What follows belongs to an exercise in optimizing a design on an open flow for small area; a production flow would make more cautious choices. Where RTL was checked, it was by simulation tests only, not by an equivalence proof against the original. Not every run is shown, and edits may drop behaviour that the tests do not exercise. Function not checked in runs 1, 2, 5 and 9: the RTL went through the layout flow alone.

==> flow/flow/run.sh <==
#!/bin/bash
# Layout flow: the standard flow (standard.sh, with its synthesis
# unchanged), except that the port buffers use the smallest buffer cell and
# clock tree synthesis runs without dummy balancing loads and with one clock
# buffer type. The full make output goes to standard.log in this folder.
set -e
bash standard.sh \
  'BUFFER_PORTS_ARGS=-buffer_cell sky130_fd_sc_hd__buf_1' \
  'CTS_ARGS=-sink_clustering_enable -repair_clock_nets -dont_use_dummy_load -buf_list sky130_fd_sc_hd__clkbuf_8' \
  finish > standard.log 2>&1
==> flow/standard.sh <==
#!/bin/bash
# synth_recipe.tcl (not shown) runs the flow's synth.tcl, then flattens the netlist and writes it again
# the make line also repeats each setting of config.mk as NAME=value (left out here)
make -C /OpenROAD-flow-scripts/flow DESIGN_CONFIG=/design/flow/config.mk WORK_HOME=/design/flow/orfs CLKGATE_MAP_FILE= SYNTH_SCRIPT=/design/flow/synth_recipe.tcl "${@:-finish}"
==> flow/config.mk <==
export PLATFORM = sky130hd
export DESIGN_NAME = pipelined_fir
export DESIGN_NICKNAME = pipelined_fir
export VERILOG_FILES = /design/flow/design.v
export SDC_FILE = /design/flow/constraint.sdc
export NUM_CORES = 4
export LEC_CHECK = 0
export CAP_MARGIN = 20
export CORE_MARGIN = 2
export CORE_UTILIZATION = 60
export GPL_TIMING_DRIVEN = 0
export SLEW_MARGIN = 20
export SYNTH_HIERARCHICAL = 1
==> flow/constraint.sdc <==
create_clock -name core_clock -period 8.0 [get_ports {clk}]
set_input_delay 1.6000 -clock core_clock [delete_from_list [all_inputs] [get_ports {clk}]]
set_output_delay 1.6000 -clock core_clock [all_outputs]
set_load 0.01 [all_outputs]
==> flow/design.v <==
module pipelined_fir(clk,reset,xn,yn);
input clk,reset;
input signed [15:0] xn;
output wire signed [15:0] yn;
reg [15:0] a, b;
reg [17:0] e, f;   
reg [15:0] yr;
wire [15:0] ysum;
wire n1 = ~b[0];
wire n2 = ~b[1];
wire n3 = ~b[2];
wire n4 = ~b[3];
wire n5 = ~b[4];
wire n6 = ~b[5];
wire n7 = ~b[6];
wire n8 = ~b[7];
wire n9 = ~b[8];
wire n10 = ~b[9];
wire n11 = ~b[10];
wire n12 = ~b[11];
wire n13 = ~b[12];
wire n14 = ~b[13];
wire n15 = ~b[14];
wire n16 = ~xn[15];
wire n53 = ~a[0];
wire n54 = ~a[1];
wire n55 = ~a[2];
wire n56 = ~a[3];
wire n57 = ~a[4];
wire n58 = ~a[5];
wire n59 = ~a[6];
wire n60 = ~a[7];
wire n61 = ~a[8];
wire n62 = ~a[9];
wire n63 = ~a[10];
wire n64 = ~a[11];
wire n65 = ~a[12];
wire n66 = ~a[13];
wire n67 = ~a[14];
wire n68 = ~a[15];
wire n69 = ~b[15];
wire n70 = ~e[0];
wire n71 = ~e[1];
wire n72 = ~e[2];
wire n73 = ~e[3];
wire n74 = ~e[4];
wire n75 = ~e[5];
wire n76 = ~e[6];
wire n77 = ~e[7];
wire n78 = ~e[8];
wire n79 = ~e[9];
wire n80 = ~e[10];
wire n81 = ~e[11];
wire n82 = ~e[12];
wire n83 = ~e[13];
wire n84 = ~e[14];
wire n85 = ~e[16];
wire n86 = ~e[17];
wire n87 = ~e[15];
wire n88 = ~f[15];
always @(posedge clk or posedge reset)
  if (reset) begin
    a <= 16'h0000; b <= 16'h0000; yr <= 16'h0000; e <= 18'b010111111111111111; f <= 18'b010111111111111111;
  end else begin
    a <= xn; b <= a; yr <= ysum; e <= e_next; f <= e;
  end
assign yn = yr;
wire [17:0] e_next;
wire s17, c18;
fir_ha u_s17 (.a(xn[0]), .b(n2), .s(s17), .co(c18));
wire s19, c20;
fir_fa u_s19 (.a(xn[1]), .b(n3), .c(c18), .s(s19), .co(c20));
wire s21, c22;
fir_fa u_s21 (.a(xn[2]), .b(n4), .c(c20), .s(s21), .co(c22));
wire s23, c24;
fir_fa u_s23 (.a(xn[3]), .b(n5), .c(c22), .s(s23), .co(c24));
wire s25, c26;
fir_fa u_s25 (.a(xn[4]), .b(n6), .c(c24), .s(s25), .co(c26));
wire s27, c28;
fir_fa u_s27 (.a(xn[5]), .b(n7), .c(c26), .s(s27), .co(c28));
wire s29, c30;
fir_fa u_s29 (.a(xn[6]), .b(n8), .c(c28), .s(s29), .co(c30));
wire s31, c32;
fir_fa u_s31 (.a(xn[7]), .b(n9), .c(c30), .s(s31), .co(c32));
wire s33, c34;
fir_fa u_s33 (.a(xn[8]), .b(n10), .c(c32), .s(s33), .co(c34));
wire s35, c36;
fir_fa u_s35 (.a(xn[9]), .b(n11), .c(c34), .s(s35), .co(c36));
wire s37, c38;
fir_fa u_s37 (.a(xn[10]), .b(n12), .c(c36), .s(s37), .co(c38));
wire s39, c40;
fir_fa u_s39 (.a(xn[11]), .b(n13), .c(c38), .s(s39), .co(c40));
wire s41, c42;
fir_fa u_s41 (.a(xn[12]), .b(n14), .c(c40), .s(s41), .co(c42));
wire s43, c44;
fir_fa u_s43 (.a(xn[13]), .b(n15), .c(c42), .s(s43), .co(c44));
wire s45, c46;
fir_ha u_s45 (.a(b[15]), .b(xn[14]), .s(s45), .co(c46));
wire s47, c48;
fir_ha u_s47 (.a(s45), .b(c44), .s(s47), .co(c48));
wire k49 = ~(s47 | c48);
wire i50 = ~k49;
wire s51, c52;
fir_fa u_s51 (.a(n16), .b(c46), .c(i50), .s(s51), .co(c52));
wire s89, c90;
fir_ha u_s89 (.a(n53), .b(n70), .s(s89), .co(c90));
wire s91, c92;
fir_fa u_s91 (.a(b[0]), .b(n54), .c(n71), .s(s91), .co(c92));
wire s93, c94;
fir_ha u_s93 (.a(c90), .b(s91), .s(s93), .co(c94));
wire s95, c96;
fir_fa u_s95 (.a(b[1]), .b(n55), .c(n70), .s(s95), .co(c96));
wire s97, c98;
fir_fa u_s97 (.a(n72), .b(c92), .c(s95), .s(s97), .co(c98));
wire s99, c100;
fir_ha u_s99 (.a(c94), .b(s97), .s(s99), .co(c100));
wire s101, c102;
fir_fa u_s101 (.a(b[2]), .b(f[0]), .c(n56), .s(s101), .co(c102));
wire s103, c104;
fir_fa u_s103 (.a(n71), .b(n73), .c(c96), .s(s103), .co(c104));
wire s105, c106;
fir_fa u_s105 (.a(s101), .b(c98), .c(s103), .s(s105), .co(c106));
wire s107, c108;
fir_fa u_s107 (.a(a[0]), .b(b[3]), .c(f[1]), .s(s107), .co(c108));
wire s109, c110;
fir_fa u_s109 (.a(n57), .b(n72), .c(n74), .s(s109), .co(c110));
wire s111, c112;
fir_fa u_s111 (.a(c102), .b(s107), .c(s109), .s(s111), .co(c112));
wire s113, c114;
fir_ha u_s113 (.a(c104), .b(s111), .s(s113), .co(c114));
wire s115, c116;
fir_fa u_s115 (.a(a[1]), .b(b[4]), .c(f[0]), .s(s115), .co(c116));
wire s117, c118;
fir_fa u_s117 (.a(f[2]), .b(n58), .c(n70), .s(s117), .co(c118));
wire s119, c120;
fir_ha u_s119 (.a(n73), .b(n75), .s(s119), .co(c120));
wire s121, c122;
fir_fa u_s121 (.a(s119), .b(c108), .c(c110), .s(s121), .co(c122));
wire s123, c124;
fir_fa u_s123 (.a(s115), .b(s117), .c(c112), .s(s123), .co(c124));
wire s125, c126;
fir_fa u_s125 (.a(s121), .b(c114), .c(s123), .s(s125), .co(c126));
wire s127, c128;
fir_fa u_s127 (.a(a[2]), .b(b[5]), .c(f[1]), .s(s127), .co(c128));
wire s129, c130;
fir_fa u_s129 (.a(f[3]), .b(n59), .c(n71), .s(s129), .co(c130));
wire s131, c132;
fir_fa u_s131 (.a(n74), .b(n76), .c(c120), .s(s131), .co(c132));
wire s133, c134;
fir_fa u_s133 (.a(c116), .b(c118), .c(s127), .s(s133), .co(c134));
wire s135, c136;
fir_fa u_s135 (.a(s129), .b(s131), .c(c122), .s(s135), .co(c136));
wire s137, c138;
fir_fa u_s137 (.a(s133), .b(c124), .c(s135), .s(s137), .co(c138));
wire s139, c140;
fir_fa u_s139 (.a(a[0]), .b(a[3]), .c(b[6]), .s(s139), .co(c140));
wire s141, c142;
fir_fa u_s141 (.a(f[2]), .b(f[4]), .c(n60), .s(s141), .co(c142));
wire s143, c144;
fir_fa u_s143 (.a(n72), .b(n75), .c(n77), .s(s143), .co(c144));
wire s145, c146;
fir_fa u_s145 (.a(c128), .b(c130), .c(s139), .s(s145), .co(c146));
wire s147, c148;
fir_ha u_s147 (.a(s141), .b(s143), .s(s147), .co(c148));
wire s149, c150;
fir_fa u_s149 (.a(c132), .b(s147), .c(c134), .s(s149), .co(c150));
wire s151, c152;
fir_fa u_s151 (.a(s145), .b(c136), .c(s149), .s(s151), .co(c152));
wire s153, c154;
fir_fa u_s153 (.a(a[1]), .b(a[4]), .c(b[7]), .s(s153), .co(c154));
wire s155, c156;
fir_fa u_s155 (.a(f[0]), .b(f[3]), .c(f[5]), .s(s155), .co(c156));
wire s157, c158;
fir_fa u_s157 (.a(n1), .b(n61), .c(n73), .s(s157), .co(c158));
wire s159, c160;
fir_fa u_s159 (.a(n76), .b(n78), .c(c140), .s(s159), .co(c160));
wire s161, c162;
fir_fa u_s161 (.a(c142), .b(c144), .c(s153), .s(s161), .co(c162));
wire s163, c164;
fir_fa u_s163 (.a(s155), .b(s157), .c(c148), .s(s163), .co(c164));
wire s165, c166;
fir_fa u_s165 (.a(c146), .b(s159), .c(s161), .s(s165), .co(c166));
wire s167, c168;
fir_fa u_s167 (.a(s163), .b(c150), .c(s165), .s(s167), .co(c168));
wire s169, c170;
fir_fa u_s169 (.a(a[2]), .b(a[5]), .c(b[8]), .s(s169), .co(c170));
wire s171, c172;
fir_fa u_s171 (.a(f[1]), .b(f[4]), .c(f[6]), .s(s171), .co(c172));
wire s173, c174;
fir_fa u_s173 (.a(n2), .b(n53), .c(n62), .s(s173), .co(c174));
wire s175, c176;
fir_fa u_s175 (.a(n74), .b(n77), .c(n79), .s(s175), .co(c176));
wire s177, c178;
fir_fa u_s177 (.a(c154), .b(c156), .c(c158), .s(s177), .co(c178));
wire s179, c180;
fir_fa u_s179 (.a(s169), .b(s171), .c(s173), .s(s179), .co(c180));
wire s181, c182;
fir_fa u_s181 (.a(s175), .b(c160), .c(c162), .s(s181), .co(c182));
wire s183, c184;
fir_fa u_s183 (.a(s177), .b(s179), .c(c164), .s(s183), .co(c184));
wire s185, c186;
fir_fa u_s185 (.a(c166), .b(s181), .c(s183), .s(s185), .co(c186));
wire s187, c188;
fir_fa u_s187 (.a(a[3]), .b(a[6]), .c(b[9]), .s(s187), .co(c188));
wire s189, c190;
fir_fa u_s189 (.a(e[0]), .b(f[2]), .c(f[5]), .s(s189), .co(c190));
wire s191, c192;
fir_fa u_s191 (.a(f[7]), .b(n3), .c(n54), .s(s191), .co(c192));
wire s193, c194;
fir_fa u_s193 (.a(n63), .b(n75), .c(n78), .s(s193), .co(c194));
wire s195, c196;
fir_fa u_s195 (.a(n80), .b(c170), .c(c172), .s(s195), .co(c196));
wire s197, c198;
fir_fa u_s197 (.a(c174), .b(c176), .c(s187), .s(s197), .co(c198));
wire s199, c200;
fir_fa u_s199 (.a(s189), .b(s191), .c(s193), .s(s199), .co(c200));
wire s201, c202;
fir_fa u_s201 (.a(c178), .b(s195), .c(c180), .s(s201), .co(c202));
wire s203, c204;
fir_fa u_s203 (.a(s197), .b(s199), .c(c182), .s(s203), .co(c204));
wire s205, c206;
fir_fa u_s205 (.a(s201), .b(c184), .c(s203), .s(s205), .co(c206));
wire s207, c208;
fir_fa u_s207 (.a(a[4]), .b(a[7]), .c(b[10]), .s(s207), .co(c208));
wire s209, c210;
fir_fa u_s209 (.a(e[1]), .b(f[0]), .c(f[3]), .s(s209), .co(c210));
wire s211, c212;
fir_fa u_s211 (.a(f[6]), .b(f[8]), .c(n4), .s(s211), .co(c212));
wire s213, c214;
fir_fa u_s213 (.a(n55), .b(n64), .c(n76), .s(s213), .co(c214));
wire s215, c216;
fir_fa u_s215 (.a(n79), .b(n81), .c(c188), .s(s215), .co(c216));
wire s217, c218;
fir_fa u_s217 (.a(c190), .b(c192), .c(c194), .s(s217), .co(c218));
wire s219, c220;
fir_fa u_s219 (.a(s207), .b(s209), .c(s211), .s(s219), .co(c220));
wire s221, c222;
fir_fa u_s221 (.a(s213), .b(c196), .c(c198), .s(s221), .co(c222));
wire s223, c224;
fir_fa u_s223 (.a(s215), .b(c200), .c(s217), .s(s223), .co(c224));
wire s225, c226;
fir_fa u_s225 (.a(s219), .b(c202), .c(s221), .s(s225), .co(c226));
wire s227, c228;
fir_fa u_s227 (.a(s223), .b(c204), .c(s225), .s(s227), .co(c228));
wire s229, c230;
fir_fa u_s229 (.a(a[5]), .b(a[8]), .c(b[11]), .s(s229), .co(c230));
wire s231, c232;
fir_fa u_s231 (.a(e[0]), .b(e[2]), .c(f[1]), .s(s231), .co(c232));
wire s233, c234;
fir_fa u_s233 (.a(f[4]), .b(f[7]), .c(f[9]), .s(s233), .co(c234));
wire s235, c236;
fir_fa u_s235 (.a(n5), .b(n56), .c(n65), .s(s235), .co(c236));
wire s237, c238;
fir_fa u_s237 (.a(n77), .b(n80), .c(n82), .s(s237), .co(c238));
wire s239, c240;
fir_fa u_s239 (.a(c208), .b(c210), .c(c212), .s(s239), .co(c240));
wire s241, c242;
fir_fa u_s241 (.a(c214), .b(s229), .c(s231), .s(s241), .co(c242));
wire s243, c244;
fir_fa u_s243 (.a(s233), .b(s235), .c(s237), .s(s243), .co(c244));
wire s245, c246;
fir_fa u_s245 (.a(c216), .b(c218), .c(c220), .s(s245), .co(c246));
wire s247, c248;
fir_fa u_s247 (.a(s239), .b(s241), .c(s243), .s(s247), .co(c248));
wire s249, c250;
fir_fa u_s249 (.a(c222), .b(c224), .c(s245), .s(s249), .co(c250));
wire s251, c252;
fir_fa u_s251 (.a(s247), .b(c226), .c(s249), .s(s251), .co(c252));
wire s253, c254;
fir_fa u_s253 (.a(a[6]), .b(a[9]), .c(b[12]), .s(s253), .co(c254));
wire s255, c256;
fir_fa u_s255 (.a(e[1]), .b(e[3]), .c(f[10]), .s(s255), .co(c256));
wire s257, c258;
fir_fa u_s257 (.a(f[2]), .b(f[5]), .c(f[8]), .s(s257), .co(c258));
wire s259, c260;
fir_fa u_s259 (.a(n57), .b(n6), .c(n66), .s(s259), .co(c260));
wire s261, c262;
fir_fa u_s261 (.a(n78), .b(n81), .c(n83), .s(s261), .co(c262));
wire s263, c264;
fir_fa u_s263 (.a(c230), .b(c232), .c(c234), .s(s263), .co(c264));
wire s265, c266;
fir_fa u_s265 (.a(c236), .b(c238), .c(s253), .s(s265), .co(c266));
wire s267, c268;
fir_fa u_s267 (.a(s255), .b(s257), .c(s259), .s(s267), .co(c268));
wire s269, c270;
fir_fa u_s269 (.a(s261), .b(c240), .c(c242), .s(s269), .co(c270));
wire s271, c272;
fir_fa u_s271 (.a(s263), .b(c244), .c(s265), .s(s271), .co(c272));
wire s273, c274;
fir_fa u_s273 (.a(s267), .b(c246), .c(s269), .s(s273), .co(c274));
wire s275, c276;
fir_fa u_s275 (.a(c248), .b(s271), .c(c250), .s(s275), .co(c276));
wire s277, c278;
fir_fa u_s277 (.a(s273), .b(c252), .c(s275), .s(s277), .co(c278));
wire s279, c280;
fir_fa u_s279 (.a(a[10]), .b(a[7]), .c(b[13]), .s(s279), .co(c280));
wire s281, c282;
fir_fa u_s281 (.a(e[0]), .b(e[2]), .c(e[4]), .s(s281), .co(c282));
wire s283, c284;
fir_fa u_s283 (.a(f[0]), .b(f[11]), .c(f[3]), .s(s283), .co(c284));
wire s285, c286;
fir_fa u_s285 (.a(f[6]), .b(f[9]), .c(n1), .s(s285), .co(c286));
wire s287, c288;
fir_fa u_s287 (.a(n53), .b(n58), .c(n67), .s(s287), .co(c288));
wire s289, c290;
fir_fa u_s289 (.a(n7), .b(n79), .c(n82), .s(s289), .co(c290));
wire s291, c292;
fir_fa u_s291 (.a(n84), .b(c254), .c(c256), .s(s291), .co(c292));
wire s293, c294;
fir_fa u_s293 (.a(c258), .b(c260), .c(c262), .s(s293), .co(c294));
wire s295, c296;
fir_fa u_s295 (.a(s279), .b(s281), .c(s283), .s(s295), .co(c296));
wire s297, c298;
fir_fa u_s297 (.a(s285), .b(s287), .c(s289), .s(s297), .co(c298));
wire s299, c300;
fir_fa u_s299 (.a(c264), .b(c266), .c(s291), .s(s299), .co(c300));
wire s301, c302;
fir_fa u_s301 (.a(c268), .b(s293), .c(s295), .s(s301), .co(c302));
wire s303, c304;
fir_fa u_s303 (.a(s297), .b(c270), .c(c272), .s(s303), .co(c304));
wire s305, c306;
fir_fa u_s305 (.a(s299), .b(s301), .c(c274), .s(s305), .co(c306));
wire s307, c308;
fir_fa u_s307 (.a(s303), .b(c276), .c(s305), .s(s307), .co(c308));
wire s309, c310;
fir_fa u_s309 (.a(a[11]), .b(a[15]), .c(a[8]), .s(s309), .co(c310));
wire s311, c312;
fir_fa u_s311 (.a(b[14]), .b(e[15]), .c(e[1]), .s(s311), .co(c312));
wire s313, c314;
fir_fa u_s313 (.a(e[3]), .b(e[5]), .c(f[10]), .s(s313), .co(c314));
wire s315, c316;
fir_fa u_s315 (.a(f[12]), .b(f[1]), .c(f[4]), .s(s315), .co(c316));
wire s317, c318;
fir_fa u_s317 (.a(f[7]), .b(n2), .c(n54), .s(s317), .co(c318));
wire s319, c320;
fir_fa u_s319 (.a(n59), .b(n8), .c(n80), .s(s319), .co(c320));
wire s321, c322;
fir_fa u_s321 (.a(n83), .b(c280), .c(c282), .s(s321), .co(c322));
wire s323, c324;
fir_fa u_s323 (.a(c284), .b(c286), .c(c288), .s(s323), .co(c324));
wire s325, c326;
fir_fa u_s325 (.a(c290), .b(s309), .c(s311), .s(s325), .co(c326));
wire s327, c328;
fir_fa u_s327 (.a(s313), .b(s315), .c(s317), .s(s327), .co(c328));
wire s329, c330;
fir_fa u_s329 (.a(s319), .b(c292), .c(c294), .s(s329), .co(c330));
wire s331, c332;
fir_fa u_s331 (.a(c296), .b(s321), .c(c298), .s(s331), .co(c332));
wire s333, c334;
fir_fa u_s333 (.a(s323), .b(s325), .c(s327), .s(s333), .co(c334));
wire s335, c336;
fir_fa u_s335 (.a(c300), .b(c302), .c(s329), .s(s335), .co(c336));
wire s337, c338;
fir_ha u_s337 (.a(s331), .b(s333), .s(s337), .co(c338));
wire s339, c340;
fir_fa u_s339 (.a(s337), .b(c304), .c(s335), .s(s339), .co(c340));
wire s341, c342;
fir_fa u_s341 (.a(c306), .b(s339), .c(c308), .s(s341), .co(c342));
wire s343, c344;
fir_fa u_s343 (.a(a[12]), .b(a[9]), .c(e[2]), .s(s343), .co(c344));
wire s345, c346;
fir_fa u_s345 (.a(e[4]), .b(e[6]), .c(f[11]), .s(s345), .co(c346));
wire s347, c348;
fir_fa u_s347 (.a(f[13]), .b(f[2]), .c(f[5]), .s(s347), .co(c348));
wire s349, c350;
fir_fa u_s349 (.a(f[8]), .b(n3), .c(n55), .s(s349), .co(c350));
wire s351, c352;
fir_fa u_s351 (.a(n60), .b(n69), .c(n81), .s(s351), .co(c352));
wire s353, c354;
fir_fa u_s353 (.a(n84), .b(n85), .c(n9), .s(s353), .co(c354));
wire s355, c356;
fir_fa u_s355 (.a(c310), .b(c312), .c(c314), .s(s355), .co(c356));
wire s357, c358;
fir_fa u_s357 (.a(c316), .b(c318), .c(c320), .s(s357), .co(c358));
wire s359, c360;
fir_fa u_s359 (.a(s343), .b(s345), .c(s347), .s(s359), .co(c360));
wire s361, c362;
fir_fa u_s361 (.a(s349), .b(s351), .c(s353), .s(s361), .co(c362));
wire s363, c364;
fir_fa u_s363 (.a(c322), .b(c324), .c(c326), .s(s363), .co(c364));
wire s365, c366;
fir_fa u_s365 (.a(s355), .b(c328), .c(s357), .s(s365), .co(c366));
wire s367, c368;
fir_fa u_s367 (.a(s359), .b(s361), .c(c330), .s(s367), .co(c368));
wire s369, c370;
fir_fa u_s369 (.a(c332), .b(s363), .c(c334), .s(s369), .co(c370));
wire s371, c372;
fir_fa u_s371 (.a(s365), .b(c338), .c(c336), .s(s371), .co(c372));
wire s373, c374;
fir_fa u_s373 (.a(s367), .b(s369), .c(c340), .s(s373), .co(c374));
wire s375, c376;
fir_fa u_s375 (.a(s371), .b(s373), .c(c342), .s(s375), .co(c376));
wire s377, c378;
fir_fa u_s377 (.a(a[10]), .b(a[13]), .c(e[15]), .s(s377), .co(c378));
wire s379, c380;
fir_fa u_s379 (.a(e[3]), .b(e[5]), .c(e[7]), .s(s379), .co(c380));
wire s381, c382;
fir_fa u_s381 (.a(f[12]), .b(f[14]), .c(f[3]), .s(s381), .co(c382));
wire s383, c384;
fir_fa u_s383 (.a(f[6]), .b(f[9]), .c(n10), .s(s383), .co(c384));
wire s385, c386;
fir_fa u_s385 (.a(n4), .b(n56), .c(n61), .s(s385), .co(c386));
wire s387, c388;
fir_fa u_s387 (.a(n82), .b(n86), .c(c344), .s(s387), .co(c388));
wire s389, c390;
fir_fa u_s389 (.a(c346), .b(c348), .c(c350), .s(s389), .co(c390));
wire s391, c392;
fir_fa u_s391 (.a(c352), .b(c354), .c(s377), .s(s391), .co(c392));
wire s393, c394;
fir_fa u_s393 (.a(s379), .b(s381), .c(s383), .s(s393), .co(c394));
wire s395, c396;
fir_fa u_s395 (.a(s385), .b(c356), .c(c358), .s(s395), .co(c396));
wire s397, c398;
fir_fa u_s397 (.a(c360), .b(s387), .c(c362), .s(s397), .co(c398));
wire s399, c400;
fir_fa u_s399 (.a(s389), .b(s391), .c(s393), .s(s399), .co(c400));
wire s401, c402;
fir_fa u_s401 (.a(c364), .b(c366), .c(s395), .s(s401), .co(c402));
wire s403, c404;
fir_fa u_s403 (.a(s397), .b(s399), .c(c368), .s(s403), .co(c404));
wire s405, c406;
fir_fa u_s405 (.a(c370), .b(s401), .c(c372), .s(s405), .co(c406));
wire s407, c408;
fir_fa u_s407 (.a(s403), .b(c374), .c(s405), .s(s407), .co(c408));
wire s409, c410;
fir_fa u_s409 (.a(a[11]), .b(a[14]), .c(e[4]), .s(s409), .co(c410));
wire s411, c412;
fir_fa u_s411 (.a(e[6]), .b(e[8]), .c(f[10]), .s(s411), .co(c412));
wire s413, c414;
fir_fa u_s413 (.a(f[13]), .b(f[4]), .c(f[7]), .s(s413), .co(c414));
wire s415, c416;
fir_fa u_s415 (.a(n11), .b(n5), .c(n57), .s(s415), .co(c416));
wire s417, c418;
fir_fa u_s417 (.a(n62), .b(n83), .c(n85), .s(s417), .co(c418));
wire s419, c420;
fir_fa u_s419 (.a(n88), .b(c378), .c(c380), .s(s419), .co(c420));
wire s421, c422;
fir_fa u_s421 (.a(c382), .b(c384), .c(c386), .s(s421), .co(c422));
wire s423, c424;
fir_fa u_s423 (.a(s409), .b(s411), .c(s413), .s(s423), .co(c424));
wire s425, c426;
fir_ha u_s425 (.a(s415), .b(s417), .s(s425), .co(c426));
wire s427, c428;
fir_fa u_s427 (.a(s425), .b(c388), .c(c390), .s(s427), .co(c428));
wire s429, c430;
fir_fa u_s429 (.a(c392), .b(s419), .c(c394), .s(s429), .co(c430));
wire s431, c432;
fir_fa u_s431 (.a(s421), .b(s423), .c(c396), .s(s431), .co(c432));
wire s433, c434;
fir_fa u_s433 (.a(c398), .b(s427), .c(c400), .s(s433), .co(c434));
wire s435, c436;
fir_fa u_s435 (.a(s429), .b(c402), .c(s431), .s(s435), .co(c436));
wire s437, c438;
fir_fa u_s437 (.a(s433), .b(c404), .c(s435), .s(s437), .co(c438));
wire s439, c440;
fir_fa u_s439 (.a(c406), .b(s437), .c(c408), .s(s439), .co(c440));
wire s441, c442;
fir_fa u_s441 (.a(a[12]), .b(e[5]), .c(e[7]), .s(s441), .co(c442));
wire s443, c444;
fir_fa u_s443 (.a(e[9]), .b(f[11]), .c(f[14]), .s(s443), .co(c444));
wire s445, c446;
fir_fa u_s445 (.a(f[16]), .b(f[5]), .c(f[8]), .s(s445), .co(c446));
wire s447, c448;
fir_fa u_s447 (.a(n12), .b(n58), .c(n6), .s(s447), .co(c448));
wire s449, c450;
fir_fa u_s449 (.a(n63), .b(n68), .c(n84), .s(s449), .co(c450));
wire s451, c452;
fir_fa u_s451 (.a(n86), .b(c410), .c(c412), .s(s451), .co(c452));
wire s453, c454;
fir_fa u_s453 (.a(c414), .b(c416), .c(c418), .s(s453), .co(c454));
wire s455, c456;
fir_fa u_s455 (.a(s441), .b(s443), .c(s445), .s(s455), .co(c456));
wire s457, c458;
fir_ha u_s457 (.a(s447), .b(s449), .s(s457), .co(c458));
wire s459, c460;
fir_fa u_s459 (.a(c426), .b(s457), .c(c420), .s(s459), .co(c460));
wire s461, c462;
fir_fa u_s461 (.a(c422), .b(c424), .c(s451), .s(s461), .co(c462));
wire s463, c464;
fir_fa u_s463 (.a(s453), .b(s455), .c(c428), .s(s463), .co(c464));
wire s465, c466;
fir_fa u_s465 (.a(s459), .b(c430), .c(s461), .s(s465), .co(c466));
wire s467, c468;
fir_fa u_s467 (.a(c432), .b(s463), .c(c434), .s(s467), .co(c468));
wire s469, c470;
fir_fa u_s469 (.a(s465), .b(c436), .c(s467), .s(s469), .co(c470));
wire s471, c472;
fir_fa u_s471 (.a(c438), .b(s469), .c(c440), .s(s471), .co(c472));
wire s473, c474;
fir_fa u_s473 (.a(a[13]), .b(e[10]), .c(e[15]), .s(s473), .co(c474));
wire s475, c476;
fir_fa u_s475 (.a(e[6]), .b(e[8]), .c(f[12]), .s(s475), .co(c476));
wire s477, c478;
fir_fa u_s477 (.a(f[17]), .b(f[6]), .c(f[9]), .s(s477), .co(c478));
wire s479, c480;
fir_fa u_s479 (.a(n13), .b(n59), .c(n64), .s(s479), .co(c480));
wire s481, c482;
fir_ha u_s481 (.a(n7), .b(n88), .s(s481), .co(c482));
wire s483, c484;
fir_fa u_s483 (.a(s481), .b(c442), .c(c444), .s(s483), .co(c484));
wire s485, c486;
fir_fa u_s485 (.a(c446), .b(c448), .c(c450), .s(s485), .co(c486));
wire s487, c488;
fir_fa u_s487 (.a(s473), .b(s475), .c(s477), .s(s487), .co(c488));
wire s489, c490;
fir_fa u_s489 (.a(s479), .b(c458), .c(c452), .s(s489), .co(c490));
wire s491, c492;
fir_fa u_s491 (.a(c454), .b(c456), .c(s483), .s(s491), .co(c492));
wire s493, c494;
fir_fa u_s493 (.a(s485), .b(s487), .c(c460), .s(s493), .co(c494));
wire s495, c496;
fir_fa u_s495 (.a(c462), .b(s489), .c(s491), .s(s495), .co(c496));
wire s497, c498;
fir_fa u_s497 (.a(c464), .b(s493), .c(c466), .s(s497), .co(c498));
wire s499, c500;
fir_fa u_s499 (.a(s495), .b(c468), .c(s497), .s(s499), .co(c500));
wire s501, c502;
fir_fa u_s501 (.a(c470), .b(s499), .c(c472), .s(s501), .co(c502));
wire s503, c504;
fir_fa u_s503 (.a(a[14]), .b(e[11]), .c(e[7]), .s(s503), .co(c504));
wire s505, c506;
fir_fa u_s505 (.a(e[9]), .b(f[10]), .c(f[13]), .s(s505), .co(c506));
wire s507, c508;
fir_fa u_s507 (.a(f[16]), .b(f[7]), .c(n14), .s(s507), .co(c508));
wire s509, c510;
fir_fa u_s509 (.a(n60), .b(n65), .c(n8), .s(s509), .co(c510));
wire s511, c512;
fir_fa u_s511 (.a(n85), .b(c482), .c(c474), .s(s511), .co(c512));
wire s513, c514;
fir_fa u_s513 (.a(c476), .b(c478), .c(c480), .s(s513), .co(c514));
wire s515, c516;
fir_fa u_s515 (.a(s503), .b(s505), .c(s507), .s(s515), .co(c516));
wire s517, c518;
fir_fa u_s517 (.a(s509), .b(c484), .c(c486), .s(s517), .co(c518));
wire s519, c520;
fir_fa u_s519 (.a(c488), .b(s511), .c(s513), .s(s519), .co(c520));
wire s521, c522;
fir_fa u_s521 (.a(s515), .b(c490), .c(c492), .s(s521), .co(c522));
wire s523, c524;
fir_fa u_s523 (.a(s517), .b(s519), .c(c494), .s(s523), .co(c524));
wire s525, c526;
fir_fa u_s525 (.a(c496), .b(s521), .c(s523), .s(s525), .co(c526));
wire s527, c528;
fir_fa u_s527 (.a(c498), .b(s525), .c(c500), .s(s527), .co(c528));
wire s529, c530;
fir_fa u_s529 (.a(e[10]), .b(e[12]), .c(e[8]), .s(s529), .co(c530));
wire s531, c532;
fir_fa u_s531 (.a(f[11]), .b(f[14]), .c(f[17]), .s(s531), .co(c532));
wire s533, c534;
fir_fa u_s533 (.a(f[8]), .b(n15), .c(n61), .s(s533), .co(c534));
wire s535, c536;
fir_fa u_s535 (.a(n66), .b(n68), .c(n86), .s(s535), .co(c536));
wire s537, c538;
fir_fa u_s537 (.a(n9), .b(c504), .c(c506), .s(s537), .co(c538));
wire s539, c540;
fir_fa u_s539 (.a(c508), .b(c510), .c(s529), .s(s539), .co(c540));
wire s541, c542;
fir_fa u_s541 (.a(s531), .b(s533), .c(s535), .s(s541), .co(c542));
wire s543, c544;
fir_fa u_s543 (.a(c512), .b(c514), .c(s537), .s(s543), .co(c544));
wire s545, c546;
fir_fa u_s545 (.a(c516), .b(s539), .c(s541), .s(s545), .co(c546));
wire s547, c548;
fir_fa u_s547 (.a(c518), .b(c520), .c(s543), .s(s547), .co(c548));
wire s549, c550;
fir_fa u_s549 (.a(s545), .b(c522), .c(s547), .s(s549), .co(c550));
wire s551, c552;
fir_fa u_s551 (.a(c524), .b(s549), .c(c526), .s(s551), .co(c552));
wire s553, c554;
fir_fa u_s553 (.a(b[15]), .b(e[11]), .c(e[13]), .s(s553), .co(c554));
wire s555, c556;
fir_fa u_s555 (.a(e[9]), .b(f[12]), .c(f[9]), .s(s555), .co(c556));
wire s557, c558;
fir_fa u_s557 (.a(n10), .b(n62), .c(n67), .s(s557), .co(c558));
wire s559, c560;
fir_fa u_s559 (.a(n88), .b(c530), .c(c532), .s(s559), .co(c560));
wire s561, c562;
fir_fa u_s561 (.a(c534), .b(c536), .c(s553), .s(s561), .co(c562));
wire s563, c564;
fir_ha u_s563 (.a(s555), .b(s557), .s(s563), .co(c564));
wire s565, c566;
fir_fa u_s565 (.a(s563), .b(c538), .c(c540), .s(s565), .co(c566));
wire s567, c568;
fir_fa u_s567 (.a(s559), .b(c542), .c(s561), .s(s567), .co(c568));
wire s569, c570;
fir_fa u_s569 (.a(c544), .b(s565), .c(c546), .s(s569), .co(c570));
wire s571, c572;
fir_fa u_s571 (.a(s567), .b(c548), .c(s569), .s(s571), .co(c572));
wire s573, c574;
fir_fa u_s573 (.a(c550), .b(s571), .c(c552), .s(s573), .co(c574));
wire s575, c576;
fir_fa u_s575 (.a(a[15]), .b(e[10]), .c(e[12]), .s(s575), .co(c576));
wire s577, c578;
fir_fa u_s577 (.a(e[14]), .b(f[10]), .c(f[13]), .s(s577), .co(c578));
wire s579, c580;
fir_fa u_s579 (.a(f[16]), .b(n11), .c(n63), .s(s579), .co(c580));
wire s581, c582;
fir_fa u_s581 (.a(c554), .b(c556), .c(c558), .s(s581), .co(c582));
wire s583, c584;
fir_fa u_s583 (.a(s575), .b(s577), .c(s579), .s(s583), .co(c584));
wire s585, c586;
fir_fa u_s585 (.a(c564), .b(c560), .c(c562), .s(s585), .co(c586));
wire s587, c588;
fir_ha u_s587 (.a(s581), .b(s583), .s(s587), .co(c588));
wire s589, c590;
fir_fa u_s589 (.a(s587), .b(c566), .c(c568), .s(s589), .co(c590));
wire s591, c592;
fir_fa u_s591 (.a(s585), .b(c570), .c(s589), .s(s591), .co(c592));
wire s593, c594;
fir_fa u_s593 (.a(c572), .b(s591), .c(c574), .s(s593), .co(c594));
wire s595, c596;
fir_fa u_s595 (.a(e[11]), .b(e[13]), .c(f[11]), .s(s595), .co(c596));
wire s597, c598;
fir_fa u_s597 (.a(f[14]), .b(f[17]), .c(n12), .s(s597), .co(c598));
wire s599, c600;
fir_ha u_s599 (.a(n64), .b(n87), .s(s599), .co(c600));
wire s601, c602;
fir_fa u_s601 (.a(s599), .b(c576), .c(c578), .s(s601), .co(c602));
wire s603, c604;
fir_fa u_s603 (.a(c580), .b(s595), .c(s597), .s(s603), .co(c604));
wire s605, c606;
fir_fa u_s605 (.a(c582), .b(s601), .c(c584), .s(s605), .co(c606));
wire s607, c608;
fir_fa u_s607 (.a(s603), .b(c588), .c(c586), .s(s607), .co(c608));
wire s609, c610;
fir_fa u_s609 (.a(s605), .b(c590), .c(s607), .s(s609), .co(c610));
wire s611, c612;
fir_fa u_s611 (.a(c592), .b(s609), .c(c594), .s(s611), .co(c612));
wire s613, c614;
fir_fa u_s613 (.a(e[12]), .b(e[14]), .c(e[16]), .s(s613), .co(c614));
wire s615, c616;
fir_fa u_s615 (.a(f[12]), .b(n13), .c(n65), .s(s615), .co(c616));
wire s617, c618;
fir_fa u_s617 (.a(n88), .b(c600), .c(c596), .s(s617), .co(c618));
wire s619, c620;
fir_fa u_s619 (.a(c598), .b(s613), .c(s615), .s(s619), .co(c620));
wire s621, c622;
fir_fa u_s621 (.a(c602), .b(s617), .c(c604), .s(s621), .co(c622));
wire s623, c624;
fir_fa u_s623 (.a(s619), .b(c606), .c(s621), .s(s623), .co(c624));
wire s625, c626;
fir_fa u_s625 (.a(c608), .b(s623), .c(c610), .s(s625), .co(c626));
wire s627, c628;
fir_fa u_s627 (.a(e[13]), .b(e[17]), .c(f[13]), .s(s627), .co(c628));
wire s629, c630;
fir_fa u_s629 (.a(f[16]), .b(n14), .c(n66), .s(s629), .co(c630));
wire s631, c632;
fir_fa u_s631 (.a(n87), .b(c614), .c(c616), .s(s631), .co(c632));
wire s633, c634;
fir_fa u_s633 (.a(s627), .b(s629), .c(c618), .s(s633), .co(c634));
wire s635, c636;
fir_fa u_s635 (.a(c620), .b(s631), .c(s633), .s(s635), .co(c636));
wire s637, c638;
fir_fa u_s637 (.a(c622), .b(s635), .c(c624), .s(s637), .co(c638));
wire s639, c640;
fir_fa u_s639 (.a(e[14]), .b(e[16]), .c(f[14]), .s(s639), .co(c640));
wire s641, c642;
fir_fa u_s641 (.a(f[17]), .b(n15), .c(n67), .s(s641), .co(c642));
wire s643, c644;
fir_fa u_s643 (.a(c628), .b(c630), .c(s639), .s(s643), .co(c644));
wire s645, c646;
fir_fa u_s645 (.a(s641), .b(c632), .c(s643), .s(s645), .co(c646));
wire s647, c648;
fir_fa u_s647 (.a(c634), .b(s645), .c(c636), .s(s647), .co(c648));
wire s649, c650;
fir_fa u_s649 (.a(a[15]), .b(b[15]), .c(e[17]), .s(s649), .co(c650));
wire s651, c652;
fir_fa u_s651 (.a(n87), .b(n88), .c(c640), .s(s651), .co(c652));
wire s653, c654;
fir_fa u_s653 (.a(c642), .b(s649), .c(c644), .s(s653), .co(c654));
wire s655, c656;
fir_fa u_s655 (.a(s651), .b(c646), .c(s653), .s(s655), .co(c656));
wire s657, c658;
fir_fa u_s657 (.a(e[16]), .b(f[16]), .c(c650), .s(s657), .co(c658));
wire s659, c660;
fir_fa u_s659 (.a(c652), .b(s657), .c(c654), .s(s659), .co(c660));
wire s661 = e[17] ^ f[17];
wire s662 = s661 ^ c658 ^ c660;
wire s663, c664;
fir_ha u_s663 (.a(c100), .b(s105), .s(s663), .co(c664));
wire k665 = ~(s663 | c664);
wire s666, c667;
fir_ha u_s666 (.a(s113), .b(c106), .s(s666), .co(c667));
wire k668 = ~(s666 | c667);
wire s669, c670;
fir_ha u_s669 (.a(c126), .b(s137), .s(s669), .co(c670));
wire k671 = ~(s669 | c670);
wire s672, c673;
fir_ha u_s672 (.a(c138), .b(s151), .s(s672), .co(c673));
wire k674 = ~(s672 | c673);
wire s675, c676;
fir_ha u_s675 (.a(c152), .b(s167), .s(s675), .co(c676));
wire k677 = ~(s675 | c676);
wire s678, c679;
fir_ha u_s678 (.a(c168), .b(s185), .s(s678), .co(c679));
wire k680 = ~(s678 | c679);
wire s681, c682;
fir_ha u_s681 (.a(c186), .b(s205), .s(s681), .co(c682));
wire k683 = ~(s681 | c682);
wire s684, c685;
fir_ha u_s684 (.a(c206), .b(s227), .s(s684), .co(c685));
wire k686 = ~(s684 | c685);
wire s687, c688;
fir_ha u_s687 (.a(c228), .b(s251), .s(s687), .co(c688));
wire k689 = ~(s687 | c688);
wire s690, c691;
fir_ha u_s690 (.a(c278), .b(s307), .s(s690), .co(c691));
wire k692 = ~(s690 | c691);
wire s693, c694;
fir_ha u_s693 (.a(s407), .b(c376), .s(s693), .co(c694));
wire k695 = ~(s693 | c694);
wire s696, c697;
fir_ha u_s696 (.a(s527), .b(c502), .s(s696), .co(c697));
wire k698 = ~(s696 | c697);
wire s699, c700;
fir_ha u_s699 (.a(s551), .b(c528), .s(s699), .co(c700));
wire k701 = ~(s699 | c700);
wire s702, c703;
fir_ha u_s702 (.a(s625), .b(c612), .s(s702), .co(c703));
wire k704 = ~(s702 | c703);
wire s705, c706;
fir_ha u_s705 (.a(s637), .b(c626), .s(s705), .co(c706));
wire k707 = ~(s705 | c706);
wire s708, c709;
fir_ha u_s708 (.a(s647), .b(c638), .s(s708), .co(c709));
wire k710 = ~(s708 | c709);
wire s711, c712;
fir_ha u_s711 (.a(s655), .b(c648), .s(s711), .co(c712));
wire k713 = ~(s711 | c712);
wire s714, c715;
fir_ha u_s714 (.a(c656), .b(s659), .s(s714), .co(c715));
wire k716 = ~(s714 | c715);
wire P717 = ~s93 & ~s89;
wire P718 = ~s99 & P717;
wire P719 = s663 & P718;
wire G720 = k668 | s666 & k665;
wire P721 = s666 & P719;
wire G722 = ~s125 & G720;
wire P723 = ~s125 & P721;
wire G724 = k671 | s669 & G722;
wire P725 = s669 & P723;
wire G726 = k674 | s672 & G724;
wire P727 = s672 & P725;
wire G728 = k677 | s675 & G726;
wire P729 = s675 & P727;
wire G730 = k680 | s678 & G728;
wire P731 = s678 & P729;
wire G732 = k683 | s681 & G730;
wire P733 = s681 & P731;
wire G734 = k686 | s684 & G732;
wire P735 = s684 & P733;
wire G736 = k689 | s687 & G734;
wire P737 = s687 & P735;
wire G738 = ~s277 & G736;
wire P739 = ~s277 & P737;
wire G740 = k692 | s690 & G738;
wire P741 = s690 & P739;
wire G742 = ~s341 & G740;
wire P743 = ~s341 & P741;
wire G744 = ~s375 & G742;
wire P745 = ~s375 & P743;
wire G746 = k695 | s693 & G744;
wire P747 = s693 & P745;
wire G748 = ~s439 & G746;
wire P749 = ~s439 & P747;
wire G750 = ~s471 & G748;
wire P751 = ~s471 & P749;
wire G752 = ~s501 & G750;
wire P753 = ~s501 & P751;
wire G754 = k698 | s696 & G752;
wire P755 = s696 & P753;
wire G756 = k701 | s699 & G754;
wire P757 = s699 & P755;
wire G758 = ~s573 & G756;
wire P759 = ~s573 & P757;
wire G760 = ~s593 & G758;
wire P761 = ~s593 & P759;
wire G762 = ~s611 & G760;
wire P763 = ~s611 & P761;
wire G764 = k704 | s702 & G762;
wire P765 = s702 & P763;
wire G766 = k707 | s705 & G764;
wire P767 = s705 & P765;
wire G768 = k710 | s708 & G766;
wire P769 = s708 & P767;
wire G770 = k716 | s714 & k713;
wire P771 = s714 & s711;
wire G772 = k713 | s711 & G768;
wire P773 = s711 & P769;
wire G774 = G770 | P771 & G768;
wire P775 = P771 & P769;
wire G776 = ~s662 & G774;
wire P777 = ~s662 & P775;
wire y778 = ~s375 ^ G742;
wire y779 = s693 ^ G744;
wire y780 = ~s439 ^ G746;
wire y781 = ~s471 ^ G748;
wire y782 = ~s501 ^ G750;
wire y783 = s696 ^ G752;
wire y784 = s699 ^ G754;
wire y785 = ~s573 ^ G756;
wire y786 = ~s593 ^ G758;
wire y787 = ~s611 ^ G760;
wire y788 = s702 ^ G762;
wire y789 = s705 ^ G764;
wire y790 = s708 ^ G766;
wire y791 = s711 ^ G768;
wire y792 = s714 ^ G772;
wire y793 = ~s662 ^ G774;
assign e_next = {c52, s51, s47, s43, s41, s39, s37, s35, s33, s31, s29, s27, s25, s23, s21, s19, s17, n1};
assign ysum = {y793, y792, y791, y790, y789, y788, y787, y786, y785, y784, y783, y782, y781, y780, y779, y778};
endmodule
module fir_fa(a, b, c, s, co);
input a, b, c;
output s, co;
assign s = a ^ b ^ c;
assign co = (a & b) | (a & c) | (b & c);
endmodule
module fir_ha(a, b, s, co);
input a, b;
output s, co;
assign s = a ^ b;
assign co = a & b;
endmodule
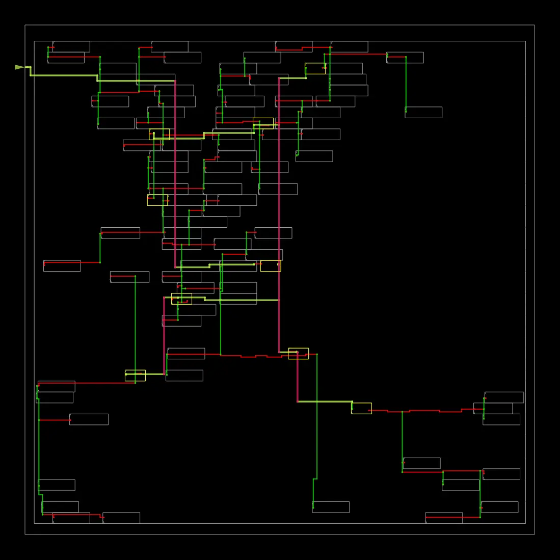
Figure 1: run 1, clock routing.
CTS sink cnt: 84
number of buffers inserted during clock tree synthesis: 9

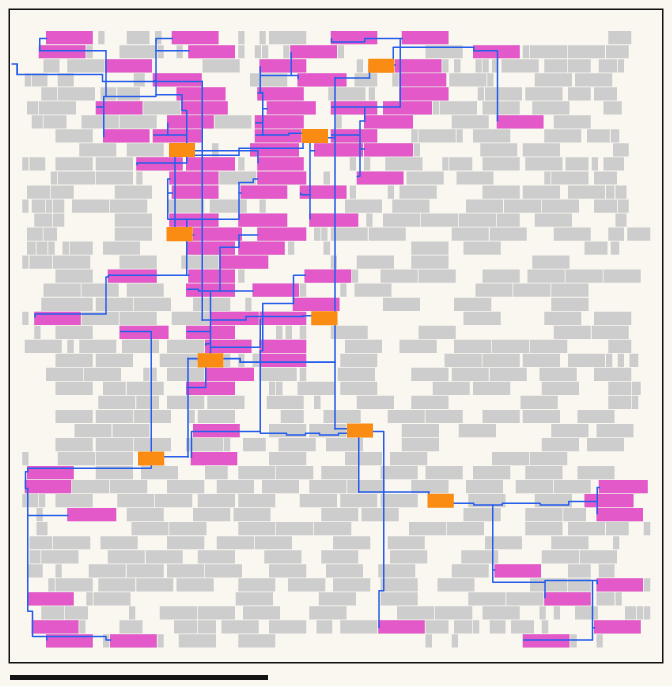
Figure 2: run 1, clock wires, drivers and flops.
Bar = 50 µm.
legend:
  magenta:
    item: flip-flops
    count: 84
  blue:
    item: clock wires
    length: 1120 µm
  orange:
    item: cells driving clock nets
    count: 9
routed clock nets: 10
flops lie: all over the die
setup clock skew after layout: 0.0265 ns
insertion delay of the later-clocked pin in the worst-skew pair: 0.38 ns

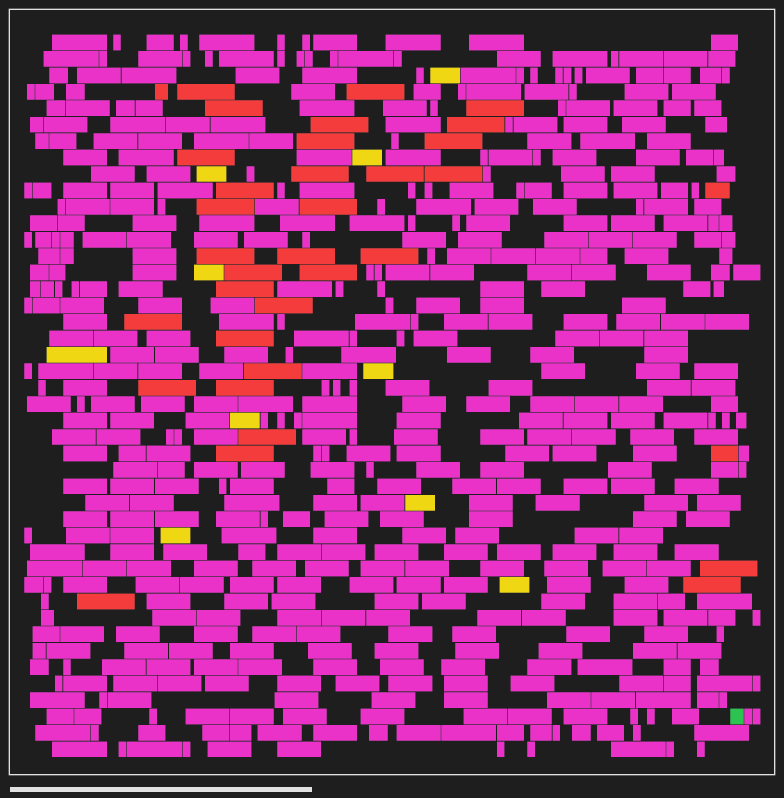
Figure 3: run 1, cells by drive strength.
Bar = 50 µm.
legend:
  yellow:
    size: drive 6 and up
    cells: 10
    share: 1.8%
    most_used: clkbuf_8
  magenta:
    size: drive 1 or less
    cells: 522
    share: 92%
    most_used: fa_1
  red:
    size: drive 2
    cells: 35
    share: 6.2%
    most_used: dfstp_2
  green:
    size: drive 3 to 4
    cells: 1
    share: 0.18%
    most_used: inv_4
crit path setup slack, layout: 0.181 ns
buffers outside the clock class: 34
area of all placed cells without fillers: 9500 µm²
area grow syn2layout: 5.65%

==> out/qor.csv, run 1 <==
metric;value;unit
run_status;finished clean;
clk_pin_slew_worst_setup_hold_paths;0.10;ns
final_net_count;916;
ys_ff_latch;84;
initial_drt_pass_iterations;4;
synth-seq-area-share;0.238;
crit_path_max_fanout;2;
count_of_final_max_slew_check_failures;0;
yosys_warnings;7;
post-synth-top-area-fraction;0.639;
timing.critical_path.cells;buf_1 -> ha_1 -> fa_1 -> fa_1 -> fa_1 -> fa_1 -> fa_1 -> fa_1 -> fa_1 -> fa_1 -> fa_1 -> fa_1 -> fa_1 -> fa_1 -> fa_1 -> ha_1 -> or2_2 -> fa_1;
sequential_cell_total;84;
cts.repair_timing.setup_buffer_count;0;
wire_length_on_met2;10900;µm
grt_pass1_vias;5508;
place.gp.congestion;0.964;
nClkBuffers;9;
finalHoldViolCount;0;
synth_top_flop_cell;sky130_fd_sc_hd__dfrtp_1;
num_rows;44;
async_reset_ff_frac;1.00;
worst-r2r-setup-slack;0.50;ns
worstHoldPathType;reg2reg;
post_cts.resized_instances;0;
chipWidth;126;µm
dpl_cell_area;9380;µm²
wirelength_met1;8260;µm
fillerInstances;1048;
cp.buffers_inverters;1;
dr_vias;4308;
grt_max_degree;66;
htree_depth;3;
place.detailed.instances;743;
synth_xor_area_frac;0.0117;
combined_area_of_the_multi_input_logic_cells;6610;µm²
core-area;14600;µm²
drcViolationCount;0;
layout_worst_path_cycle_share;0.977;
taps;184;
final_cell_count_without_fillers;752;
cts_tree;built;
yosys-top-cells-area;sky130_fd_sc_hd__fa_1 (64%), sky130_fd_sc_hd__dfrtp_1 (14%), sky130_fd_sc_hd__dfstp_2 (9.4%), sky130_fd_sc_hd__ha_1 (5.7%), sky130_fd_sc_hd__inv_1 (2.7%);
totalWireLength;21100;µm
timing.hold.ws;0.446;ns
layout.core_utilization;0.651;
slew-limit-headroom;0.714;
grt_overflow;0;
ff_latch_area;2140;µm²
mappedNetlistNets;871;
design.die.area;16000;µm²
maxUsedRoutingLayer;met4;
wire_per_inst;28.0;µm
-- run 1: placed cells by master (no fill, tap or decap), types with 2 or more instances in the layout --
master	n
sky130_fd_sc_hd__a21oi_1	2
sky130_fd_sc_hd__a31oi_1	2
sky130_fd_sc_hd__and3_1	2
sky130_fd_sc_hd__buf_1	33
sky130_fd_sc_hd__clkbuf_8	9
sky130_fd_sc_hd__dfrtp_1	52
sky130_fd_sc_hd__dfstp_2	32
sky130_fd_sc_hd__fa_1	287
sky130_fd_sc_hd__ha_1	41
sky130_fd_sc_hd__inv_1	64
sky130_fd_sc_hd__mux2i_1	4
sky130_fd_sc_hd__nand2_1	3
sky130_fd_sc_hd__nand2b_1	5
sky130_fd_sc_hd__nor2_1	4
sky130_fd_sc_hd__o21ai_0	2
sky130_fd_sc_hd__xnor2_1	7
sky130_fd_sc_hd__xor2_1	5
-- run 1: sequential cells by signal, summed over array words and instances, names as in the netlist --
name,count
yr,16
a,16
b,16
f,18
e,18
-- run 1: metal layers --
| layer | vias to the layer above | track usage |
|---|---|---|
| met2 | 145 | 0.504 |
| met3 | 48 | 0.0624 |
| met4 | 0 | 0.109 |
| met1 | 2435 | 0.409 |
| met5 | - | 0 |
| li1 | 1680 | - |
-- run 1: Yosys stat by module, one instance, submodules excluded --
module | flip-flops and latches | cells | times used | cell area, µm²
fir_ha | 0 | 1 | 34 | 12.5
pipelined_fir | 84 | 204 | 1 | 2820
fir_fa | 0 | 1 | 287 | 20.0
-- run 1: path summary, 6_finish.rpt --
check | startpoint | endpoint | depth (start not counted)
worst max-delay path | xn[0] | e[16] | 18
worst min-delay path | e[13] | f[13] | 0
worst max register to register | e[6] | yr[13] | 26
worst min register to register | e[13] | f[13] | 0
max in group asynchronous | reset | f[3] | 3
min in group asynchronous | reset | yr[1] | 2
-- run 1: through the flow --
| stage | setup TNS, ns | worst slack [ns] |
|---|---|---|
| finish | 0 | 0.181 |
| floorplan | 0 | 0.212 |
| CTS | 0 | 0.171 |
| detailed placement | -0.405 | -0.232 |
| global placement | -0.114 | -0.0833 |
| global route | 0 | 0.0272 |
==> run 2, diff against run 1 <==
--- a/flow/design.v
+++ b/flow/design.v
@@ -768,46 +768,60 @@
 wire G752 = ~s501 & G750;
 wire P753 = ~s501 & P751;
-wire G754 = k698 | s696 & G752;
-wire P755 = s696 & P753;
-wire G756 = k701 | s699 & G754;
-wire P757 = s699 & P755;
-wire G758 = ~s573 & G756;
-wire P759 = ~s573 & P757;
-wire G760 = ~s593 & G758;
-wire P761 = ~s593 & P759;
-wire G762 = ~s611 & G760;
-wire P763 = ~s611 & P761;
-wire G764 = k704 | s702 & G762;
-wire P765 = s702 & P763;
-wire G766 = k707 | s705 & G764;
-wire P767 = s705 & P765;
-wire G768 = k710 | s708 & G766;
-wire P769 = s708 & P767;
-wire G770 = k716 | s714 & k713;
-wire P771 = s714 & s711;
-wire G772 = k713 | s711 & G768;
-wire P773 = s711 & P769;
-wire G774 = G770 | P771 & G768;
-wire P775 = P771 & P769;
-wire G776 = ~s662 & G774;
-wire P777 = ~s662 & P775;
-wire y778 = ~s375 ^ G742;
-wire y779 = s693 ^ G744;
-wire y780 = ~s439 ^ G746;
-wire y781 = ~s471 ^ G748;
-wire y782 = ~s501 ^ G750;
-wire y783 = s696 ^ G752;
-wire y784 = s699 ^ G754;
-wire y785 = ~s573 ^ G756;
-wire y786 = ~s593 ^ G758;
-wire y787 = ~s611 ^ G760;
-wire y788 = s702 ^ G762;
-wire y789 = s705 ^ G764;
-wire y790 = s708 ^ G766;
-wire y791 = s711 ^ G768;
-wire y792 = s714 ^ G772;
-wire y793 = ~s662 ^ G774;
+wire G754 = k701 | s699 & k698;
+wire P755 = s699 & s696;
+wire P756 = ~s593 & ~s573;
+wire P757 = s702 & ~s611;
+wire G758 = k710 | s708 & k707;
+wire P759 = s708 & s705;
+wire G760 = k716 | s714 & k713;
+wire P761 = s714 & s711;
+wire G762 = k698 | s696 & G752;
+wire P763 = s696 & P753;
+wire G764 = G754 | P755 & G752;
+wire P765 = P755 & P753;
+wire P766 = ~s611 & P756;
+wire P767 = P757 & P756;
+wire G768 = k713 | s711 & G758;
+wire P769 = s711 & P759;
+wire G770 = G760 | P761 & G758;
+wire P771 = P761 & P759;
+wire G772 = ~s573 & G764;
+wire P773 = ~s573 & P765;
+wire G774 = P756 & G764;
+wire P775 = P756 & P765;
+wire G776 = P766 & G764;
+wire P777 = P766 & P765;
+wire G778 = k704 | P767 & G764;
+wire P779 = P767 & P765;
+wire G780 = ~s662 & G770;
+wire P781 = ~s662 & P771;
+wire G782 = k707 | s705 & G778;
+wire P783 = s705 & P779;
+wire G784 = G758 | P759 & G778;
+wire P785 = P759 & P779;
+wire G786 = G768 | P769 & G778;
+wire P787 = P769 & P779;
+wire G788 = G770 | P771 & G778;
+wire P789 = P771 & P779;
+wire G790 = G780 | P781 & G778;
+wire P791 = P781 & P779;
+wire y792 = ~s375 ^ G742;
+wire y793 = s693 ^ G744;
+wire y794 = ~s439 ^ G746;
+wire y795 = ~s471 ^ G748;
+wire y796 = ~s501 ^ G750;
+wire y797 = s696 ^ G752;
+wire y798 = s699 ^ G762;
+wire y799 = ~s573 ^ G764;
+wire y800 = ~s593 ^ G772;
+wire y801 = ~s611 ^ G774;
+wire y802 = s702 ^ G776;
+wire y803 = s705 ^ G778;
+wire y804 = s708 ^ G782;
+wire y805 = s711 ^ G784;
+wire y806 = s714 ^ G786;
+wire y807 = ~s662 ^ G788;
 assign e_next = {c52, s51, s47, s43, s41, s39, s37, s35, s33, s31, s29, s27, s25, s23, s21, s19, s17, n1};
-assign ysum = {y793, y792, y791, y790, y789, y788, y787, y786, y785, y784, y783, y782, y781, y780, y779, y778};
+assign ysum = {y807, y806, y805, y804, y803, y802, y801, y800, y799, y798, y797, y796, y795, y794, y793, y792};
 endmodule
 module fir_fa(a, b, c, s, co);
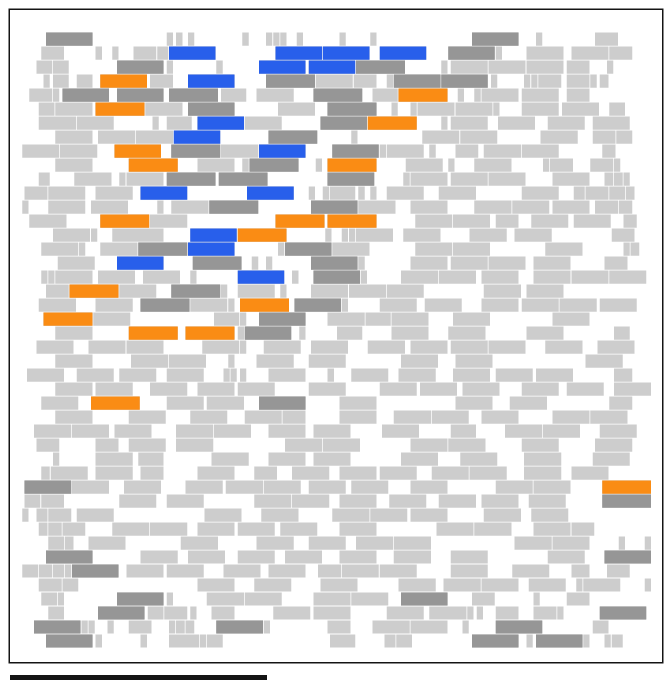
Figure 4: run 2, where the registers sit.
Bar = 50 µm. Other sequential cells in the stronger grey, the rest of the logic in the fainter grey.
legend:
  blue:
    name_in_the_netlist: a
    flops: 16
  orange:
    name_in_the_netlist: f
    flops: 18
not coloured: 50
fraction of standard cell area that is sequential: 0.224
final standard cell utilization of the core: 0.652

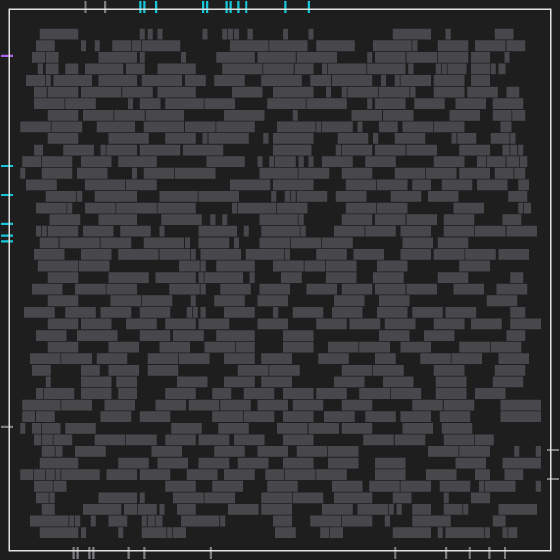
Figure 5: run 2, pin map.
Pins as bars across the die edge, other pins in grey.
legend:
  cyan:
    port: xn
    pins: 16
    direction: input
    edge: 11 north, 5 west
  purple:
    port: clk
    pins: 1
    direction: input
    edge: west
all pins by edge: 13 north, 12 south, 7 west, 2 east
I/O Buffers: 33
height of the chip: 127 µm

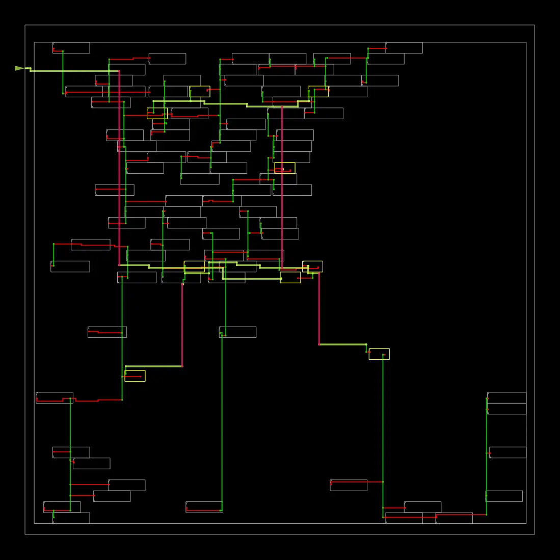
Figure 6: run 2, clock routing.
number of sequential cells in the layout: 84
final-layout clock buffer total: 9
setup clock skew after layout: 0.0363 ns

==> run 2 against run 1 <==
Largest cell class unchanged; critical path type unchanged; worst hold slack got worse by 0.022 ns; maximum frequency grew 1.4%; first-iteration DRC count up 9.6%; design area is 0.45% higher; clock-buffer cell count unchanged.
==> out/qor.csv, run 2 <==
metric;value;unit;change
synth.avg_cell_area;17.1;µm²;
timing.hold.ws;0.424;ns;-0.0221 ns
core-area;14600;µm²;+0.38%
clock_latency;0.38;ns;about the same
initial_drt_pass_iterations;4;;unchanged
cts_tree;built;;
fillerInstances;1035;;-1.2%
gr-usage-met3;0.0772;;+0.0148
min_delay_worst_endpoint;f[10];;
r2r-end;yr[15];;
clk_pin_slew_worst_setup_hold_paths;0.10;ns;about the same
htree_depth;3;;unchanged
design.die.area;16100;µm²;+0.46%
synth_most_common_cell;sky130_fd_sc_hd__fa_1;;
final_cell_count_without_fillers;756;;+0.53%
max-clock-path-buffers;2;;
crit_path_max_fanout;2;;unchanged
synth_top_flop_cell;sky130_fd_sc_hd__dfrtp_1;;
async_reset_ff_frac;1.00;;unchanged
taps;184;;unchanged
place.detailed.instances;747;;+0.54%
num_rows;44;;unchanged
drcViolationCount;0;;unchanged
mappedNetlistNets;873;;+0.23%
most-common-layout-cells;sky130_fd_sc_hd__fa_1 (287), sky130_fd_sc_hd__inv_1 (63), sky130_fd_sc_hd__dfrtp_1 (52);;
worst_hold_startpoint;e[10];;
buffers;34;;unchanged
groute.layer.met1.usage;0.388;;-0.0210
slew-limit-headroom;0.703;;-0.0109
final_net_count;918;;+0.22%
place.gp.congestion;0.996;;+3.3%
worstHoldPathType;reg2reg;;
post-synth-top-area-fraction;0.636;;-0.00301
min_path_cells;0;;unchanged
yosys_warnings;7;;unchanged
tritoncts_num_sinks;84;;unchanged
worstRegToRegCells;21;;-19%
post_cts.resized_instances;0;;unchanged
layout_worst_path_cycle_share;0.964;;-0.0135
grt_pass1_vias;5356;;-2.8%
registers_with_the_highest_flip_flop_counts;e: 18 flops, f: 18 flops;;
finalHoldViolCount;0;;unchanged
combined_area_of_the_multi_input_logic_cells;6650;µm²;+0.70%
run_status;finished clean;;
grt_max_degree;65;;-1.5%
cts-buffers-inserted;9;;unchanged
layout-area-overhead-vs-synth;5.62;%;about the same
largestClassByArea;multi-input gates;;
synth-seq-area-share;0.237;;-0.00112
wire_per_inst;26.8;µm;-4.5%
ff_latch_area;2140;µm²;unchanged
cts.repair_timing.setup_buffer_count;0;;unchanged
count_of_final_max_slew_check_failures;0;;unchanged
totalWireLength;20200;µm;-4.0%
grt_overflow;0;;unchanged
[run 2: per-module statistics from Yosys, one instance, submodules excluded]
module	cell area (µm²)	cells
fir_fa	20.0	1
pipelined_fir	2860	208
fir_ha	12.5	1
[run 2: critical path, cell delays in order]
cell and delay (ns):
sky130_fd_sc_hd__buf_1 0.09, sky130_fd_sc_hd__ha_1 0.21, sky130_fd_sc_hd__fa_1 0.38, sky130_fd_sc_hd__fa_1 0.38, sky130_fd_sc_hd__fa_1 0.39, sky130_fd_sc_hd__fa_1 0.39, sky130_fd_sc_hd__fa_1 0.38, sky130_fd_sc_hd__fa_1 0.39
sky130_fd_sc_hd__fa_1 0.38, sky130_fd_sc_hd__fa_1 0.40, sky130_fd_sc_hd__fa_1 0.39, sky130_fd_sc_hd__fa_1 0.39, sky130_fd_sc_hd__fa_1 0.41, sky130_fd_sc_hd__fa_1 0.40, sky130_fd_sc_hd__fa_1 0.39, sky130_fd_sc_hd__ha_1 0.30
sky130_fd_sc_hd__or2_2 0.29, sky130_fd_sc_hd__fa_1 0.48
[run 2: worst max-delay path by stage]
stage	endpoint	from	cells past startpoint
finish	e[16]	xn[0]	18
global route	e[16]	xn[0]	18
CTS	e[16]	xn[0]	18
detailed placement	e[16]	xn[0]	18
global placement	e[16]	xn[0]	18
floorplan	e[16]	xn[0]	17
[run 2: metal layers]
metal  routed length [µm]  up-vias
met3                 1450       42
met4                  656        0
li1                     -     1704
met5                    0        -
met2                10600      158
met1                 7550     2442
[run 2: stage by stage]
stage	TNS (ns)	instance area [µm²]	setup WS (ns)	util
final	0	9540	0.289	0.652
after global routing	0	9540	0.113	0.652
after CTS	0	9540	0.261	0.652
after detailed placement	-0.218	9420	-0.129	0.643
after global placement	-0.124	9390	-0.0872	0.641
after floorplan	0	9030	0.212	-
[run 2: kinds of logic (layout without fill, tap and decap cells)]
kind of cell,after synthesis,in the layout,synth area share
compound gates,20,20,0.0163
xor+xnor,14,14,0.0136
fa+ha+maj,326,326,0.690
buf+inv,64,107,0.0266
flops,84,84,0.237
mux,1,1,0.00111
simple gates,20,20,0.0152
--- run 3 (changed files replaced; the others as in run 2) ---
==> flow/design.v <==
module pipelined_fir(clk,reset,xn,yn);
input clk,reset;
input signed [15:0] xn;
output wire signed [15:0] yn;
reg [15:0] a, b, c;
reg [17:0] u;   
reg [15:0] yr;
wire [15:0] ysum;
wire n1 = ~c[0];
wire n2 = ~c[1];
wire n3 = ~c[2];
wire n4 = ~c[3];
wire n5 = ~c[4];
wire n6 = ~c[5];
wire n7 = ~c[6];
wire n8 = ~c[7];
wire n9 = ~c[8];
wire n10 = ~c[9];
wire n11 = ~c[10];
wire n12 = ~c[11];
wire n13 = ~c[12];
wire n14 = ~c[13];
wire n15 = ~c[14];
wire n16 = ~a[15];
wire n53 = ~b[15];
wire n54 = ~b[0];
wire n55 = ~b[1];
wire n56 = ~b[2];
wire n57 = ~b[3];
wire n58 = ~b[4];
wire n59 = ~b[5];
wire n60 = ~b[6];
wire n61 = ~b[7];
wire n62 = ~b[8];
wire n63 = ~b[9];
wire n64 = ~b[10];
wire n65 = ~b[11];
wire n66 = ~b[12];
wire n67 = ~b[13];
wire n68 = ~b[14];
wire n69 = ~c[15];
wire n70 = ~u[15];
always @(posedge clk or posedge reset)
  if (reset) begin
    a <= 16'h0000; b <= 16'h0000; c <= 16'h0000; yr <= 16'h0000; u <= 18'b010111111111111111;
  end else begin
    a <= xn; b <= a; c <= b; yr <= ysum; u <= u_next;
  end
assign yn = yr;
wire [17:0] u_next;
wire s17, c18;
fir_ha u_s17 (.a(a[0]), .b(n2), .s(s17), .co(c18));
wire s19, c20;
fir_fa u_s19 (.a(a[1]), .b(n3), .c(c18), .s(s19), .co(c20));
wire s21, c22;
fir_fa u_s21 (.a(a[2]), .b(n4), .c(c20), .s(s21), .co(c22));
wire s23, c24;
fir_fa u_s23 (.a(a[3]), .b(n5), .c(c22), .s(s23), .co(c24));
wire s25, c26;
fir_fa u_s25 (.a(a[4]), .b(n6), .c(c24), .s(s25), .co(c26));
wire s27, c28;
fir_fa u_s27 (.a(a[5]), .b(n7), .c(c26), .s(s27), .co(c28));
wire s29, c30;
fir_fa u_s29 (.a(a[6]), .b(n8), .c(c28), .s(s29), .co(c30));
wire s31, c32;
fir_fa u_s31 (.a(a[7]), .b(n9), .c(c30), .s(s31), .co(c32));
wire s33, c34;
fir_fa u_s33 (.a(a[8]), .b(n10), .c(c32), .s(s33), .co(c34));
wire s35, c36;
fir_fa u_s35 (.a(a[9]), .b(n11), .c(c34), .s(s35), .co(c36));
wire s37, c38;
fir_fa u_s37 (.a(a[10]), .b(n12), .c(c36), .s(s37), .co(c38));
wire s39, c40;
fir_fa u_s39 (.a(a[11]), .b(n13), .c(c38), .s(s39), .co(c40));
wire s41, c42;
fir_fa u_s41 (.a(a[12]), .b(n14), .c(c40), .s(s41), .co(c42));
wire s43, c44;
fir_fa u_s43 (.a(a[13]), .b(n15), .c(c42), .s(s43), .co(c44));
wire s45, c46;
fir_ha u_s45 (.a(a[14]), .b(c[15]), .s(s45), .co(c46));
wire s47, c48;
fir_ha u_s47 (.a(s45), .b(c44), .s(s47), .co(c48));
wire k49 = ~(s47 | c48);
wire i50 = ~k49;
wire s51, c52;
fir_fa u_s51 (.a(n16), .b(c46), .c(i50), .s(s51), .co(c52));
wire s71, c72;
fir_fa u_s71 (.a(a[1]), .b(b[0]), .c(c[1]), .s(s71), .co(c72));
wire s73, c74;
fir_fa u_s73 (.a(a[0]), .b(a[2]), .c(b[1]), .s(s73), .co(c74));
wire s75, c76;
fir_ha u_s75 (.a(c[0]), .b(c[2]), .s(s75), .co(c76));
wire s77, c78;
fir_fa u_s77 (.a(s75), .b(c72), .c(s73), .s(s77), .co(c78));
wire s79, c80;
fir_fa u_s79 (.a(a[1]), .b(a[3]), .c(b[2]), .s(s79), .co(c80));
wire s81, c82;
fir_fa u_s81 (.a(c[1]), .b(c[3]), .c(u[0]), .s(s81), .co(c82));
wire s83, c84;
fir_fa u_s83 (.a(c76), .b(c74), .c(s79), .s(s83), .co(c84));
wire s85, c86;
fir_fa u_s85 (.a(s81), .b(c78), .c(s83), .s(s85), .co(c86));
wire s87, c88;
fir_fa u_s87 (.a(a[2]), .b(a[4]), .c(b[3]), .s(s87), .co(c88));
wire s89, c90;
fir_fa u_s89 (.a(c[2]), .b(c[4]), .c(u[1]), .s(s89), .co(c90));
wire s91, c92;
fir_fa u_s91 (.a(c80), .b(c82), .c(s87), .s(s91), .co(c92));
wire s93, c94;
fir_fa u_s93 (.a(s89), .b(c84), .c(s91), .s(s93), .co(c94));
wire s95, c96;
fir_fa u_s95 (.a(a[3]), .b(a[5]), .c(b[4]), .s(s95), .co(c96));
wire s97, c98;
fir_fa u_s97 (.a(c[0]), .b(c[3]), .c(c[5]), .s(s97), .co(c98));
wire s99, c100;
fir_ha u_s99 (.a(u[0]), .b(u[2]), .s(s99), .co(c100));
wire s101, c102;
fir_fa u_s101 (.a(s99), .b(c88), .c(c90), .s(s101), .co(c102));
wire s103, c104;
fir_fa u_s103 (.a(s95), .b(s97), .c(c92), .s(s103), .co(c104));
wire s105, c106;
fir_fa u_s105 (.a(s101), .b(c94), .c(s103), .s(s105), .co(c106));
wire s107, c108;
fir_fa u_s107 (.a(a[0]), .b(a[4]), .c(a[6]), .s(s107), .co(c108));
wire s109, c110;
fir_fa u_s109 (.a(b[5]), .b(c[1]), .c(c[4]), .s(s109), .co(c110));
wire s111, c112;
fir_fa u_s111 (.a(c[6]), .b(u[1]), .c(u[3]), .s(s111), .co(c112));
wire s113, c114;
fir_fa u_s113 (.a(c100), .b(c96), .c(c98), .s(s113), .co(c114));
wire s115, c116;
fir_fa u_s115 (.a(s107), .b(s109), .c(s111), .s(s115), .co(c116));
wire s117, c118;
fir_fa u_s117 (.a(c102), .b(s113), .c(s115), .s(s117), .co(c118));
wire s119, c120;
fir_ha u_s119 (.a(c104), .b(s117), .s(s119), .co(c120));
wire s121, c122;
fir_fa u_s121 (.a(a[1]), .b(a[5]), .c(a[7]), .s(s121), .co(c122));
wire s123, c124;
fir_fa u_s123 (.a(b[6]), .b(c[2]), .c(c[5]), .s(s123), .co(c124));
wire s125, c126;
fir_fa u_s125 (.a(c[7]), .b(u[2]), .c(u[4]), .s(s125), .co(c126));
wire s127, c128;
fir_fa u_s127 (.a(c108), .b(c110), .c(c112), .s(s127), .co(c128));
wire s129, c130;
fir_fa u_s129 (.a(s121), .b(s123), .c(s125), .s(s129), .co(c130));
wire s131, c132;
fir_fa u_s131 (.a(c114), .b(c116), .c(s127), .s(s131), .co(c132));
wire s133, c134;
fir_fa u_s133 (.a(s129), .b(c118), .c(s131), .s(s133), .co(c134));
wire s135, c136;
fir_fa u_s135 (.a(a[2]), .b(a[6]), .c(a[8]), .s(s135), .co(c136));
wire s137, c138;
fir_fa u_s137 (.a(b[7]), .b(c[3]), .c(c[6]), .s(s137), .co(c138));
wire s139, c140;
fir_fa u_s139 (.a(c[8]), .b(u[0]), .c(u[3]), .s(s139), .co(c140));
wire s141, c142;
fir_fa u_s141 (.a(u[5]), .b(n54), .c(c122), .s(s141), .co(c142));
wire s143, c144;
fir_fa u_s143 (.a(c124), .b(c126), .c(s135), .s(s143), .co(c144));
wire s145, c146;
fir_fa u_s145 (.a(s137), .b(s139), .c(c128), .s(s145), .co(c146));
wire s147, c148;
fir_fa u_s147 (.a(c130), .b(s141), .c(s143), .s(s147), .co(c148));
wire s149, c150;
fir_fa u_s149 (.a(c132), .b(s145), .c(s147), .s(s149), .co(c150));
wire s151, c152;
fir_fa u_s151 (.a(a[0]), .b(a[3]), .c(a[7]), .s(s151), .co(c152));
wire s153, c154;
fir_fa u_s153 (.a(a[9]), .b(b[8]), .c(c[4]), .s(s153), .co(c154));
wire s155, c156;
fir_fa u_s155 (.a(c[7]), .b(c[9]), .c(u[1]), .s(s155), .co(c156));
wire s157, c158;
fir_fa u_s157 (.a(u[4]), .b(u[6]), .c(n55), .s(s157), .co(c158));
wire s159, c160;
fir_fa u_s159 (.a(c136), .b(c138), .c(c140), .s(s159), .co(c160));
wire s161, c162;
fir_fa u_s161 (.a(s151), .b(s153), .c(s155), .s(s161), .co(c162));
wire s163, c164;
fir_fa u_s163 (.a(s157), .b(c142), .c(c144), .s(s163), .co(c164));
wire s165, c166;
fir_ha u_s165 (.a(s159), .b(s161), .s(s165), .co(c166));
wire s167, c168;
fir_fa u_s167 (.a(s165), .b(c146), .c(c148), .s(s167), .co(c168));
wire s169, c170;
fir_fa u_s169 (.a(s163), .b(c150), .c(s167), .s(s169), .co(c170));
wire s171, c172;
fir_fa u_s171 (.a(a[0]), .b(a[10]), .c(a[1]), .s(s171), .co(c172));
wire s173, c174;
fir_fa u_s173 (.a(a[4]), .b(a[8]), .c(b[9]), .s(s173), .co(c174));
wire s175, c176;
fir_fa u_s175 (.a(c[10]), .b(c[5]), .c(c[8]), .s(s175), .co(c176));
wire s177, c178;
fir_fa u_s177 (.a(u[2]), .b(u[5]), .c(u[7]), .s(s177), .co(c178));
wire s179, c180;
fir_ha u_s179 (.a(n1), .b(n56), .s(s179), .co(c180));
wire s181, c182;
fir_fa u_s181 (.a(s179), .b(c152), .c(c154), .s(s181), .co(c182));
wire s183, c184;
fir_fa u_s183 (.a(c156), .b(c158), .c(s171), .s(s183), .co(c184));
wire s185, c186;
fir_fa u_s185 (.a(s173), .b(s175), .c(s177), .s(s185), .co(c186));
wire s187, c188;
fir_fa u_s187 (.a(c160), .b(c162), .c(s181), .s(s187), .co(c188));
wire s189, c190;
fir_fa u_s189 (.a(s183), .b(s185), .c(c166), .s(s189), .co(c190));
wire s191, c192;
fir_fa u_s191 (.a(c164), .b(s187), .c(s189), .s(s191), .co(c192));
wire s193, c194;
fir_fa u_s193 (.a(c168), .b(s191), .c(c170), .s(s193), .co(c194));
wire s195, c196;
fir_fa u_s195 (.a(a[11]), .b(a[1]), .c(a[2]), .s(s195), .co(c196));
wire s197, c198;
fir_fa u_s197 (.a(a[5]), .b(a[9]), .c(b[10]), .s(s197), .co(c198));
wire s199, c200;
fir_fa u_s199 (.a(c[11]), .b(c[6]), .c(c[9]), .s(s199), .co(c200));
wire s201, c202;
fir_fa u_s201 (.a(u[0]), .b(u[3]), .c(u[6]), .s(s201), .co(c202));
wire s203, c204;
fir_fa u_s203 (.a(u[8]), .b(n2), .c(n57), .s(s203), .co(c204));
wire s205, c206;
fir_fa u_s205 (.a(c180), .b(c172), .c(c174), .s(s205), .co(c206));
wire s207, c208;
fir_fa u_s207 (.a(c176), .b(c178), .c(s195), .s(s207), .co(c208));
wire s209, c210;
fir_fa u_s209 (.a(s197), .b(s199), .c(s201), .s(s209), .co(c210));
wire s211, c212;
fir_fa u_s211 (.a(s203), .b(c182), .c(c184), .s(s211), .co(c212));
wire s213, c214;
fir_fa u_s213 (.a(c186), .b(s205), .c(s207), .s(s213), .co(c214));
wire s215, c216;
fir_fa u_s215 (.a(s209), .b(c188), .c(s211), .s(s215), .co(c216));
wire s217, c218;
fir_fa u_s217 (.a(s213), .b(c190), .c(s215), .s(s217), .co(c218));
wire s219, c220;
fir_fa u_s219 (.a(c192), .b(s217), .c(c194), .s(s219), .co(c220));
wire s221, c222;
fir_fa u_s221 (.a(a[10]), .b(a[12]), .c(a[2]), .s(s221), .co(c222));
wire s223, c224;
fir_fa u_s223 (.a(a[3]), .b(a[6]), .c(b[11]), .s(s223), .co(c224));
wire s225, c226;
fir_fa u_s225 (.a(c[10]), .b(c[12]), .c(c[7]), .s(s225), .co(c226));
wire s227, c228;
fir_fa u_s227 (.a(u[1]), .b(u[4]), .c(u[7]), .s(s227), .co(c228));
wire s229, c230;
fir_fa u_s229 (.a(u[9]), .b(n1), .c(n3), .s(s229), .co(c230));
wire s231, c232;
fir_fa u_s231 (.a(n58), .b(c196), .c(c198), .s(s231), .co(c232));
wire s233, c234;
fir_fa u_s233 (.a(c200), .b(c202), .c(c204), .s(s233), .co(c234));
wire s235, c236;
fir_fa u_s235 (.a(s221), .b(s223), .c(s225), .s(s235), .co(c236));
wire s237, c238;
fir_fa u_s237 (.a(s227), .b(s229), .c(c206), .s(s237), .co(c238));
wire s239, c240;
fir_fa u_s239 (.a(c208), .b(c210), .c(s231), .s(s239), .co(c240));
wire s241, c242;
fir_fa u_s241 (.a(s233), .b(s235), .c(c212), .s(s241), .co(c242));
wire s243, c244;
fir_fa u_s243 (.a(s237), .b(c214), .c(s239), .s(s243), .co(c244));
wire s245, c246;
fir_fa u_s245 (.a(c216), .b(s241), .c(s243), .s(s245), .co(c246));
wire s247, c248;
fir_fa u_s247 (.a(c218), .b(s245), .c(c220), .s(s247), .co(c248));
wire s249, c250;
fir_fa u_s249 (.a(a[0]), .b(a[11]), .c(a[13]), .s(s249), .co(c250));
wire s251, c252;
fir_fa u_s251 (.a(a[3]), .b(a[4]), .c(a[7]), .s(s251), .co(c252));
wire s253, c254;
fir_fa u_s253 (.a(b[12]), .b(c[11]), .c(c[13]), .s(s253), .co(c254));
wire s255, c256;
fir_fa u_s255 (.a(c[8]), .b(u[10]), .c(u[2]), .s(s255), .co(c256));
wire s257, c258;
fir_fa u_s257 (.a(u[5]), .b(u[8]), .c(n2), .s(s257), .co(c258));
wire s259, c260;
fir_ha u_s259 (.a(n4), .b(n59), .s(s259), .co(c260));
wire s261, c262;
fir_fa u_s261 (.a(s259), .b(c222), .c(c224), .s(s261), .co(c262));
wire s263, c264;
fir_fa u_s263 (.a(c226), .b(c228), .c(c230), .s(s263), .co(c264));
wire s265, c266;
fir_fa u_s265 (.a(s249), .b(s251), .c(s253), .s(s265), .co(c266));
wire s267, c268;
fir_fa u_s267 (.a(s255), .b(s257), .c(c232), .s(s267), .co(c268));
wire s269, c270;
fir_fa u_s269 (.a(c234), .b(c236), .c(s261), .s(s269), .co(c270));
wire s271, c272;
fir_fa u_s271 (.a(s263), .b(s265), .c(c238), .s(s271), .co(c272));
wire s273, c274;
fir_fa u_s273 (.a(c240), .b(s267), .c(s269), .s(s273), .co(c274));
wire s275, c276;
fir_fa u_s275 (.a(c242), .b(s271), .c(c244), .s(s275), .co(c276));
wire s277, c278;
fir_fa u_s277 (.a(s273), .b(c246), .c(s275), .s(s277), .co(c278));
wire s279, c280;
fir_fa u_s279 (.a(a[0]), .b(a[12]), .c(a[14]), .s(s279), .co(c280));
wire s281, c282;
fir_fa u_s281 (.a(a[1]), .b(a[4]), .c(a[5]), .s(s281), .co(c282));
wire s283, c284;
fir_fa u_s283 (.a(a[8]), .b(b[13]), .c(c[12]), .s(s283), .co(c284));
wire s285, c286;
fir_fa u_s285 (.a(c[14]), .b(c[9]), .c(u[0]), .s(s285), .co(c286));
wire s287, c288;
fir_fa u_s287 (.a(u[11]), .b(u[3]), .c(u[6]), .s(s287), .co(c288));
wire s289, c290;
fir_fa u_s289 (.a(u[9]), .b(n1), .c(n3), .s(s289), .co(c290));
wire s291, c292;
fir_fa u_s291 (.a(n5), .b(n54), .c(n60), .s(s291), .co(c292));
wire s293, c294;
fir_fa u_s293 (.a(c260), .b(c250), .c(c252), .s(s293), .co(c294));
wire s295, c296;
fir_fa u_s295 (.a(c254), .b(c256), .c(c258), .s(s295), .co(c296));
wire s297, c298;
fir_fa u_s297 (.a(s279), .b(s281), .c(s283), .s(s297), .co(c298));
wire s299, c300;
fir_fa u_s299 (.a(s285), .b(s287), .c(s289), .s(s299), .co(c300));
wire s301, c302;
fir_fa u_s301 (.a(s291), .b(c262), .c(c264), .s(s301), .co(c302));
wire s303, c304;
fir_fa u_s303 (.a(c266), .b(s293), .c(s295), .s(s303), .co(c304));
wire s305, c306;
fir_ha u_s305 (.a(s297), .b(s299), .s(s305), .co(c306));
wire s307, c308;
fir_fa u_s307 (.a(c268), .b(s305), .c(c270), .s(s307), .co(c308));
wire s309, c310;
fir_fa u_s309 (.a(s301), .b(s303), .c(c272), .s(s309), .co(c310));
wire s311, c312;
fir_fa u_s311 (.a(c274), .b(s307), .c(s309), .s(s311), .co(c312));
wire s313, c314;
fir_fa u_s313 (.a(c276), .b(s311), .c(c278), .s(s313), .co(c314));
wire s315, c316;
fir_fa u_s315 (.a(a[13]), .b(a[1]), .c(a[2]), .s(s315), .co(c316));
wire s317, c318;
fir_fa u_s317 (.a(a[5]), .b(a[6]), .c(a[9]), .s(s317), .co(c318));
wire s319, c320;
fir_fa u_s319 (.a(b[14]), .b(c[10]), .c(c[13]), .s(s319), .co(c320));
wire s321, c322;
fir_fa u_s321 (.a(u[10]), .b(u[12]), .c(u[1]), .s(s321), .co(c322));
wire s323, c324;
fir_fa u_s323 (.a(u[4]), .b(u[7]), .c(n16), .s(s323), .co(c324));
wire s325, c326;
fir_fa u_s325 (.a(n2), .b(n4), .c(n55), .s(s325), .co(c326));
wire s327, c328;
fir_fa u_s327 (.a(n6), .b(n61), .c(n69), .s(s327), .co(c328));
wire s329, c330;
fir_fa u_s329 (.a(c280), .b(c282), .c(c284), .s(s329), .co(c330));
wire s331, c332;
fir_fa u_s331 (.a(c286), .b(c288), .c(c290), .s(s331), .co(c332));
wire s333, c334;
fir_fa u_s333 (.a(c292), .b(s315), .c(s317), .s(s333), .co(c334));
wire s335, c336;
fir_fa u_s335 (.a(s319), .b(s321), .c(s323), .s(s335), .co(c336));
wire s337, c338;
fir_fa u_s337 (.a(s325), .b(s327), .c(c294), .s(s337), .co(c338));
wire s339, c340;
fir_fa u_s339 (.a(c296), .b(c298), .c(s329), .s(s339), .co(c340));
wire s341, c342;
fir_fa u_s341 (.a(c300), .b(s331), .c(s333), .s(s341), .co(c342));
wire s343, c344;
fir_fa u_s343 (.a(s335), .b(c306), .c(c302), .s(s343), .co(c344));
wire s345, c346;
fir_fa u_s345 (.a(s337), .b(c304), .c(s339), .s(s345), .co(c346));
wire s347, c348;
fir_fa u_s347 (.a(s341), .b(c308), .c(s343), .s(s347), .co(c348));
wire s349, c350;
fir_fa u_s349 (.a(s345), .b(c310), .c(s347), .s(s349), .co(c350));
wire s351, c352;
fir_fa u_s351 (.a(c312), .b(s349), .c(c314), .s(s351), .co(c352));
wire s353, c354;
fir_fa u_s353 (.a(a[10]), .b(a[14]), .c(a[2]), .s(s353), .co(c354));
wire s355, c356;
fir_fa u_s355 (.a(a[3]), .b(a[6]), .c(a[7]), .s(s355), .co(c356));
wire s357, c358;
fir_fa u_s357 (.a(c[11]), .b(c[14]), .c(u[11]), .s(s357), .co(c358));
wire s359, c360;
fir_fa u_s359 (.a(u[13]), .b(u[2]), .c(u[5]), .s(s359), .co(c360));
wire s361, c362;
fir_fa u_s361 (.a(u[8]), .b(n3), .c(n5), .s(s361), .co(c362));
wire s363, c364;
fir_fa u_s363 (.a(n53), .b(n56), .c(n62), .s(s363), .co(c364));
wire s365, c366;
fir_fa u_s365 (.a(n7), .b(c316), .c(c318), .s(s365), .co(c366));
wire s367, c368;
fir_fa u_s367 (.a(c320), .b(c322), .c(c324), .s(s367), .co(c368));
wire s369, c370;
fir_fa u_s369 (.a(c326), .b(c328), .c(s353), .s(s369), .co(c370));
wire s371, c372;
fir_fa u_s371 (.a(s355), .b(s357), .c(s359), .s(s371), .co(c372));
wire s373, c374;
fir_fa u_s373 (.a(s361), .b(s363), .c(c330), .s(s373), .co(c374));
wire s375, c376;
fir_fa u_s375 (.a(c332), .b(c334), .c(s365), .s(s375), .co(c376));
wire s377, c378;
fir_fa u_s377 (.a(c336), .b(s367), .c(s369), .s(s377), .co(c378));
wire s379, c380;
fir_fa u_s379 (.a(s371), .b(c338), .c(c340), .s(s379), .co(c380));
wire s381, c382;
fir_fa u_s381 (.a(s373), .b(c342), .c(s375), .s(s381), .co(c382));
wire s383, c384;
fir_fa u_s383 (.a(s377), .b(c344), .c(c346), .s(s383), .co(c384));
wire s385, c386;
fir_fa u_s385 (.a(s379), .b(s381), .c(c348), .s(s385), .co(c386));
wire s387, c388;
fir_fa u_s387 (.a(s383), .b(c350), .c(s385), .s(s387), .co(c388));
wire s389, c390;
fir_fa u_s389 (.a(a[11]), .b(a[3]), .c(a[4]), .s(s389), .co(c390));
wire s391, c392;
fir_fa u_s391 (.a(a[7]), .b(a[8]), .c(c[12]), .s(s391), .co(c392));
wire s393, c394;
fir_fa u_s393 (.a(u[12]), .b(u[14]), .c(u[3]), .s(s393), .co(c394));
wire s395, c396;
fir_fa u_s395 (.a(u[6]), .b(u[9]), .c(n16), .s(s395), .co(c396));
wire s397, c398;
fir_fa u_s397 (.a(n4), .b(n57), .c(n6), .s(s397), .co(c398));
wire s399, c400;
fir_fa u_s399 (.a(n63), .b(n69), .c(n8), .s(s399), .co(c400));
wire s401, c402;
fir_fa u_s401 (.a(c354), .b(c356), .c(c358), .s(s401), .co(c402));
wire s403, c404;
fir_fa u_s403 (.a(c360), .b(c362), .c(c364), .s(s403), .co(c404));
wire s405, c406;
fir_fa u_s405 (.a(s389), .b(s391), .c(s393), .s(s405), .co(c406));
wire s407, c408;
fir_fa u_s407 (.a(s395), .b(s397), .c(s399), .s(s407), .co(c408));
wire s409, c410;
fir_fa u_s409 (.a(c366), .b(c368), .c(c370), .s(s409), .co(c410));
wire s411, c412;
fir_fa u_s411 (.a(c372), .b(s401), .c(s403), .s(s411), .co(c412));
wire s413, c414;
fir_ha u_s413 (.a(s405), .b(s407), .s(s413), .co(c414));
wire s415, c416;
fir_fa u_s415 (.a(c374), .b(s413), .c(c376), .s(s415), .co(c416));
wire s417, c418;
fir_fa u_s417 (.a(c378), .b(s409), .c(s411), .s(s417), .co(c418));
wire s419, c420;
fir_fa u_s419 (.a(c380), .b(c382), .c(s415), .s(s419), .co(c420));
wire s421, c422;
fir_fa u_s421 (.a(s417), .b(c384), .c(s419), .s(s421), .co(c422));
wire s423, c424;
fir_fa u_s423 (.a(c386), .b(s421), .c(c388), .s(s423), .co(c424));
wire s425, c426;
fir_fa u_s425 (.a(a[12]), .b(a[4]), .c(a[5]), .s(s425), .co(c426));
wire s427, c428;
fir_fa u_s427 (.a(a[8]), .b(a[9]), .c(c[13]), .s(s427), .co(c428));
wire s429, c430;
fir_fa u_s429 (.a(u[10]), .b(u[13]), .c(u[4]), .s(s429), .co(c430));
wire s431, c432;
fir_fa u_s431 (.a(u[7]), .b(n5), .c(n58), .s(s431), .co(c432));
wire s433, c434;
fir_fa u_s433 (.a(n64), .b(n7), .c(n70), .s(s433), .co(c434));
wire s435, c436;
fir_fa u_s435 (.a(n9), .b(c390), .c(c392), .s(s435), .co(c436));
wire s437, c438;
fir_fa u_s437 (.a(c394), .b(c396), .c(c398), .s(s437), .co(c438));
wire s439, c440;
fir_fa u_s439 (.a(c400), .b(s425), .c(s427), .s(s439), .co(c440));
wire s441, c442;
fir_fa u_s441 (.a(s429), .b(s431), .c(s433), .s(s441), .co(c442));
wire s443, c444;
fir_fa u_s443 (.a(c402), .b(c404), .c(c406), .s(s443), .co(c444));
wire s445, c446;
fir_fa u_s445 (.a(s435), .b(c408), .c(s437), .s(s445), .co(c446));
wire s447, c448;
fir_fa u_s447 (.a(s439), .b(s441), .c(c414), .s(s447), .co(c448));
wire s449, c450;
fir_fa u_s449 (.a(c410), .b(c412), .c(s443), .s(s449), .co(c450));
wire s451, c452;
fir_fa u_s451 (.a(s445), .b(c416), .c(s447), .s(s451), .co(c452));
wire s453, c454;
fir_fa u_s453 (.a(c418), .b(s449), .c(c420), .s(s453), .co(c454));
wire s455, c456;
fir_fa u_s455 (.a(s451), .b(c422), .c(s453), .s(s455), .co(c456));
wire s457, c458;
fir_fa u_s457 (.a(a[10]), .b(a[13]), .c(a[5]), .s(s457), .co(c458));
wire s459, c460;
fir_fa u_s459 (.a(a[6]), .b(a[9]), .c(c[14]), .s(s459), .co(c460));
wire s461, c462;
fir_fa u_s461 (.a(u[11]), .b(u[14]), .c(u[16]), .s(s461), .co(c462));
wire s463, c464;
fir_fa u_s463 (.a(u[5]), .b(u[8]), .c(n10), .s(s463), .co(c464));
wire s465, c466;
fir_fa u_s465 (.a(n59), .b(n6), .c(n65), .s(s465), .co(c466));
wire s467, c468;
fir_fa u_s467 (.a(n8), .b(c426), .c(c428), .s(s467), .co(c468));
wire s469, c470;
fir_fa u_s469 (.a(c430), .b(c432), .c(c434), .s(s469), .co(c470));
wire s471, c472;
fir_fa u_s471 (.a(s457), .b(s459), .c(s461), .s(s471), .co(c472));
wire s473, c474;
fir_ha u_s473 (.a(s463), .b(s465), .s(s473), .co(c474));
wire s475, c476;
fir_fa u_s475 (.a(s473), .b(c436), .c(c438), .s(s475), .co(c476));
wire s477, c478;
fir_fa u_s477 (.a(c440), .b(s467), .c(c442), .s(s477), .co(c478));
wire s479, c480;
fir_fa u_s479 (.a(s469), .b(s471), .c(c444), .s(s479), .co(c480));
wire s481, c482;
fir_fa u_s481 (.a(c446), .b(s475), .c(s477), .s(s481), .co(c482));
wire s483, c484;
fir_fa u_s483 (.a(c448), .b(c450), .c(s479), .s(s483), .co(c484));
wire s485, c486;
fir_fa u_s485 (.a(s481), .b(c452), .c(s483), .s(s485), .co(c486));
wire s487, c488;
fir_fa u_s487 (.a(c454), .b(s485), .c(c456), .s(s487), .co(c488));
wire s489, c490;
fir_fa u_s489 (.a(a[10]), .b(a[11]), .c(a[14]), .s(s489), .co(c490));
wire s491, c492;
fir_fa u_s491 (.a(a[6]), .b(a[7]), .c(u[12]), .s(s491), .co(c492));
wire s493, c494;
fir_fa u_s493 (.a(u[17]), .b(u[6]), .c(u[9]), .s(s493), .co(c494));
wire s495, c496;
fir_fa u_s495 (.a(n11), .b(n60), .c(n66), .s(s495), .co(c496));
wire s497, c498;
fir_fa u_s497 (.a(n69), .b(n7), .c(n70), .s(s497), .co(c498));
wire s499, c500;
fir_fa u_s499 (.a(n9), .b(c458), .c(c460), .s(s499), .co(c500));
wire s501, c502;
fir_fa u_s501 (.a(c462), .b(c464), .c(c466), .s(s501), .co(c502));
wire s503, c504;
fir_fa u_s503 (.a(s489), .b(s491), .c(s493), .s(s503), .co(c504));
wire s505, c506;
fir_ha u_s505 (.a(s495), .b(s497), .s(s505), .co(c506));
wire s507, c508;
fir_fa u_s507 (.a(c474), .b(s505), .c(c468), .s(s507), .co(c508));
wire s509, c510;
fir_fa u_s509 (.a(c470), .b(c472), .c(s499), .s(s509), .co(c510));
wire s511, c512;
fir_fa u_s511 (.a(s501), .b(s503), .c(c476), .s(s511), .co(c512));
wire s513, c514;
fir_fa u_s513 (.a(s507), .b(c478), .c(s509), .s(s513), .co(c514));
wire s515, c516;
fir_fa u_s515 (.a(c480), .b(s511), .c(c482), .s(s515), .co(c516));
wire s517, c518;
fir_fa u_s517 (.a(s513), .b(c484), .c(s515), .s(s517), .co(c518));
wire s519, c520;
fir_fa u_s519 (.a(c486), .b(s517), .c(c488), .s(s519), .co(c520));
wire s521, c522;
fir_fa u_s521 (.a(a[11]), .b(a[12]), .c(a[7]), .s(s521), .co(c522));
wire s523, c524;
fir_fa u_s523 (.a(a[8]), .b(u[10]), .c(u[13]), .s(s523), .co(c524));
wire s525, c526;
fir_fa u_s525 (.a(u[16]), .b(u[7]), .c(n10), .s(s525), .co(c526));
wire s527, c528;
fir_fa u_s527 (.a(n12), .b(n16), .c(n61), .s(s527), .co(c528));
wire s529, c530;
fir_ha u_s529 (.a(n67), .b(n8), .s(s529), .co(c530));
wire s531, c532;
fir_fa u_s531 (.a(s529), .b(c490), .c(c492), .s(s531), .co(c532));
wire s533, c534;
fir_fa u_s533 (.a(c494), .b(c496), .c(c498), .s(s533), .co(c534));
wire s535, c536;
fir_fa u_s535 (.a(s521), .b(s523), .c(s525), .s(s535), .co(c536));
wire s537, c538;
fir_fa u_s537 (.a(s527), .b(c506), .c(c500), .s(s537), .co(c538));
wire s539, c540;
fir_fa u_s539 (.a(c502), .b(c504), .c(s531), .s(s539), .co(c540));
wire s541, c542;
fir_fa u_s541 (.a(s533), .b(s535), .c(c508), .s(s541), .co(c542));
wire s543, c544;
fir_fa u_s543 (.a(c510), .b(s537), .c(s539), .s(s543), .co(c544));
wire s545, c546;
fir_fa u_s545 (.a(c512), .b(s541), .c(c514), .s(s545), .co(c546));
wire s547, c548;
fir_fa u_s547 (.a(s543), .b(c516), .c(s545), .s(s547), .co(c548));
wire s549, c550;
fir_fa u_s549 (.a(c518), .b(s547), .c(c520), .s(s549), .co(c550));
wire s551, c552;
fir_fa u_s551 (.a(a[12]), .b(a[13]), .c(a[8]), .s(s551), .co(c552));
wire s553, c554;
fir_fa u_s553 (.a(a[9]), .b(u[11]), .c(u[14]), .s(s553), .co(c554));
wire s555, c556;
fir_fa u_s555 (.a(u[17]), .b(u[8]), .c(n11), .s(s555), .co(c556));
wire s557, c558;
fir_fa u_s557 (.a(n13), .b(n62), .c(n68), .s(s557), .co(c558));
wire s559, c560;
fir_fa u_s559 (.a(n9), .b(c530), .c(c522), .s(s559), .co(c560));
wire s561, c562;
fir_fa u_s561 (.a(c524), .b(c526), .c(c528), .s(s561), .co(c562));
wire s563, c564;
fir_fa u_s563 (.a(s551), .b(s553), .c(s555), .s(s563), .co(c564));
wire s565, c566;
fir_fa u_s565 (.a(s557), .b(c532), .c(c534), .s(s565), .co(c566));
wire s567, c568;
fir_fa u_s567 (.a(s559), .b(c536), .c(s561), .s(s567), .co(c568));
wire s569, c570;
fir_fa u_s569 (.a(s563), .b(c538), .c(c540), .s(s569), .co(c570));
wire s571, c572;
fir_ha u_s571 (.a(s565), .b(s567), .s(s571), .co(c572));
wire s573, c574;
fir_fa u_s573 (.a(c542), .b(s571), .c(c544), .s(s573), .co(c574));
wire s575, c576;
fir_fa u_s575 (.a(s569), .b(c546), .c(s573), .s(s575), .co(c576));
wire s577, c578;
fir_ha u_s577 (.a(c548), .b(s575), .s(s577), .co(c578));
wire k579 = ~(s577 | c578);
wire s580, c581;
fir_fa u_s580 (.a(a[10]), .b(a[13]), .c(a[14]), .s(s580), .co(c581));
wire s582, c583;
fir_fa u_s582 (.a(a[9]), .b(b[15]), .c(u[12]), .s(s582), .co(c583));
wire s584, c585;
fir_fa u_s584 (.a(u[9]), .b(n10), .c(n12), .s(s584), .co(c585));
wire s586, c587;
fir_fa u_s586 (.a(n14), .b(n63), .c(n70), .s(s586), .co(c587));
wire s588, c589;
fir_fa u_s588 (.a(c552), .b(c554), .c(c556), .s(s588), .co(c589));
wire s590, c591;
fir_fa u_s590 (.a(c558), .b(s580), .c(s582), .s(s590), .co(c591));
wire s592, c593;
fir_ha u_s592 (.a(s584), .b(s586), .s(s592), .co(c593));
wire s594, c595;
fir_fa u_s594 (.a(s592), .b(c560), .c(c562), .s(s594), .co(c595));
wire s596, c597;
fir_fa u_s596 (.a(c564), .b(s588), .c(s590), .s(s596), .co(c597));
wire s598, c599;
fir_fa u_s598 (.a(c566), .b(c568), .c(s594), .s(s598), .co(c599));
wire s600, c601;
fir_fa u_s600 (.a(s596), .b(c572), .c(c570), .s(s600), .co(c601));
wire s602, c603;
fir_fa u_s602 (.a(s598), .b(c574), .c(s600), .s(s602), .co(c603));
wire i604 = ~k579;
wire s605, c606;
fir_fa u_s605 (.a(c576), .b(s602), .c(i604), .s(s605), .co(c606));
wire s607, c608;
fir_fa u_s607 (.a(a[10]), .b(a[11]), .c(a[14]), .s(s607), .co(c608));
wire s609, c610;
fir_fa u_s609 (.a(u[10]), .b(u[13]), .c(u[16]), .s(s609), .co(c610));
wire s611, c612;
fir_fa u_s611 (.a(n11), .b(n13), .c(n15), .s(s611), .co(c612));
wire s613, c614;
fir_ha u_s613 (.a(n16), .b(n64), .s(s613), .co(c614));
wire s615, c616;
fir_fa u_s615 (.a(s613), .b(c581), .c(c583), .s(s615), .co(c616));
wire s617, c618;
fir_fa u_s617 (.a(c585), .b(c587), .c(s607), .s(s617), .co(c618));
wire s619, c620;
fir_fa u_s619 (.a(s609), .b(s611), .c(c593), .s(s619), .co(c620));
wire s621, c622;
fir_fa u_s621 (.a(c589), .b(c591), .c(s615), .s(s621), .co(c622));
wire s623, c624;
fir_fa u_s623 (.a(s617), .b(s619), .c(c595), .s(s623), .co(c624));
wire s625, c626;
fir_fa u_s625 (.a(c597), .b(s621), .c(c599), .s(s625), .co(c626));
wire s627, c628;
fir_fa u_s627 (.a(s623), .b(c601), .c(s625), .s(s627), .co(c628));
wire s629, c630;
fir_fa u_s629 (.a(c603), .b(s627), .c(c606), .s(s629), .co(c630));
wire s631, c632;
fir_fa u_s631 (.a(a[11]), .b(a[12]), .c(c[15]), .s(s631), .co(c632));
wire s633, c634;
fir_fa u_s633 (.a(u[11]), .b(u[14]), .c(u[17]), .s(s633), .co(c634));
wire s635, c636;
fir_fa u_s635 (.a(n12), .b(n14), .c(n16), .s(s635), .co(c636));
wire s637, c638;
fir_fa u_s637 (.a(n65), .b(c614), .c(c608), .s(s637), .co(c638));
wire s639, c640;
fir_fa u_s639 (.a(c610), .b(c612), .c(s631), .s(s639), .co(c640));
wire s641, c642;
fir_ha u_s641 (.a(s633), .b(s635), .s(s641), .co(c642));
wire s643, c644;
fir_fa u_s643 (.a(s641), .b(c616), .c(c618), .s(s643), .co(c644));
wire s645, c646;
fir_fa u_s645 (.a(s637), .b(s639), .c(c620), .s(s645), .co(c646));
wire s647, c648;
fir_fa u_s647 (.a(c622), .b(s643), .c(s645), .s(s647), .co(c648));
wire s649, c650;
fir_fa u_s649 (.a(c624), .b(s647), .c(c626), .s(s649), .co(c650));
wire s651, c652;
fir_ha u_s651 (.a(c628), .b(s649), .s(s651), .co(c652));
wire k653 = ~(s651 | c652);
wire s654, c655;
fir_fa u_s654 (.a(a[12]), .b(a[13]), .c(u[12]), .s(s654), .co(c655));
wire s656, c657;
fir_fa u_s656 (.a(n13), .b(n15), .c(n66), .s(s656), .co(c657));
wire s658, c659;
fir_fa u_s658 (.a(n70), .b(c632), .c(c634), .s(s658), .co(c659));
wire s660, c661;
fir_fa u_s660 (.a(c636), .b(s654), .c(s656), .s(s660), .co(c661));
wire s662, c663;
fir_fa u_s662 (.a(c642), .b(c638), .c(c640), .s(s662), .co(c663));
wire s664, c665;
fir_ha u_s664 (.a(s658), .b(s660), .s(s664), .co(c665));
wire s666, c667;
fir_fa u_s666 (.a(s664), .b(c644), .c(s662), .s(s666), .co(c667));
wire s668, c669;
fir_fa u_s668 (.a(c646), .b(s666), .c(c648), .s(s668), .co(c669));
wire i670 = ~k653;
wire s671, c672;
fir_fa u_s671 (.a(s668), .b(c650), .c(i670), .s(s671), .co(c672));
wire s673, c674;
fir_fa u_s673 (.a(a[13]), .b(a[14]), .c(c[15]), .s(s673), .co(c674));
wire s675, c676;
fir_fa u_s675 (.a(u[13]), .b(u[16]), .c(n14), .s(s675), .co(c676));
wire s677, c678;
fir_fa u_s677 (.a(n67), .b(c655), .c(c657), .s(s677), .co(c678));
wire s679, c680;
fir_ha u_s679 (.a(s673), .b(s675), .s(s679), .co(c680));
wire s681, c682;
fir_fa u_s681 (.a(s679), .b(c659), .c(c661), .s(s681), .co(c682));
wire s683, c684;
fir_fa u_s683 (.a(s677), .b(c665), .c(c663), .s(s683), .co(c684));
wire s685, c686;
fir_fa u_s685 (.a(s681), .b(c667), .c(s683), .s(s685), .co(c686));
wire s687, c688;
fir_fa u_s687 (.a(s685), .b(c669), .c(c672), .s(s687), .co(c688));
wire s689, c690;
fir_fa u_s689 (.a(a[14]), .b(u[14]), .c(u[17]), .s(s689), .co(c690));
wire s691, c692;
fir_fa u_s691 (.a(n15), .b(n16), .c(n68), .s(s691), .co(c692));
wire s693, c694;
fir_fa u_s693 (.a(c674), .b(c676), .c(s689), .s(s693), .co(c694));
wire s695, c696;
fir_fa u_s695 (.a(s691), .b(c680), .c(c678), .s(s695), .co(c696));
wire s697, c698;
fir_fa u_s697 (.a(s693), .b(c682), .c(s695), .s(s697), .co(c698));
wire s699, c700;
fir_fa u_s699 (.a(c684), .b(s697), .c(c686), .s(s699), .co(c700));
wire s701, c702;
fir_fa u_s701 (.a(b[15]), .b(c[15]), .c(n16), .s(s701), .co(c702));
wire s703, c704;
fir_fa u_s703 (.a(n70), .b(c690), .c(c692), .s(s703), .co(c704));
wire s705, c706;
fir_fa u_s705 (.a(s701), .b(c694), .c(s703), .s(s705), .co(c706));
wire s707, c708;
fir_ha u_s707 (.a(c696), .b(s705), .s(s707), .co(c708));
wire s709, c710;
fir_fa u_s709 (.a(s707), .b(c698), .c(c700), .s(s709), .co(c710));
wire s711, c712;
fir_ha u_s711 (.a(u[16]), .b(c702), .s(s711), .co(c712));
wire s713, c714;
fir_fa u_s713 (.a(s711), .b(c704), .c(c706), .s(s713), .co(c714));
wire s715, c716;
fir_fa u_s715 (.a(c708), .b(s713), .c(c710), .s(s715), .co(c716));
wire s717 = u[17] ^ c712;
wire s718 = s717 ^ c714 ^ c716;
wire s719, c720;
fir_ha u_s719 (.a(a[0]), .b(c[0]), .s(s719), .co(c720));
wire k721 = ~(s719 | c720);
wire s722, c723;
fir_ha u_s722 (.a(c86), .b(s93), .s(s722), .co(c723));
wire k724 = ~(s722 | c723);
wire s725, c726;
fir_ha u_s725 (.a(s119), .b(c106), .s(s725), .co(c726));
wire k727 = ~(s725 | c726);
wire s728, c729;
fir_ha u_s728 (.a(c120), .b(s133), .s(s728), .co(c729));
wire k730 = ~(s728 | c729);
wire s731, c732;
fir_ha u_s731 (.a(c134), .b(s149), .s(s731), .co(c732));
wire k733 = ~(s731 | c732);
wire s734, c735;
fir_ha u_s734 (.a(s277), .b(c248), .s(s734), .co(c735));
wire k736 = ~(s734 | c735);
wire s737, c738;
fir_ha u_s737 (.a(s387), .b(c352), .s(s737), .co(c738));
wire k739 = ~(s737 | c738);
wire s740, c741;
fir_ha u_s740 (.a(s455), .b(c424), .s(s740), .co(c741));
wire k742 = ~(s740 | c741);
wire s743, c744;
fir_ha u_s743 (.a(s577), .b(c550), .s(s743), .co(c744));
wire k745 = s743 & s577;
wire s746, c747;
fir_ha u_s746 (.a(s651), .b(c630), .s(s746), .co(c747));
wire k748 = s746 & s651;
wire s749, c750;
fir_ha u_s749 (.a(s699), .b(c688), .s(s749), .co(c750));
wire k751 = ~(s749 | c750);
wire G752 = ~s71 & k721;
wire P753 = ~s71 & s719;
wire G754 = ~s77 & G752;
wire P755 = ~s77 & P753;
wire G756 = ~s85 | s85 & G754;
wire P757 = s85 & P755;
wire G758 = k724 | s722 & G756;
wire P759 = s722 & P757;
wire G760 = ~s105 & G758;
wire P761 = ~s105 & P759;
wire G762 = k727 | s725 & G760;
wire P763 = s725 & P761;
wire G764 = k730 | s728 & G762;
wire P765 = s728 & P763;
wire G766 = k733 | s731 & G764;
wire P767 = s731 & P765;
wire G768 = ~s169 & G766;
wire P769 = ~s169 & P767;
wire G770 = ~s193 & G768;
wire P771 = ~s193 & P769;
wire G772 = ~s219 & G770;
wire P773 = ~s219 & P771;
wire G774 = ~s247 & G772;
wire P775 = ~s247 & P773;
wire G776 = k736 | s734 & G774;
wire P777 = s734 & P775;
wire G778 = ~s313 & G776;
wire P779 = ~s313 & P777;
wire G780 = ~s351 & G778;
wire P781 = ~s351 & P779;
wire G782 = k739 | s737 & G780;
wire P783 = s737 & P781;
wire G784 = ~s423 & G782;
wire P785 = ~s423 & P783;
wire G786 = k742 | s740 & G784;
wire P787 = s740 & P785;
wire G788 = ~s487 & G786;
wire P789 = ~s487 & P787;
wire G790 = ~s519 & G788;
wire P791 = ~s519 & P789;
wire P792 = ~s743 & ~s549;
wire P793 = ~s629 & ~s605;
wire G794 = ~s671 & k748;
wire P795 = ~s671 & ~s746;
wire P796 = s749 & ~s687;
wire P797 = ~s715 & ~s709;
wire G798 = ~s549 & G790;
wire P799 = ~s549 & P791;
wire G800 = k745 | P792 & G790;
wire P801 = P792 & P791;
wire P802 = ~s746 & P793;
wire P803 = P795 & P793;
wire G804 = ~s709 & k751;
wire P805 = ~s709 & P796;
wire G806 = P797 & k751;
wire P807 = P797 & P796;
wire G808 = ~s605 & G800;
wire P809 = ~s605 & P801;
wire G810 = P793 & G800;
wire P811 = P793 & P801;
wire G812 = k748 | P802 & G800;
wire P813 = P802 & P801;
wire G814 = G794 | P803 & G800;
wire P815 = P803 & P801;
wire G816 = ~s718 & G806;
wire P817 = ~s718 & P807;
wire G818 = ~s687 & G814;
wire P819 = ~s687 & P815;
wire G820 = k751 | P796 & G814;
wire P821 = P796 & P815;
wire G822 = G804 | P805 & G814;
wire P823 = P805 & P815;
wire G824 = G806 | P807 & G814;
wire P825 = P807 & P815;
wire G826 = G816 | P817 & G814;
wire P827 = P817 & P815;
wire y828 = s737 ^ G780;
wire y829 = ~s423 ^ G782;
wire y830 = s740 ^ G784;
wire y831 = ~s487 ^ G786;
wire y832 = ~s519 ^ G788;
wire y833 = ~s549 ^ G790;
wire y834 = ~s743 ^ G798;
wire y835 = ~s605 ^ G800;
wire y836 = ~s629 ^ G808;
wire y837 = ~s746 ^ G810;
wire y838 = ~s671 ^ G812;
wire y839 = ~s687 ^ G814;
wire y840 = s749 ^ G818;
wire y841 = ~s709 ^ G820;
wire y842 = ~s715 ^ G822;
wire y843 = ~s718 ^ G824;
assign u_next = {c52, s51, s47, s43, s41, s39, s37, s35, s33, s31, s29, s27, s25, s23, s21, s19, s17, n1};
assign ysum = {y843, y842, y841, y840, y839, y838, y837, y836, y835, y834, y833, y832, y831, y830, y829, y828};
endmodule
module fir_fa(a, b, c, s, co);
input a, b, c;
output s, co;
assign s = a ^ b ^ c;
assign co = (a & b) | (a & c) | (b & c);
endmodule
module fir_ha(a, b, s, co);
input a, b;
output s, co;
assign s = a ^ b;
assign co = a & b;
endmodule
==> flow/config.mk <==
export PLATFORM = sky130hd
export DESIGN_NAME = pipelined_fir
export DESIGN_NICKNAME = pipelined_fir
export VERILOG_FILES = /design/flow/design.v
export SDC_FILE = /design/flow/constraint.sdc
export NUM_CORES = 4
export LEC_CHECK = 0
export CAP_MARGIN = 20
export CORE_MARGIN = 2
export CORE_UTILIZATION = 40
export GPL_TIMING_DRIVEN = 0
export SLEW_MARGIN = 20
export SYNTH_HIERARCHICAL = 1
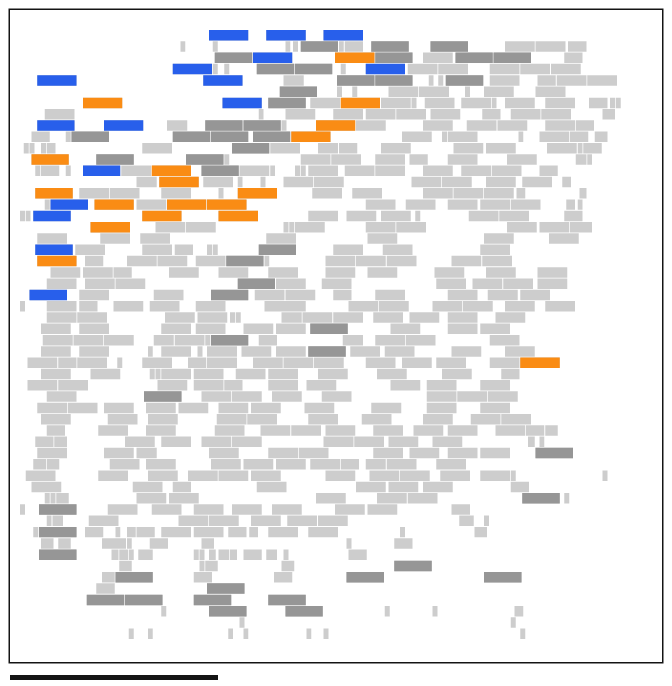
Figure 7: run 3, where the registers sit.
Bar = 50 µm. Other sequential cells in the stronger grey, the rest of the logic in the fainter grey.
legend:
  orange:
    name_in_the_netlist: u
    flops: 18
  blue:
    name_in_the_netlist: a
    flops: 16
area occupied by registers: 2080 µm²
fraction of standard cell area that is sequential: 0.207

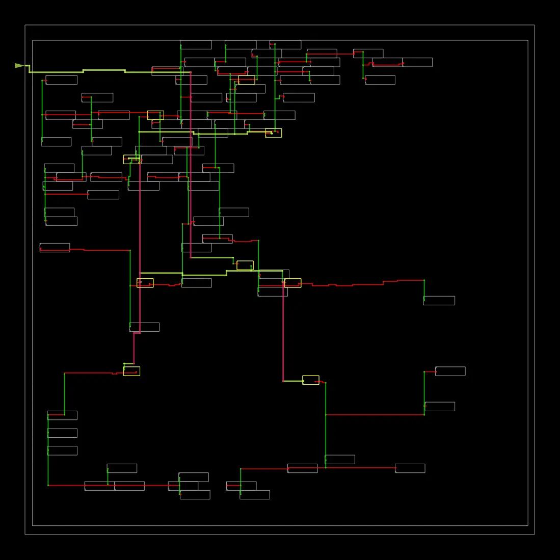
Figure 8: run 3, clock routing.
setup clock skew after layout: 0.0250 ns
CTS sink cnt: 82
number of sequential cells in the layout: 82

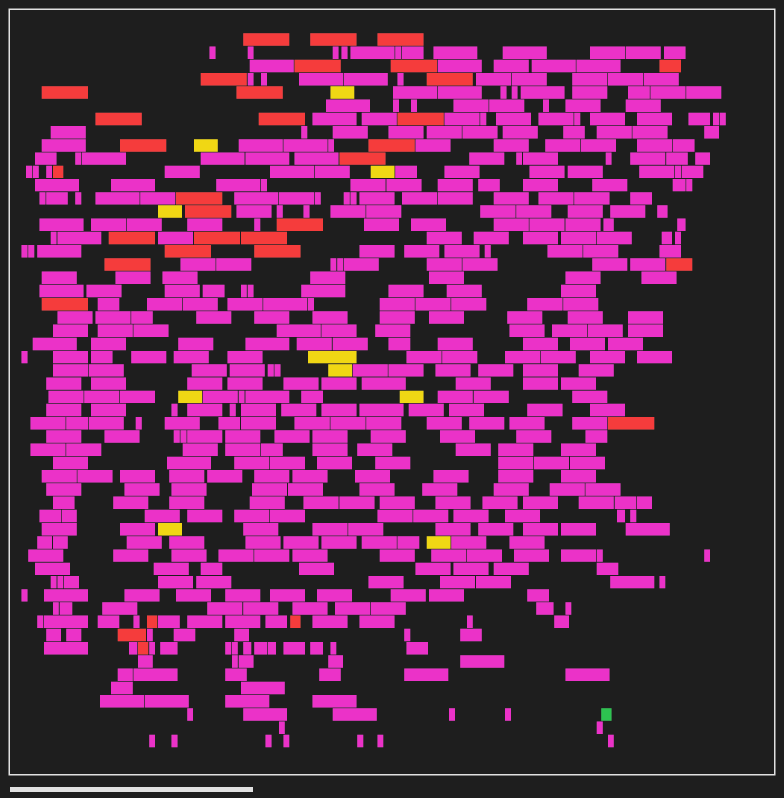
Figure 9: run 3, cells by drive strength.
Bar = 50 µm.
legend:
  green:
    size: drive 3 to 4
    cells: 1
    share: 0.18%
    most_used: inv_4
  yellow:
    size: drive 6 and up
    cells: 10
    share: 1.8%
    most_used: clkbuf_8
  red:
    size: drive 2
    cells: 33
    share: 5.8%
    most_used: dfstp_2
  magenta:
    size: drive 1 or less
    cells: 526
    share: 92%
    most_used: fa_1
area grow syn2layout: 7.28%
crit path setup slack, layout: 0.516 ns
area of all placed cells without fillers: 10000 µm²

==> run 3 against run 2 <==
Still clean on timing, DRC and antenna; register-to-register slack got worse by 0.43 ns; non-clock buffer count unchanged; wire length grew 7.6%; clock skew is 0.011 ns lower; synthesized cell count fell by 0.38%; worst hold slack lost 0.036 ns; design area is 5.3% higher; final cell count rose by 17%; highest routed layer unchanged.
==> out/qor.csv, run 3 <==
metric;value;unit;change
run_status;finished clean;;
grt_max_degree;62;;-4.6%
final_tns_setup;0;ns;unchanged
worstRegToRegCells;25;;+19%
mappedNetlistNets;900;;+3.1%
min_path_cells;0;;unchanged
layout_worst_path_cycle_share;0.935;;-0.0284
most-common-layout-cells;sky130_fd_sc_hd__fa_1 (314), sky130_fd_sc_hd__dfrtp_1 (56), sky130_fd_sc_hd__inv_1 (44);;
die_h;157;µm;+24%
synth-seq-area-share;0.221;;-0.0159
num_rows;55;;+25%
totalWireLength;21800;µm;+7.6%
max-clock-path-buffers;2;;unchanged
yosys_warnings;7;;unchanged
synth_simple_gate_area_share;0.0126;;-0.00268
grt_pass1_vias;5680;;+6.0%
cts_tree;built;;
slew-limit-headroom;0.494;;-0.209
layout.core_utilization;0.440;;-0.212
core-area;22800;µm²;+56%
clk_pin_slew_worst_setup_hold_paths;0.10;ns;about the same
crit_path_max_fanout;9;;+7
async_reset_ff_frac;1.00;;unchanged
io_buffers;33;;unchanged
finalHoldViolCount;0;;unchanged
min_delay_worst_endpoint;b[15];;
worst_ep_arrival_time;7.77;ns;
place.gp.congestion;0.928;;-6.8%
count_of_final_max_slew_check_failures;0;;unchanged
critical_path.slowest_cell;sky130_fd_sc_hd__dfrtp_2;;
pre_cts_ws;0.156;ns;+0.285 ns
clock_latency;0.38;ns;about the same
synth.mux.area_fraction;0.00214;;+0.00103
grt_overflow;0;;unchanged
timing.critical_path.slowest_cell_delay;0.66;ns;+0.18 ns
r2r-end;yr[12];;
worst_hold_startpoint;a[15];;
wire_per_inst;24.7;µm;-7.9%
synth_most_common_cell;sky130_fd_sc_hd__fa_1;;
post-synth-top-area-fraction;0.671;;+0.0350
initial_drt_pass_iterations;4;;unchanged
synth-compound-area-share;0.00815;;-0.00820
htree_depth;3;;unchanged
drcViolationCount;0;;unchanged
design.die.area;24700;µm²;+54%
cts-buffers-inserted;9;;unchanged
synth_top_family_by_area;adder cells;;
final_net_count;945;;+2.9%
worstHoldPathType;reg2reg;;
run 3: changes by cell type in the layout (fill, tap and decap cells not counted), moves of 3 or more:
cell | previous run | this run
sky130_fd_sc_hd__fa_1 | 287 | 314
sky130_fd_sc_hd__inv_1 | 63 | 44
sky130_fd_sc_hd__dfstp_2 | 32 | 16
sky130_fd_sc_hd__dfrtp_2 | 0 | 10
sky130_fd_sc_hd__o21ai_0 | 7 | 2
sky130_fd_sc_hd__dfrtp_1 | 52 | 56
sky130_fd_sc_hd__or2_2 | 1 | 4
sky130_fd_sc_hd__xor2_1 | 6 | 3
run 3: how the worst max path moves through the flow:
stage          start  endpoint
3_3_place_gp    a[6]    yr[12]
5_1_grt         a[6]    yr[12]
4_1_cts         a[6]    yr[12]
2_1_floorplan   a[0]     u[16]
3_5_place_dp    a[6]    yr[12]
6_report        a[6]    yr[12]
run 3: per-module statistics from Yosys (local to each module, per instance):
module,area [µm²],copies in the design
pipelined_fir,2640,1
fir_ha,12.5,35
fir_fa,20.0,314
run 3: layer usage:
metal  vias to the layer above  global-route usage  part of all wire
met1                      2597               0.268              0.40
li1                       1700                   -                 -
met5                         -                   0                 0
met2                       137               0.342              0.53
met4                         0              0.0459             0.012
met3                        17              0.0402             0.059
run 3: stage by stage:
step	area [µm²]	instances
after floorplan	9370	527
after global placement	9880	873
after detailed placement	9910	874
after CTS	10000	883
after global routing	10000	883
final	10000	883
run 3: layout make-up:
cell class | instances | area, µm²
fill | 2065 | 12800
multi-input combinational | 400 | 7130
sequential | 82 | 2080
tap | 313 | 392
inverter | 45 | 171
timing repair buffer | 34 | 151
clock buffer | 9 | 124
run 3: what timing repair did:
action,CTS,global route
resized for setup,0,10
hold buffers,0,0
setup endpoints to repair,0,5
run 3: critical path: cells and delay by family, from the launching register on:
kind                       cells  cell delay [ns]
AOI/OAI and AO/OA              5             1.02
and+or+nand+nor                4             0.80
DFF                            1             0.66
buffers and inverters          1             0.05
xor gates and xnor gates       1             0.12
adders and majority gates     13             4.57
muxes                          1             0.15
==> run 4, diff against run 3 <==
--- a/flow/config.mk
+++ b/flow/config.mk
@@ -9,5 +9,4 @@
 export CORE_MARGIN = 2
 export CORE_UTILIZATION = 40
-export GPL_TIMING_DRIVEN = 0
 export SLEW_MARGIN = 20
 export SYNTH_HIERARCHICAL = 1
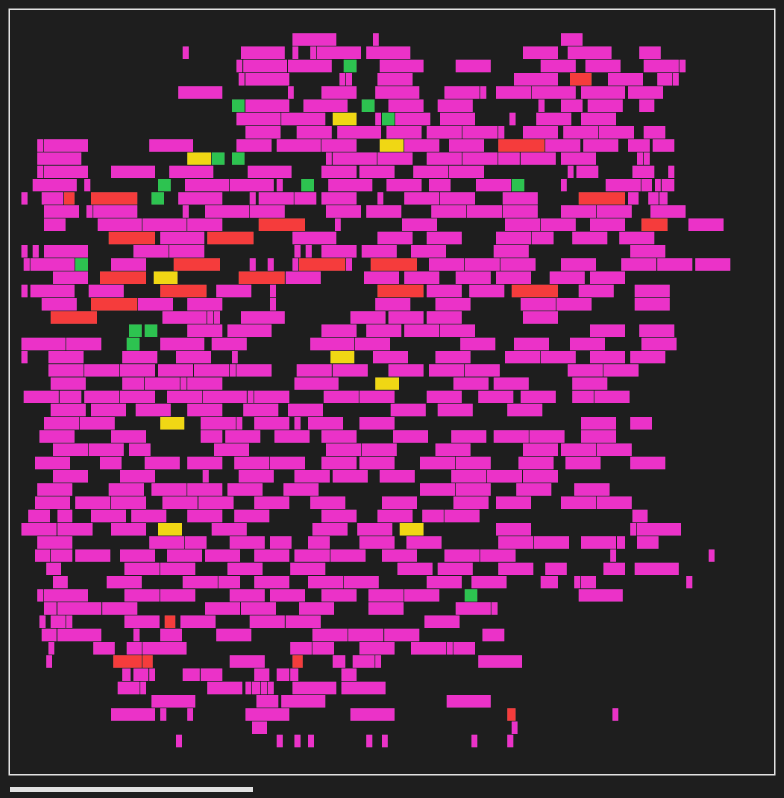
Figure 10: run 4, cells by drive strength.
Bar = 50 µm.
legend:
  magenta:
    size: drive 1 or less
    cells: 536
    share: 92%
    most_used: fa_1
  yellow:
    size: drive 6 and up
    cells: 9
    share: 1.5%
    most_used: clkbuf_8
  green:
    size: drive 3 to 4
    cells: 15
    share: 2.6%
    most_used: buf_4
  red:
    size: drive 2
    cells: 24
    share: 4.1%
    most_used: dfstp_2
area grow syn2layout: 8.04%
area of all placed cells without fillers: 10100 µm²
crit path setup slack, layout: 0.500 ns

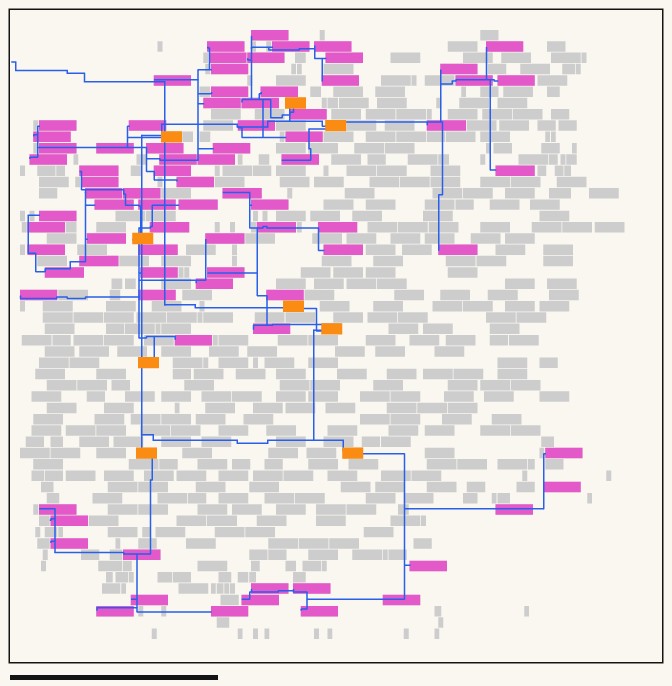
Figure 11: run 4, clock wires, drivers and flops.
Bar = 50 µm.
legend:
  blue:
    item: clock wires
    length: 1270 µm
  orange:
    item: cells driving clock nets
    count: 9
  magenta:
    item: flip-flops
    count: 82
flops lie: all over the die
routed clock nets: 10
setup clock skew after layout: 0.0300 ns

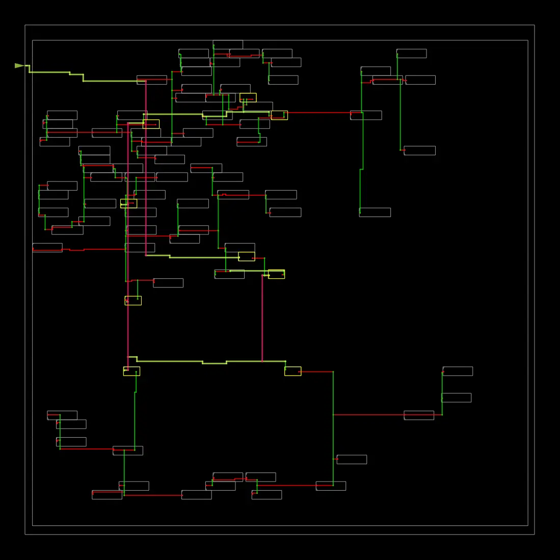
Figure 12: run 4, clock routing.

==> run 4 against run 3 <==
Utilization increased by 0.31 points; final cell count up 1.6%; critical path type unchanged; critical path depth unchanged.
==> out/qor.csv, run 4 <==
metric;value;unit;change
core-area;22800;µm²;unchanged
synth_simple_gate_area_share;0.0126;;unchanged
yosys_warnings;7;;unchanged
clk_pin_slew_worst_setup_hold_paths;0.10;ns;about the same
cts-buffers-inserted;9;;unchanged
hold_buffers;0;;unchanged
crit_path_max_fanout;9;;unchanged
synth.avg_cell_area;17.8;µm²;
finalHoldViolCount;0;;unchanged
yosys-top-cells-area;sky130_fd_sc_hd__fa_1 (67%), sky130_fd_sc_hd__dfrtp_1 (18%), sky130_fd_sc_hd__ha_1 (5.5%), sky130_fd_sc_hd__dfstp_2 (4.5%), sky130_fd_sc_hd__inv_1 (1.8%);;
timing.critical_path.slowest_cell_delay;0.61;ns;-0.05 ns
critical_path.slowest_cell;sky130_fd_sc_hd__dfrtp_1;;
totalWireLength;22800;µm;+4.9%
design.die.area;24700;µm²;unchanged
num_rows;55;;unchanged
worst_hold_startpoint;a[15];;
drcViolationCount;0;;unchanged
worst-r2r-setup-slack;0.50;ns;
cts_tree;built;;
worst_ep_arrival_time;7.78;ns;about the same
layout_worst_path_cycle_share;0.938;;+0.00206
dr_vias;4539;;
cp.buffers_inverters;1;;unchanged
run_status;finished clean;;
grt_overflow;0;;unchanged
initial_drt_pass_iterations;4;;unchanged
count_of_final_max_slew_check_failures;0;;unchanged
gr-usage-all-layers;0.207;;
critical_path.top_delay_family;adder cells;;
wire_per_inst;25.5;µm;+3.2%
pre_cts_ws;0.382;ns;+0.226 ns
io_buffers;33;;unchanged
grt_pass1_vias;5815;;+2.4%
synth_most_common_cell;sky130_fd_sc_hd__fa_1;;
synth-seq-area-share;0.221;;unchanged
crit_path_end_kind;flip-flop;;
post_cts.resized_instances;0;;unchanged
synth.mux.area_fraction;0.00214;;unchanged
max-clock-path-buffers;2;;unchanged
r2r-end;yr[12];;
worstRegToRegCells;25;;unchanged
synth-compound-area-share;0.00815;;unchanged
die_h;157;µm;unchanged
htree_depth;3;;unchanged
## run 4: cell counts after synthesis
No cell type changed its count.
## run 4: Yosys stat by module (local to each module, per instance)
module / cells inside / times used / flip-flops and latches / area (µm²)
fir_fa: 1 / 314 / 0 / 20.0
pipelined_fir: 178 / 1 / 82 / 2640
fir_ha: 1 / 35 / 0 / 12.5
## run 4: final cells by class
class / count / area (µm²)
clock buffers: 9 / 124
fillers: 2079 / 12700
inverters: 45 / 170
multi-input cells: 400 / 7130
flip-flops and latches: 82 / 2070
well taps: 313 / 392
repair buffers: 48 / 236
## run 4: kinds of logic after synthesis
| logic type | Yosys count |
|---|---|
| buffers and inverters | 45 |
| adders and majority gates | 355 |
| AOI/OAI and AO/OA | 9 |
| xor gates and xnor gates | 13 |
| and+or+nand+nor | 21 |
| DFF | 82 |
| muxes | 2 |
## run 4: worst max-delay path by stage
stage | from | depth (start not counted) | slack, ns | to
CTS | a[3] | 25 | 0.34 | yr[12]
finish | a[3] | 25 | 0.50 | yr[12]
global placement | a[3] | 25 | 0.47 | yr[12]
floorplan | a[0] | 17 | 1.19 | u[16]
detailed placement | a[3] | 25 | 0.38 | yr[12]
global route | a[3] | 25 | 0.007 | yr[12]
## run 4: layer usage
layer	track usage	vias to the layer above	routed length (µm)	share of wire
met4	0.0571	0	529	0.023
met5	0	-	0	0
met2	0.331	186	11300	0.50
met3	0.0578	34	2030	0.089
met1	0.283	2594	8960	0.39
li1	-	1725	-	-
## run 4: per-stage QoR
| stage | utilization | instances | hold WS (ns) | area, µm² |
|---|---|---|---|---|
| floorplan | - | 527 | 0.354 | 9370 |
| global placement | 0.438 | 888 | 0.359 | 10000 |
| detailed placement | 0.438 | 888 | 0.376 | 10000 |
| CTS | 0.443 | 897 | 0.427 | 10100 |
| global route | 0.443 | 897 | 0.443 | 10100 |
| finish | 0.443 | 897 | 0.415 | 10100 |
--- run 5 (changed files replaced; the others as in run 4) ---
==> flow/design.v <==
module pipelined_fir(clk,reset,xn,yn);
input clk,reset;
input signed [15:0] xn;
output wire signed [15:0] yn;
reg [15:0] a, b;
reg [17:0] e, f;   
reg [15:0] yr;
wire [15:0] ysum;
wire n1 = ~b[1];
wire n2 = ~b[2];
wire n3 = ~b[3];
wire n4 = ~b[4];
wire n5 = ~b[5];
wire n6 = ~b[6];
wire n7 = ~b[7];
wire n8 = ~b[8];
wire n9 = ~b[9];
wire n10 = ~b[10];
wire n11 = ~b[11];
wire n12 = ~b[12];
wire n13 = ~b[13];
wire n14 = ~b[14];
wire n15 = ~b[15];
wire n46 = ~a[0];
wire n47 = ~a[1];
wire n48 = ~a[2];
wire n49 = ~a[3];
wire n50 = ~a[4];
wire n51 = ~a[5];
wire n52 = ~a[6];
wire n53 = ~a[7];
wire n54 = ~a[8];
wire n55 = ~a[9];
wire n56 = ~a[10];
wire n57 = ~a[11];
wire n58 = ~a[12];
wire n59 = ~a[13];
wire n60 = ~a[14];
wire n61 = ~a[15];
wire n62 = ~b[0];
wire n63 = ~e[1];
wire n64 = ~e[2];
wire n65 = ~e[3];
wire n66 = ~e[4];
wire n67 = ~e[5];
wire n68 = ~e[6];
wire n69 = ~e[7];
wire n70 = ~e[8];
wire n71 = ~e[9];
wire n72 = ~e[10];
wire n73 = ~e[11];
wire n74 = ~e[12];
wire n75 = ~e[13];
wire n76 = ~e[14];
wire n77 = ~e[15];
wire n78 = ~ev[1];
wire n79 = ~e[0];
wire n80 = ~ev[0];
wire n81 = ~f[0];
wire n82 = ~f[16];
always @(posedge clk or posedge reset)
  if (reset) begin
    a <= 16'h0000; b <= 16'h0000; yr <= 16'h0000; e <= 18'b001111111111111110; f <= 18'b001111111111111110;
  end else begin
    a <= xn; b <= a; yr <= ysum; e <= e_next; f <= {ev, e[15:0]};
  end
assign yn = yr;
wire [17:0] e_next;
wire ep = e[17] ^ ~a[15];
wire [1:0] ev;
assign ev[0] = ep ^ ~e[16];
assign ev[1] = ep ? e[16] : e[17];
wire s16, c17;
fir_ha u_s16 (.a(n1), .b(xn[0]), .s(s16), .co(c17));
wire s18, c19;
fir_fa u_s18 (.a(n2), .b(xn[1]), .c(c17), .s(s18), .co(c19));
wire s20, c21;
fir_fa u_s20 (.a(n3), .b(xn[2]), .c(c19), .s(s20), .co(c21));
wire s22, c23;
fir_fa u_s22 (.a(n4), .b(xn[3]), .c(c21), .s(s22), .co(c23));
wire s24, c25;
fir_fa u_s24 (.a(n5), .b(xn[4]), .c(c23), .s(s24), .co(c25));
wire s26, c27;
fir_fa u_s26 (.a(n6), .b(xn[5]), .c(c25), .s(s26), .co(c27));
wire s28, c29;
fir_fa u_s28 (.a(n7), .b(xn[6]), .c(c27), .s(s28), .co(c29));
wire s30, c31;
fir_fa u_s30 (.a(n8), .b(xn[7]), .c(c29), .s(s30), .co(c31));
wire s32, c33;
fir_fa u_s32 (.a(n9), .b(xn[8]), .c(c31), .s(s32), .co(c33));
wire s34, c35;
fir_fa u_s34 (.a(n10), .b(xn[9]), .c(c33), .s(s34), .co(c35));
wire s36, c37;
fir_fa u_s36 (.a(n11), .b(xn[10]), .c(c35), .s(s36), .co(c37));
wire s38, c39;
fir_fa u_s38 (.a(n12), .b(xn[11]), .c(c37), .s(s38), .co(c39));
wire s40, c41;
fir_fa u_s40 (.a(n13), .b(xn[12]), .c(c39), .s(s40), .co(c41));
wire s42, c43;
fir_fa u_s42 (.a(n14), .b(xn[13]), .c(c41), .s(s42), .co(c43));
wire s44, c45;
fir_fa u_s44 (.a(n15), .b(xn[14]), .c(c43), .s(s44), .co(c45));
wire s83, c84;
fir_ha u_s83 (.a(e[0]), .b(n46), .s(s83), .co(c84));
wire s85, c86;
fir_fa u_s85 (.a(b[0]), .b(n47), .c(n63), .s(s85), .co(c86));
wire s87, c88;
fir_ha u_s87 (.a(c84), .b(s85), .s(s87), .co(c88));
wire s89, c90;
fir_fa u_s89 (.a(b[1]), .b(e[0]), .c(n48), .s(s89), .co(c90));
wire s91, c92;
fir_fa u_s91 (.a(n64), .b(c86), .c(s89), .s(s91), .co(c92));
wire s93, c94;
fir_ha u_s93 (.a(c88), .b(s91), .s(s93), .co(c94));
wire s95, c96;
fir_fa u_s95 (.a(b[2]), .b(n49), .c(n63), .s(s95), .co(c96));
wire s97, c98;
fir_fa u_s97 (.a(n65), .b(n81), .c(c90), .s(s97), .co(c98));
wire s99, c100;
fir_fa u_s99 (.a(s95), .b(c92), .c(s97), .s(s99), .co(c100));
wire s101, c102;
fir_fa u_s101 (.a(a[0]), .b(b[3]), .c(f[1]), .s(s101), .co(c102));
wire s103, c104;
fir_fa u_s103 (.a(n50), .b(n64), .c(n66), .s(s103), .co(c104));
wire s105, c106;
fir_fa u_s105 (.a(c96), .b(s101), .c(s103), .s(s105), .co(c106));
wire s107, c108;
fir_ha u_s107 (.a(c98), .b(s105), .s(s107), .co(c108));
wire s109, c110;
fir_fa u_s109 (.a(a[1]), .b(b[4]), .c(e[0]), .s(s109), .co(c110));
wire s111, c112;
fir_fa u_s111 (.a(f[2]), .b(n51), .c(n65), .s(s111), .co(c112));
wire s113, c114;
fir_ha u_s113 (.a(n67), .b(n81), .s(s113), .co(c114));
wire s115, c116;
fir_fa u_s115 (.a(s113), .b(c102), .c(c104), .s(s115), .co(c116));
wire s117, c118;
fir_fa u_s117 (.a(s109), .b(s111), .c(c106), .s(s117), .co(c118));
wire s119, c120;
fir_fa u_s119 (.a(s115), .b(c108), .c(s117), .s(s119), .co(c120));
wire s121, c122;
fir_fa u_s121 (.a(a[2]), .b(b[5]), .c(f[1]), .s(s121), .co(c122));
wire s123, c124;
fir_fa u_s123 (.a(f[3]), .b(n52), .c(n63), .s(s123), .co(c124));
wire s125, c126;
fir_fa u_s125 (.a(n66), .b(n68), .c(c114), .s(s125), .co(c126));
wire s127, c128;
fir_fa u_s127 (.a(c110), .b(c112), .c(s121), .s(s127), .co(c128));
wire s129, c130;
fir_fa u_s129 (.a(s123), .b(s125), .c(c116), .s(s129), .co(c130));
wire s131, c132;
fir_fa u_s131 (.a(s127), .b(c118), .c(s129), .s(s131), .co(c132));
wire s133, c134;
fir_fa u_s133 (.a(a[0]), .b(a[3]), .c(b[6]), .s(s133), .co(c134));
wire s135, c136;
fir_fa u_s135 (.a(f[2]), .b(f[4]), .c(n53), .s(s135), .co(c136));
wire s137, c138;
fir_fa u_s137 (.a(n64), .b(n67), .c(n69), .s(s137), .co(c138));
wire s139, c140;
fir_fa u_s139 (.a(c122), .b(c124), .c(s133), .s(s139), .co(c140));
wire s141, c142;
fir_ha u_s141 (.a(s135), .b(s137), .s(s141), .co(c142));
wire s143, c144;
fir_fa u_s143 (.a(c126), .b(s141), .c(c128), .s(s143), .co(c144));
wire s145, c146;
fir_fa u_s145 (.a(s139), .b(c130), .c(s143), .s(s145), .co(c146));
wire s147, c148;
fir_fa u_s147 (.a(a[1]), .b(a[4]), .c(b[7]), .s(s147), .co(c148));
wire s149, c150;
fir_fa u_s149 (.a(f[3]), .b(f[5]), .c(n54), .s(s149), .co(c150));
wire s151, c152;
fir_fa u_s151 (.a(n62), .b(n65), .c(n68), .s(s151), .co(c152));
wire s153, c154;
fir_fa u_s153 (.a(n70), .b(n81), .c(c134), .s(s153), .co(c154));
wire s155, c156;
fir_fa u_s155 (.a(c136), .b(c138), .c(s147), .s(s155), .co(c156));
wire s157, c158;
fir_fa u_s157 (.a(s149), .b(s151), .c(c142), .s(s157), .co(c158));
wire s159, c160;
fir_fa u_s159 (.a(c140), .b(s153), .c(s155), .s(s159), .co(c160));
wire s161, c162;
fir_fa u_s161 (.a(s157), .b(c144), .c(s159), .s(s161), .co(c162));
wire s163, c164;
fir_fa u_s163 (.a(a[2]), .b(a[5]), .c(b[8]), .s(s163), .co(c164));
wire s165, c166;
fir_fa u_s165 (.a(f[1]), .b(f[4]), .c(f[6]), .s(s165), .co(c166));
wire s167, c168;
fir_fa u_s167 (.a(n1), .b(n46), .c(n55), .s(s167), .co(c168));
wire s169, c170;
fir_fa u_s169 (.a(n66), .b(n69), .c(n71), .s(s169), .co(c170));
wire s171, c172;
fir_fa u_s171 (.a(c148), .b(c150), .c(c152), .s(s171), .co(c172));
wire s173, c174;
fir_fa u_s173 (.a(s163), .b(s165), .c(s167), .s(s173), .co(c174));
wire s175, c176;
fir_fa u_s175 (.a(s169), .b(c154), .c(c156), .s(s175), .co(c176));
wire s177, c178;
fir_fa u_s177 (.a(s171), .b(s173), .c(c158), .s(s177), .co(c178));
wire s179, c180;
fir_fa u_s179 (.a(c160), .b(s175), .c(s177), .s(s179), .co(c180));
wire s181, c182;
fir_fa u_s181 (.a(a[3]), .b(a[6]), .c(b[9]), .s(s181), .co(c182));
wire s183, c184;
fir_fa u_s183 (.a(f[2]), .b(f[5]), .c(f[7]), .s(s183), .co(c184));
wire s185, c186;
fir_fa u_s185 (.a(n2), .b(n47), .c(n56), .s(s185), .co(c186));
wire s187, c188;
fir_fa u_s187 (.a(n67), .b(n70), .c(n72), .s(s187), .co(c188));
wire s189, c190;
fir_fa u_s189 (.a(n79), .b(c164), .c(c166), .s(s189), .co(c190));
wire s191, c192;
fir_fa u_s191 (.a(c168), .b(c170), .c(s181), .s(s191), .co(c192));
wire s193, c194;
fir_fa u_s193 (.a(s183), .b(s185), .c(s187), .s(s193), .co(c194));
wire s195, c196;
fir_fa u_s195 (.a(c172), .b(s189), .c(c174), .s(s195), .co(c196));
wire s197, c198;
fir_fa u_s197 (.a(s191), .b(s193), .c(c176), .s(s197), .co(c198));
wire s199, c200;
fir_fa u_s199 (.a(s195), .b(c178), .c(s197), .s(s199), .co(c200));
wire s201, c202;
fir_fa u_s201 (.a(a[4]), .b(a[7]), .c(b[10]), .s(s201), .co(c202));
wire s203, c204;
fir_fa u_s203 (.a(e[1]), .b(f[3]), .c(f[6]), .s(s203), .co(c204));
wire s205, c206;
fir_fa u_s205 (.a(f[8]), .b(n3), .c(n48), .s(s205), .co(c206));
wire s207, c208;
fir_fa u_s207 (.a(n57), .b(n68), .c(n71), .s(s207), .co(c208));
wire s209, c210;
fir_fa u_s209 (.a(n73), .b(n81), .c(c182), .s(s209), .co(c210));
wire s211, c212;
fir_fa u_s211 (.a(c184), .b(c186), .c(c188), .s(s211), .co(c212));
wire s213, c214;
fir_fa u_s213 (.a(s201), .b(s203), .c(s205), .s(s213), .co(c214));
wire s215, c216;
fir_fa u_s215 (.a(s207), .b(c190), .c(c192), .s(s215), .co(c216));
wire s217, c218;
fir_fa u_s217 (.a(s209), .b(c194), .c(s211), .s(s217), .co(c218));
wire s219, c220;
fir_fa u_s219 (.a(s213), .b(c196), .c(s215), .s(s219), .co(c220));
wire s221, c222;
fir_fa u_s221 (.a(s217), .b(c198), .c(s219), .s(s221), .co(c222));
wire s223, c224;
fir_fa u_s223 (.a(a[5]), .b(a[8]), .c(b[11]), .s(s223), .co(c224));
wire s225, c226;
fir_fa u_s225 (.a(e[2]), .b(f[1]), .c(f[4]), .s(s225), .co(c226));
wire s227, c228;
fir_fa u_s227 (.a(f[7]), .b(f[9]), .c(n4), .s(s227), .co(c228));
wire s229, c230;
fir_fa u_s229 (.a(n49), .b(n58), .c(n69), .s(s229), .co(c230));
wire s231, c232;
fir_fa u_s231 (.a(n72), .b(n74), .c(n79), .s(s231), .co(c232));
wire s233, c234;
fir_fa u_s233 (.a(c202), .b(c204), .c(c206), .s(s233), .co(c234));
wire s235, c236;
fir_fa u_s235 (.a(c208), .b(s223), .c(s225), .s(s235), .co(c236));
wire s237, c238;
fir_fa u_s237 (.a(s227), .b(s229), .c(s231), .s(s237), .co(c238));
wire s239, c240;
fir_fa u_s239 (.a(c210), .b(c212), .c(c214), .s(s239), .co(c240));
wire s241, c242;
fir_fa u_s241 (.a(s233), .b(s235), .c(s237), .s(s241), .co(c242));
wire s243, c244;
fir_fa u_s243 (.a(c216), .b(c218), .c(s239), .s(s243), .co(c244));
wire s245, c246;
fir_fa u_s245 (.a(s241), .b(c220), .c(s243), .s(s245), .co(c246));
wire s247, c248;
fir_fa u_s247 (.a(a[6]), .b(a[9]), .c(b[12]), .s(s247), .co(c248));
wire s249, c250;
fir_fa u_s249 (.a(e[1]), .b(e[3]), .c(f[10]), .s(s249), .co(c250));
wire s251, c252;
fir_fa u_s251 (.a(f[2]), .b(f[5]), .c(f[8]), .s(s251), .co(c252));
wire s253, c254;
fir_fa u_s253 (.a(n5), .b(n50), .c(n59), .s(s253), .co(c254));
wire s255, c256;
fir_fa u_s255 (.a(n70), .b(n73), .c(n75), .s(s255), .co(c256));
wire s257, c258;
fir_fa u_s257 (.a(c224), .b(c226), .c(c228), .s(s257), .co(c258));
wire s259, c260;
fir_fa u_s259 (.a(c230), .b(c232), .c(s247), .s(s259), .co(c260));
wire s261, c262;
fir_fa u_s261 (.a(s249), .b(s251), .c(s253), .s(s261), .co(c262));
wire s263, c264;
fir_fa u_s263 (.a(s255), .b(c234), .c(c236), .s(s263), .co(c264));
wire s265, c266;
fir_fa u_s265 (.a(c238), .b(s257), .c(s259), .s(s265), .co(c266));
wire s267, c268;
fir_fa u_s267 (.a(s261), .b(c240), .c(s263), .s(s267), .co(c268));
wire s269, c270;
fir_fa u_s269 (.a(c242), .b(s265), .c(c244), .s(s269), .co(c270));
wire s271, c272;
fir_fa u_s271 (.a(s267), .b(c246), .c(s269), .s(s271), .co(c272));
wire s273, c274;
fir_fa u_s273 (.a(a[10]), .b(a[7]), .c(b[13]), .s(s273), .co(c274));
wire s275, c276;
fir_fa u_s275 (.a(e[2]), .b(e[4]), .c(f[11]), .s(s275), .co(c276));
wire s277, c278;
fir_fa u_s277 (.a(f[3]), .b(f[6]), .c(f[9]), .s(s277), .co(c278));
wire s279, c280;
fir_fa u_s279 (.a(n46), .b(n51), .c(n6), .s(s279), .co(c280));
wire s281, c282;
fir_fa u_s281 (.a(n60), .b(n62), .c(n71), .s(s281), .co(c282));
wire s283, c284;
fir_fa u_s283 (.a(n74), .b(n76), .c(n79), .s(s283), .co(c284));
wire s285, c286;
fir_fa u_s285 (.a(n81), .b(c248), .c(c250), .s(s285), .co(c286));
wire s287, c288;
fir_fa u_s287 (.a(c252), .b(c254), .c(c256), .s(s287), .co(c288));
wire s289, c290;
fir_fa u_s289 (.a(s273), .b(s275), .c(s277), .s(s289), .co(c290));
wire s291, c292;
fir_fa u_s291 (.a(s279), .b(s281), .c(s283), .s(s291), .co(c292));
wire s293, c294;
fir_fa u_s293 (.a(c258), .b(c260), .c(s285), .s(s293), .co(c294));
wire s295, c296;
fir_fa u_s295 (.a(c262), .b(s287), .c(s289), .s(s295), .co(c296));
wire s297, c298;
fir_fa u_s297 (.a(s291), .b(c264), .c(c266), .s(s297), .co(c298));
wire s299, c300;
fir_fa u_s299 (.a(s293), .b(s295), .c(c268), .s(s299), .co(c300));
wire s301, c302;
fir_fa u_s301 (.a(s297), .b(c270), .c(s299), .s(s301), .co(c302));
wire s303, c304;
fir_fa u_s303 (.a(a[11]), .b(a[15]), .c(a[8]), .s(s303), .co(c304));
wire s305, c306;
fir_fa u_s305 (.a(b[14]), .b(e[1]), .c(e[3]), .s(s305), .co(c306));
wire s307, c308;
fir_fa u_s307 (.a(e[5]), .b(f[10]), .c(f[12]), .s(s307), .co(c308));
wire s309, c310;
fir_fa u_s309 (.a(f[1]), .b(f[4]), .c(f[7]), .s(s309), .co(c310));
wire s311, c312;
fir_fa u_s311 (.a(n1), .b(n47), .c(n52), .s(s311), .co(c312));
wire s313, c314;
fir_fa u_s313 (.a(n7), .b(n72), .c(n75), .s(s313), .co(c314));
wire s315, c316;
fir_fa u_s315 (.a(n77), .b(c274), .c(c276), .s(s315), .co(c316));
wire s317, c318;
fir_fa u_s317 (.a(c278), .b(c280), .c(c282), .s(s317), .co(c318));
wire s319, c320;
fir_fa u_s319 (.a(c284), .b(s303), .c(s305), .s(s319), .co(c320));
wire s321, c322;
fir_fa u_s321 (.a(s307), .b(s309), .c(s311), .s(s321), .co(c322));
wire s323, c324;
fir_fa u_s323 (.a(s313), .b(c286), .c(c288), .s(s323), .co(c324));
wire s325, c326;
fir_fa u_s325 (.a(c290), .b(s315), .c(c292), .s(s325), .co(c326));
wire s327, c328;
fir_fa u_s327 (.a(s317), .b(s319), .c(s321), .s(s327), .co(c328));
wire s329, c330;
fir_fa u_s329 (.a(c294), .b(c296), .c(s323), .s(s329), .co(c330));
wire s331, c332;
fir_ha u_s331 (.a(s325), .b(s327), .s(s331), .co(c332));
wire s333, c334;
fir_fa u_s333 (.a(s331), .b(c298), .c(s329), .s(s333), .co(c334));
wire s335, c336;
fir_fa u_s335 (.a(c300), .b(s333), .c(c302), .s(s335), .co(c336));
wire s337, c338;
fir_fa u_s337 (.a(a[12]), .b(a[9]), .c(e[2]), .s(s337), .co(c338));
wire s339, c340;
fir_fa u_s339 (.a(e[4]), .b(e[6]), .c(ev[0]), .s(s339), .co(c340));
wire s341, c342;
fir_fa u_s341 (.a(f[11]), .b(f[13]), .c(f[2]), .s(s341), .co(c342));
wire s343, c344;
fir_fa u_s343 (.a(f[5]), .b(f[8]), .c(n15), .s(s343), .co(c344));
wire s345, c346;
fir_fa u_s345 (.a(n2), .b(n48), .c(n53), .s(s345), .co(c346));
wire s347, c348;
fir_fa u_s347 (.a(n73), .b(n76), .c(n8), .s(s347), .co(c348));
wire s349, c350;
fir_fa u_s349 (.a(c304), .b(c306), .c(c308), .s(s349), .co(c350));
wire s351, c352;
fir_fa u_s351 (.a(c310), .b(c312), .c(c314), .s(s351), .co(c352));
wire s353, c354;
fir_fa u_s353 (.a(s337), .b(s339), .c(s341), .s(s353), .co(c354));
wire s355, c356;
fir_fa u_s355 (.a(s343), .b(s345), .c(s347), .s(s355), .co(c356));
wire s357, c358;
fir_fa u_s357 (.a(c316), .b(c318), .c(c320), .s(s357), .co(c358));
wire s359, c360;
fir_fa u_s359 (.a(s349), .b(c322), .c(s351), .s(s359), .co(c360));
wire s361, c362;
fir_fa u_s361 (.a(s353), .b(s355), .c(c324), .s(s361), .co(c362));
wire s363, c364;
fir_fa u_s363 (.a(c326), .b(s357), .c(c328), .s(s363), .co(c364));
wire s365, c366;
fir_fa u_s365 (.a(s359), .b(c332), .c(c330), .s(s365), .co(c366));
wire s367, c368;
fir_fa u_s367 (.a(s361), .b(s363), .c(c334), .s(s367), .co(c368));
wire s369, c370;
fir_fa u_s369 (.a(s365), .b(s367), .c(c336), .s(s369), .co(c370));
wire s371, c372;
fir_fa u_s371 (.a(a[10]), .b(a[13]), .c(e[3]), .s(s371), .co(c372));
wire s373, c374;
fir_fa u_s373 (.a(e[5]), .b(e[7]), .c(f[12]), .s(s373), .co(c374));
wire s375, c376;
fir_fa u_s375 (.a(f[14]), .b(f[3]), .c(f[6]), .s(s375), .co(c376));
wire s377, c378;
fir_fa u_s377 (.a(f[9]), .b(n3), .c(n49), .s(s377), .co(c378));
wire s379, c380;
fir_fa u_s379 (.a(n54), .b(n74), .c(n77), .s(s379), .co(c380));
wire s381, c382;
fir_fa u_s381 (.a(n78), .b(n9), .c(c338), .s(s381), .co(c382));
wire s383, c384;
fir_fa u_s383 (.a(c340), .b(c342), .c(c344), .s(s383), .co(c384));
wire s385, c386;
fir_fa u_s385 (.a(c346), .b(c348), .c(s371), .s(s385), .co(c386));
wire s387, c388;
fir_fa u_s387 (.a(s373), .b(s375), .c(s377), .s(s387), .co(c388));
wire s389, c390;
fir_fa u_s389 (.a(s379), .b(c350), .c(c352), .s(s389), .co(c390));
wire s391, c392;
fir_fa u_s391 (.a(c354), .b(s381), .c(c356), .s(s391), .co(c392));
wire s393, c394;
fir_fa u_s393 (.a(s383), .b(s385), .c(s387), .s(s393), .co(c394));
wire s395, c396;
fir_fa u_s395 (.a(c358), .b(c360), .c(s389), .s(s395), .co(c396));
wire s397, c398;
fir_fa u_s397 (.a(s391), .b(s393), .c(c362), .s(s397), .co(c398));
wire s399, c400;
fir_fa u_s399 (.a(c364), .b(s395), .c(c366), .s(s399), .co(c400));
wire s401, c402;
fir_fa u_s401 (.a(s397), .b(c368), .c(s399), .s(s401), .co(c402));
wire s403, c404;
fir_fa u_s403 (.a(a[11]), .b(a[14]), .c(e[4]), .s(s403), .co(c404));
wire s405, c406;
fir_fa u_s405 (.a(e[6]), .b(e[8]), .c(ev[0]), .s(s405), .co(c406));
wire s407, c408;
fir_fa u_s407 (.a(f[10]), .b(f[13]), .c(f[15]), .s(s407), .co(c408));
wire s409, c410;
fir_fa u_s409 (.a(f[4]), .b(f[7]), .c(n10), .s(s409), .co(c410));
wire s411, c412;
fir_fa u_s411 (.a(n4), .b(n50), .c(n55), .s(s411), .co(c412));
wire s413, c414;
fir_fa u_s413 (.a(n75), .b(c372), .c(c374), .s(s413), .co(c414));
wire s415, c416;
fir_fa u_s415 (.a(c376), .b(c378), .c(c380), .s(s415), .co(c416));
wire s417, c418;
fir_fa u_s417 (.a(s403), .b(s405), .c(s407), .s(s417), .co(c418));
wire s419, c420;
fir_ha u_s419 (.a(s409), .b(s411), .s(s419), .co(c420));
wire s421, c422;
fir_fa u_s421 (.a(s419), .b(c382), .c(c384), .s(s421), .co(c422));
wire s423, c424;
fir_fa u_s423 (.a(c386), .b(s413), .c(c388), .s(s423), .co(c424));
wire s425, c426;
fir_fa u_s425 (.a(s415), .b(s417), .c(c390), .s(s425), .co(c426));
wire s427, c428;
fir_fa u_s427 (.a(c392), .b(s421), .c(c394), .s(s427), .co(c428));
wire s429, c430;
fir_fa u_s429 (.a(s423), .b(c396), .c(s425), .s(s429), .co(c430));
wire s431, c432;
fir_fa u_s431 (.a(s427), .b(c398), .c(s429), .s(s431), .co(c432));
wire s433, c434;
fir_fa u_s433 (.a(c400), .b(s431), .c(c402), .s(s433), .co(c434));
wire s435, c436;
fir_fa u_s435 (.a(a[12]), .b(e[5]), .c(e[7]), .s(s435), .co(c436));
wire s437, c438;
fir_fa u_s437 (.a(e[9]), .b(f[11]), .c(f[14]), .s(s437), .co(c438));
wire s439, c440;
fir_fa u_s439 (.a(f[5]), .b(f[8]), .c(n11), .s(s439), .co(c440));
wire s441, c442;
fir_fa u_s441 (.a(n5), .b(n51), .c(n56), .s(s441), .co(c442));
wire s443, c444;
fir_fa u_s443 (.a(n61), .b(n76), .c(n78), .s(s443), .co(c444));
wire s445, c446;
fir_fa u_s445 (.a(n82), .b(c404), .c(c406), .s(s445), .co(c446));
wire s447, c448;
fir_fa u_s447 (.a(c408), .b(c410), .c(c412), .s(s447), .co(c448));
wire s449, c450;
fir_fa u_s449 (.a(s435), .b(s437), .c(s439), .s(s449), .co(c450));
wire s451, c452;
fir_ha u_s451 (.a(s441), .b(s443), .s(s451), .co(c452));
wire s453, c454;
fir_fa u_s453 (.a(c420), .b(s451), .c(c414), .s(s453), .co(c454));
wire s455, c456;
fir_fa u_s455 (.a(c416), .b(c418), .c(s445), .s(s455), .co(c456));
wire s457, c458;
fir_fa u_s457 (.a(s447), .b(s449), .c(c422), .s(s457), .co(c458));
wire s459, c460;
fir_fa u_s459 (.a(s453), .b(c424), .c(s455), .s(s459), .co(c460));
wire s461, c462;
fir_fa u_s461 (.a(c426), .b(s457), .c(c428), .s(s461), .co(c462));
wire s463, c464;
fir_fa u_s463 (.a(s459), .b(c430), .c(s461), .s(s463), .co(c464));
wire s465, c466;
fir_fa u_s465 (.a(c432), .b(s463), .c(c434), .s(s465), .co(c466));
wire s467, c468;
fir_fa u_s467 (.a(a[13]), .b(e[10]), .c(e[6]), .s(s467), .co(c468));
wire s469, c470;
fir_fa u_s469 (.a(e[8]), .b(f[12]), .c(f[15]), .s(s469), .co(c470));
wire s471, c472;
fir_fa u_s471 (.a(f[17]), .b(f[6]), .c(f[9]), .s(s471), .co(c472));
wire s473, c474;
fir_fa u_s473 (.a(n12), .b(n52), .c(n57), .s(s473), .co(c474));
wire s475, c476;
fir_ha u_s475 (.a(n6), .b(n77), .s(s475), .co(c476));
wire s477, c478;
fir_fa u_s477 (.a(s475), .b(c436), .c(c438), .s(s477), .co(c478));
wire s479, c480;
fir_fa u_s479 (.a(c440), .b(c442), .c(c444), .s(s479), .co(c480));
wire s481, c482;
fir_fa u_s481 (.a(s467), .b(s469), .c(s471), .s(s481), .co(c482));
wire s483, c484;
fir_fa u_s483 (.a(s473), .b(c452), .c(c446), .s(s483), .co(c484));
wire s485, c486;
fir_fa u_s485 (.a(c448), .b(s477), .c(c450), .s(s485), .co(c486));
wire s487, c488;
fir_fa u_s487 (.a(s479), .b(s481), .c(c454), .s(s487), .co(c488));
wire s489, c490;
fir_fa u_s489 (.a(c456), .b(s483), .c(s485), .s(s489), .co(c490));
wire s491, c492;
fir_fa u_s491 (.a(c458), .b(s487), .c(c460), .s(s491), .co(c492));
wire s493, c494;
fir_fa u_s493 (.a(s489), .b(c462), .c(s491), .s(s493), .co(c494));
wire s495, c496;
fir_fa u_s495 (.a(c464), .b(s493), .c(c466), .s(s495), .co(c496));
wire s497, c498;
fir_fa u_s497 (.a(a[14]), .b(e[11]), .c(e[7]), .s(s497), .co(c498));
wire s499, c500;
fir_fa u_s499 (.a(e[9]), .b(ev[0]), .c(f[10]), .s(s499), .co(c500));
wire s501, c502;
fir_fa u_s501 (.a(f[13]), .b(f[7]), .c(n13), .s(s501), .co(c502));
wire s503, c504;
fir_fa u_s503 (.a(n53), .b(n58), .c(n7), .s(s503), .co(c504));
wire s505, c506;
fir_fa u_s505 (.a(n82), .b(c476), .c(c468), .s(s505), .co(c506));
wire s507, c508;
fir_fa u_s507 (.a(c470), .b(c472), .c(c474), .s(s507), .co(c508));
wire s509, c510;
fir_fa u_s509 (.a(s497), .b(s499), .c(s501), .s(s509), .co(c510));
wire s511, c512;
fir_fa u_s511 (.a(s503), .b(c478), .c(c480), .s(s511), .co(c512));
wire s513, c514;
fir_fa u_s513 (.a(c482), .b(s505), .c(s507), .s(s513), .co(c514));
wire s515, c516;
fir_fa u_s515 (.a(s509), .b(c484), .c(c486), .s(s515), .co(c516));
wire s517, c518;
fir_fa u_s517 (.a(s511), .b(s513), .c(c488), .s(s517), .co(c518));
wire s519, c520;
fir_fa u_s519 (.a(c490), .b(s515), .c(s517), .s(s519), .co(c520));
wire s521, c522;
fir_fa u_s521 (.a(c492), .b(s519), .c(c494), .s(s521), .co(c522));
wire s523, c524;
fir_fa u_s523 (.a(e[10]), .b(e[12]), .c(e[8]), .s(s523), .co(c524));
wire s525, c526;
fir_fa u_s525 (.a(f[11]), .b(f[14]), .c(f[17]), .s(s525), .co(c526));
wire s527, c528;
fir_fa u_s527 (.a(f[8]), .b(n14), .c(n54), .s(s527), .co(c528));
wire s529, c530;
fir_fa u_s529 (.a(n59), .b(n61), .c(n78), .s(s529), .co(c530));
wire s531, c532;
fir_fa u_s531 (.a(n8), .b(c498), .c(c500), .s(s531), .co(c532));
wire s533, c534;
fir_fa u_s533 (.a(c502), .b(c504), .c(s523), .s(s533), .co(c534));
wire s535, c536;
fir_fa u_s535 (.a(s525), .b(s527), .c(s529), .s(s535), .co(c536));
wire s537, c538;
fir_fa u_s537 (.a(c506), .b(c508), .c(s531), .s(s537), .co(c538));
wire s539, c540;
fir_fa u_s539 (.a(c510), .b(s533), .c(s535), .s(s539), .co(c540));
wire s541, c542;
fir_fa u_s541 (.a(c512), .b(c514), .c(s537), .s(s541), .co(c542));
wire s543, c544;
fir_fa u_s543 (.a(s539), .b(c516), .c(s541), .s(s543), .co(c544));
wire s545, c546;
fir_fa u_s545 (.a(c518), .b(s543), .c(c520), .s(s545), .co(c546));
wire s547, c548;
fir_fa u_s547 (.a(b[15]), .b(e[11]), .c(e[13]), .s(s547), .co(c548));
wire s549, c550;
fir_fa u_s549 (.a(e[9]), .b(f[12]), .c(f[15]), .s(s549), .co(c550));
wire s551, c552;
fir_fa u_s551 (.a(f[9]), .b(n55), .c(n60), .s(s551), .co(c552));
wire s553, c554;
fir_fa u_s553 (.a(n9), .b(c524), .c(c526), .s(s553), .co(c554));
wire s555, c556;
fir_fa u_s555 (.a(c528), .b(c530), .c(s547), .s(s555), .co(c556));
wire s557, c558;
fir_ha u_s557 (.a(s549), .b(s551), .s(s557), .co(c558));
wire s559, c560;
fir_fa u_s559 (.a(s557), .b(c532), .c(c534), .s(s559), .co(c560));
wire s561, c562;
fir_fa u_s561 (.a(s553), .b(c536), .c(s555), .s(s561), .co(c562));
wire s563, c564;
fir_fa u_s563 (.a(c538), .b(s559), .c(c540), .s(s563), .co(c564));
wire s565, c566;
fir_fa u_s565 (.a(s561), .b(c542), .c(s563), .s(s565), .co(c566));
wire s567, c568;
fir_fa u_s567 (.a(c544), .b(s565), .c(c546), .s(s567), .co(c568));
wire s569, c570;
fir_fa u_s569 (.a(a[15]), .b(e[10]), .c(e[12]), .s(s569), .co(c570));
wire s571, c572;
fir_fa u_s571 (.a(e[14]), .b(f[10]), .c(f[13]), .s(s571), .co(c572));
wire s573, c574;
fir_fa u_s573 (.a(n10), .b(n56), .c(n82), .s(s573), .co(c574));
wire s575, c576;
fir_fa u_s575 (.a(c548), .b(c550), .c(c552), .s(s575), .co(c576));
wire s577, c578;
fir_fa u_s577 (.a(s569), .b(s571), .c(s573), .s(s577), .co(c578));
wire s579, c580;
fir_fa u_s579 (.a(c558), .b(c554), .c(c556), .s(s579), .co(c580));
wire s581, c582;
fir_ha u_s581 (.a(s575), .b(s577), .s(s581), .co(c582));
wire s583, c584;
fir_fa u_s583 (.a(s581), .b(c560), .c(c562), .s(s583), .co(c584));
wire s585, c586;
fir_fa u_s585 (.a(s579), .b(c564), .c(s583), .s(s585), .co(c586));
wire s587, c588;
fir_fa u_s587 (.a(c566), .b(s585), .c(c568), .s(s587), .co(c588));
wire s589, c590;
fir_fa u_s589 (.a(e[11]), .b(e[13]), .c(e[15]), .s(s589), .co(c590));
wire s591, c592;
fir_fa u_s591 (.a(f[11]), .b(f[14]), .c(f[17]), .s(s591), .co(c592));
wire s593, c594;
fir_ha u_s593 (.a(n11), .b(n57), .s(s593), .co(c594));
wire s595, c596;
fir_fa u_s595 (.a(s593), .b(c570), .c(c572), .s(s595), .co(c596));
wire s597, c598;
fir_fa u_s597 (.a(c574), .b(s589), .c(s591), .s(s597), .co(c598));
wire s599, c600;
fir_fa u_s599 (.a(c576), .b(s595), .c(c578), .s(s599), .co(c600));
wire s601, c602;
fir_fa u_s601 (.a(s597), .b(c582), .c(c580), .s(s601), .co(c602));
wire s603, c604;
fir_fa u_s603 (.a(s599), .b(c584), .c(s601), .s(s603), .co(c604));
wire s605, c606;
fir_fa u_s605 (.a(c586), .b(s603), .c(c588), .s(s605), .co(c606));
wire s607, c608;
fir_fa u_s607 (.a(e[12]), .b(e[14]), .c(f[12]), .s(s607), .co(c608));
wire s609, c610;
fir_fa u_s609 (.a(f[15]), .b(n12), .c(n58), .s(s609), .co(c610));
wire s611, c612;
fir_fa u_s611 (.a(n80), .b(c594), .c(c590), .s(s611), .co(c612));
wire s613, c614;
fir_fa u_s613 (.a(c592), .b(s607), .c(s609), .s(s613), .co(c614));
wire s615, c616;
fir_fa u_s615 (.a(c596), .b(c598), .c(s611), .s(s615), .co(c616));
wire s617, c618;
fir_fa u_s617 (.a(s613), .b(c600), .c(s615), .s(s617), .co(c618));
wire s619, c620;
fir_fa u_s619 (.a(c602), .b(s617), .c(c604), .s(s619), .co(c620));
wire s621, c622;
fir_fa u_s621 (.a(e[13]), .b(e[15]), .c(ev[1]), .s(s621), .co(c622));
wire s623, c624;
fir_fa u_s623 (.a(f[13]), .b(n13), .c(n59), .s(s623), .co(c624));
wire s625, c626;
fir_fa u_s625 (.a(n82), .b(c608), .c(c610), .s(s625), .co(c626));
wire s627, c628;
fir_fa u_s627 (.a(s621), .b(s623), .c(c612), .s(s627), .co(c628));
wire s629, c630;
fir_fa u_s629 (.a(c614), .b(s625), .c(c616), .s(s629), .co(c630));
wire s631, c632;
fir_fa u_s631 (.a(s627), .b(c618), .c(s629), .s(s631), .co(c632));
wire s633, c634;
fir_fa u_s633 (.a(e[14]), .b(f[14]), .c(f[17]), .s(s633), .co(c634));
wire s635, c636;
fir_fa u_s635 (.a(n14), .b(n60), .c(n80), .s(s635), .co(c636));
wire s637, c638;
fir_fa u_s637 (.a(c622), .b(c624), .c(s633), .s(s637), .co(c638));
wire s639, c640;
fir_fa u_s639 (.a(s635), .b(c626), .c(s637), .s(s639), .co(c640));
wire s641, c642;
fir_fa u_s641 (.a(c628), .b(s639), .c(c630), .s(s641), .co(c642));
wire s643, c644;
fir_fa u_s643 (.a(a[15]), .b(b[15]), .c(e[15]), .s(s643), .co(c644));
wire s645, c646;
fir_fa u_s645 (.a(ev[1]), .b(f[15]), .c(c634), .s(s645), .co(c646));
wire s647, c648;
fir_fa u_s647 (.a(c636), .b(s643), .c(c638), .s(s647), .co(c648));
wire s649, c650;
fir_fa u_s649 (.a(s645), .b(c640), .c(s647), .s(s649), .co(c650));
wire s651, c652;
fir_fa u_s651 (.a(n80), .b(n82), .c(c644), .s(s651), .co(c652));
wire s653, c654;
fir_fa u_s653 (.a(c646), .b(s651), .c(c648), .s(s653), .co(c654));
wire s655 = ev[1] ^ f[17];
wire s656 = s655 ^ c652 ^ c654;
wire s657, c658;
fir_ha u_s657 (.a(c94), .b(s99), .s(s657), .co(c658));
wire k659 = ~(s657 | c658);
wire s660, c661;
fir_ha u_s660 (.a(s107), .b(c100), .s(s660), .co(c661));
wire k662 = ~(s660 | c661);
wire s663, c664;
fir_ha u_s663 (.a(c120), .b(s131), .s(s663), .co(c664));
wire k665 = ~(s663 | c664);
wire s666, c667;
fir_ha u_s666 (.a(c132), .b(s145), .s(s666), .co(c667));
wire k668 = ~(s666 | c667);
wire s669, c670;
fir_ha u_s669 (.a(c146), .b(s161), .s(s669), .co(c670));
wire k671 = ~(s669 | c670);
wire s672, c673;
fir_ha u_s672 (.a(c162), .b(s179), .s(s672), .co(c673));
wire k674 = ~(s672 | c673);
wire s675, c676;
fir_ha u_s675 (.a(c180), .b(s199), .s(s675), .co(c676));
wire k677 = ~(s675 | c676);
wire s678, c679;
fir_ha u_s678 (.a(c200), .b(s221), .s(s678), .co(c679));
wire k680 = ~(s678 | c679);
wire s681, c682;
fir_ha u_s681 (.a(c222), .b(s245), .s(s681), .co(c682));
wire k683 = ~(s681 | c682);
wire s684, c685;
fir_ha u_s684 (.a(c272), .b(s301), .s(s684), .co(c685));
wire k686 = ~(s684 | c685);
wire s687, c688;
fir_ha u_s687 (.a(s401), .b(c370), .s(s687), .co(c688));
wire k689 = ~(s687 | c688);
wire s690, c691;
fir_ha u_s690 (.a(s521), .b(c496), .s(s690), .co(c691));
wire k692 = ~(s690 | c691);
wire s693, c694;
fir_ha u_s693 (.a(s545), .b(c522), .s(s693), .co(c694));
wire k695 = ~(s693 | c694);
wire s696, c697;
fir_ha u_s696 (.a(s619), .b(c606), .s(s696), .co(c697));
wire k698 = ~(s696 | c697);
wire s699, c700;
fir_ha u_s699 (.a(s631), .b(c620), .s(s699), .co(c700));
wire k701 = ~(s699 | c700);
wire s702, c703;
fir_ha u_s702 (.a(c632), .b(s641), .s(s702), .co(c703));
wire k704 = ~(s702 | c703);
wire s705, c706;
fir_ha u_s705 (.a(s649), .b(c642), .s(s705), .co(c706));
wire k707 = ~(s705 | c706);
wire s708, c709;
fir_ha u_s708 (.a(c650), .b(s653), .s(s708), .co(c709));
wire k710 = ~(s708 | c709);
wire P711 = ~s87 & ~s83;
wire P712 = ~s93 & P711;
wire P713 = s657 & P712;
wire G714 = k662 | s660 & k659;
wire P715 = s660 & P713;
wire G716 = ~s119 & G714;
wire P717 = ~s119 & P715;
wire G718 = k665 | s663 & G716;
wire P719 = s663 & P717;
wire G720 = k668 | s666 & G718;
wire P721 = s666 & P719;
wire G722 = k671 | s669 & G720;
wire P723 = s669 & P721;
wire G724 = k674 | s672 & G722;
wire P725 = s672 & P723;
wire G726 = k677 | s675 & G724;
wire P727 = s675 & P725;
wire G728 = k680 | s678 & G726;
wire P729 = s678 & P727;
wire G730 = k683 | s681 & G728;
wire P731 = s681 & P729;
wire G732 = ~s271 & G730;
wire P733 = ~s271 & P731;
wire G734 = k686 | s684 & G732;
wire P735 = s684 & P733;
wire G736 = ~s335 & G734;
wire P737 = ~s335 & P735;
wire G738 = ~s369 & G736;
wire P739 = ~s369 & P737;
wire G740 = k689 | s687 & G738;
wire P741 = s687 & P739;
wire G742 = ~s433 & G740;
wire P743 = ~s433 & P741;
wire G744 = ~s465 & G742;
wire P745 = ~s465 & P743;
wire G746 = ~s495 & G744;
wire P747 = ~s495 & P745;
wire G748 = k695 | s693 & k692;
wire P749 = s693 & s690;
wire P750 = ~s587 & ~s567;
wire P751 = s696 & ~s605;
wire G752 = k704 | s702 & k701;
wire P753 = s702 & s699;
wire G754 = k710 | s708 & k707;
wire P755 = s708 & s705;
wire G756 = k692 | s690 & G746;
wire P757 = s690 & P747;
wire G758 = G748 | P749 & G746;
wire P759 = P749 & P747;
wire P760 = ~s605 & P750;
wire P761 = P751 & P750;
wire G762 = k707 | s705 & G752;
wire P763 = s705 & P753;
wire G764 = G754 | P755 & G752;
wire P765 = P755 & P753;
wire G766 = ~s567 & G758;
wire P767 = ~s567 & P759;
wire G768 = P750 & G758;
wire P769 = P750 & P759;
wire G770 = P760 & G758;
wire P771 = P760 & P759;
wire G772 = k698 | P761 & G758;
wire P773 = P761 & P759;
wire G774 = ~s656 & G764;
wire P775 = ~s656 & P765;
wire G776 = k701 | s699 & G772;
wire P777 = s699 & P773;
wire G778 = G752 | P753 & G772;
wire P779 = P753 & P773;
wire G780 = G762 | P763 & G772;
wire P781 = P763 & P773;
wire G782 = G764 | P765 & G772;
wire P783 = P765 & P773;
wire G784 = G774 | P775 & G772;
wire P785 = P775 & P773;
wire y786 = ~s369 ^ G736;
wire y787 = s687 ^ G738;
wire y788 = ~s433 ^ G740;
wire y789 = ~s465 ^ G742;
wire y790 = ~s495 ^ G744;
wire y791 = s690 ^ G746;
wire y792 = s693 ^ G756;
wire y793 = ~s567 ^ G758;
wire y794 = ~s587 ^ G766;
wire y795 = ~s605 ^ G768;
wire y796 = s696 ^ G770;
wire y797 = s699 ^ G772;
wire y798 = s702 ^ G776;
wire y799 = s705 ^ G778;
wire y800 = s708 ^ G780;
wire y801 = ~s656 ^ G782;
assign e_next = {b[15], c45, s44, s42, s40, s38, s36, s34, s32, s30, s28, s26, s24, s22, s20, s18, s16, b[0]};
assign ysum = {y801, y800, y799, y798, y797, y796, y795, y794, y793, y792, y791, y790, y789, y788, y787, y786};
endmodule
module fir_fa(a, b, c, s, co);
input a, b, c;
output s, co;
assign s = a ^ b ^ c;
assign co = (a & b) | (a & c) | (b & c);
endmodule
module fir_ha(a, b, s, co);
input a, b;
output s, co;
assign s = a ^ b;
assign co = a & b;
endmodule
==> flow/config.mk <==
export PLATFORM = sky130hd
export DESIGN_NAME = pipelined_fir
export DESIGN_NICKNAME = pipelined_fir
export VERILOG_FILES = /design/flow/design.v
export SDC_FILE = /design/flow/constraint.sdc
export NUM_CORES = 4
export LEC_CHECK = 0
export CAP_MARGIN = 20
export CORE_MARGIN = 2
export CORE_UTILIZATION = 60
export GPL_TIMING_DRIVEN = 0
export SLEW_MARGIN = 20
export SYNTH_HIERARCHICAL = 1
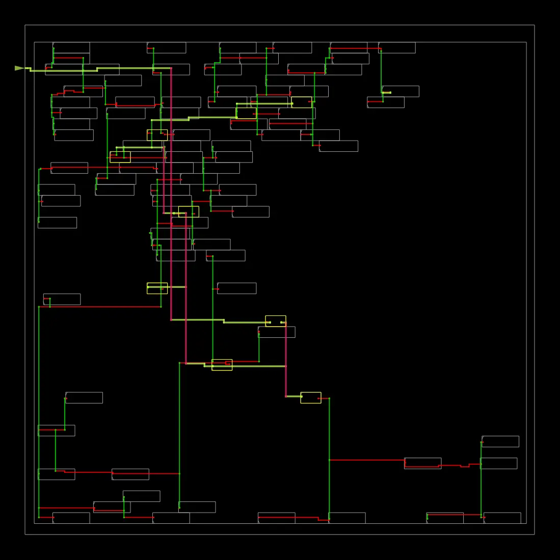
Figure 13: run 5, clock routing.
number of sequential cells in the layout: 84
insertion delay of the later-clocked pin in the worst-skew pair: 0.36 ns
setup clock skew after layout: 0.0172 ns

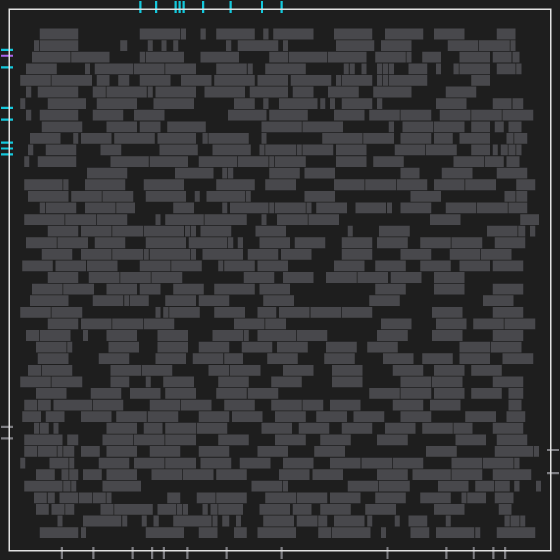
Figure 14: run 5, pin map.
Pins as bars across the die edge, other pins in grey.
legend:
  purple:
    port: clk
    pins: 1
    direction: input
    edge: west
  cyan:
    port: xn
    pins: 16
    direction: input
    edge: 9 north, 7 west
all pins by edge: 13 south, 10 west, 9 north, 2 east
height of the chip: 127 µm
DIE WIDTH: 127 µm

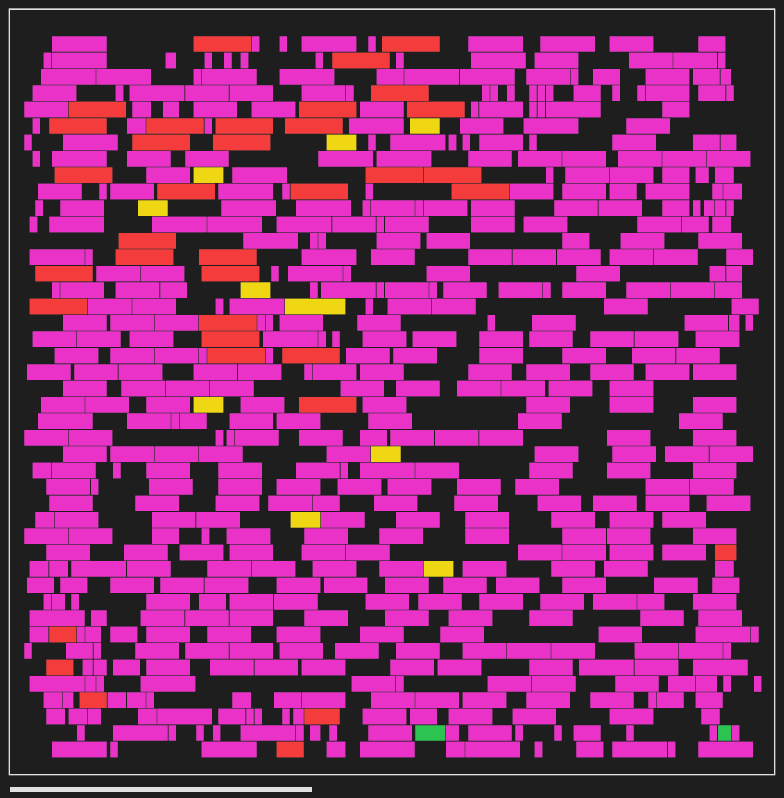
Figure 15: run 5, cells by drive strength.
Bar = 50 µm.
legend:
  yellow:
    size: drive 6 and up
    cells: 10
    share: 1.7%
    most_used: clkbuf_8
  red:
    size: drive 2
    cells: 36
    share: 6.3%
    most_used: dfstp_2
  green:
    size: drive 3 to 4
    cells: 2
    share: 0.35%
  magenta:
    size: drive 1 or less
    cells: 525
    share: 92%
    most_used: fa_1
area of all placed cells without fillers: 9540 µm²
area grow syn2layout: 5.63%

==> run 5 against run 4 <==
Still clean on timing, DRC and antenna; clock skew is 0.013 ns lower; worst hold slack better by 0.014 ns; critical path depth is 6 lower; synthesized cell count is 0.57% higher; sequential cell count is 2 higher; global-route usage is 9.9 points higher; utilization is 21 points higher; wire length is 6.2% lower; via count is 3.4% lower; largest cell class unchanged.
==> out/qor.csv, run 5 <==
metric;value;unit;change
num_antenna_cells;0;;
place.detailed.instances;748;;-16%
synth_top_flop_cell;sky130_fd_sc_hd__dfrtp_1;;
io_buffers;33;;unchanged
drcViolationCount;0;;unchanged
crit_cells;19;;-24%
fmaxAchievable;139;MHz;
critical_path.top_delay_family;adder cells;;
dpl_cell_area;9410;µm²;-5.8%
yosys-top-cells-area;sky130_fd_sc_hd__fa_1 (64%), sky130_fd_sc_hd__dfrtp_1 (15%), sky130_fd_sc_hd__dfstp_2 (8.7%), sky130_fd_sc_hd__ha_1 (5.1%), sky130_fd_sc_hd__inv_1 (2.7%);;
crit_start;a[15];;
synth-seq-area-share;0.237;;+0.0158
dr_vias;4386;;-3.4%
layout_worst_path_cycle_share;0.897;;-0.0409
totalWireLength;21400;µm;-6.2%
hold_buffers;0;;unchanged
wire_per_inst;28.3;µm;+11%
gr-usage-all-layers;0.306;;+0.0987
initial_utilization;0.617;;
viasPerCell;5.79;;
min_path_cells;0;;
synth_enable_flop_cells;0;;
design.die.area;16000;µm²;-35%
critical_path_required;8.28;ns;
finalHoldViolCount;0;;unchanged
cp.buffers_inverters;1;;unchanged
grt_overflow;0;;unchanged
fillerInstances;1087;;-48%
grt_setup_unrepaired;no;;
core-area;14600;µm²;-36%
grt_pass1_vias;5465;;-6.0%
num_rows;44;;-20%
htree_depth;3;;unchanged
synth_most_common_cell;sky130_fd_sc_hd__fa_1;;
crit_path_end_kind;flip-flop;;
final_cell_count_without_fillers;757;;-16%
cts-buffers-inserted;9;;unchanged
crit_path_end;yr[15];;
max-clock-path-buffers;2;;unchanged
worst-r2r-setup-slack;0.83;ns;+0.33 ns
count_of_final_max_slew_check_failures;0;;unchanged
r2r-end;yr[15];;
async_reset_ff_frac;1.00;;
initial_drt_pass_iterations;4;;unchanged
combined_area_of_the_multi_input_logic_cells;6650;µm²;-6.7%
cts_tree;built;;
worst_ep_arrival_time;7.45;ns;-0.33 ns
run_status;finished clean;;
yosys_warnings;7;;unchanged
worst_hold_startpoint;e[12];;
ff_latch_area;2140;µm²;+3.3%
finalCriticalPeriod;7.17;ns;
critical_path.slowest_cell;sky130_fd_sc_hd__a21boi_1;;
timing.critical_path.slowest_cell_delay;0.75;ns;+0.14 ns
post_cts.resized_instances;0;;unchanged
worstRegToRegCells;19;;-24%
crit_path_max_fanout;6;;-3
synth.avg_cell_area;17.0;µm²;-4.2%
clk_pin_slew_worst_setup_hold_paths;0.09;ns;about the same
==> run 5: cell types whose count changed after synthesis, sizes merged, moves of 4 or more <==
| cell | before | now |
|---|---|---|
| or2 | 4 | 0 |
| xor2 | 3 | 7 |
| ha | 41 | 37 |
| fa | 314 | 287 |
| inv | 45 | 64 |
| dfstp | 16 | 30 |
| o21ai | 2 | 8 |
| dfrtp | 66 | 54 |
==> run 5: layout make-up <==
cell class | instances | share of cell area
inverter | 64 | 0.0254
timing repair buffer | 34 | 0.0159
sequential | 84 | 0.224
multi-input combinational | 382 | 0.697
tap | 184 | 0.0241
clock buffer | 9 | 0.0130
==> run 5: through the flow <==
step | setup slack, ns | util | hold slack (ns)
3_3_place_gp | 0.532 | 0.641 | 0.422
6_report | 0.827 | 0.651 | 0.429
5_1_grt | 0.437 | 0.651 | 0.452
4_1_cts | 0.766 | 0.651 | 0.430
3_5_place_dp | 0.515 | 0.643 | 0.423
2_1_floorplan | 0.764 | - | 0.394
==> run 5: cells by family (layout without fill, tap and decap cells) <==
group                    count (synthesis)  after routing  synth area share
XOR/XNOR                                16             16            0.0155
flip-flops                              84             84             0.237
adder cells (fa/ha/maj)                324            324             0.688
AND/OR/NAND/NOR                         19             19            0.0145
multiplexers                             1              1           0.00111
buffers and inverters                   64            107            0.0266
AO/OA/AOI/OAI                           22             22            0.0177
==> run 5: routing by layer <==
| layer | vias up | GRT usage | wire length, µm |
|---|---|---|---|
| met5 | - | 0 | 0 |
| met4 | 0 | 0.0911 | 680 |
| met2 | 154 | 0.503 | 10900 |
| met3 | 38 | 0.0704 | 1480 |
| met1 | 2491 | 0.422 | 8360 |
| li1 | 1703 | - | - |
==> run 5: Yosys stat by module, one instance, submodules excluded <==
module | cell area (µm²) | times used | cells inside | flip-flops and latches
fir_fa | 20.0 | 287 | 1 | 0
fir_ha | 12.5 | 32 | 1 | 0
pipelined_fir | 2880 | 1 | 211 | 84
==> run 6, diff against run 5 <==
--- a/flow/design.v
+++ b/flow/design.v
@@ -766,60 +766,46 @@
 wire G746 = ~s495 & G744;
 wire P747 = ~s495 & P745;
-wire G748 = k695 | s693 & k692;
-wire P749 = s693 & s690;
-wire P750 = ~s587 & ~s567;
-wire P751 = s696 & ~s605;
-wire G752 = k704 | s702 & k701;
-wire P753 = s702 & s699;
-wire G754 = k710 | s708 & k707;
-wire P755 = s708 & s705;
-wire G756 = k692 | s690 & G746;
-wire P757 = s690 & P747;
-wire G758 = G748 | P749 & G746;
-wire P759 = P749 & P747;
-wire P760 = ~s605 & P750;
-wire P761 = P751 & P750;
-wire G762 = k707 | s705 & G752;
-wire P763 = s705 & P753;
-wire G764 = G754 | P755 & G752;
-wire P765 = P755 & P753;
-wire G766 = ~s567 & G758;
-wire P767 = ~s567 & P759;
-wire G768 = P750 & G758;
-wire P769 = P750 & P759;
-wire G770 = P760 & G758;
-wire P771 = P760 & P759;
-wire G772 = k698 | P761 & G758;
-wire P773 = P761 & P759;
-wire G774 = ~s656 & G764;
-wire P775 = ~s656 & P765;
-wire G776 = k701 | s699 & G772;
-wire P777 = s699 & P773;
-wire G778 = G752 | P753 & G772;
-wire P779 = P753 & P773;
-wire G780 = G762 | P763 & G772;
-wire P781 = P763 & P773;
-wire G782 = G764 | P765 & G772;
-wire P783 = P765 & P773;
-wire G784 = G774 | P775 & G772;
-wire P785 = P775 & P773;
-wire y786 = ~s369 ^ G736;
-wire y787 = s687 ^ G738;
-wire y788 = ~s433 ^ G740;
-wire y789 = ~s465 ^ G742;
-wire y790 = ~s495 ^ G744;
-wire y791 = s690 ^ G746;
-wire y792 = s693 ^ G756;
-wire y793 = ~s567 ^ G758;
-wire y794 = ~s587 ^ G766;
-wire y795 = ~s605 ^ G768;
-wire y796 = s696 ^ G770;
-wire y797 = s699 ^ G772;
-wire y798 = s702 ^ G776;
-wire y799 = s705 ^ G778;
-wire y800 = s708 ^ G780;
-wire y801 = ~s656 ^ G782;
+wire G748 = k692 | s690 & G746;
+wire P749 = s690 & P747;
+wire G750 = k695 | s693 & G748;
+wire P751 = s693 & P749;
+wire G752 = ~s567 & G750;
+wire P753 = ~s567 & P751;
+wire G754 = ~s587 & G752;
+wire P755 = ~s587 & P753;
+wire G756 = ~s605 & G754;
+wire P757 = ~s605 & P755;
+wire G758 = k698 | s696 & G756;
+wire P759 = s696 & P757;
+wire G760 = k701 | s699 & G758;
+wire P761 = s699 & P759;
+wire G762 = k704 | s702 & G760;
+wire P763 = s702 & P761;
+wire G764 = k710 | s708 & k707;
+wire P765 = s708 & s705;
+wire G766 = k707 | s705 & G762;
+wire P767 = s705 & P763;
+wire G768 = G764 | P765 & G762;
+wire P769 = P765 & P763;
+wire G770 = ~s656 & G768;
+wire P771 = ~s656 & P769;
+wire y772 = ~s369 ^ G736;
+wire y773 = s687 ^ G738;
+wire y774 = ~s433 ^ G740;
+wire y775 = ~s465 ^ G742;
+wire y776 = ~s495 ^ G744;
+wire y777 = s690 ^ G746;
+wire y778 = s693 ^ G748;
+wire y779 = ~s567 ^ G750;
+wire y780 = ~s587 ^ G752;
+wire y781 = ~s605 ^ G754;
+wire y782 = s696 ^ G756;
+wire y783 = s699 ^ G758;
+wire y784 = s702 ^ G760;
+wire y785 = s705 ^ G762;
+wire y786 = s708 ^ G766;
+wire y787 = ~s656 ^ G768;
 assign e_next = {b[15], c45, s44, s42, s40, s38, s36, s34, s32, s30, s28, s26, s24, s22, s20, s18, s16, b[0]};
-assign ysum = {y801, y800, y799, y798, y797, y796, y795, y794, y793, y792, y791, y790, y789, y788, y787, y786};
+assign ysum = {y787, y786, y785, y784, y783, y782, y781, y780, y779, y778, y777, y776, y775, y774, y773, y772};
 endmodule
 module fir_fa(a, b, c, s, co);
--- a/flow/flow/run.sh
+++ b/flow/flow/run.sh
@@ -7,4 +7,4 @@
 bash standard.sh \
   'BUFFER_PORTS_ARGS=-buffer_cell sky130_fd_sc_hd__buf_1' \
-  'CTS_ARGS=-sink_clustering_enable -repair_clock_nets -dont_use_dummy_load -buf_list sky130_fd_sc_hd__clkbuf_8' \
+  'CTS_ARGS=-sink_clustering_enable -repair_clock_nets -dont_use_dummy_load -buf_list {sky130_fd_sc_hd__clkbuf_2 sky130_fd_sc_hd__clkbuf_4 sky130_fd_sc_hd__clkbuf_8}' \
   finish > standard.log 2>&1
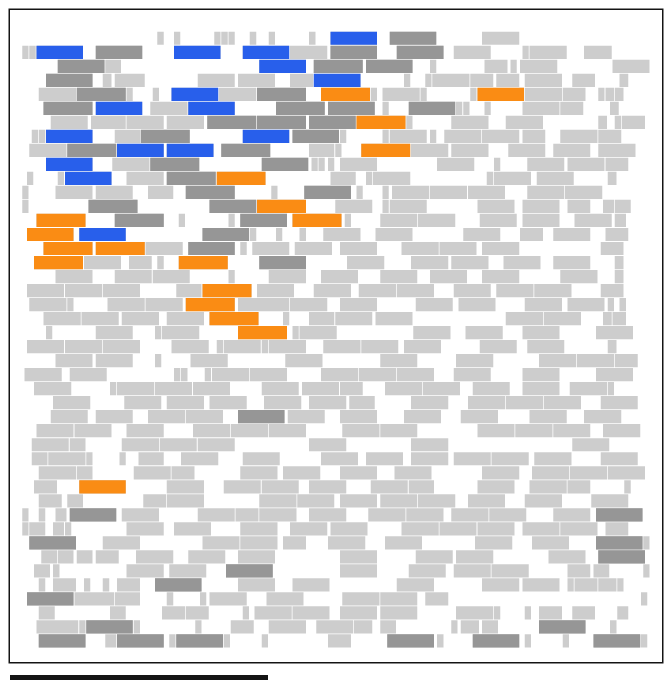
Figure 16: run 6, where the registers sit.
Bar = 50 µm. Other sequential cells in the stronger grey, the rest of the logic in the fainter grey.
legend:
  blue:
    name_in_the_netlist: a
    flops: 16
  orange:
    name_in_the_netlist: f
    flops: 18
not coloured: 50
final standard cell utilization of the core: 0.653
fraction of standard cell area that is sequential: 0.225

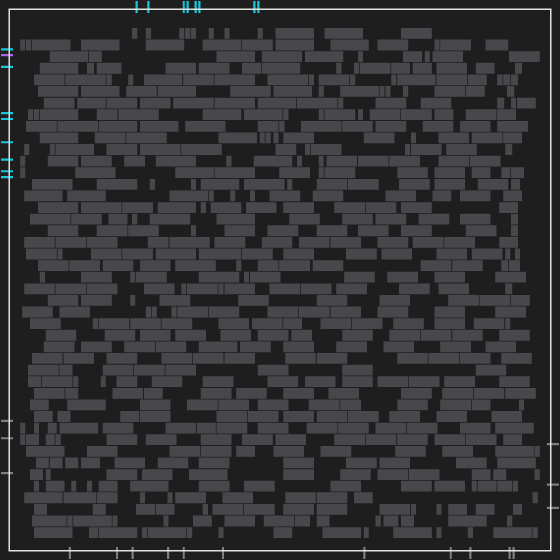
Figure 17: run 6, pin map.
Pins as bars across the die edge, other pins in grey.
legend:
  purple:
    port: clk
    pins: 1
    direction: input
    edge: west
  cyan:
    port: xn
    pins: 16
    direction: input
    edge: 8 north, 8 west
all pins by edge: 12 west, 11 south, 8 north, 3 east
height of the chip: 127 µm
DIE WIDTH: 127 µm

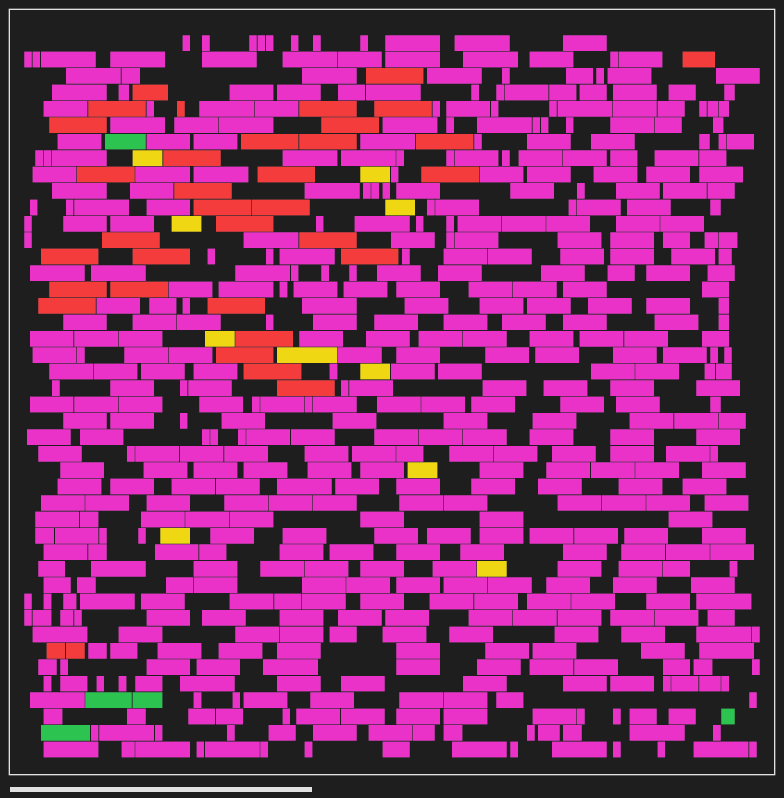
Figure 18: run 6, cells by drive strength.
Bar = 50 µm.
legend:
  green:
    size: drive 3 to 4
    cells: 5
    share: 0.88%
  red:
    size: drive 2
    cells: 35
    share: 6.2%
    most_used: dfstp_2
  yellow:
    size: drive 6 and up
    cells: 10
    share: 1.8%
    most_used: clkbuf_8
  magenta:
    size: drive 1 or less
    cells: 517
    share: 91%
    most_used: fa_1
area of all placed cells without fillers: 9520 µm²
crit path setup slack, layout: 0.602 ns
area grow syn2layout: 5.72%

==> run 6 against run 5 <==
Design area decreased by 0.16%; critical path depth increased by 3; critical path type unchanged; still clean on timing, DRC and antenna; sequential cell count unchanged.
==> out/qor.csv, run 6 <==
metric;value;unit;change
cts-buffers-inserted;9;;unchanged
drcViolationCount;0;;unchanged
worstRegToRegCells;22;;+3
critical_path_required;8.28;ns;about the same
run_status;finished clean;;
initial_antenna_violation_count;0;;
most-common-layout-cells;sky130_fd_sc_hd__fa_1 (287), sky130_fd_sc_hd__inv_1 (63), sky130_fd_sc_hd__dfrtp_1 (54);;
max-clock-path-buffers;2;;unchanged
r2r-end;yr[14];;
totalWireLength;20500;µm;-4.5%
worst_hold_startpoint;e[3];;
viasPerCell;5.76;;-0.53%
num_rows;44;;unchanged
worst-r2r-setup-slack;0.60;ns;-0.23 ns
synth.avg_cell_area;17.2;µm²;+0.89%
yosys-top-cells-area;sky130_fd_sc_hd__fa_1 (64%), sky130_fd_sc_hd__dfrtp_1 (15%), sky130_fd_sc_hd__dfstp_2 (8.8%), sky130_fd_sc_hd__ha_1 (5.4%), sky130_fd_sc_hd__inv_1 (2.7%);;
clk_pin_slew_worst_setup_hold_paths;0.10;ns;about the same
min_path_cells;0;;unchanged
fin_worst_skew;0.0325;ns;+0.0153 ns
cp.buffers_inverters;1;;unchanged
cts_tree;built;;
design.die.area;16000;µm²;-0.24%
gr-usage-all-layers;0.292;;-0.0139
count_of_final_max_slew_check_failures;0;;unchanged
crit_path_end;yr[14];;
num_antenna_cells;0;;unchanged
dpl_cell_area;9390;µm²;-0.24%
place.detailed.instances;742;;-0.80%
clock_latency;0.38;ns;+0.02 ns
synth-seq-area-share;0.238;;+0.000592
crit_path_end_kind;flip-flop;;
io_buffers;33;;unchanged
pre_cts_ws;0.356;ns;-0.159 ns
htree_depth;3;;unchanged
grt_setup_unrepaired;no;;
core-area;14600;µm²;-0.38%
synth_enable_flop_cells;0;;unchanged
finalHoldViolCount;0;;unchanged
dr_vias;4328;;-1.3%
timing.critical_path.slowest_cell_delay;0.67;ns;-0.08 ns
crit_cells;22;;+3
initial_utilization;0.617;;+0.000783
timing.hold.ws;0.437;ns;+0.00747 ns
crit_start;e[7];;
final_cell_count_without_fillers;751;;-0.79%
grt_pass1_vias;5507;;+0.77%
synth_top_flop_cell;sky130_fd_sc_hd__dfrtp_1;;
netlist_top_cells_count;sky130_fd_sc_hd__fa_1 (287), sky130_fd_sc_hd__inv_1 (64), sky130_fd_sc_hd__dfrtp_1 (54);;
fmaxAchievable;135;MHz;-3.1%
initial_drt_pass_iterations;4;;unchanged
finalCriticalPeriod;7.40;ns;+0.226 ns
critical_path.slowest_cell;sky130_fd_sc_hd__dfstp_2;;
wire_per_inst;27.2;µm;-3.8%
synth_most_common_cell;sky130_fd_sc_hd__fa_1;;
worst_ep_arrival_time;7.68;ns;+0.23 ns
==> run 6: per-layer routing <==
metal / global-route usage / vias to the layer above / part of all wire
met3: 0.0544 / 33 / 0.078
met2: 0.484 / 165 / 0.52
met5: 0 / - / 0
li1: - / 1663 / -
met4: 0.0873 / 0 / 0.024
met1: 0.406 / 2467 / 0.37
==> run 6: worst min path at each step <==
| stage | to | slack (ns) |
|---|---|---|
| 2_1_floorplan | f[15] | 0.39 |
| 3_3_place_gp | f[10] | 0.43 |
| 3_5_place_dp | f[13] | 0.43 |
| 4_1_cts | f[3] | 0.43 |
| 5_1_grt | f[3] | 0.44 |
| 6_report | f[3] | 0.44 |
==> run 6: per-stage QoR <==
stage / util
5_1_grt: 0.653
2_1_floorplan: -
3_3_place_gp: 0.642
6_report: 0.653
4_1_cts: 0.652
3_5_place_dp: 0.644
==> run 6: Yosys stat by module, one instance, submodules excluded <==
module / cells / times used / cell area, µm² / flops+latches
fir_ha: 1 / 32 / 12.5 / 0
fir_fa: 1 / 287 / 20.0 / 0
pipelined_fir: 205 / 1 / 2860 / 84
==> run 6: cell type report <==
type	instances	area, µm²
multi-input combinational	375	6630
clock buffer	9	124
inverter	65	246
sequential	84	2140
timing repair buffer	34	151
tap	184	230
fill	1056	5070
==> run 6: repair_timing <==
item / in CTS / in global routing
resized for setup: 0 / 1
endpoints found under the hold margin: 0 / 0
setup buffers: 0 / 0
hold buffers: 0 / 0
endpoints found under the setup margin: 0 / 2
==> run 6: cells by family (layout without fill, tap and decap cells) <==
family / Yosys count / count (layout) / share of synthesized area
AOI/OAI and AO/OA: 17 / 17 / 0.0144
xor gates and xnor gates: 14 / 14 / 0.0136
adders and majority gates: 326 / 326 / 0.692
buffers and inverters: 65 / 108 / 0.0271
DFF: 84 / 84 / 0.238
muxes: 4 / 4 / 0.00583
and+or+nand+nor: 14 / 14 / 0.00944
==> run 7, diff against run 6 <==
--- a/flow/flow/run.sh
+++ b/flow/flow/run.sh
@@ -7,4 +7,4 @@
 bash standard.sh \
   'BUFFER_PORTS_ARGS=-buffer_cell sky130_fd_sc_hd__buf_1' \
-  'CTS_ARGS=-sink_clustering_enable -repair_clock_nets -dont_use_dummy_load -buf_list {sky130_fd_sc_hd__clkbuf_2 sky130_fd_sc_hd__clkbuf_4 sky130_fd_sc_hd__clkbuf_8}' \
+  'CTS_ARGS=-sink_clustering_enable -repair_clock_nets -dont_use_dummy_load -buf_list sky130_fd_sc_hd__clkbuf_8' \
   finish > standard.log 2>&1
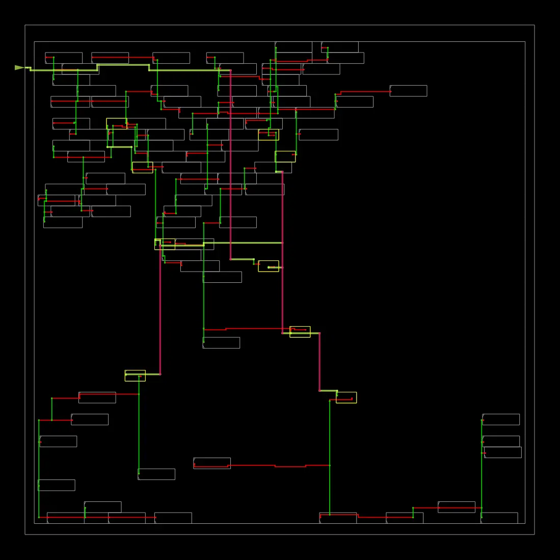
Figure 19: run 7, clock routing.
setup clock skew after layout: 0.0325 ns
insertion delay of the later-clocked pin in the worst-skew pair: 0.38 ns

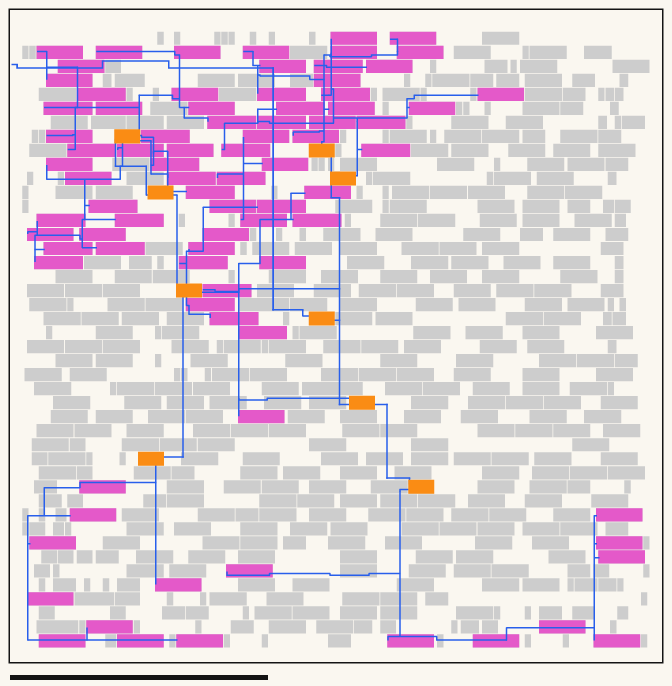
Figure 20: run 7, clock wires, drivers and flops.
Bar = 50 µm.
legend:
  magenta:
    item: flip-flops
    count: 84
  blue:
    item: clock wires
    length: 1130 µm
  orange:
    item: cells driving clock nets
    count: 9
routed clock nets: 10

==> run 7 against run 6 <==
Final cell count unchanged; largest cell class unchanged; sequential share of layout area unchanged; synthesized cell count unchanged; design area unchanged; non-clock buffer count unchanged; still clean.
==> out/qor.csv, run 7 <==
metric;value;unit;change
worst_hold_startpoint;e[3];;
htree_depth;3;;unchanged
totalWireLength;20500;µm;unchanged
synth-adder-area-share;0.692;;unchanged
hold_buffers;0;;unchanged
die_h;127;µm;unchanged
crit_path_end;yr[14];;
synth_top_flop_cell;sky130_fd_sc_hd__dfrtp_1;;
detailroute.wirelength.met3;1590;µm;unchanged
yosys-top-cells-area;sky130_fd_sc_hd__fa_1 (64%), sky130_fd_sc_hd__dfrtp_1 (15%), sky130_fd_sc_hd__dfstp_2 (8.8%), sky130_fd_sc_hd__ha_1 (5.4%), sky130_fd_sc_hd__inv_1 (2.7%);;
dr_vias;4328;;unchanged
min_delay_worst_endpoint;f[3];;
io_buffers;33;;unchanged
drcViolationCount;0;;unchanged
critical_path_required;8.28;ns;about the same
gr-usage-all-layers;0.292;;unchanged
pre_cts_ws;0.356;ns;unchanged
r2r-end;yr[14];;
synth-seq-area-share;0.238;;unchanged
synth.mux.area_fraction;0.00583;;unchanged
design.die.area;16000;µm²;unchanged
num_antenna_cells;0;;unchanged
synth_enable_flop_cells;0;;unchanged
synth_most_common_cell;sky130_fd_sc_hd__fa_1;;
initial_drt_pass_iterations;4;;unchanged
layout-area-overhead-vs-synth;5.72;%;unchanged
synth_xor_area_frac;0.0136;;unchanged
run_status;finished clean;;
min_path_cells;0;;unchanged
worst-r2r-setup-slack;0.60;ns;about the same
## run 7: worst max-delay path: stages, from the launching register on
cell and delay, ns:
sky130_fd_sc_hd__dfstp_2 0.67, sky130_fd_sc_hd__inv_1 0.17, sky130_fd_sc_hd__fa_1 0.42, sky130_fd_sc_hd__fa_1 0.53
sky130_fd_sc_hd__fa_1 0.46, sky130_fd_sc_hd__fa_1 0.50, sky130_fd_sc_hd__fa_1 0.40, sky130_fd_sc_hd__fa_1 0.40
sky130_fd_sc_hd__fa_1 0.41, sky130_fd_sc_hd__fa_1 0.38, sky130_fd_sc_hd__fa_1 0.38, sky130_fd_sc_hd__fa_1 0.37
sky130_fd_sc_hd__ha_1 0.34, sky130_fd_sc_hd__mux2i_1 0.29, sky130_fd_sc_hd__mux2i_1 0.14, sky130_fd_sc_hd__ha_1 0.21
sky130_fd_sc_hd__ha_1 0.18, sky130_fd_sc_hd__ha_1 0.20, sky130_fd_sc_hd__nand2b_1 0.20, sky130_fd_sc_hd__a31oi_4 0.23
sky130_fd_sc_hd__mux2i_4 0.12, sky130_fd_sc_hd__a21oi_2 0.16, sky130_fd_sc_hd__xnor2_1 0.12
## run 7: stage by stage
step | std cells | hold WS, ns | utilization | cell area [µm²]
finish | 751 | 0.437 | 0.653 | 9520
floorplan | 524 | 0.394 | - | 9010
global route | 751 | 0.438 | 0.653 | 9520
global placement | 741 | 0.429 | 0.642 | 9360
CTS | 751 | 0.432 | 0.652 | 9520
detailed placement | 742 | 0.426 | 0.644 | 9390
## run 7: cell type report
class,count,area share
Clock buffer,9,0.0130
Sequential cell,84,0.225
Inverter,65,0.0259
Multi-Input combinational cell,375,0.696
Timing Repair Buffer,34,0.0159
Tap cell,184,0.0242
## run 7: Yosys stat by module (local to each module, per instance)
module,copies in the design,cells,cell area [µm²],flip-flops and latches
fir_fa,287,1,20.0,0
pipelined_fir,1,205,2860,84
fir_ha,32,1,12.5,0
==> run 8, diff against run 7 <==
--- a/flow/flow/run.sh
+++ b/flow/flow/run.sh
@@ -7,4 +7,4 @@
 bash standard.sh \
   'BUFFER_PORTS_ARGS=-buffer_cell sky130_fd_sc_hd__buf_1' \
-  'CTS_ARGS=-sink_clustering_enable -repair_clock_nets -dont_use_dummy_load -buf_list sky130_fd_sc_hd__clkbuf_8' \
+  'CTS_ARGS=-sink_clustering_enable -repair_clock_nets -dont_use_dummy_load -root_buf sky130_fd_sc_hd__clkbuf_8 -buf_list {sky130_fd_sc_hd__clkbuf_4 sky130_fd_sc_hd__clkbuf_8}' \
   finish > standard.log 2>&1
==> run 8 against run 7 <==
Still clean; area after synthesis unchanged; critical path depth unchanged; clock-buffer cell count unchanged; final cell count unchanged; worst hold slack unchanged; register-to-register slack about the same; global-route usage unchanged; via count unchanged; sequential share of layout area unchanged; critical path type unchanged; critical endpoint unchanged; largest cell class unchanged.
==> out/qor.csv, run 8 <==
metric;value;unit;change
yosys-top-cells-area;sky130_fd_sc_hd__fa_1 (64%), sky130_fd_sc_hd__dfrtp_1 (15%), sky130_fd_sc_hd__dfstp_2 (8.8%), sky130_fd_sc_hd__ha_1 (5.4%), sky130_fd_sc_hd__inv_1 (2.7%);;
layout.core_utilization;0.653;;unchanged
grt_pass1_vias;5507;;
synth-seq-area-share;0.238;;unchanged
synth_top_flop_cell;sky130_fd_sc_hd__dfrtp_1;;
share_of_final_layout_standard_cells_stronger_than_drive_strength_1;0.0882;;
totalWireLength;20500;µm;unchanged
synth_most_common_cell;sky130_fd_sc_hd__fa_1;;
initial_drt_pass_iterations;4;;unchanged
viasPerCell;5.76;;
synth_enable_flop_cells;0;;unchanged
cts.repair_timing.setup_buffer_count;0;;
timing.critical_path.slowest_cell_delay;0.67;ns;about the same
clock_latency;0.38;ns;about the same
async_reset_ff_frac;1.00;;
pre_cts_ws;0.356;ns;unchanged
io_buffers;33;;unchanged
clk_pin_slew_worst_setup_hold_paths;0.10;ns;
timing.hold.ws;0.437;ns;unchanged
final_tns_setup;0;ns;
run_status;finished clean;;
die_h;127;µm;unchanged
cp.buffers_inverters;1;;unchanged
timing.critical_path.mode_cell;sky130_fd_sc_hd__fa_1;;
critical_path.top_delay_family;adder cells;;
drcViolationCount;0;;unchanged
design.die.area;16000;µm²;unchanged
critical_path_required;8.28;ns;about the same
initial_antenna_violation_count;0;;
htree_depth;3;;unchanged
num_antenna_cells;0;;unchanged
dr_vias;4328;;unchanged
worst_slack;0.602;ns;
layout-area-overhead-vs-synth;5.72;%;unchanged
gr-usage-all-layers;0.292;;unchanged
worst_setup_path_type;reg2reg;;
timing.critical_path.cells;inv_1 -> fa_1 -> fa_1 -> fa_1 -> fa_1 -> fa_1 -> fa_1 -> fa_1 -> fa_1 -> fa_1 -> fa_1 -> ha_1 -> mux2i_1 -> mux2i_1 -> ha_1 -> ha_1 -> ha_1 -> nand2b_1 -> a31oi_4 -> mux2i_4 -> a21oi_2 -> xnor2_1;;
fin_worst_skew;0.0325;ns;unchanged
critical_path.slowest_cell;sky130_fd_sc_hd__dfstp_2;;
## run 8: cell counts after synthesis
Identical to the previous run, type by type.
## run 8: final cells by class
type                       count  area, µm²
clock buffer                   9        124
timing repair buffer          34        151
multi-input combinational    375       6630
tap                          184        230
sequential                    84       2140
fill                        1056       5070
inverter                      65        246
## run 8: final timing paths
check | from | endpoint | slack (ns) | depth (start not counted)
max in group asynchronous | reset | f[4] | 6.15 | 3
worst max register to register | e[7] | yr[14] | 0.60 | 22
worst min-delay path | e[3] | f[3] | 0.44 | 0
worst max-delay path | e[7] | yr[14] | 0.60 | 22
min in group asynchronous | reset | yr[1] | 1.19 | 2
worst min register to register | e[3] | f[3] | 0.44 | 0
## run 8: worst reg2reg max path, delay by kind of cell (launching register included)
family,cells,cell delay (ns)
xor gates and xnor gates,1,0.12
and+or+nand+nor,1,0.20
AOI/OAI and AO/OA,2,0.39
buffers and inverters,1,0.18
adders and majority gates,14,5.18
DFF,1,0.67
muxes,3,0.55
## run 8: per-layer routing
layer / GRT usage / wire length, µm
met1: 0.406 / 7650
met2: 0.484 / 10700
met3: 0.0544 / 1590
met4: 0.0873 / 490
met5: 0 / 0
## run 8: kinds of logic (layout without fill, tap and decap cells)
group,Yosys count,in the layout,synth area share
adders and majority gates,326,326,0.692
DFF,84,84,0.238
buffers and inverters,65,108,0.0271
AOI/OAI and AO/OA,17,17,0.0144
xor gates and xnor gates,14,14,0.0136
and+or+nand+nor,14,14,0.00944
muxes,4,4,0.00583
## run 8: per-stage QoR
step           std cells  instance area (µm²)
2_1_floorplan        524                 9010
3_3_place_gp         741                 9360
3_5_place_dp         742                 9390
4_1_cts              751                 9520
5_1_grt              751                 9520
6_report             751                 9520
## run 8: modules after synthesis, one instance, submodules excluded
module / flip-flops and latches / cells / times used
fir_ha: 0 / 1 / 32
fir_fa: 0 / 1 / 287
pipelined_fir: 84 / 205 / 1
## run 8: what timing repair did
action                     in CTS  in global routing
gates resized for setup         0                  1
hold buffers                    0                  0
setup endpoints to repair       0                  2
hold endpoints to repair        0                  0
## Run 9: large edit since run 8, in outline
flow/design.v: 822 -> 766 lines; modules unchanged: 2
  pipelined_fir: edited, 810 -> 754 lines
--- a/flow/flow/run.sh
+++ b/flow/flow/run.sh
@@ -7,4 +7,4 @@
 bash standard.sh \
   'BUFFER_PORTS_ARGS=-buffer_cell sky130_fd_sc_hd__buf_1' \
-  'CTS_ARGS=-sink_clustering_enable -repair_clock_nets -dont_use_dummy_load -root_buf sky130_fd_sc_hd__clkbuf_8 -buf_list {sky130_fd_sc_hd__clkbuf_4 sky130_fd_sc_hd__clkbuf_8}' \
+  'CTS_ARGS=-sink_clustering_enable -repair_clock_nets -dont_use_dummy_load -buf_list sky130_fd_sc_hd__clkbuf_8' \
   finish > standard.log 2>&1
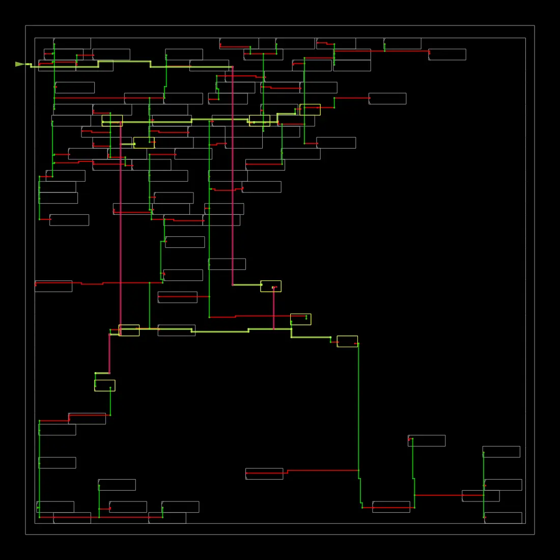
Figure 21: run 9, clock routing.
CTS sink cnt: 84
setup clock skew after layout: 0.0198 ns
insertion delay of the later-clocked pin in the worst-skew pair: 0.37 ns

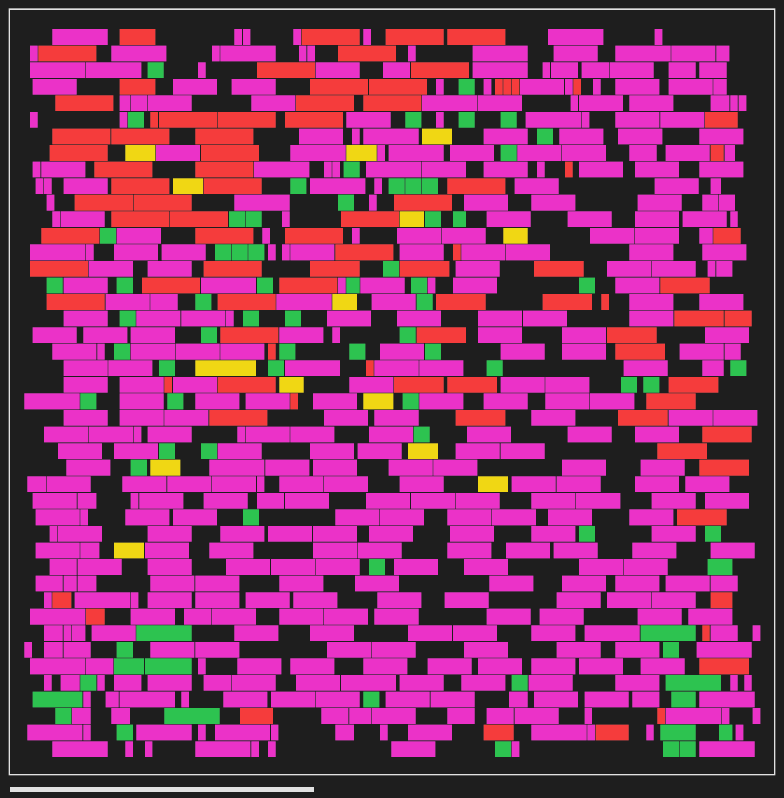
Figure 22: run 9, cells by drive strength.
Bar = 50 µm.
legend:
  red:
    size: drive 2
    cells: 91
    share: 15%
    most_used: dfstp_2
  green:
    size: drive 3 to 4
    cells: 78
    share: 13%
    most_used: buf_4
  yellow:
    size: drive 6 and up
    cells: 14
    share: 2.3%
    most_used: clkbuf_8
  magenta:
    size: drive 1 or less
    cells: 438
    share: 71%
    most_used: fa_1
area of all placed cells without fillers: 10100 µm²
crit path setup slack, layout: 0.271 ns
buffers outside the clock class: 98

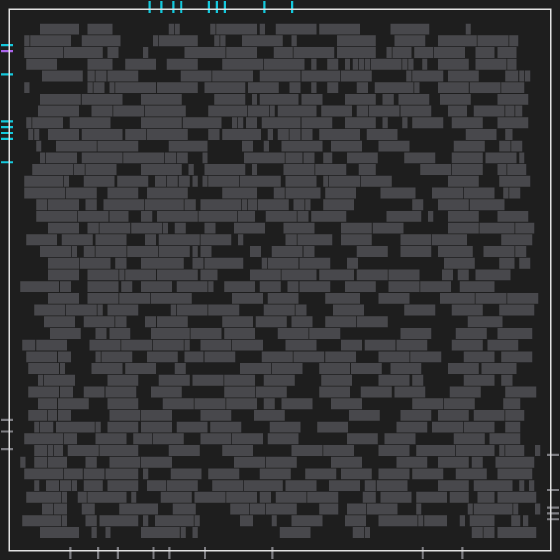
Figure 23: run 9, pin map.
Pins as bars across the die edge, other pins in grey.
legend:
  cyan:
    port: xn
    pins: 16
    direction: input
    edge: 9 north, 7 west
  purple:
    port: clk
    pins: 1
    direction: input
    edge: west
all pins by edge: 11 west, 9 north, 9 south, 5 east
DIE WIDTH: 125 µm
height of the chip: 125 µm

==> run 9 against run 8 <==
Via count increased by 6.6%; utilization rose by 4.5 points; maximum frequency decreased by 4.3%; area after synthesis is 1.7% lower; design area grew 6.2%; non-clock buffer count increased by 64; clock-buffer cell count unchanged; worst hold slack worse by 0.015 ns; sequential share of layout area fell by 1.1 points; synthesized cell count down 1.9%; largest cell class unchanged; highest routed layer unchanged.
==> out/qor.csv, run 9 <==
metric;value;unit;change
r2r-end;yr[13];;
run_status;finished clean;;
synth_xor_area_frac;0.0129;;-0.000754
timing.critical_path.slowest_cell_delay;0.56;ns;-0.11 ns
final_cell_count_without_fillers;805;;+7.2%
hold_buffers;0;;unchanged
critical_path_required;8.24;ns;-0.04 ns
htree_depth;3;;unchanged
dr_vias;4612;;+6.6%
crit_cells;29;;+32%
synth_enable_flop_cells;0;;unchanged
r2r-start;e[7];;
ff_latch_area;2160;µm²;+0.82%
cp.buffers_inverters;4;;+3
async_reset_ff_frac;1.00;;unchanged
initial_drt_pass_iterations;5;;+1
synth_most_common_cell;sky130_fd_sc_hd__fa_1;;
clk_pin_slew_worst_setup_hold_paths;0.09;ns;about the same
synth.mux.area_fraction;0.00339;;-0.00244
layout-area-overhead-vs-synth;14.2;%;
worst-r2r-setup-slack;0.27;ns;-0.33 ns
viasPerCell;5.73;;-0.59%
num_antenna_cells;0;;unchanged
gr-usage-all-layers;0.314;;+0.0213
timing.hold.ws;0.422;ns;-0.0146 ns
initial_antenna_violation_count;0;;unchanged
yosys-top-cells-area;sky130_fd_sc_hd__fa_1 (65%), sky130_fd_sc_hd__dfrtp_1 (15%), sky130_fd_sc_hd__dfstp_2 (8.9%), sky130_fd_sc_hd__ha_1 (3.8%), sky130_fd_sc_hd__inv_1 (2.6%);;
crit_path_end;yr[13];;
synth_simple_gate_area_share;0.00975;;+0.000304
drcViolationCount;0;;unchanged
synth_top_flop_cell;sky130_fd_sc_hd__dfrtp_1;;
worstRegToRegCells;29;;+32%
combined_area_of_the_multi_input_logic_cells;6690;µm²;+0.92%
critical_path.slowest_cell;sky130_fd_sc_hd__dfstp_2;;
dpl_cell_area;9240;µm²;-1.6%
worst_setup_path_type;reg2reg;;
design.die.area;15700;µm²;-1.6%
grt_pass1_vias;5599;;+1.7%
synth_top_family_by_area;adder cells;;
synth-compound-area-share;0.0134;;-0.00102
run 9: cell types whose count changed in the layout (fill, tap and decap cells not counted), sizes merged, moves of 2 or more:
cell      delta
buf         +64
fa           +2
nor4         +2
nand2b       -2
a21oi        -4
clkinvlp     +5
o22ai        +2
a22oi        +2
inv          -8
nor2         +4
ha          -12
o21ai        -3
run 9: how the worst min path moves through the flow:
stage	startpoint	end	cells after the start
after global placement	b[0]	e[0]	0
after global routing	e[13]	f[13]	0
after detailed placement	e[13]	f[13]	0
after CTS	e[13]	f[13]	0
after floorplan	e[15]	f[15]	0
final	e[13]	f[13]	0
run 9: timing repair:
item | CTS | global route
setup buffers | 35 | 29
endpoints found under the setup margin | 7 | 4
hold endpoints to repair | 0 | 0
pin swaps | 20 | 24
gates resized for setup | 50 | 38
run 9: metal layers:
metal | vias to the layer above | track usage | share of wire
met5 | - | 0 | 0
met1 | 2566 | 0.447 | 0.38
li1 | 1769 | - | -
met3 | 46 | 0.0625 | 0.076
met4 | 0 | 0.0948 | 0.031
met2 | 231 | 0.506 | 0.52
run 9: Yosys stat by module (local to each module, per instance):
module	cells	cell area (µm²)	times used
pipelined_fir	202	2780	1
fir_fa	1	20.0	289
fir_ha	1	12.5	23
run 9: cells by family after synthesis:
kind of cell | after synthesis
and+or+nand+nor | 18
adders and majority gates | 317
AOI/OAI and AO/OA | 17
buffers and inverters | 62
xor gates and xnor gates | 13
muxes | 3
DFF | 84
run 9: final cells by class:
class                           count  share of cell area
Clock buffer                        9              0.0123
Inverter                           62              0.0256
Multi-Input combinational cell    368               0.662
Sequential cell                    84               0.213
Tap cell                          184              0.0228
Timing Repair Buffer               98              0.0640
run 9: worst reg2reg max path, delay by kind of cell (launching register included):
| kind | cells | cell delay (ns) |
|---|---|---|
| AND/OR/NAND/NOR | 4 | 0.75 |
| XOR/XNOR | 1 | 0.11 |
| buffers and inverters | 4 | 0.38 |
| AO/OA/AOI/OAI | 1 | 0.20 |
| multiplexers | 3 | 0.46 |
| adder cells (fa/ha/maj) | 16 | 5.13 |
| flip-flops | 1 | 0.56 |
==> run 10, diff against run 9 <==
--- a/flow/design.v
+++ b/flow/design.v
@@ -692,64 +692,63 @@
 wire c672 = ~s335 & ~c671;
 wire s673, c674;
-fir_ha u_s673 (.a(c672), .b(s369), .s(s673), .co(c674));
-wire k675 = s673 & c672;
-wire i676 = ~k675;
-wire s677, c678;
-fir_fa u_s677 (.a(s401), .b(c370), .c(i676), .s(s677), .co(c678));
+fir_ha u_s673 (.a(s401), .b(c370), .s(s673), .co(c674));
+wire k675 = ~(s673 | c674);
+wire s676, c677;
+fir_ha u_s676 (.a(s521), .b(c496), .s(s676), .co(c677));
+wire k678 = ~(s676 | c677);
 wire s679, c680;
-fir_ha u_s679 (.a(s433), .b(c678), .s(s679), .co(c680));
+fir_ha u_s679 (.a(s545), .b(c522), .s(s679), .co(c680));
 wire k681 = ~(s679 | c680);
 wire s682, c683;
-fir_ha u_s682 (.a(k681), .b(s465), .s(s682), .co(c683));
-wire k684 = s682 & k681;
+fir_ha u_s682 (.a(s619), .b(c606), .s(s682), .co(c683));
+wire k684 = ~(s682 | c683);
 wire s685, c686;
-fir_ha u_s685 (.a(s521), .b(c496), .s(s685), .co(c686));
+fir_ha u_s685 (.a(s631), .b(c620), .s(s685), .co(c686));
 wire k687 = ~(s685 | c686);
 wire s688, c689;
-fir_ha u_s688 (.a(s545), .b(c522), .s(s688), .co(c689));
+fir_ha u_s688 (.a(c632), .b(s641), .s(s688), .co(c689));
 wire k690 = ~(s688 | c689);
 wire s691, c692;
-fir_ha u_s691 (.a(s619), .b(c606), .s(s691), .co(c692));
+fir_ha u_s691 (.a(s649), .b(c642), .s(s691), .co(c692));
 wire k693 = ~(s691 | c692);
 wire s694, c695;
-fir_ha u_s694 (.a(s631), .b(c620), .s(s694), .co(c695));
+fir_ha u_s694 (.a(c650), .b(s653), .s(s694), .co(c695));
 wire k696 = ~(s694 | c695);
-wire s697, c698;
-fir_ha u_s697 (.a(c632), .b(s641), .s(s697), .co(c698));
-wire k699 = ~(s697 | c698);
-wire s700, c701;
-fir_ha u_s700 (.a(s649), .b(c642), .s(s700), .co(c701));
-wire k702 = ~(s700 | c701);
-wire s703, c704;
-fir_ha u_s703 (.a(c650), .b(s653), .s(s703), .co(c704));
-wire k705 = ~(s703 | c704);
-wire G706 = ~s495 & k684;
-wire G707 = k687 | s685 & G706;
-wire G708 = k690 | s688 & G707;
-wire G709 = ~s567 & G708;
-wire G710 = ~s587 & G709;
-wire G711 = ~s605 & G710;
-wire G712 = k693 | s691 & G711;
-wire G713 = k696 | s694 & G712;
-wire G714 = k699 | s697 & G713;
-wire G715 = k705 | s703 & k702;
-wire P716 = s703 & s700;
-wire G717 = k702 | s700 & G714;
-wire G718 = G715 | P716 & G714;
-wire G719 = ~s656 & G718;
-wire y720 = ~s495 ^ k684;
-wire y721 = s685 ^ G706;
-wire y722 = s688 ^ G707;
-wire y723 = ~s567 ^ G708;
-wire y724 = ~s587 ^ G709;
-wire y725 = ~s605 ^ G710;
-wire y726 = s691 ^ G711;
-wire y727 = s694 ^ G712;
-wire y728 = s697 ^ G713;
-wire y729 = s700 ^ G714;
-wire y730 = s703 ^ G717;
-wire y731 = ~s656 ^ G718;
+wire G697 = ~s369 & c672;
+wire G698 = k675 | s673 & G697;
+wire G699 = ~s433 & G698;
+wire G700 = ~s465 & G699;
+wire G701 = ~s495 & G700;
+wire G702 = k678 | s676 & G701;
+wire G703 = k681 | s679 & G702;
+wire G704 = ~s567 & G703;
+wire G705 = ~s587 & G704;
+wire G706 = ~s605 & G705;
+wire G707 = k684 | s682 & G706;
+wire G708 = k687 | s685 & G707;
+wire G709 = k690 | s688 & G708;
+wire G710 = k696 | s694 & k693;
+wire P711 = s694 & s691;
+wire G712 = k693 | s691 & G709;
+wire G713 = G710 | P711 & G709;
+wire G714 = ~s656 & G713;
+wire y715 = ~s369 ^ c672;
+wire y716 = s673 ^ G697;
+wire y717 = ~s433 ^ G698;
+wire y718 = ~s465 ^ G699;
+wire y719 = ~s495 ^ G700;
+wire y720 = s676 ^ G701;
+wire y721 = s679 ^ G702;
+wire y722 = ~s567 ^ G703;
+wire y723 = ~s587 ^ G704;
+wire y724 = ~s605 ^ G705;
+wire y725 = s682 ^ G706;
+wire y726 = s685 ^ G707;
+wire y727 = s688 ^ G708;
+wire y728 = s691 ^ G709;
+wire y729 = s694 ^ G712;
+wire y730 = ~s656 ^ G713;
 assign e_next = {b[15], c45, s44, s42, s40, s38, s36, s34, s32, s30, s28, s26, s24, s22, s20, s18, s16, b[0]};
-assign ysum = {y731, y730, y729, y728, y727, y726, y725, y724, y723, y722, y721, y720, ~s682, s679, ~s677, ~s673};
+assign ysum = {y730, y729, y728, y727, y726, y725, y724, y723, y722, y721, y720, y719, y718, y717, y716, y715};
 endmodule
 module fir_fa(a, b, c, s, co);
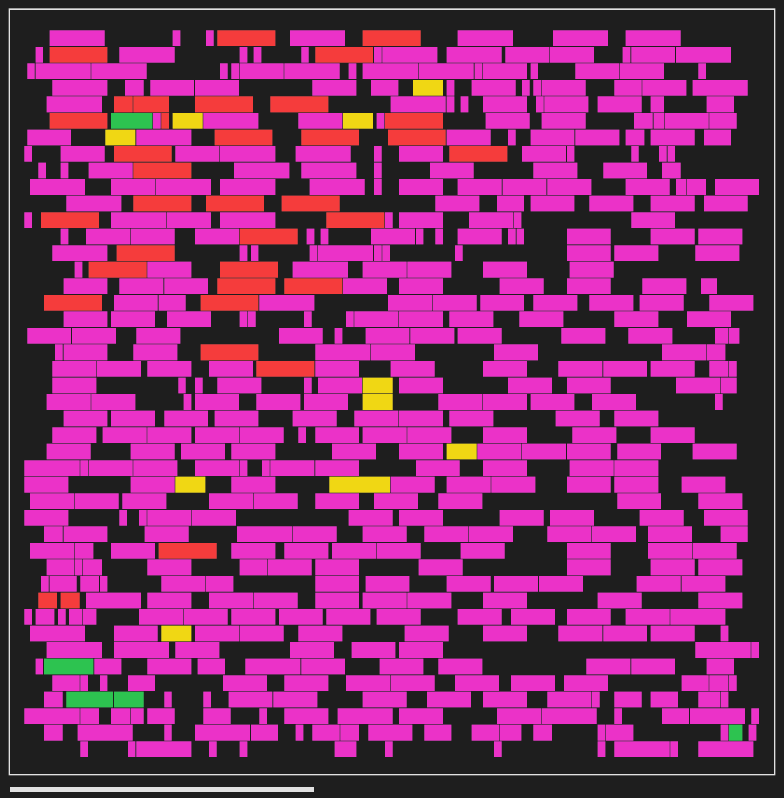
Figure 24: run 10, cells by drive strength.
Bar = 50 µm.
legend:
  magenta:
    size: drive 1 or less
    cells: 502
    share: 91%
    most_used: fa_1
  green:
    size: drive 3 to 4
    cells: 5
    share: 0.91%
  yellow:
    size: drive 6 and up
    cells: 10
    share: 1.8%
    most_used: clkbuf_8
  red:
    size: drive 2
    cells: 35
    share: 6.3%
    most_used: dfstp_2
area grow syn2layout: 5.80%
buffers outside the clock class: 34
area of all placed cells without fillers: 9400 µm²
crit path setup slack, layout: 0.417 ns

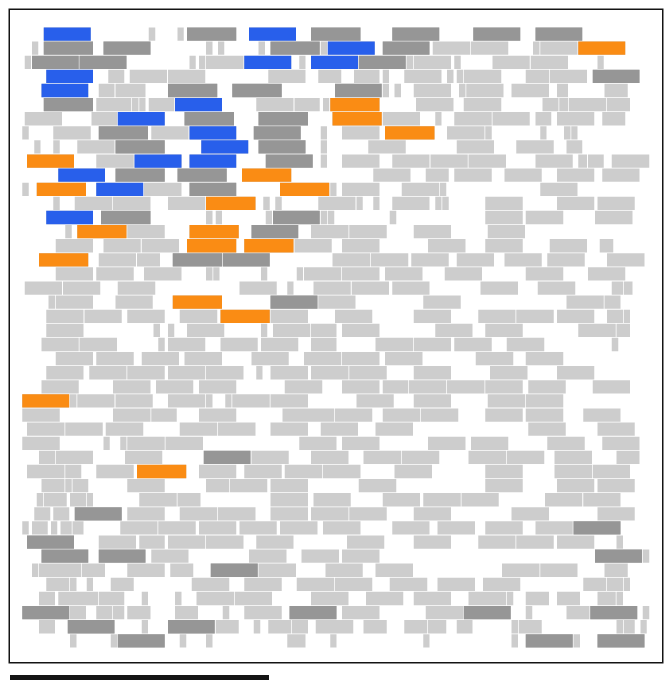
Figure 25: run 10, where the registers sit.
Bar = 50 µm. Other sequential cells in the stronger grey, the rest of the logic in the fainter grey.
legend:
  blue:
    name_in_the_netlist: a
    flops: 16
  orange:
    name_in_the_netlist: f
    flops: 18
not coloured: 50
fraction of standard cell area that is sequential: 0.228
area occupied by registers: 2140 µm²

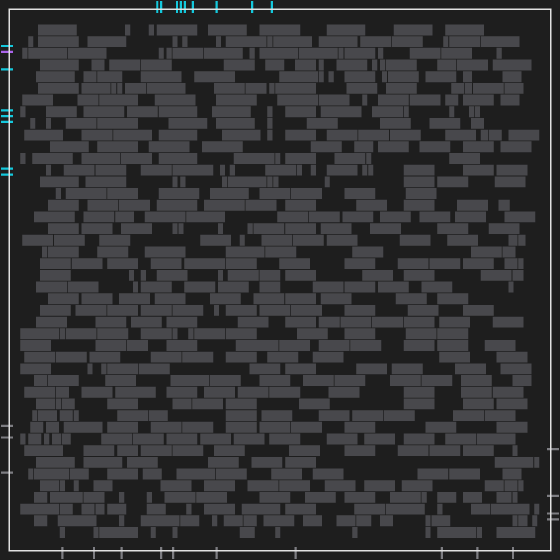
Figure 26: run 10, pin map.
Pins as bars across the die edge, other pins in grey.
legend:
  cyan:
    port: xn
    pins: 16
    direction: input
    edge: 9 north, 7 west
  purple:
    port: clk
    pins: 1
    direction: input
    edge: west
height of the chip: 126 µm
DIE WIDTH: 126 µm

==> run 10 against run 9 <==
Critical path type unchanged; critical path depth down 7; wire length down 5.7%; utilization down 4.9 points; synthesized cell count down 0.97%; via count down 5.2%; final cell count down 8.6%; area after synthesis up 0.33%; largest cell class unchanged; still clean on timing, DRC and antenna; clock-buffer cell count unchanged.
==> out/qor.csv, run 10 <==
metric;value;unit;change
run_status;finished clean;;
crit_path_end_kind;flip-flop;;
final_tns_setup;0;ns;
drcViolationCount;0;;unchanged
ys_ff_latch;84;;
dpl_cell_area;9270;µm²;+0.31%
post_cts.resized_instances;0;;-100%
cp.buffers_inverters;0;;-4
r2r-start;a[15];;
registers_with_the_highest_flip_flop_counts;e: 18 flops, f: 18 flops;;
timing.critical_path.slowest_cell_delay;0.63;ns;+0.07 ns
groute.layer.met1.usage;0.433;;-0.0137
critical_path.slowest_cell;sky130_fd_sc_hd__dfrtp_1;;
grt.met2_usage;0.483;;-0.0229
worstRegToRegCells;22;;-24%
combined_area_of_the_multi_input_logic_cells;6520;µm²;-2.7%
pre_cts_ws;0.174;ns;
io_buffers;33;;
yosys-top-cells-area;sky130_fd_sc_hd__fa_1 (65%), sky130_fd_sc_hd__dfrtp_1 (15%), sky130_fd_sc_hd__dfstp_2 (8.9%), sky130_fd_sc_hd__ha_1 (3.9%), sky130_fd_sc_hd__inv_1 (2.6%);;
worst-r2r-setup-slack;0.42;ns;+0.15 ns
grt_pass1_vias;5321;;-5.0%
design.die.area;15800;µm²;+0.32%
slew-limit-headroom;0.578;;
initial_drt_pass_iterations;5;;unchanged
crit_cells;22;;-24%
hold_buffers;0;;unchanged
gr-usage-met3;0.0556;;-0.00682
clk_pin_slew_worst_setup_hold_paths;0.09;ns;about the same
tritoncts_num_sinks;84;;unchanged
initial_antenna_violation_count;0;;unchanged
r2r-end;yr[14];;
worst_setup_path_type;reg2reg;;
synth_enable_flop_cells;0;;unchanged
htree_depth;3;;unchanged
count_of_final_max_slew_check_failures;0;;
num_antenna_cells;0;;unchanged
synth_most_common_cell;sky130_fd_sc_hd__fa_1;;
fin_worst_skew;0.0270;ns;+0.00720 ns
synth_top_flop_cell;sky130_fd_sc_hd__dfrtp_1;;
crit_path_end;yr[14];;
critical_path_required;8.28;ns;+0.04 ns
viasPerCell;5.94;;+3.7%
dr_vias;4374;;-5.2%
gr-max-usage-layer;met2;;
clock_latency;0.37;ns;about the same
cts.repair_timing.setup_buffer_count;0;;-100%
async_reset_ff_frac;1.00;;unchanged
gr-usage-all-layers;0.301;;-0.0130
run 10: area by class of cell:
type,instances,share of cell area
clock buffers,9,0.0132
multi-input cells,362,0.693
well taps,184,0.0245
flip-flops and latches,84,0.228
inverters,63,0.0254
repair buffers,34,0.0161
run 10: through the flow:
step                      instances
after global routing            736
after global placement          726
after floorplan                 509
final                           736
after CTS                       736
after detailed placement        727
run 10: per-module statistics from Yosys (local to each module, per instance):
module         cell area (µm²)  cells  copies in the design
fir_fa                    20.0      1                   288
pipelined_fir             2860    200                     1
fir_ha                    12.5      1                    21
run 10: cells by family after synthesis:
kind of cell	share of synthesized area
xor+xnor	0.0138
flops	0.241
mux	0.00592
fa+ha+maj	0.688
compound gates	0.0189
simple gates	0.00549
buf+inv	0.0266
run 10: how the worst min path moves through the flow:
stage / startpoint / endpoint / slack [ns] / cells past startpoint
after detailed placement: e[10] / f[10] / 0.43 / 0
after floorplan: e[15] / f[15] / 0.39 / 0
after global placement: e[13] / f[13] / 0.43 / 0
after global routing: e[3] / f[3] / 0.44 / 0
after CTS: e[11] / f[11] / 0.44 / 0
final: e[3] / f[3] / 0.43 / 0
run 10: layer usage:
layer  up-vias  part of all wire
met3        38             0.067
met1      2503              0.39
met2       209              0.51
met5         -                 0
li1       1624                 -
met4         0             0.032
run 10: worst register-to-register path: cells and delay by family, from the launching register on:
family,cells,cell delay (ns)
adders and majority gates,13,4.87
AOI/OAI and AO/OA,2,0.39
xor gates and xnor gates,3,0.82
DFF,1,0.63
muxes,3,0.59
and+or+nand+nor,1,0.20
==> run 11, diff against run 10 <==
--- a/flow/design.v
+++ b/flow/design.v
@@ -718,37 +718,60 @@
 wire G698 = k675 | s673 & G697;
 wire G699 = ~s433 & G698;
-wire G700 = ~s465 & G699;
-wire G701 = ~s495 & G700;
-wire G702 = k678 | s676 & G701;
-wire G703 = k681 | s679 & G702;
-wire G704 = ~s567 & G703;
-wire G705 = ~s587 & G704;
-wire G706 = ~s605 & G705;
-wire G707 = k684 | s682 & G706;
-wire G708 = k687 | s685 & G707;
-wire G709 = k690 | s688 & G708;
-wire G710 = k696 | s694 & k693;
-wire P711 = s694 & s691;
-wire G712 = k693 | s691 & G709;
-wire G713 = G710 | P711 & G709;
-wire G714 = ~s656 & G713;
-wire y715 = ~s369 ^ c672;
-wire y716 = s673 ^ G697;
-wire y717 = ~s433 ^ G698;
-wire y718 = ~s465 ^ G699;
-wire y719 = ~s495 ^ G700;
-wire y720 = s676 ^ G701;
-wire y721 = s679 ^ G702;
-wire y722 = ~s567 ^ G703;
-wire y723 = ~s587 ^ G704;
-wire y724 = ~s605 ^ G705;
-wire y725 = s682 ^ G706;
-wire y726 = s685 ^ G707;
-wire y727 = s688 ^ G708;
-wire y728 = s691 ^ G709;
-wire y729 = s694 ^ G712;
-wire y730 = ~s656 ^ G713;
+wire P700 = ~s495 & ~s465;
+wire G701 = k681 | s679 & k678;
+wire P702 = s679 & s676;
+wire P703 = ~s587 & ~s567;
+wire P704 = s682 & ~s605;
+wire G705 = k690 | s688 & k687;
+wire P706 = s688 & s685;
+wire G707 = k696 | s694 & k693;
+wire P708 = s694 & s691;
+wire G709 = ~s465 & G699;
+wire G710 = P700 & G699;
+wire G711 = ~s567 & G701;
+wire P712 = ~s567 & P702;
+wire G713 = P703 & G701;
+wire P714 = P703 & P702;
+wire G715 = k687 | s685 & k684;
+wire P716 = s685 & P704;
+wire G717 = G705 | P706 & k684;
+wire P718 = P706 & P704;
+wire G719 = ~s656 & G707;
+wire P720 = ~s656 & P708;
+wire G721 = k678 | s676 & G710;
+wire G722 = G701 | P702 & G710;
+wire G723 = G711 | P712 & G710;
+wire G724 = G713 | P714 & G710;
+wire G725 = k693 | s691 & G717;
+wire P726 = s691 & P718;
+wire G727 = G707 | P708 & G717;
+wire P728 = P708 & P718;
+wire G729 = G719 | P720 & G717;
+wire P730 = P720 & P718;
+wire G731 = ~s605 & G724;
+wire G732 = k684 | P704 & G724;
+wire G733 = G715 | P716 & G724;
+wire G734 = G717 | P718 & G724;
+wire G735 = G725 | P726 & G724;
+wire G736 = G727 | P728 & G724;
+wire G737 = G729 | P730 & G724;
+wire y738 = ~s369 ^ c672;
+wire y739 = s673 ^ G697;
+wire y740 = ~s433 ^ G698;
+wire y741 = ~s465 ^ G699;
+wire y742 = ~s495 ^ G709;
+wire y743 = s676 ^ G710;
+wire y744 = s679 ^ G721;
+wire y745 = ~s567 ^ G722;
+wire y746 = ~s587 ^ G723;
+wire y747 = ~s605 ^ G724;
+wire y748 = s682 ^ G731;
+wire y749 = s685 ^ G732;
+wire y750 = s688 ^ G733;
+wire y751 = s691 ^ G734;
+wire y752 = s694 ^ G735;
+wire y753 = ~s656 ^ G736;
 assign e_next = {b[15], c45, s44, s42, s40, s38, s36, s34, s32, s30, s28, s26, s24, s22, s20, s18, s16, b[0]};
-assign ysum = {y730, y729, y728, y727, y726, y725, y724, y723, y722, y721, y720, y719, y718, y717, y716, y715};
+assign ysum = {y753, y752, y751, y750, y749, y748, y747, y746, y745, y744, y743, y742, y741, y740, y739, y738};
 endmodule
 module fir_fa(a, b, c, s, co);
--- a/flow/config.mk
+++ b/flow/config.mk
@@ -6,8 +6,8 @@
 export NUM_CORES = 4
 export LEC_CHECK = 0
-export CAP_MARGIN = 20
+export CAP_MARGIN = 0
 export CORE_MARGIN = 2
 export CORE_UTILIZATION = 60
 export GPL_TIMING_DRIVEN = 0
-export SLEW_MARGIN = 20
+export SLEW_MARGIN = 0
 export SYNTH_HIERARCHICAL = 1
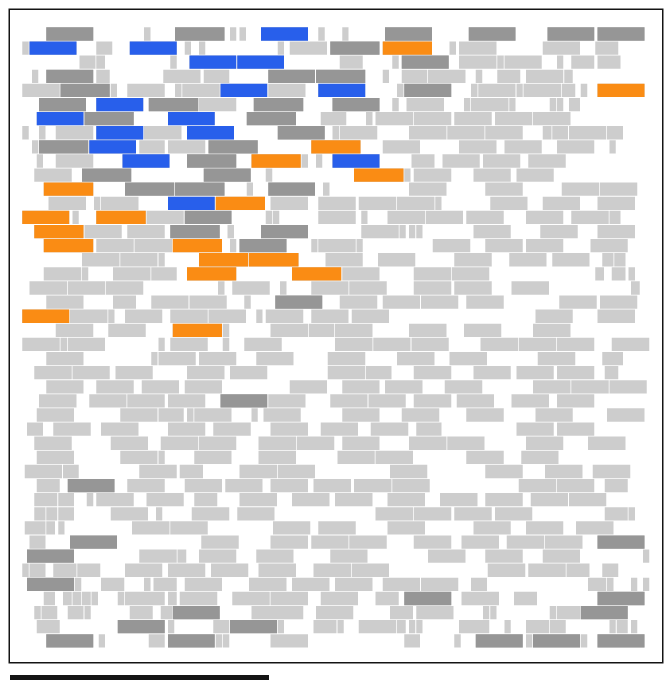
Figure 27: run 11, where the registers sit.
Bar = 50 µm. Other sequential cells in the stronger grey, the rest of the logic in the fainter grey.
legend:
  orange:
    name_in_the_netlist: f
    flops: 18
  blue:
    name_in_the_netlist: a
    flops: 16
not coloured: 50
fraction of standard cell area that is sequential: 0.228

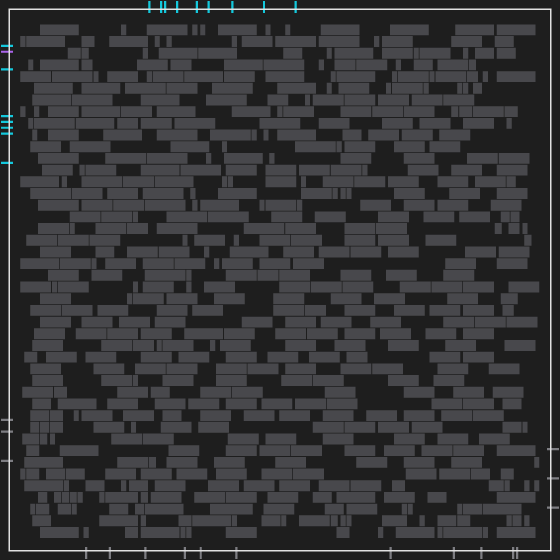
Figure 28: run 11, pin map.
Pins as bars across the die edge, other pins in grey.
legend:
  cyan:
    port: xn
    pins: 16
    direction: input
    edge: 9 north, 7 west
  purple:
    port: clk
    pins: 1
    direction: input
    edge: west
DIE WIDTH: 126 µm
height of the chip: 126 µm

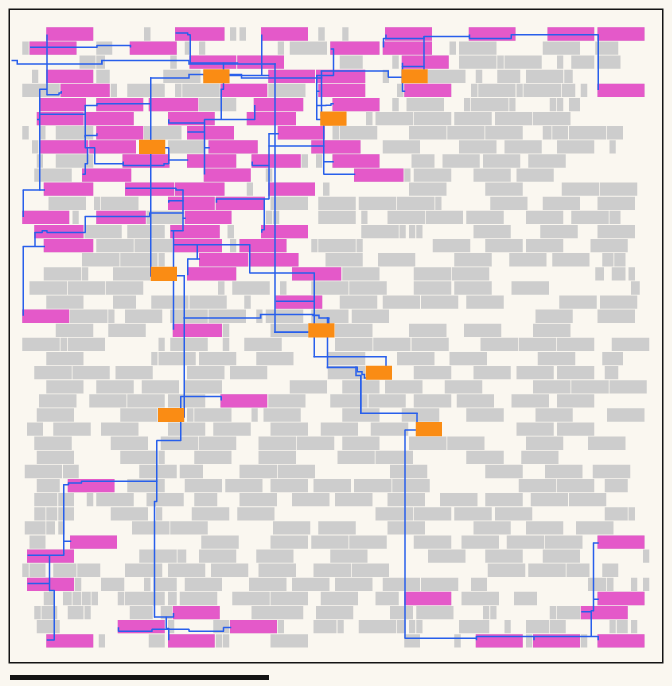
Figure 29: run 11, clock wires, drivers and flops.
Bar = 50 µm.
legend:
  blue:
    item: clock wires
    length: 1140 µm
  orange:
    item: cells driving clock nets
    count: 9
  magenta:
    item: flip-flops
    count: 84
flops lie: all over the die

==> run 11 against run 10 <==
The layout now fails its checks (max-capacitance violations, max-slew violations); via count shrank 0.16%; first-iteration DRC count shrank 8.0%; die area is essentially flat.
==> out/qor.csv, run 11 <==
metric;value;unit;change
design.die.area;15800;µm²;about the same
cp.buffers_inverters;1;;+1
worst_hold_startpoint;b[0];;
synth-compound-area-share;0.0200;;+0.00113
layout-area-overhead-vs-synth;5.72;%;about the same
min_path_cells;0;;unchanged
viasPerCell;5.88;;-1.1%
run_status;failed layout checks;;
pre_cts_ws;0.419;ns;+0.245 ns
num_antenna_cells;0;;unchanged
combined_area_of_the_multi_input_logic_cells;6510;µm²;about the same
ff_latch_area;2140;µm²;unchanged
grt.met2_usage;0.484;;+0.000954
fin_area;9390;µm²;-0.11%
gr-max-usage-layer;met2;;
critical_path_required;8.26;ns;-0.02 ns
worst_slack;0.710;ns;+0.293 ns
hold_buffers;0;;unchanged
clock_latency;0.38;ns;about the same
cap_violations;1;;
ys_ff_latch;84;;unchanged
initial_antenna_violation_count;0;;unchanged
r2r-start;a[15];;
layout_checks_that_failed;max-capacitance violations, max-slew violations;;
synth_simple_gate_area_share;0.0107;;+0.00521
count_of_final_max_slew_check_failures;1;;+1
min_delay_worst_endpoint;e[0];;
crit_path_end_kind;flip-flop;;
==> run 11: cell types whose count changed in the layout (fill, tap and decap cells not counted), moves of 2 or more <==
cell / change
sky130_fd_sc_hd__inv_1: -2
sky130_fd_sc_hd__a31oi_1: +2
sky130_fd_sc_hd__o31ai_1: +3
sky130_fd_sc_hd__mux2i_1: -2
sky130_fd_sc_hd__a21oi_1: +2
sky130_fd_sc_hd__o21ai_2: -2
sky130_fd_sc_hd__ha_1: -3
sky130_fd_sc_hd__nor2_1: +3
sky130_fd_sc_hd__xnor2_1: +3
sky130_fd_sc_hd__o21ai_0: +5
==> run 11: worst max-delay path by stage <==
stage                     cells past startpoint  slack [ns]      to  startpoint
after floorplan                              15        0.76   e[15]       xn[0]
after global placement                       16        0.53   e[15]       xn[0]
after detailed placement                     16        0.42   e[15]       xn[0]
after CTS                                    18        0.69  yr[14]       a[15]
after global routing                         18        0.40  yr[14]       a[15]
final                                        18        0.71  yr[14]       a[15]
==> run 11: per-stage QoR <==
step,utilization,hold slack [ns],std cells
after global routing,0.648,0.457,743
after floorplan,-,0.394,516
after CTS,0.648,0.453,743
after detailed placement,0.640,0.430,734
after global placement,0.638,0.420,733
final,0.648,0.445,743
==> run 11: routing by layer <==
layer / routed length (µm) / part of all wire / vias to the layer above
met5: 0 / 0 / -
met4: 895 / 0.043 / 0
met3: 1440 / 0.069 / 59
met2: 10600 / 0.51 / 188
met1: 7900 / 0.38 / 2465
li1: - / - / 1655
==> run 11: logic make-up (layout without fill, tap and decap cells) <==
logic type      after synthesis  after routing
flops                        84             84
mux                           2              2
xor+xnor                     16             16
simple gates                 15             15
compound gates               25             25
fa+ha+maj                   313            313
buf+inv                      61            104
==> run 11: area by class of cell <==
type | count | area share
inverter | 61 | 0.0247
multi-input combinational | 371 | 0.694
sequential | 84 | 0.228
tap | 184 | 0.0245
timing repair buffer | 34 | 0.0161
clock buffer | 9 | 0.0132
==> run 11: per-module statistics from Yosys (local to each module, per instance) <==
module,cell area (µm²),cells inside
pipelined_fir,2850,207
fir_fa,20.0,1
fir_ha,12.5,1
==> run 12, diff against run 11 <==
--- a/flow/config.mk
+++ b/flow/config.mk
@@ -6,8 +6,9 @@
 export NUM_CORES = 4
 export LEC_CHECK = 0
-export CAP_MARGIN = 0
+export CAP_MARGIN = 20
 export CORE_MARGIN = 2
-export CORE_UTILIZATION = 60
+export CORE_UTILIZATION = 75
 export GPL_TIMING_DRIVEN = 0
-export SLEW_MARGIN = 0
+export PLACE_DENSITY = 0.85
+export SLEW_MARGIN = 20
 export SYNTH_HIERARCHICAL = 1
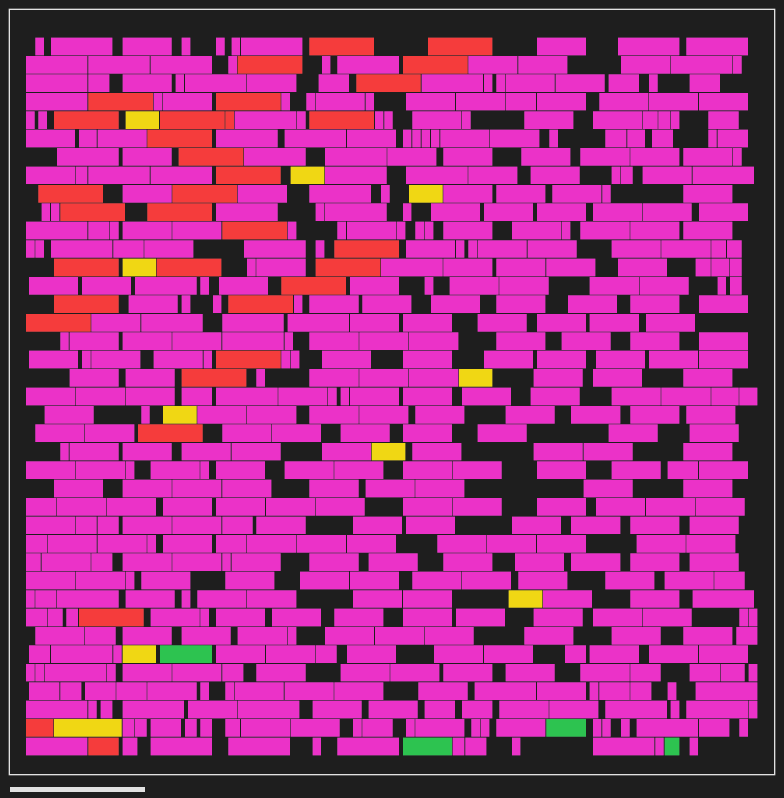
Figure 30: run 12, cells by drive strength.
Bar = 20 µm.
legend:
  magenta:
    size: drive 1 or less
    cells: 512
    share: 92%
    most_used: fa_1
  red:
    size: drive 2
    cells: 33
    share: 5.9%
    most_used: dfstp_2
  green:
    size: drive 3 to 4
    cells: 4
    share: 0.72%
  yellow:
    size: drive 6 and up
    cells: 10
    share: 1.8%
    most_used: clkbuf_8
crit path setup slack, layout: 0.578 ns
area of all placed cells without fillers: 9340 µm²
area grow syn2layout: 5.14%

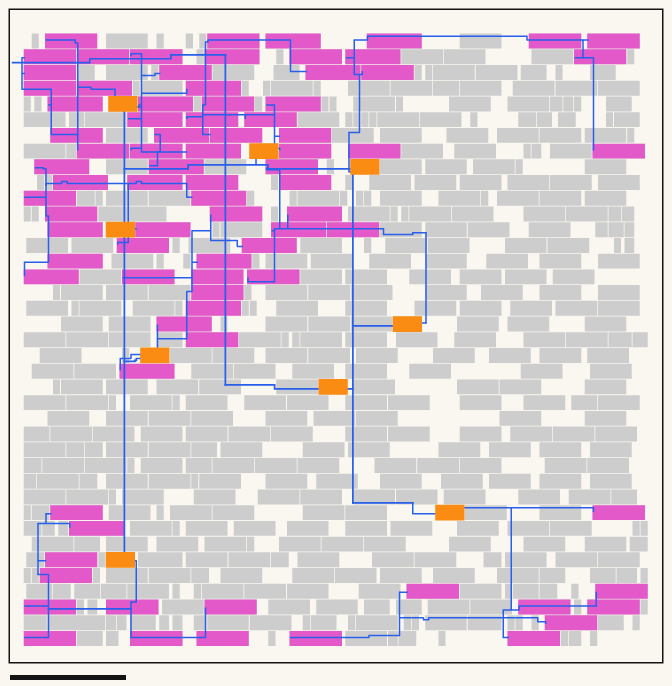
Figure 31: run 12, clock wires, drivers and flops.
Bar = 20 µm.
legend:
  blue:
    item: clock wires
    length: 1040 µm
  orange:
    item: cells driving clock nets
    count: 9
  magenta:
    item: flip-flops
    count: 84
routed clock nets: 10
setup clock skew after layout: 0.0346 ns
insertion delay of the later-clocked pin in the worst-skew pair: 0.39 ns

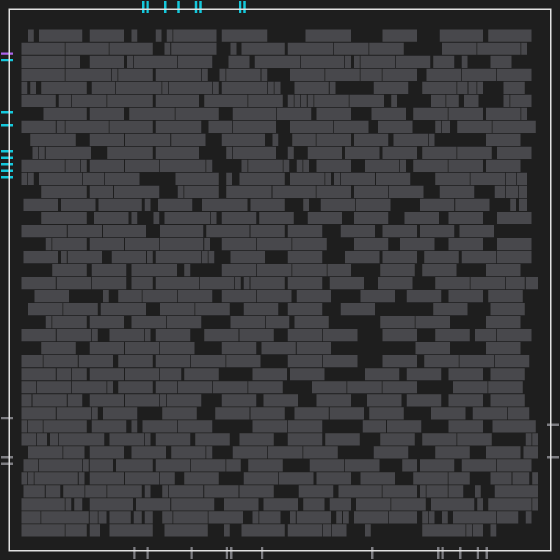
Figure 32: run 12, pin map.
Pins as bars across the die edge, other pins in grey.
legend:
  cyan:
    port: xn
    pins: 16
    direction: input
    edge: 8 north, 8 west
  purple:
    port: clk
    pins: 1
    direction: input
    edge: west
DIE WIDTH: 113 µm
height of the chip: 113 µm

==> run 12 against run 11 <==
The run now finishes clean; highest routed layer unchanged; wire length is 5.7% higher; non-clock buffer count stayed put; final cell count is 5.5% lower; sequential cell count stayed put; sequential share of layout area is 0.13 points higher; register-to-register slack worse by 0.13 ns; worst setup slack worse by 0.13 ns; worst hold slack worse by 0.0042 ns; critical path depth stayed put; clock skew is 0.0017 ns higher; critical endpoint is now yr[15].
==> out/qor.csv, run 12 <==
metric;value;unit;change
run_status;finished clean;;
async_reset_ff_frac;1.00;;
worstHoldPathType;reg2reg;;
post_synth_instance_area;8880;µm²;
critical_path.slowest_cell;sky130_fd_sc_hd__xnor2_1;;
place.detailed.instances;693;;-5.6%
wire_length_on_met2;11000;µm;+3.4%
cp.buffers_inverters;0;;-1
cts.root.buffer_cell;sky130_fd_sc_hd__clkbuf_8;;
max_slew.worst_pin.slew;1.01;ns;
layout.core_utilization;0.814;;+0.166
cap_violations;0;;-1
grt_max_degree;66;;
worst_setup_path_type;reg2reg;;
min_path_cells;0;;unchanged
initial_utilization;0.774;;
maxUsedRoutingLayer;met4;;
synth_most_common_cell;sky130_fd_sc_hd__fa_1;;
critical_path_required;8.28;ns;+0.02 ns
grt_setup_unrepaired;no;;
crit_path_end_kind;flip-flop;;
ys_ff_latch;84;;unchanged
yosys-top-cells-area;sky130_fd_sc_hd__fa_1 (65%), sky130_fd_sc_hd__dfrtp_1 (15%), sky130_fd_sc_hd__dfstp_2 (8.9%), sky130_fd_sc_hd__ha_1 (3.5%), sky130_fd_sc_hd__inv_1 (2.5%);;
min_delay_worst_endpoint;f[3];;
count_of_final_max_slew_check_failures;0;;-1
cts-buffers-inserted;9;;
wirelength_met1;7680;µm;-2.9%
worst_hold_startpoint;e[3];;
final_cell_count_without_fillers;702;;-5.5%
r2r-start;a[15];;
hold_buffers;0;;unchanged
pre_cts_ws;0.258;ns;-0.161 ns
detailroute.wirelength.met3;2030;µm;+41%
viasPerCell;6.60;;+12%
design.die.area;12700;µm²;-19%
==> run 12: cell count changes in the layout (fill, tap and decap cells not counted) <==
| cell | previous run | this run |
|---|---|---|
| sky130_fd_sc_hd__a21boi_1 | 0 | 1 |
| sky130_fd_sc_hd__a21boi_0 | 1 | 0 |
==> run 12: worst max-delay path by stage <==
stage | start | end | depth (start not counted) | slack [ns]
finish | a[15] | yr[15] | 18 | 0.58
global route | a[15] | yr[15] | 18 | 0.29
CTS | a[15] | yr[14] | 18 | 0.60
detailed placement | xn[0] | e[15] | 16 | 0.26
global placement | xn[0] | e[15] | 16 | 0.55
floorplan | xn[0] | e[15] | 15 | 0.76
==> run 12: area by class of cell <==
class / count / area, µm²
inverters: 61 / 231
flip-flops and latches: 84 / 2140
repair buffers: 34 / 151
fillers: 594 / 2130
multi-input cells: 371 / 6510
clock buffers: 9 / 124
well taps: 143 / 179
==> run 12: cell families (layout without fill, tap and decap cells) <==
group | count (synthesis) | in the layout | synth area share
simple gates | 15 | 15 | 0.0107
compound gates | 25 | 25 | 0.0200
mux | 2 | 2 | 0.00239
xor+xnor | 16 | 16 | 0.0158
flops | 84 | 84 | 0.241
buf+inv | 61 | 104 | 0.0258
fa+ha+maj | 313 | 313 | 0.684
==> run 12: routing by layer <==
layer,global-route usage,up-vias
met1,0.527,2597
met4,0.187,0
met5,0,-
met2,0.632,291
met3,0.106,89
li1,-,1657
==> run 12: Yosys stat by module (local to each module, per instance) <==
module	cells inside	flops+latches	copies in the design	area [µm²]
pipelined_fir	207	84	1	2850
fir_fa	1	0	288	20.0
fir_ha	1	0	21	12.5
==> run 12: metrics by stage <==
step / hold WS [ns] / instance area [µm²]
6_report: 0.441 / 9340
5_1_grt: 0.446 / 9340
4_1_cts: 0.439 / 9340
3_5_place_dp: 0.428 / 9210
3_3_place_gp: 0.423 / 9180
2_1_floorplan: 0.394 / 8880

## Gallery

Pin map.
Pins as bars across the die edge, other pins in grey.
panel A
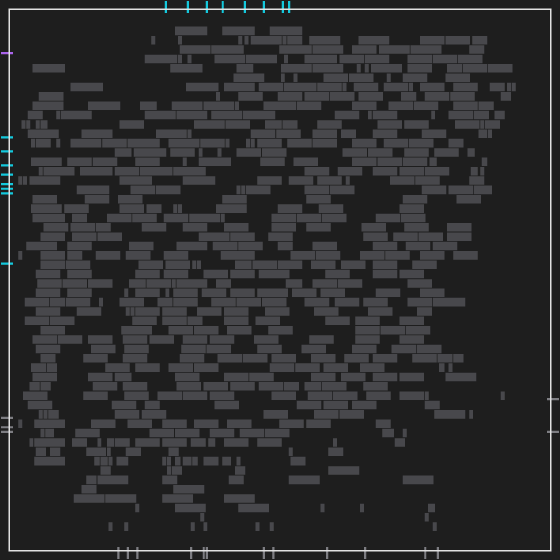
panel B
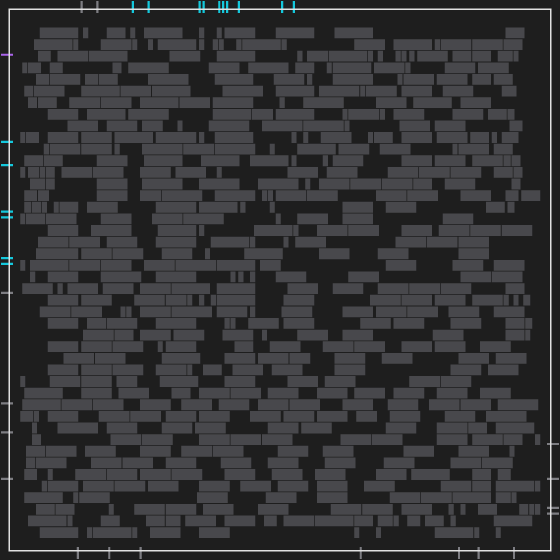
run 1: panel B
run 3: panel A

Key to panel B:
legend:
  purple:
    port: clk
    pins: 1
    direction: input
    edge: west
  cyan:
    port: xn
    pins: 16
    direction: input
    edge: 10 north, 6 west

==> static timing again, ports no longer ideal <==
How much do the figures lean on ideal ports? The routed layouts below were timed once more, with nothing changed but the port constraints. Step 1: set_driving_cell puts a clkbuf_16 on clk and a buf_2 on each other input, an assumption about the parent block. Step 2 times the ports against the registers' clock, not the clock port: input delays grow and output delays shrink by t, the midpoint of the rising clock arrivals with the driver on. Slacks: ideal ports / drivers / drivers and shift; pairs: ideal ports / drivers.
run | t (ns) | setup WS [ns] | cell pins on the clock port's net
run 1 | 0.405 | 0.181 / 0.195 / -0.210 | 1
run 2 | 0.399 | 0.289 / 0.307 / -0.092 | 1
run 3 | 0.405 | 0.516 / 0.516 / 0.516 | 1
run 4 | 0.405 | 0.500 / 0.500 / 0.500 | 1
run 5 | 0.394 | 0.827 / 0.827 / 0.522 | 1
run 6 | 0.396 | 0.602 / 0.602 / 0.509 | 1
run 7 | 0.396 | 0.602 / 0.602 / 0.509 | 1
run 8 | 0.396 | 0.602 / 0.602 / 0.509 | 1
run 9 | 0.396 | 0.271 / 0.271 / 0.271 | 1
run 10 | 0.398 | 0.417 / 0.417 / 0.417 | 1
run 11 | 0.401 | 0.710 / 0.710 / 0.462 | 1
run 12 | 0.408 | 0.578 / 0.578 / 0.285 | 1
Met with ideal ports but missed after step 2: setup timing in run 1 and run 2. For run 1, which loses most, drivers alone change the setup slack by +0.014 ns; drivers and shift together by -0.391 ns.
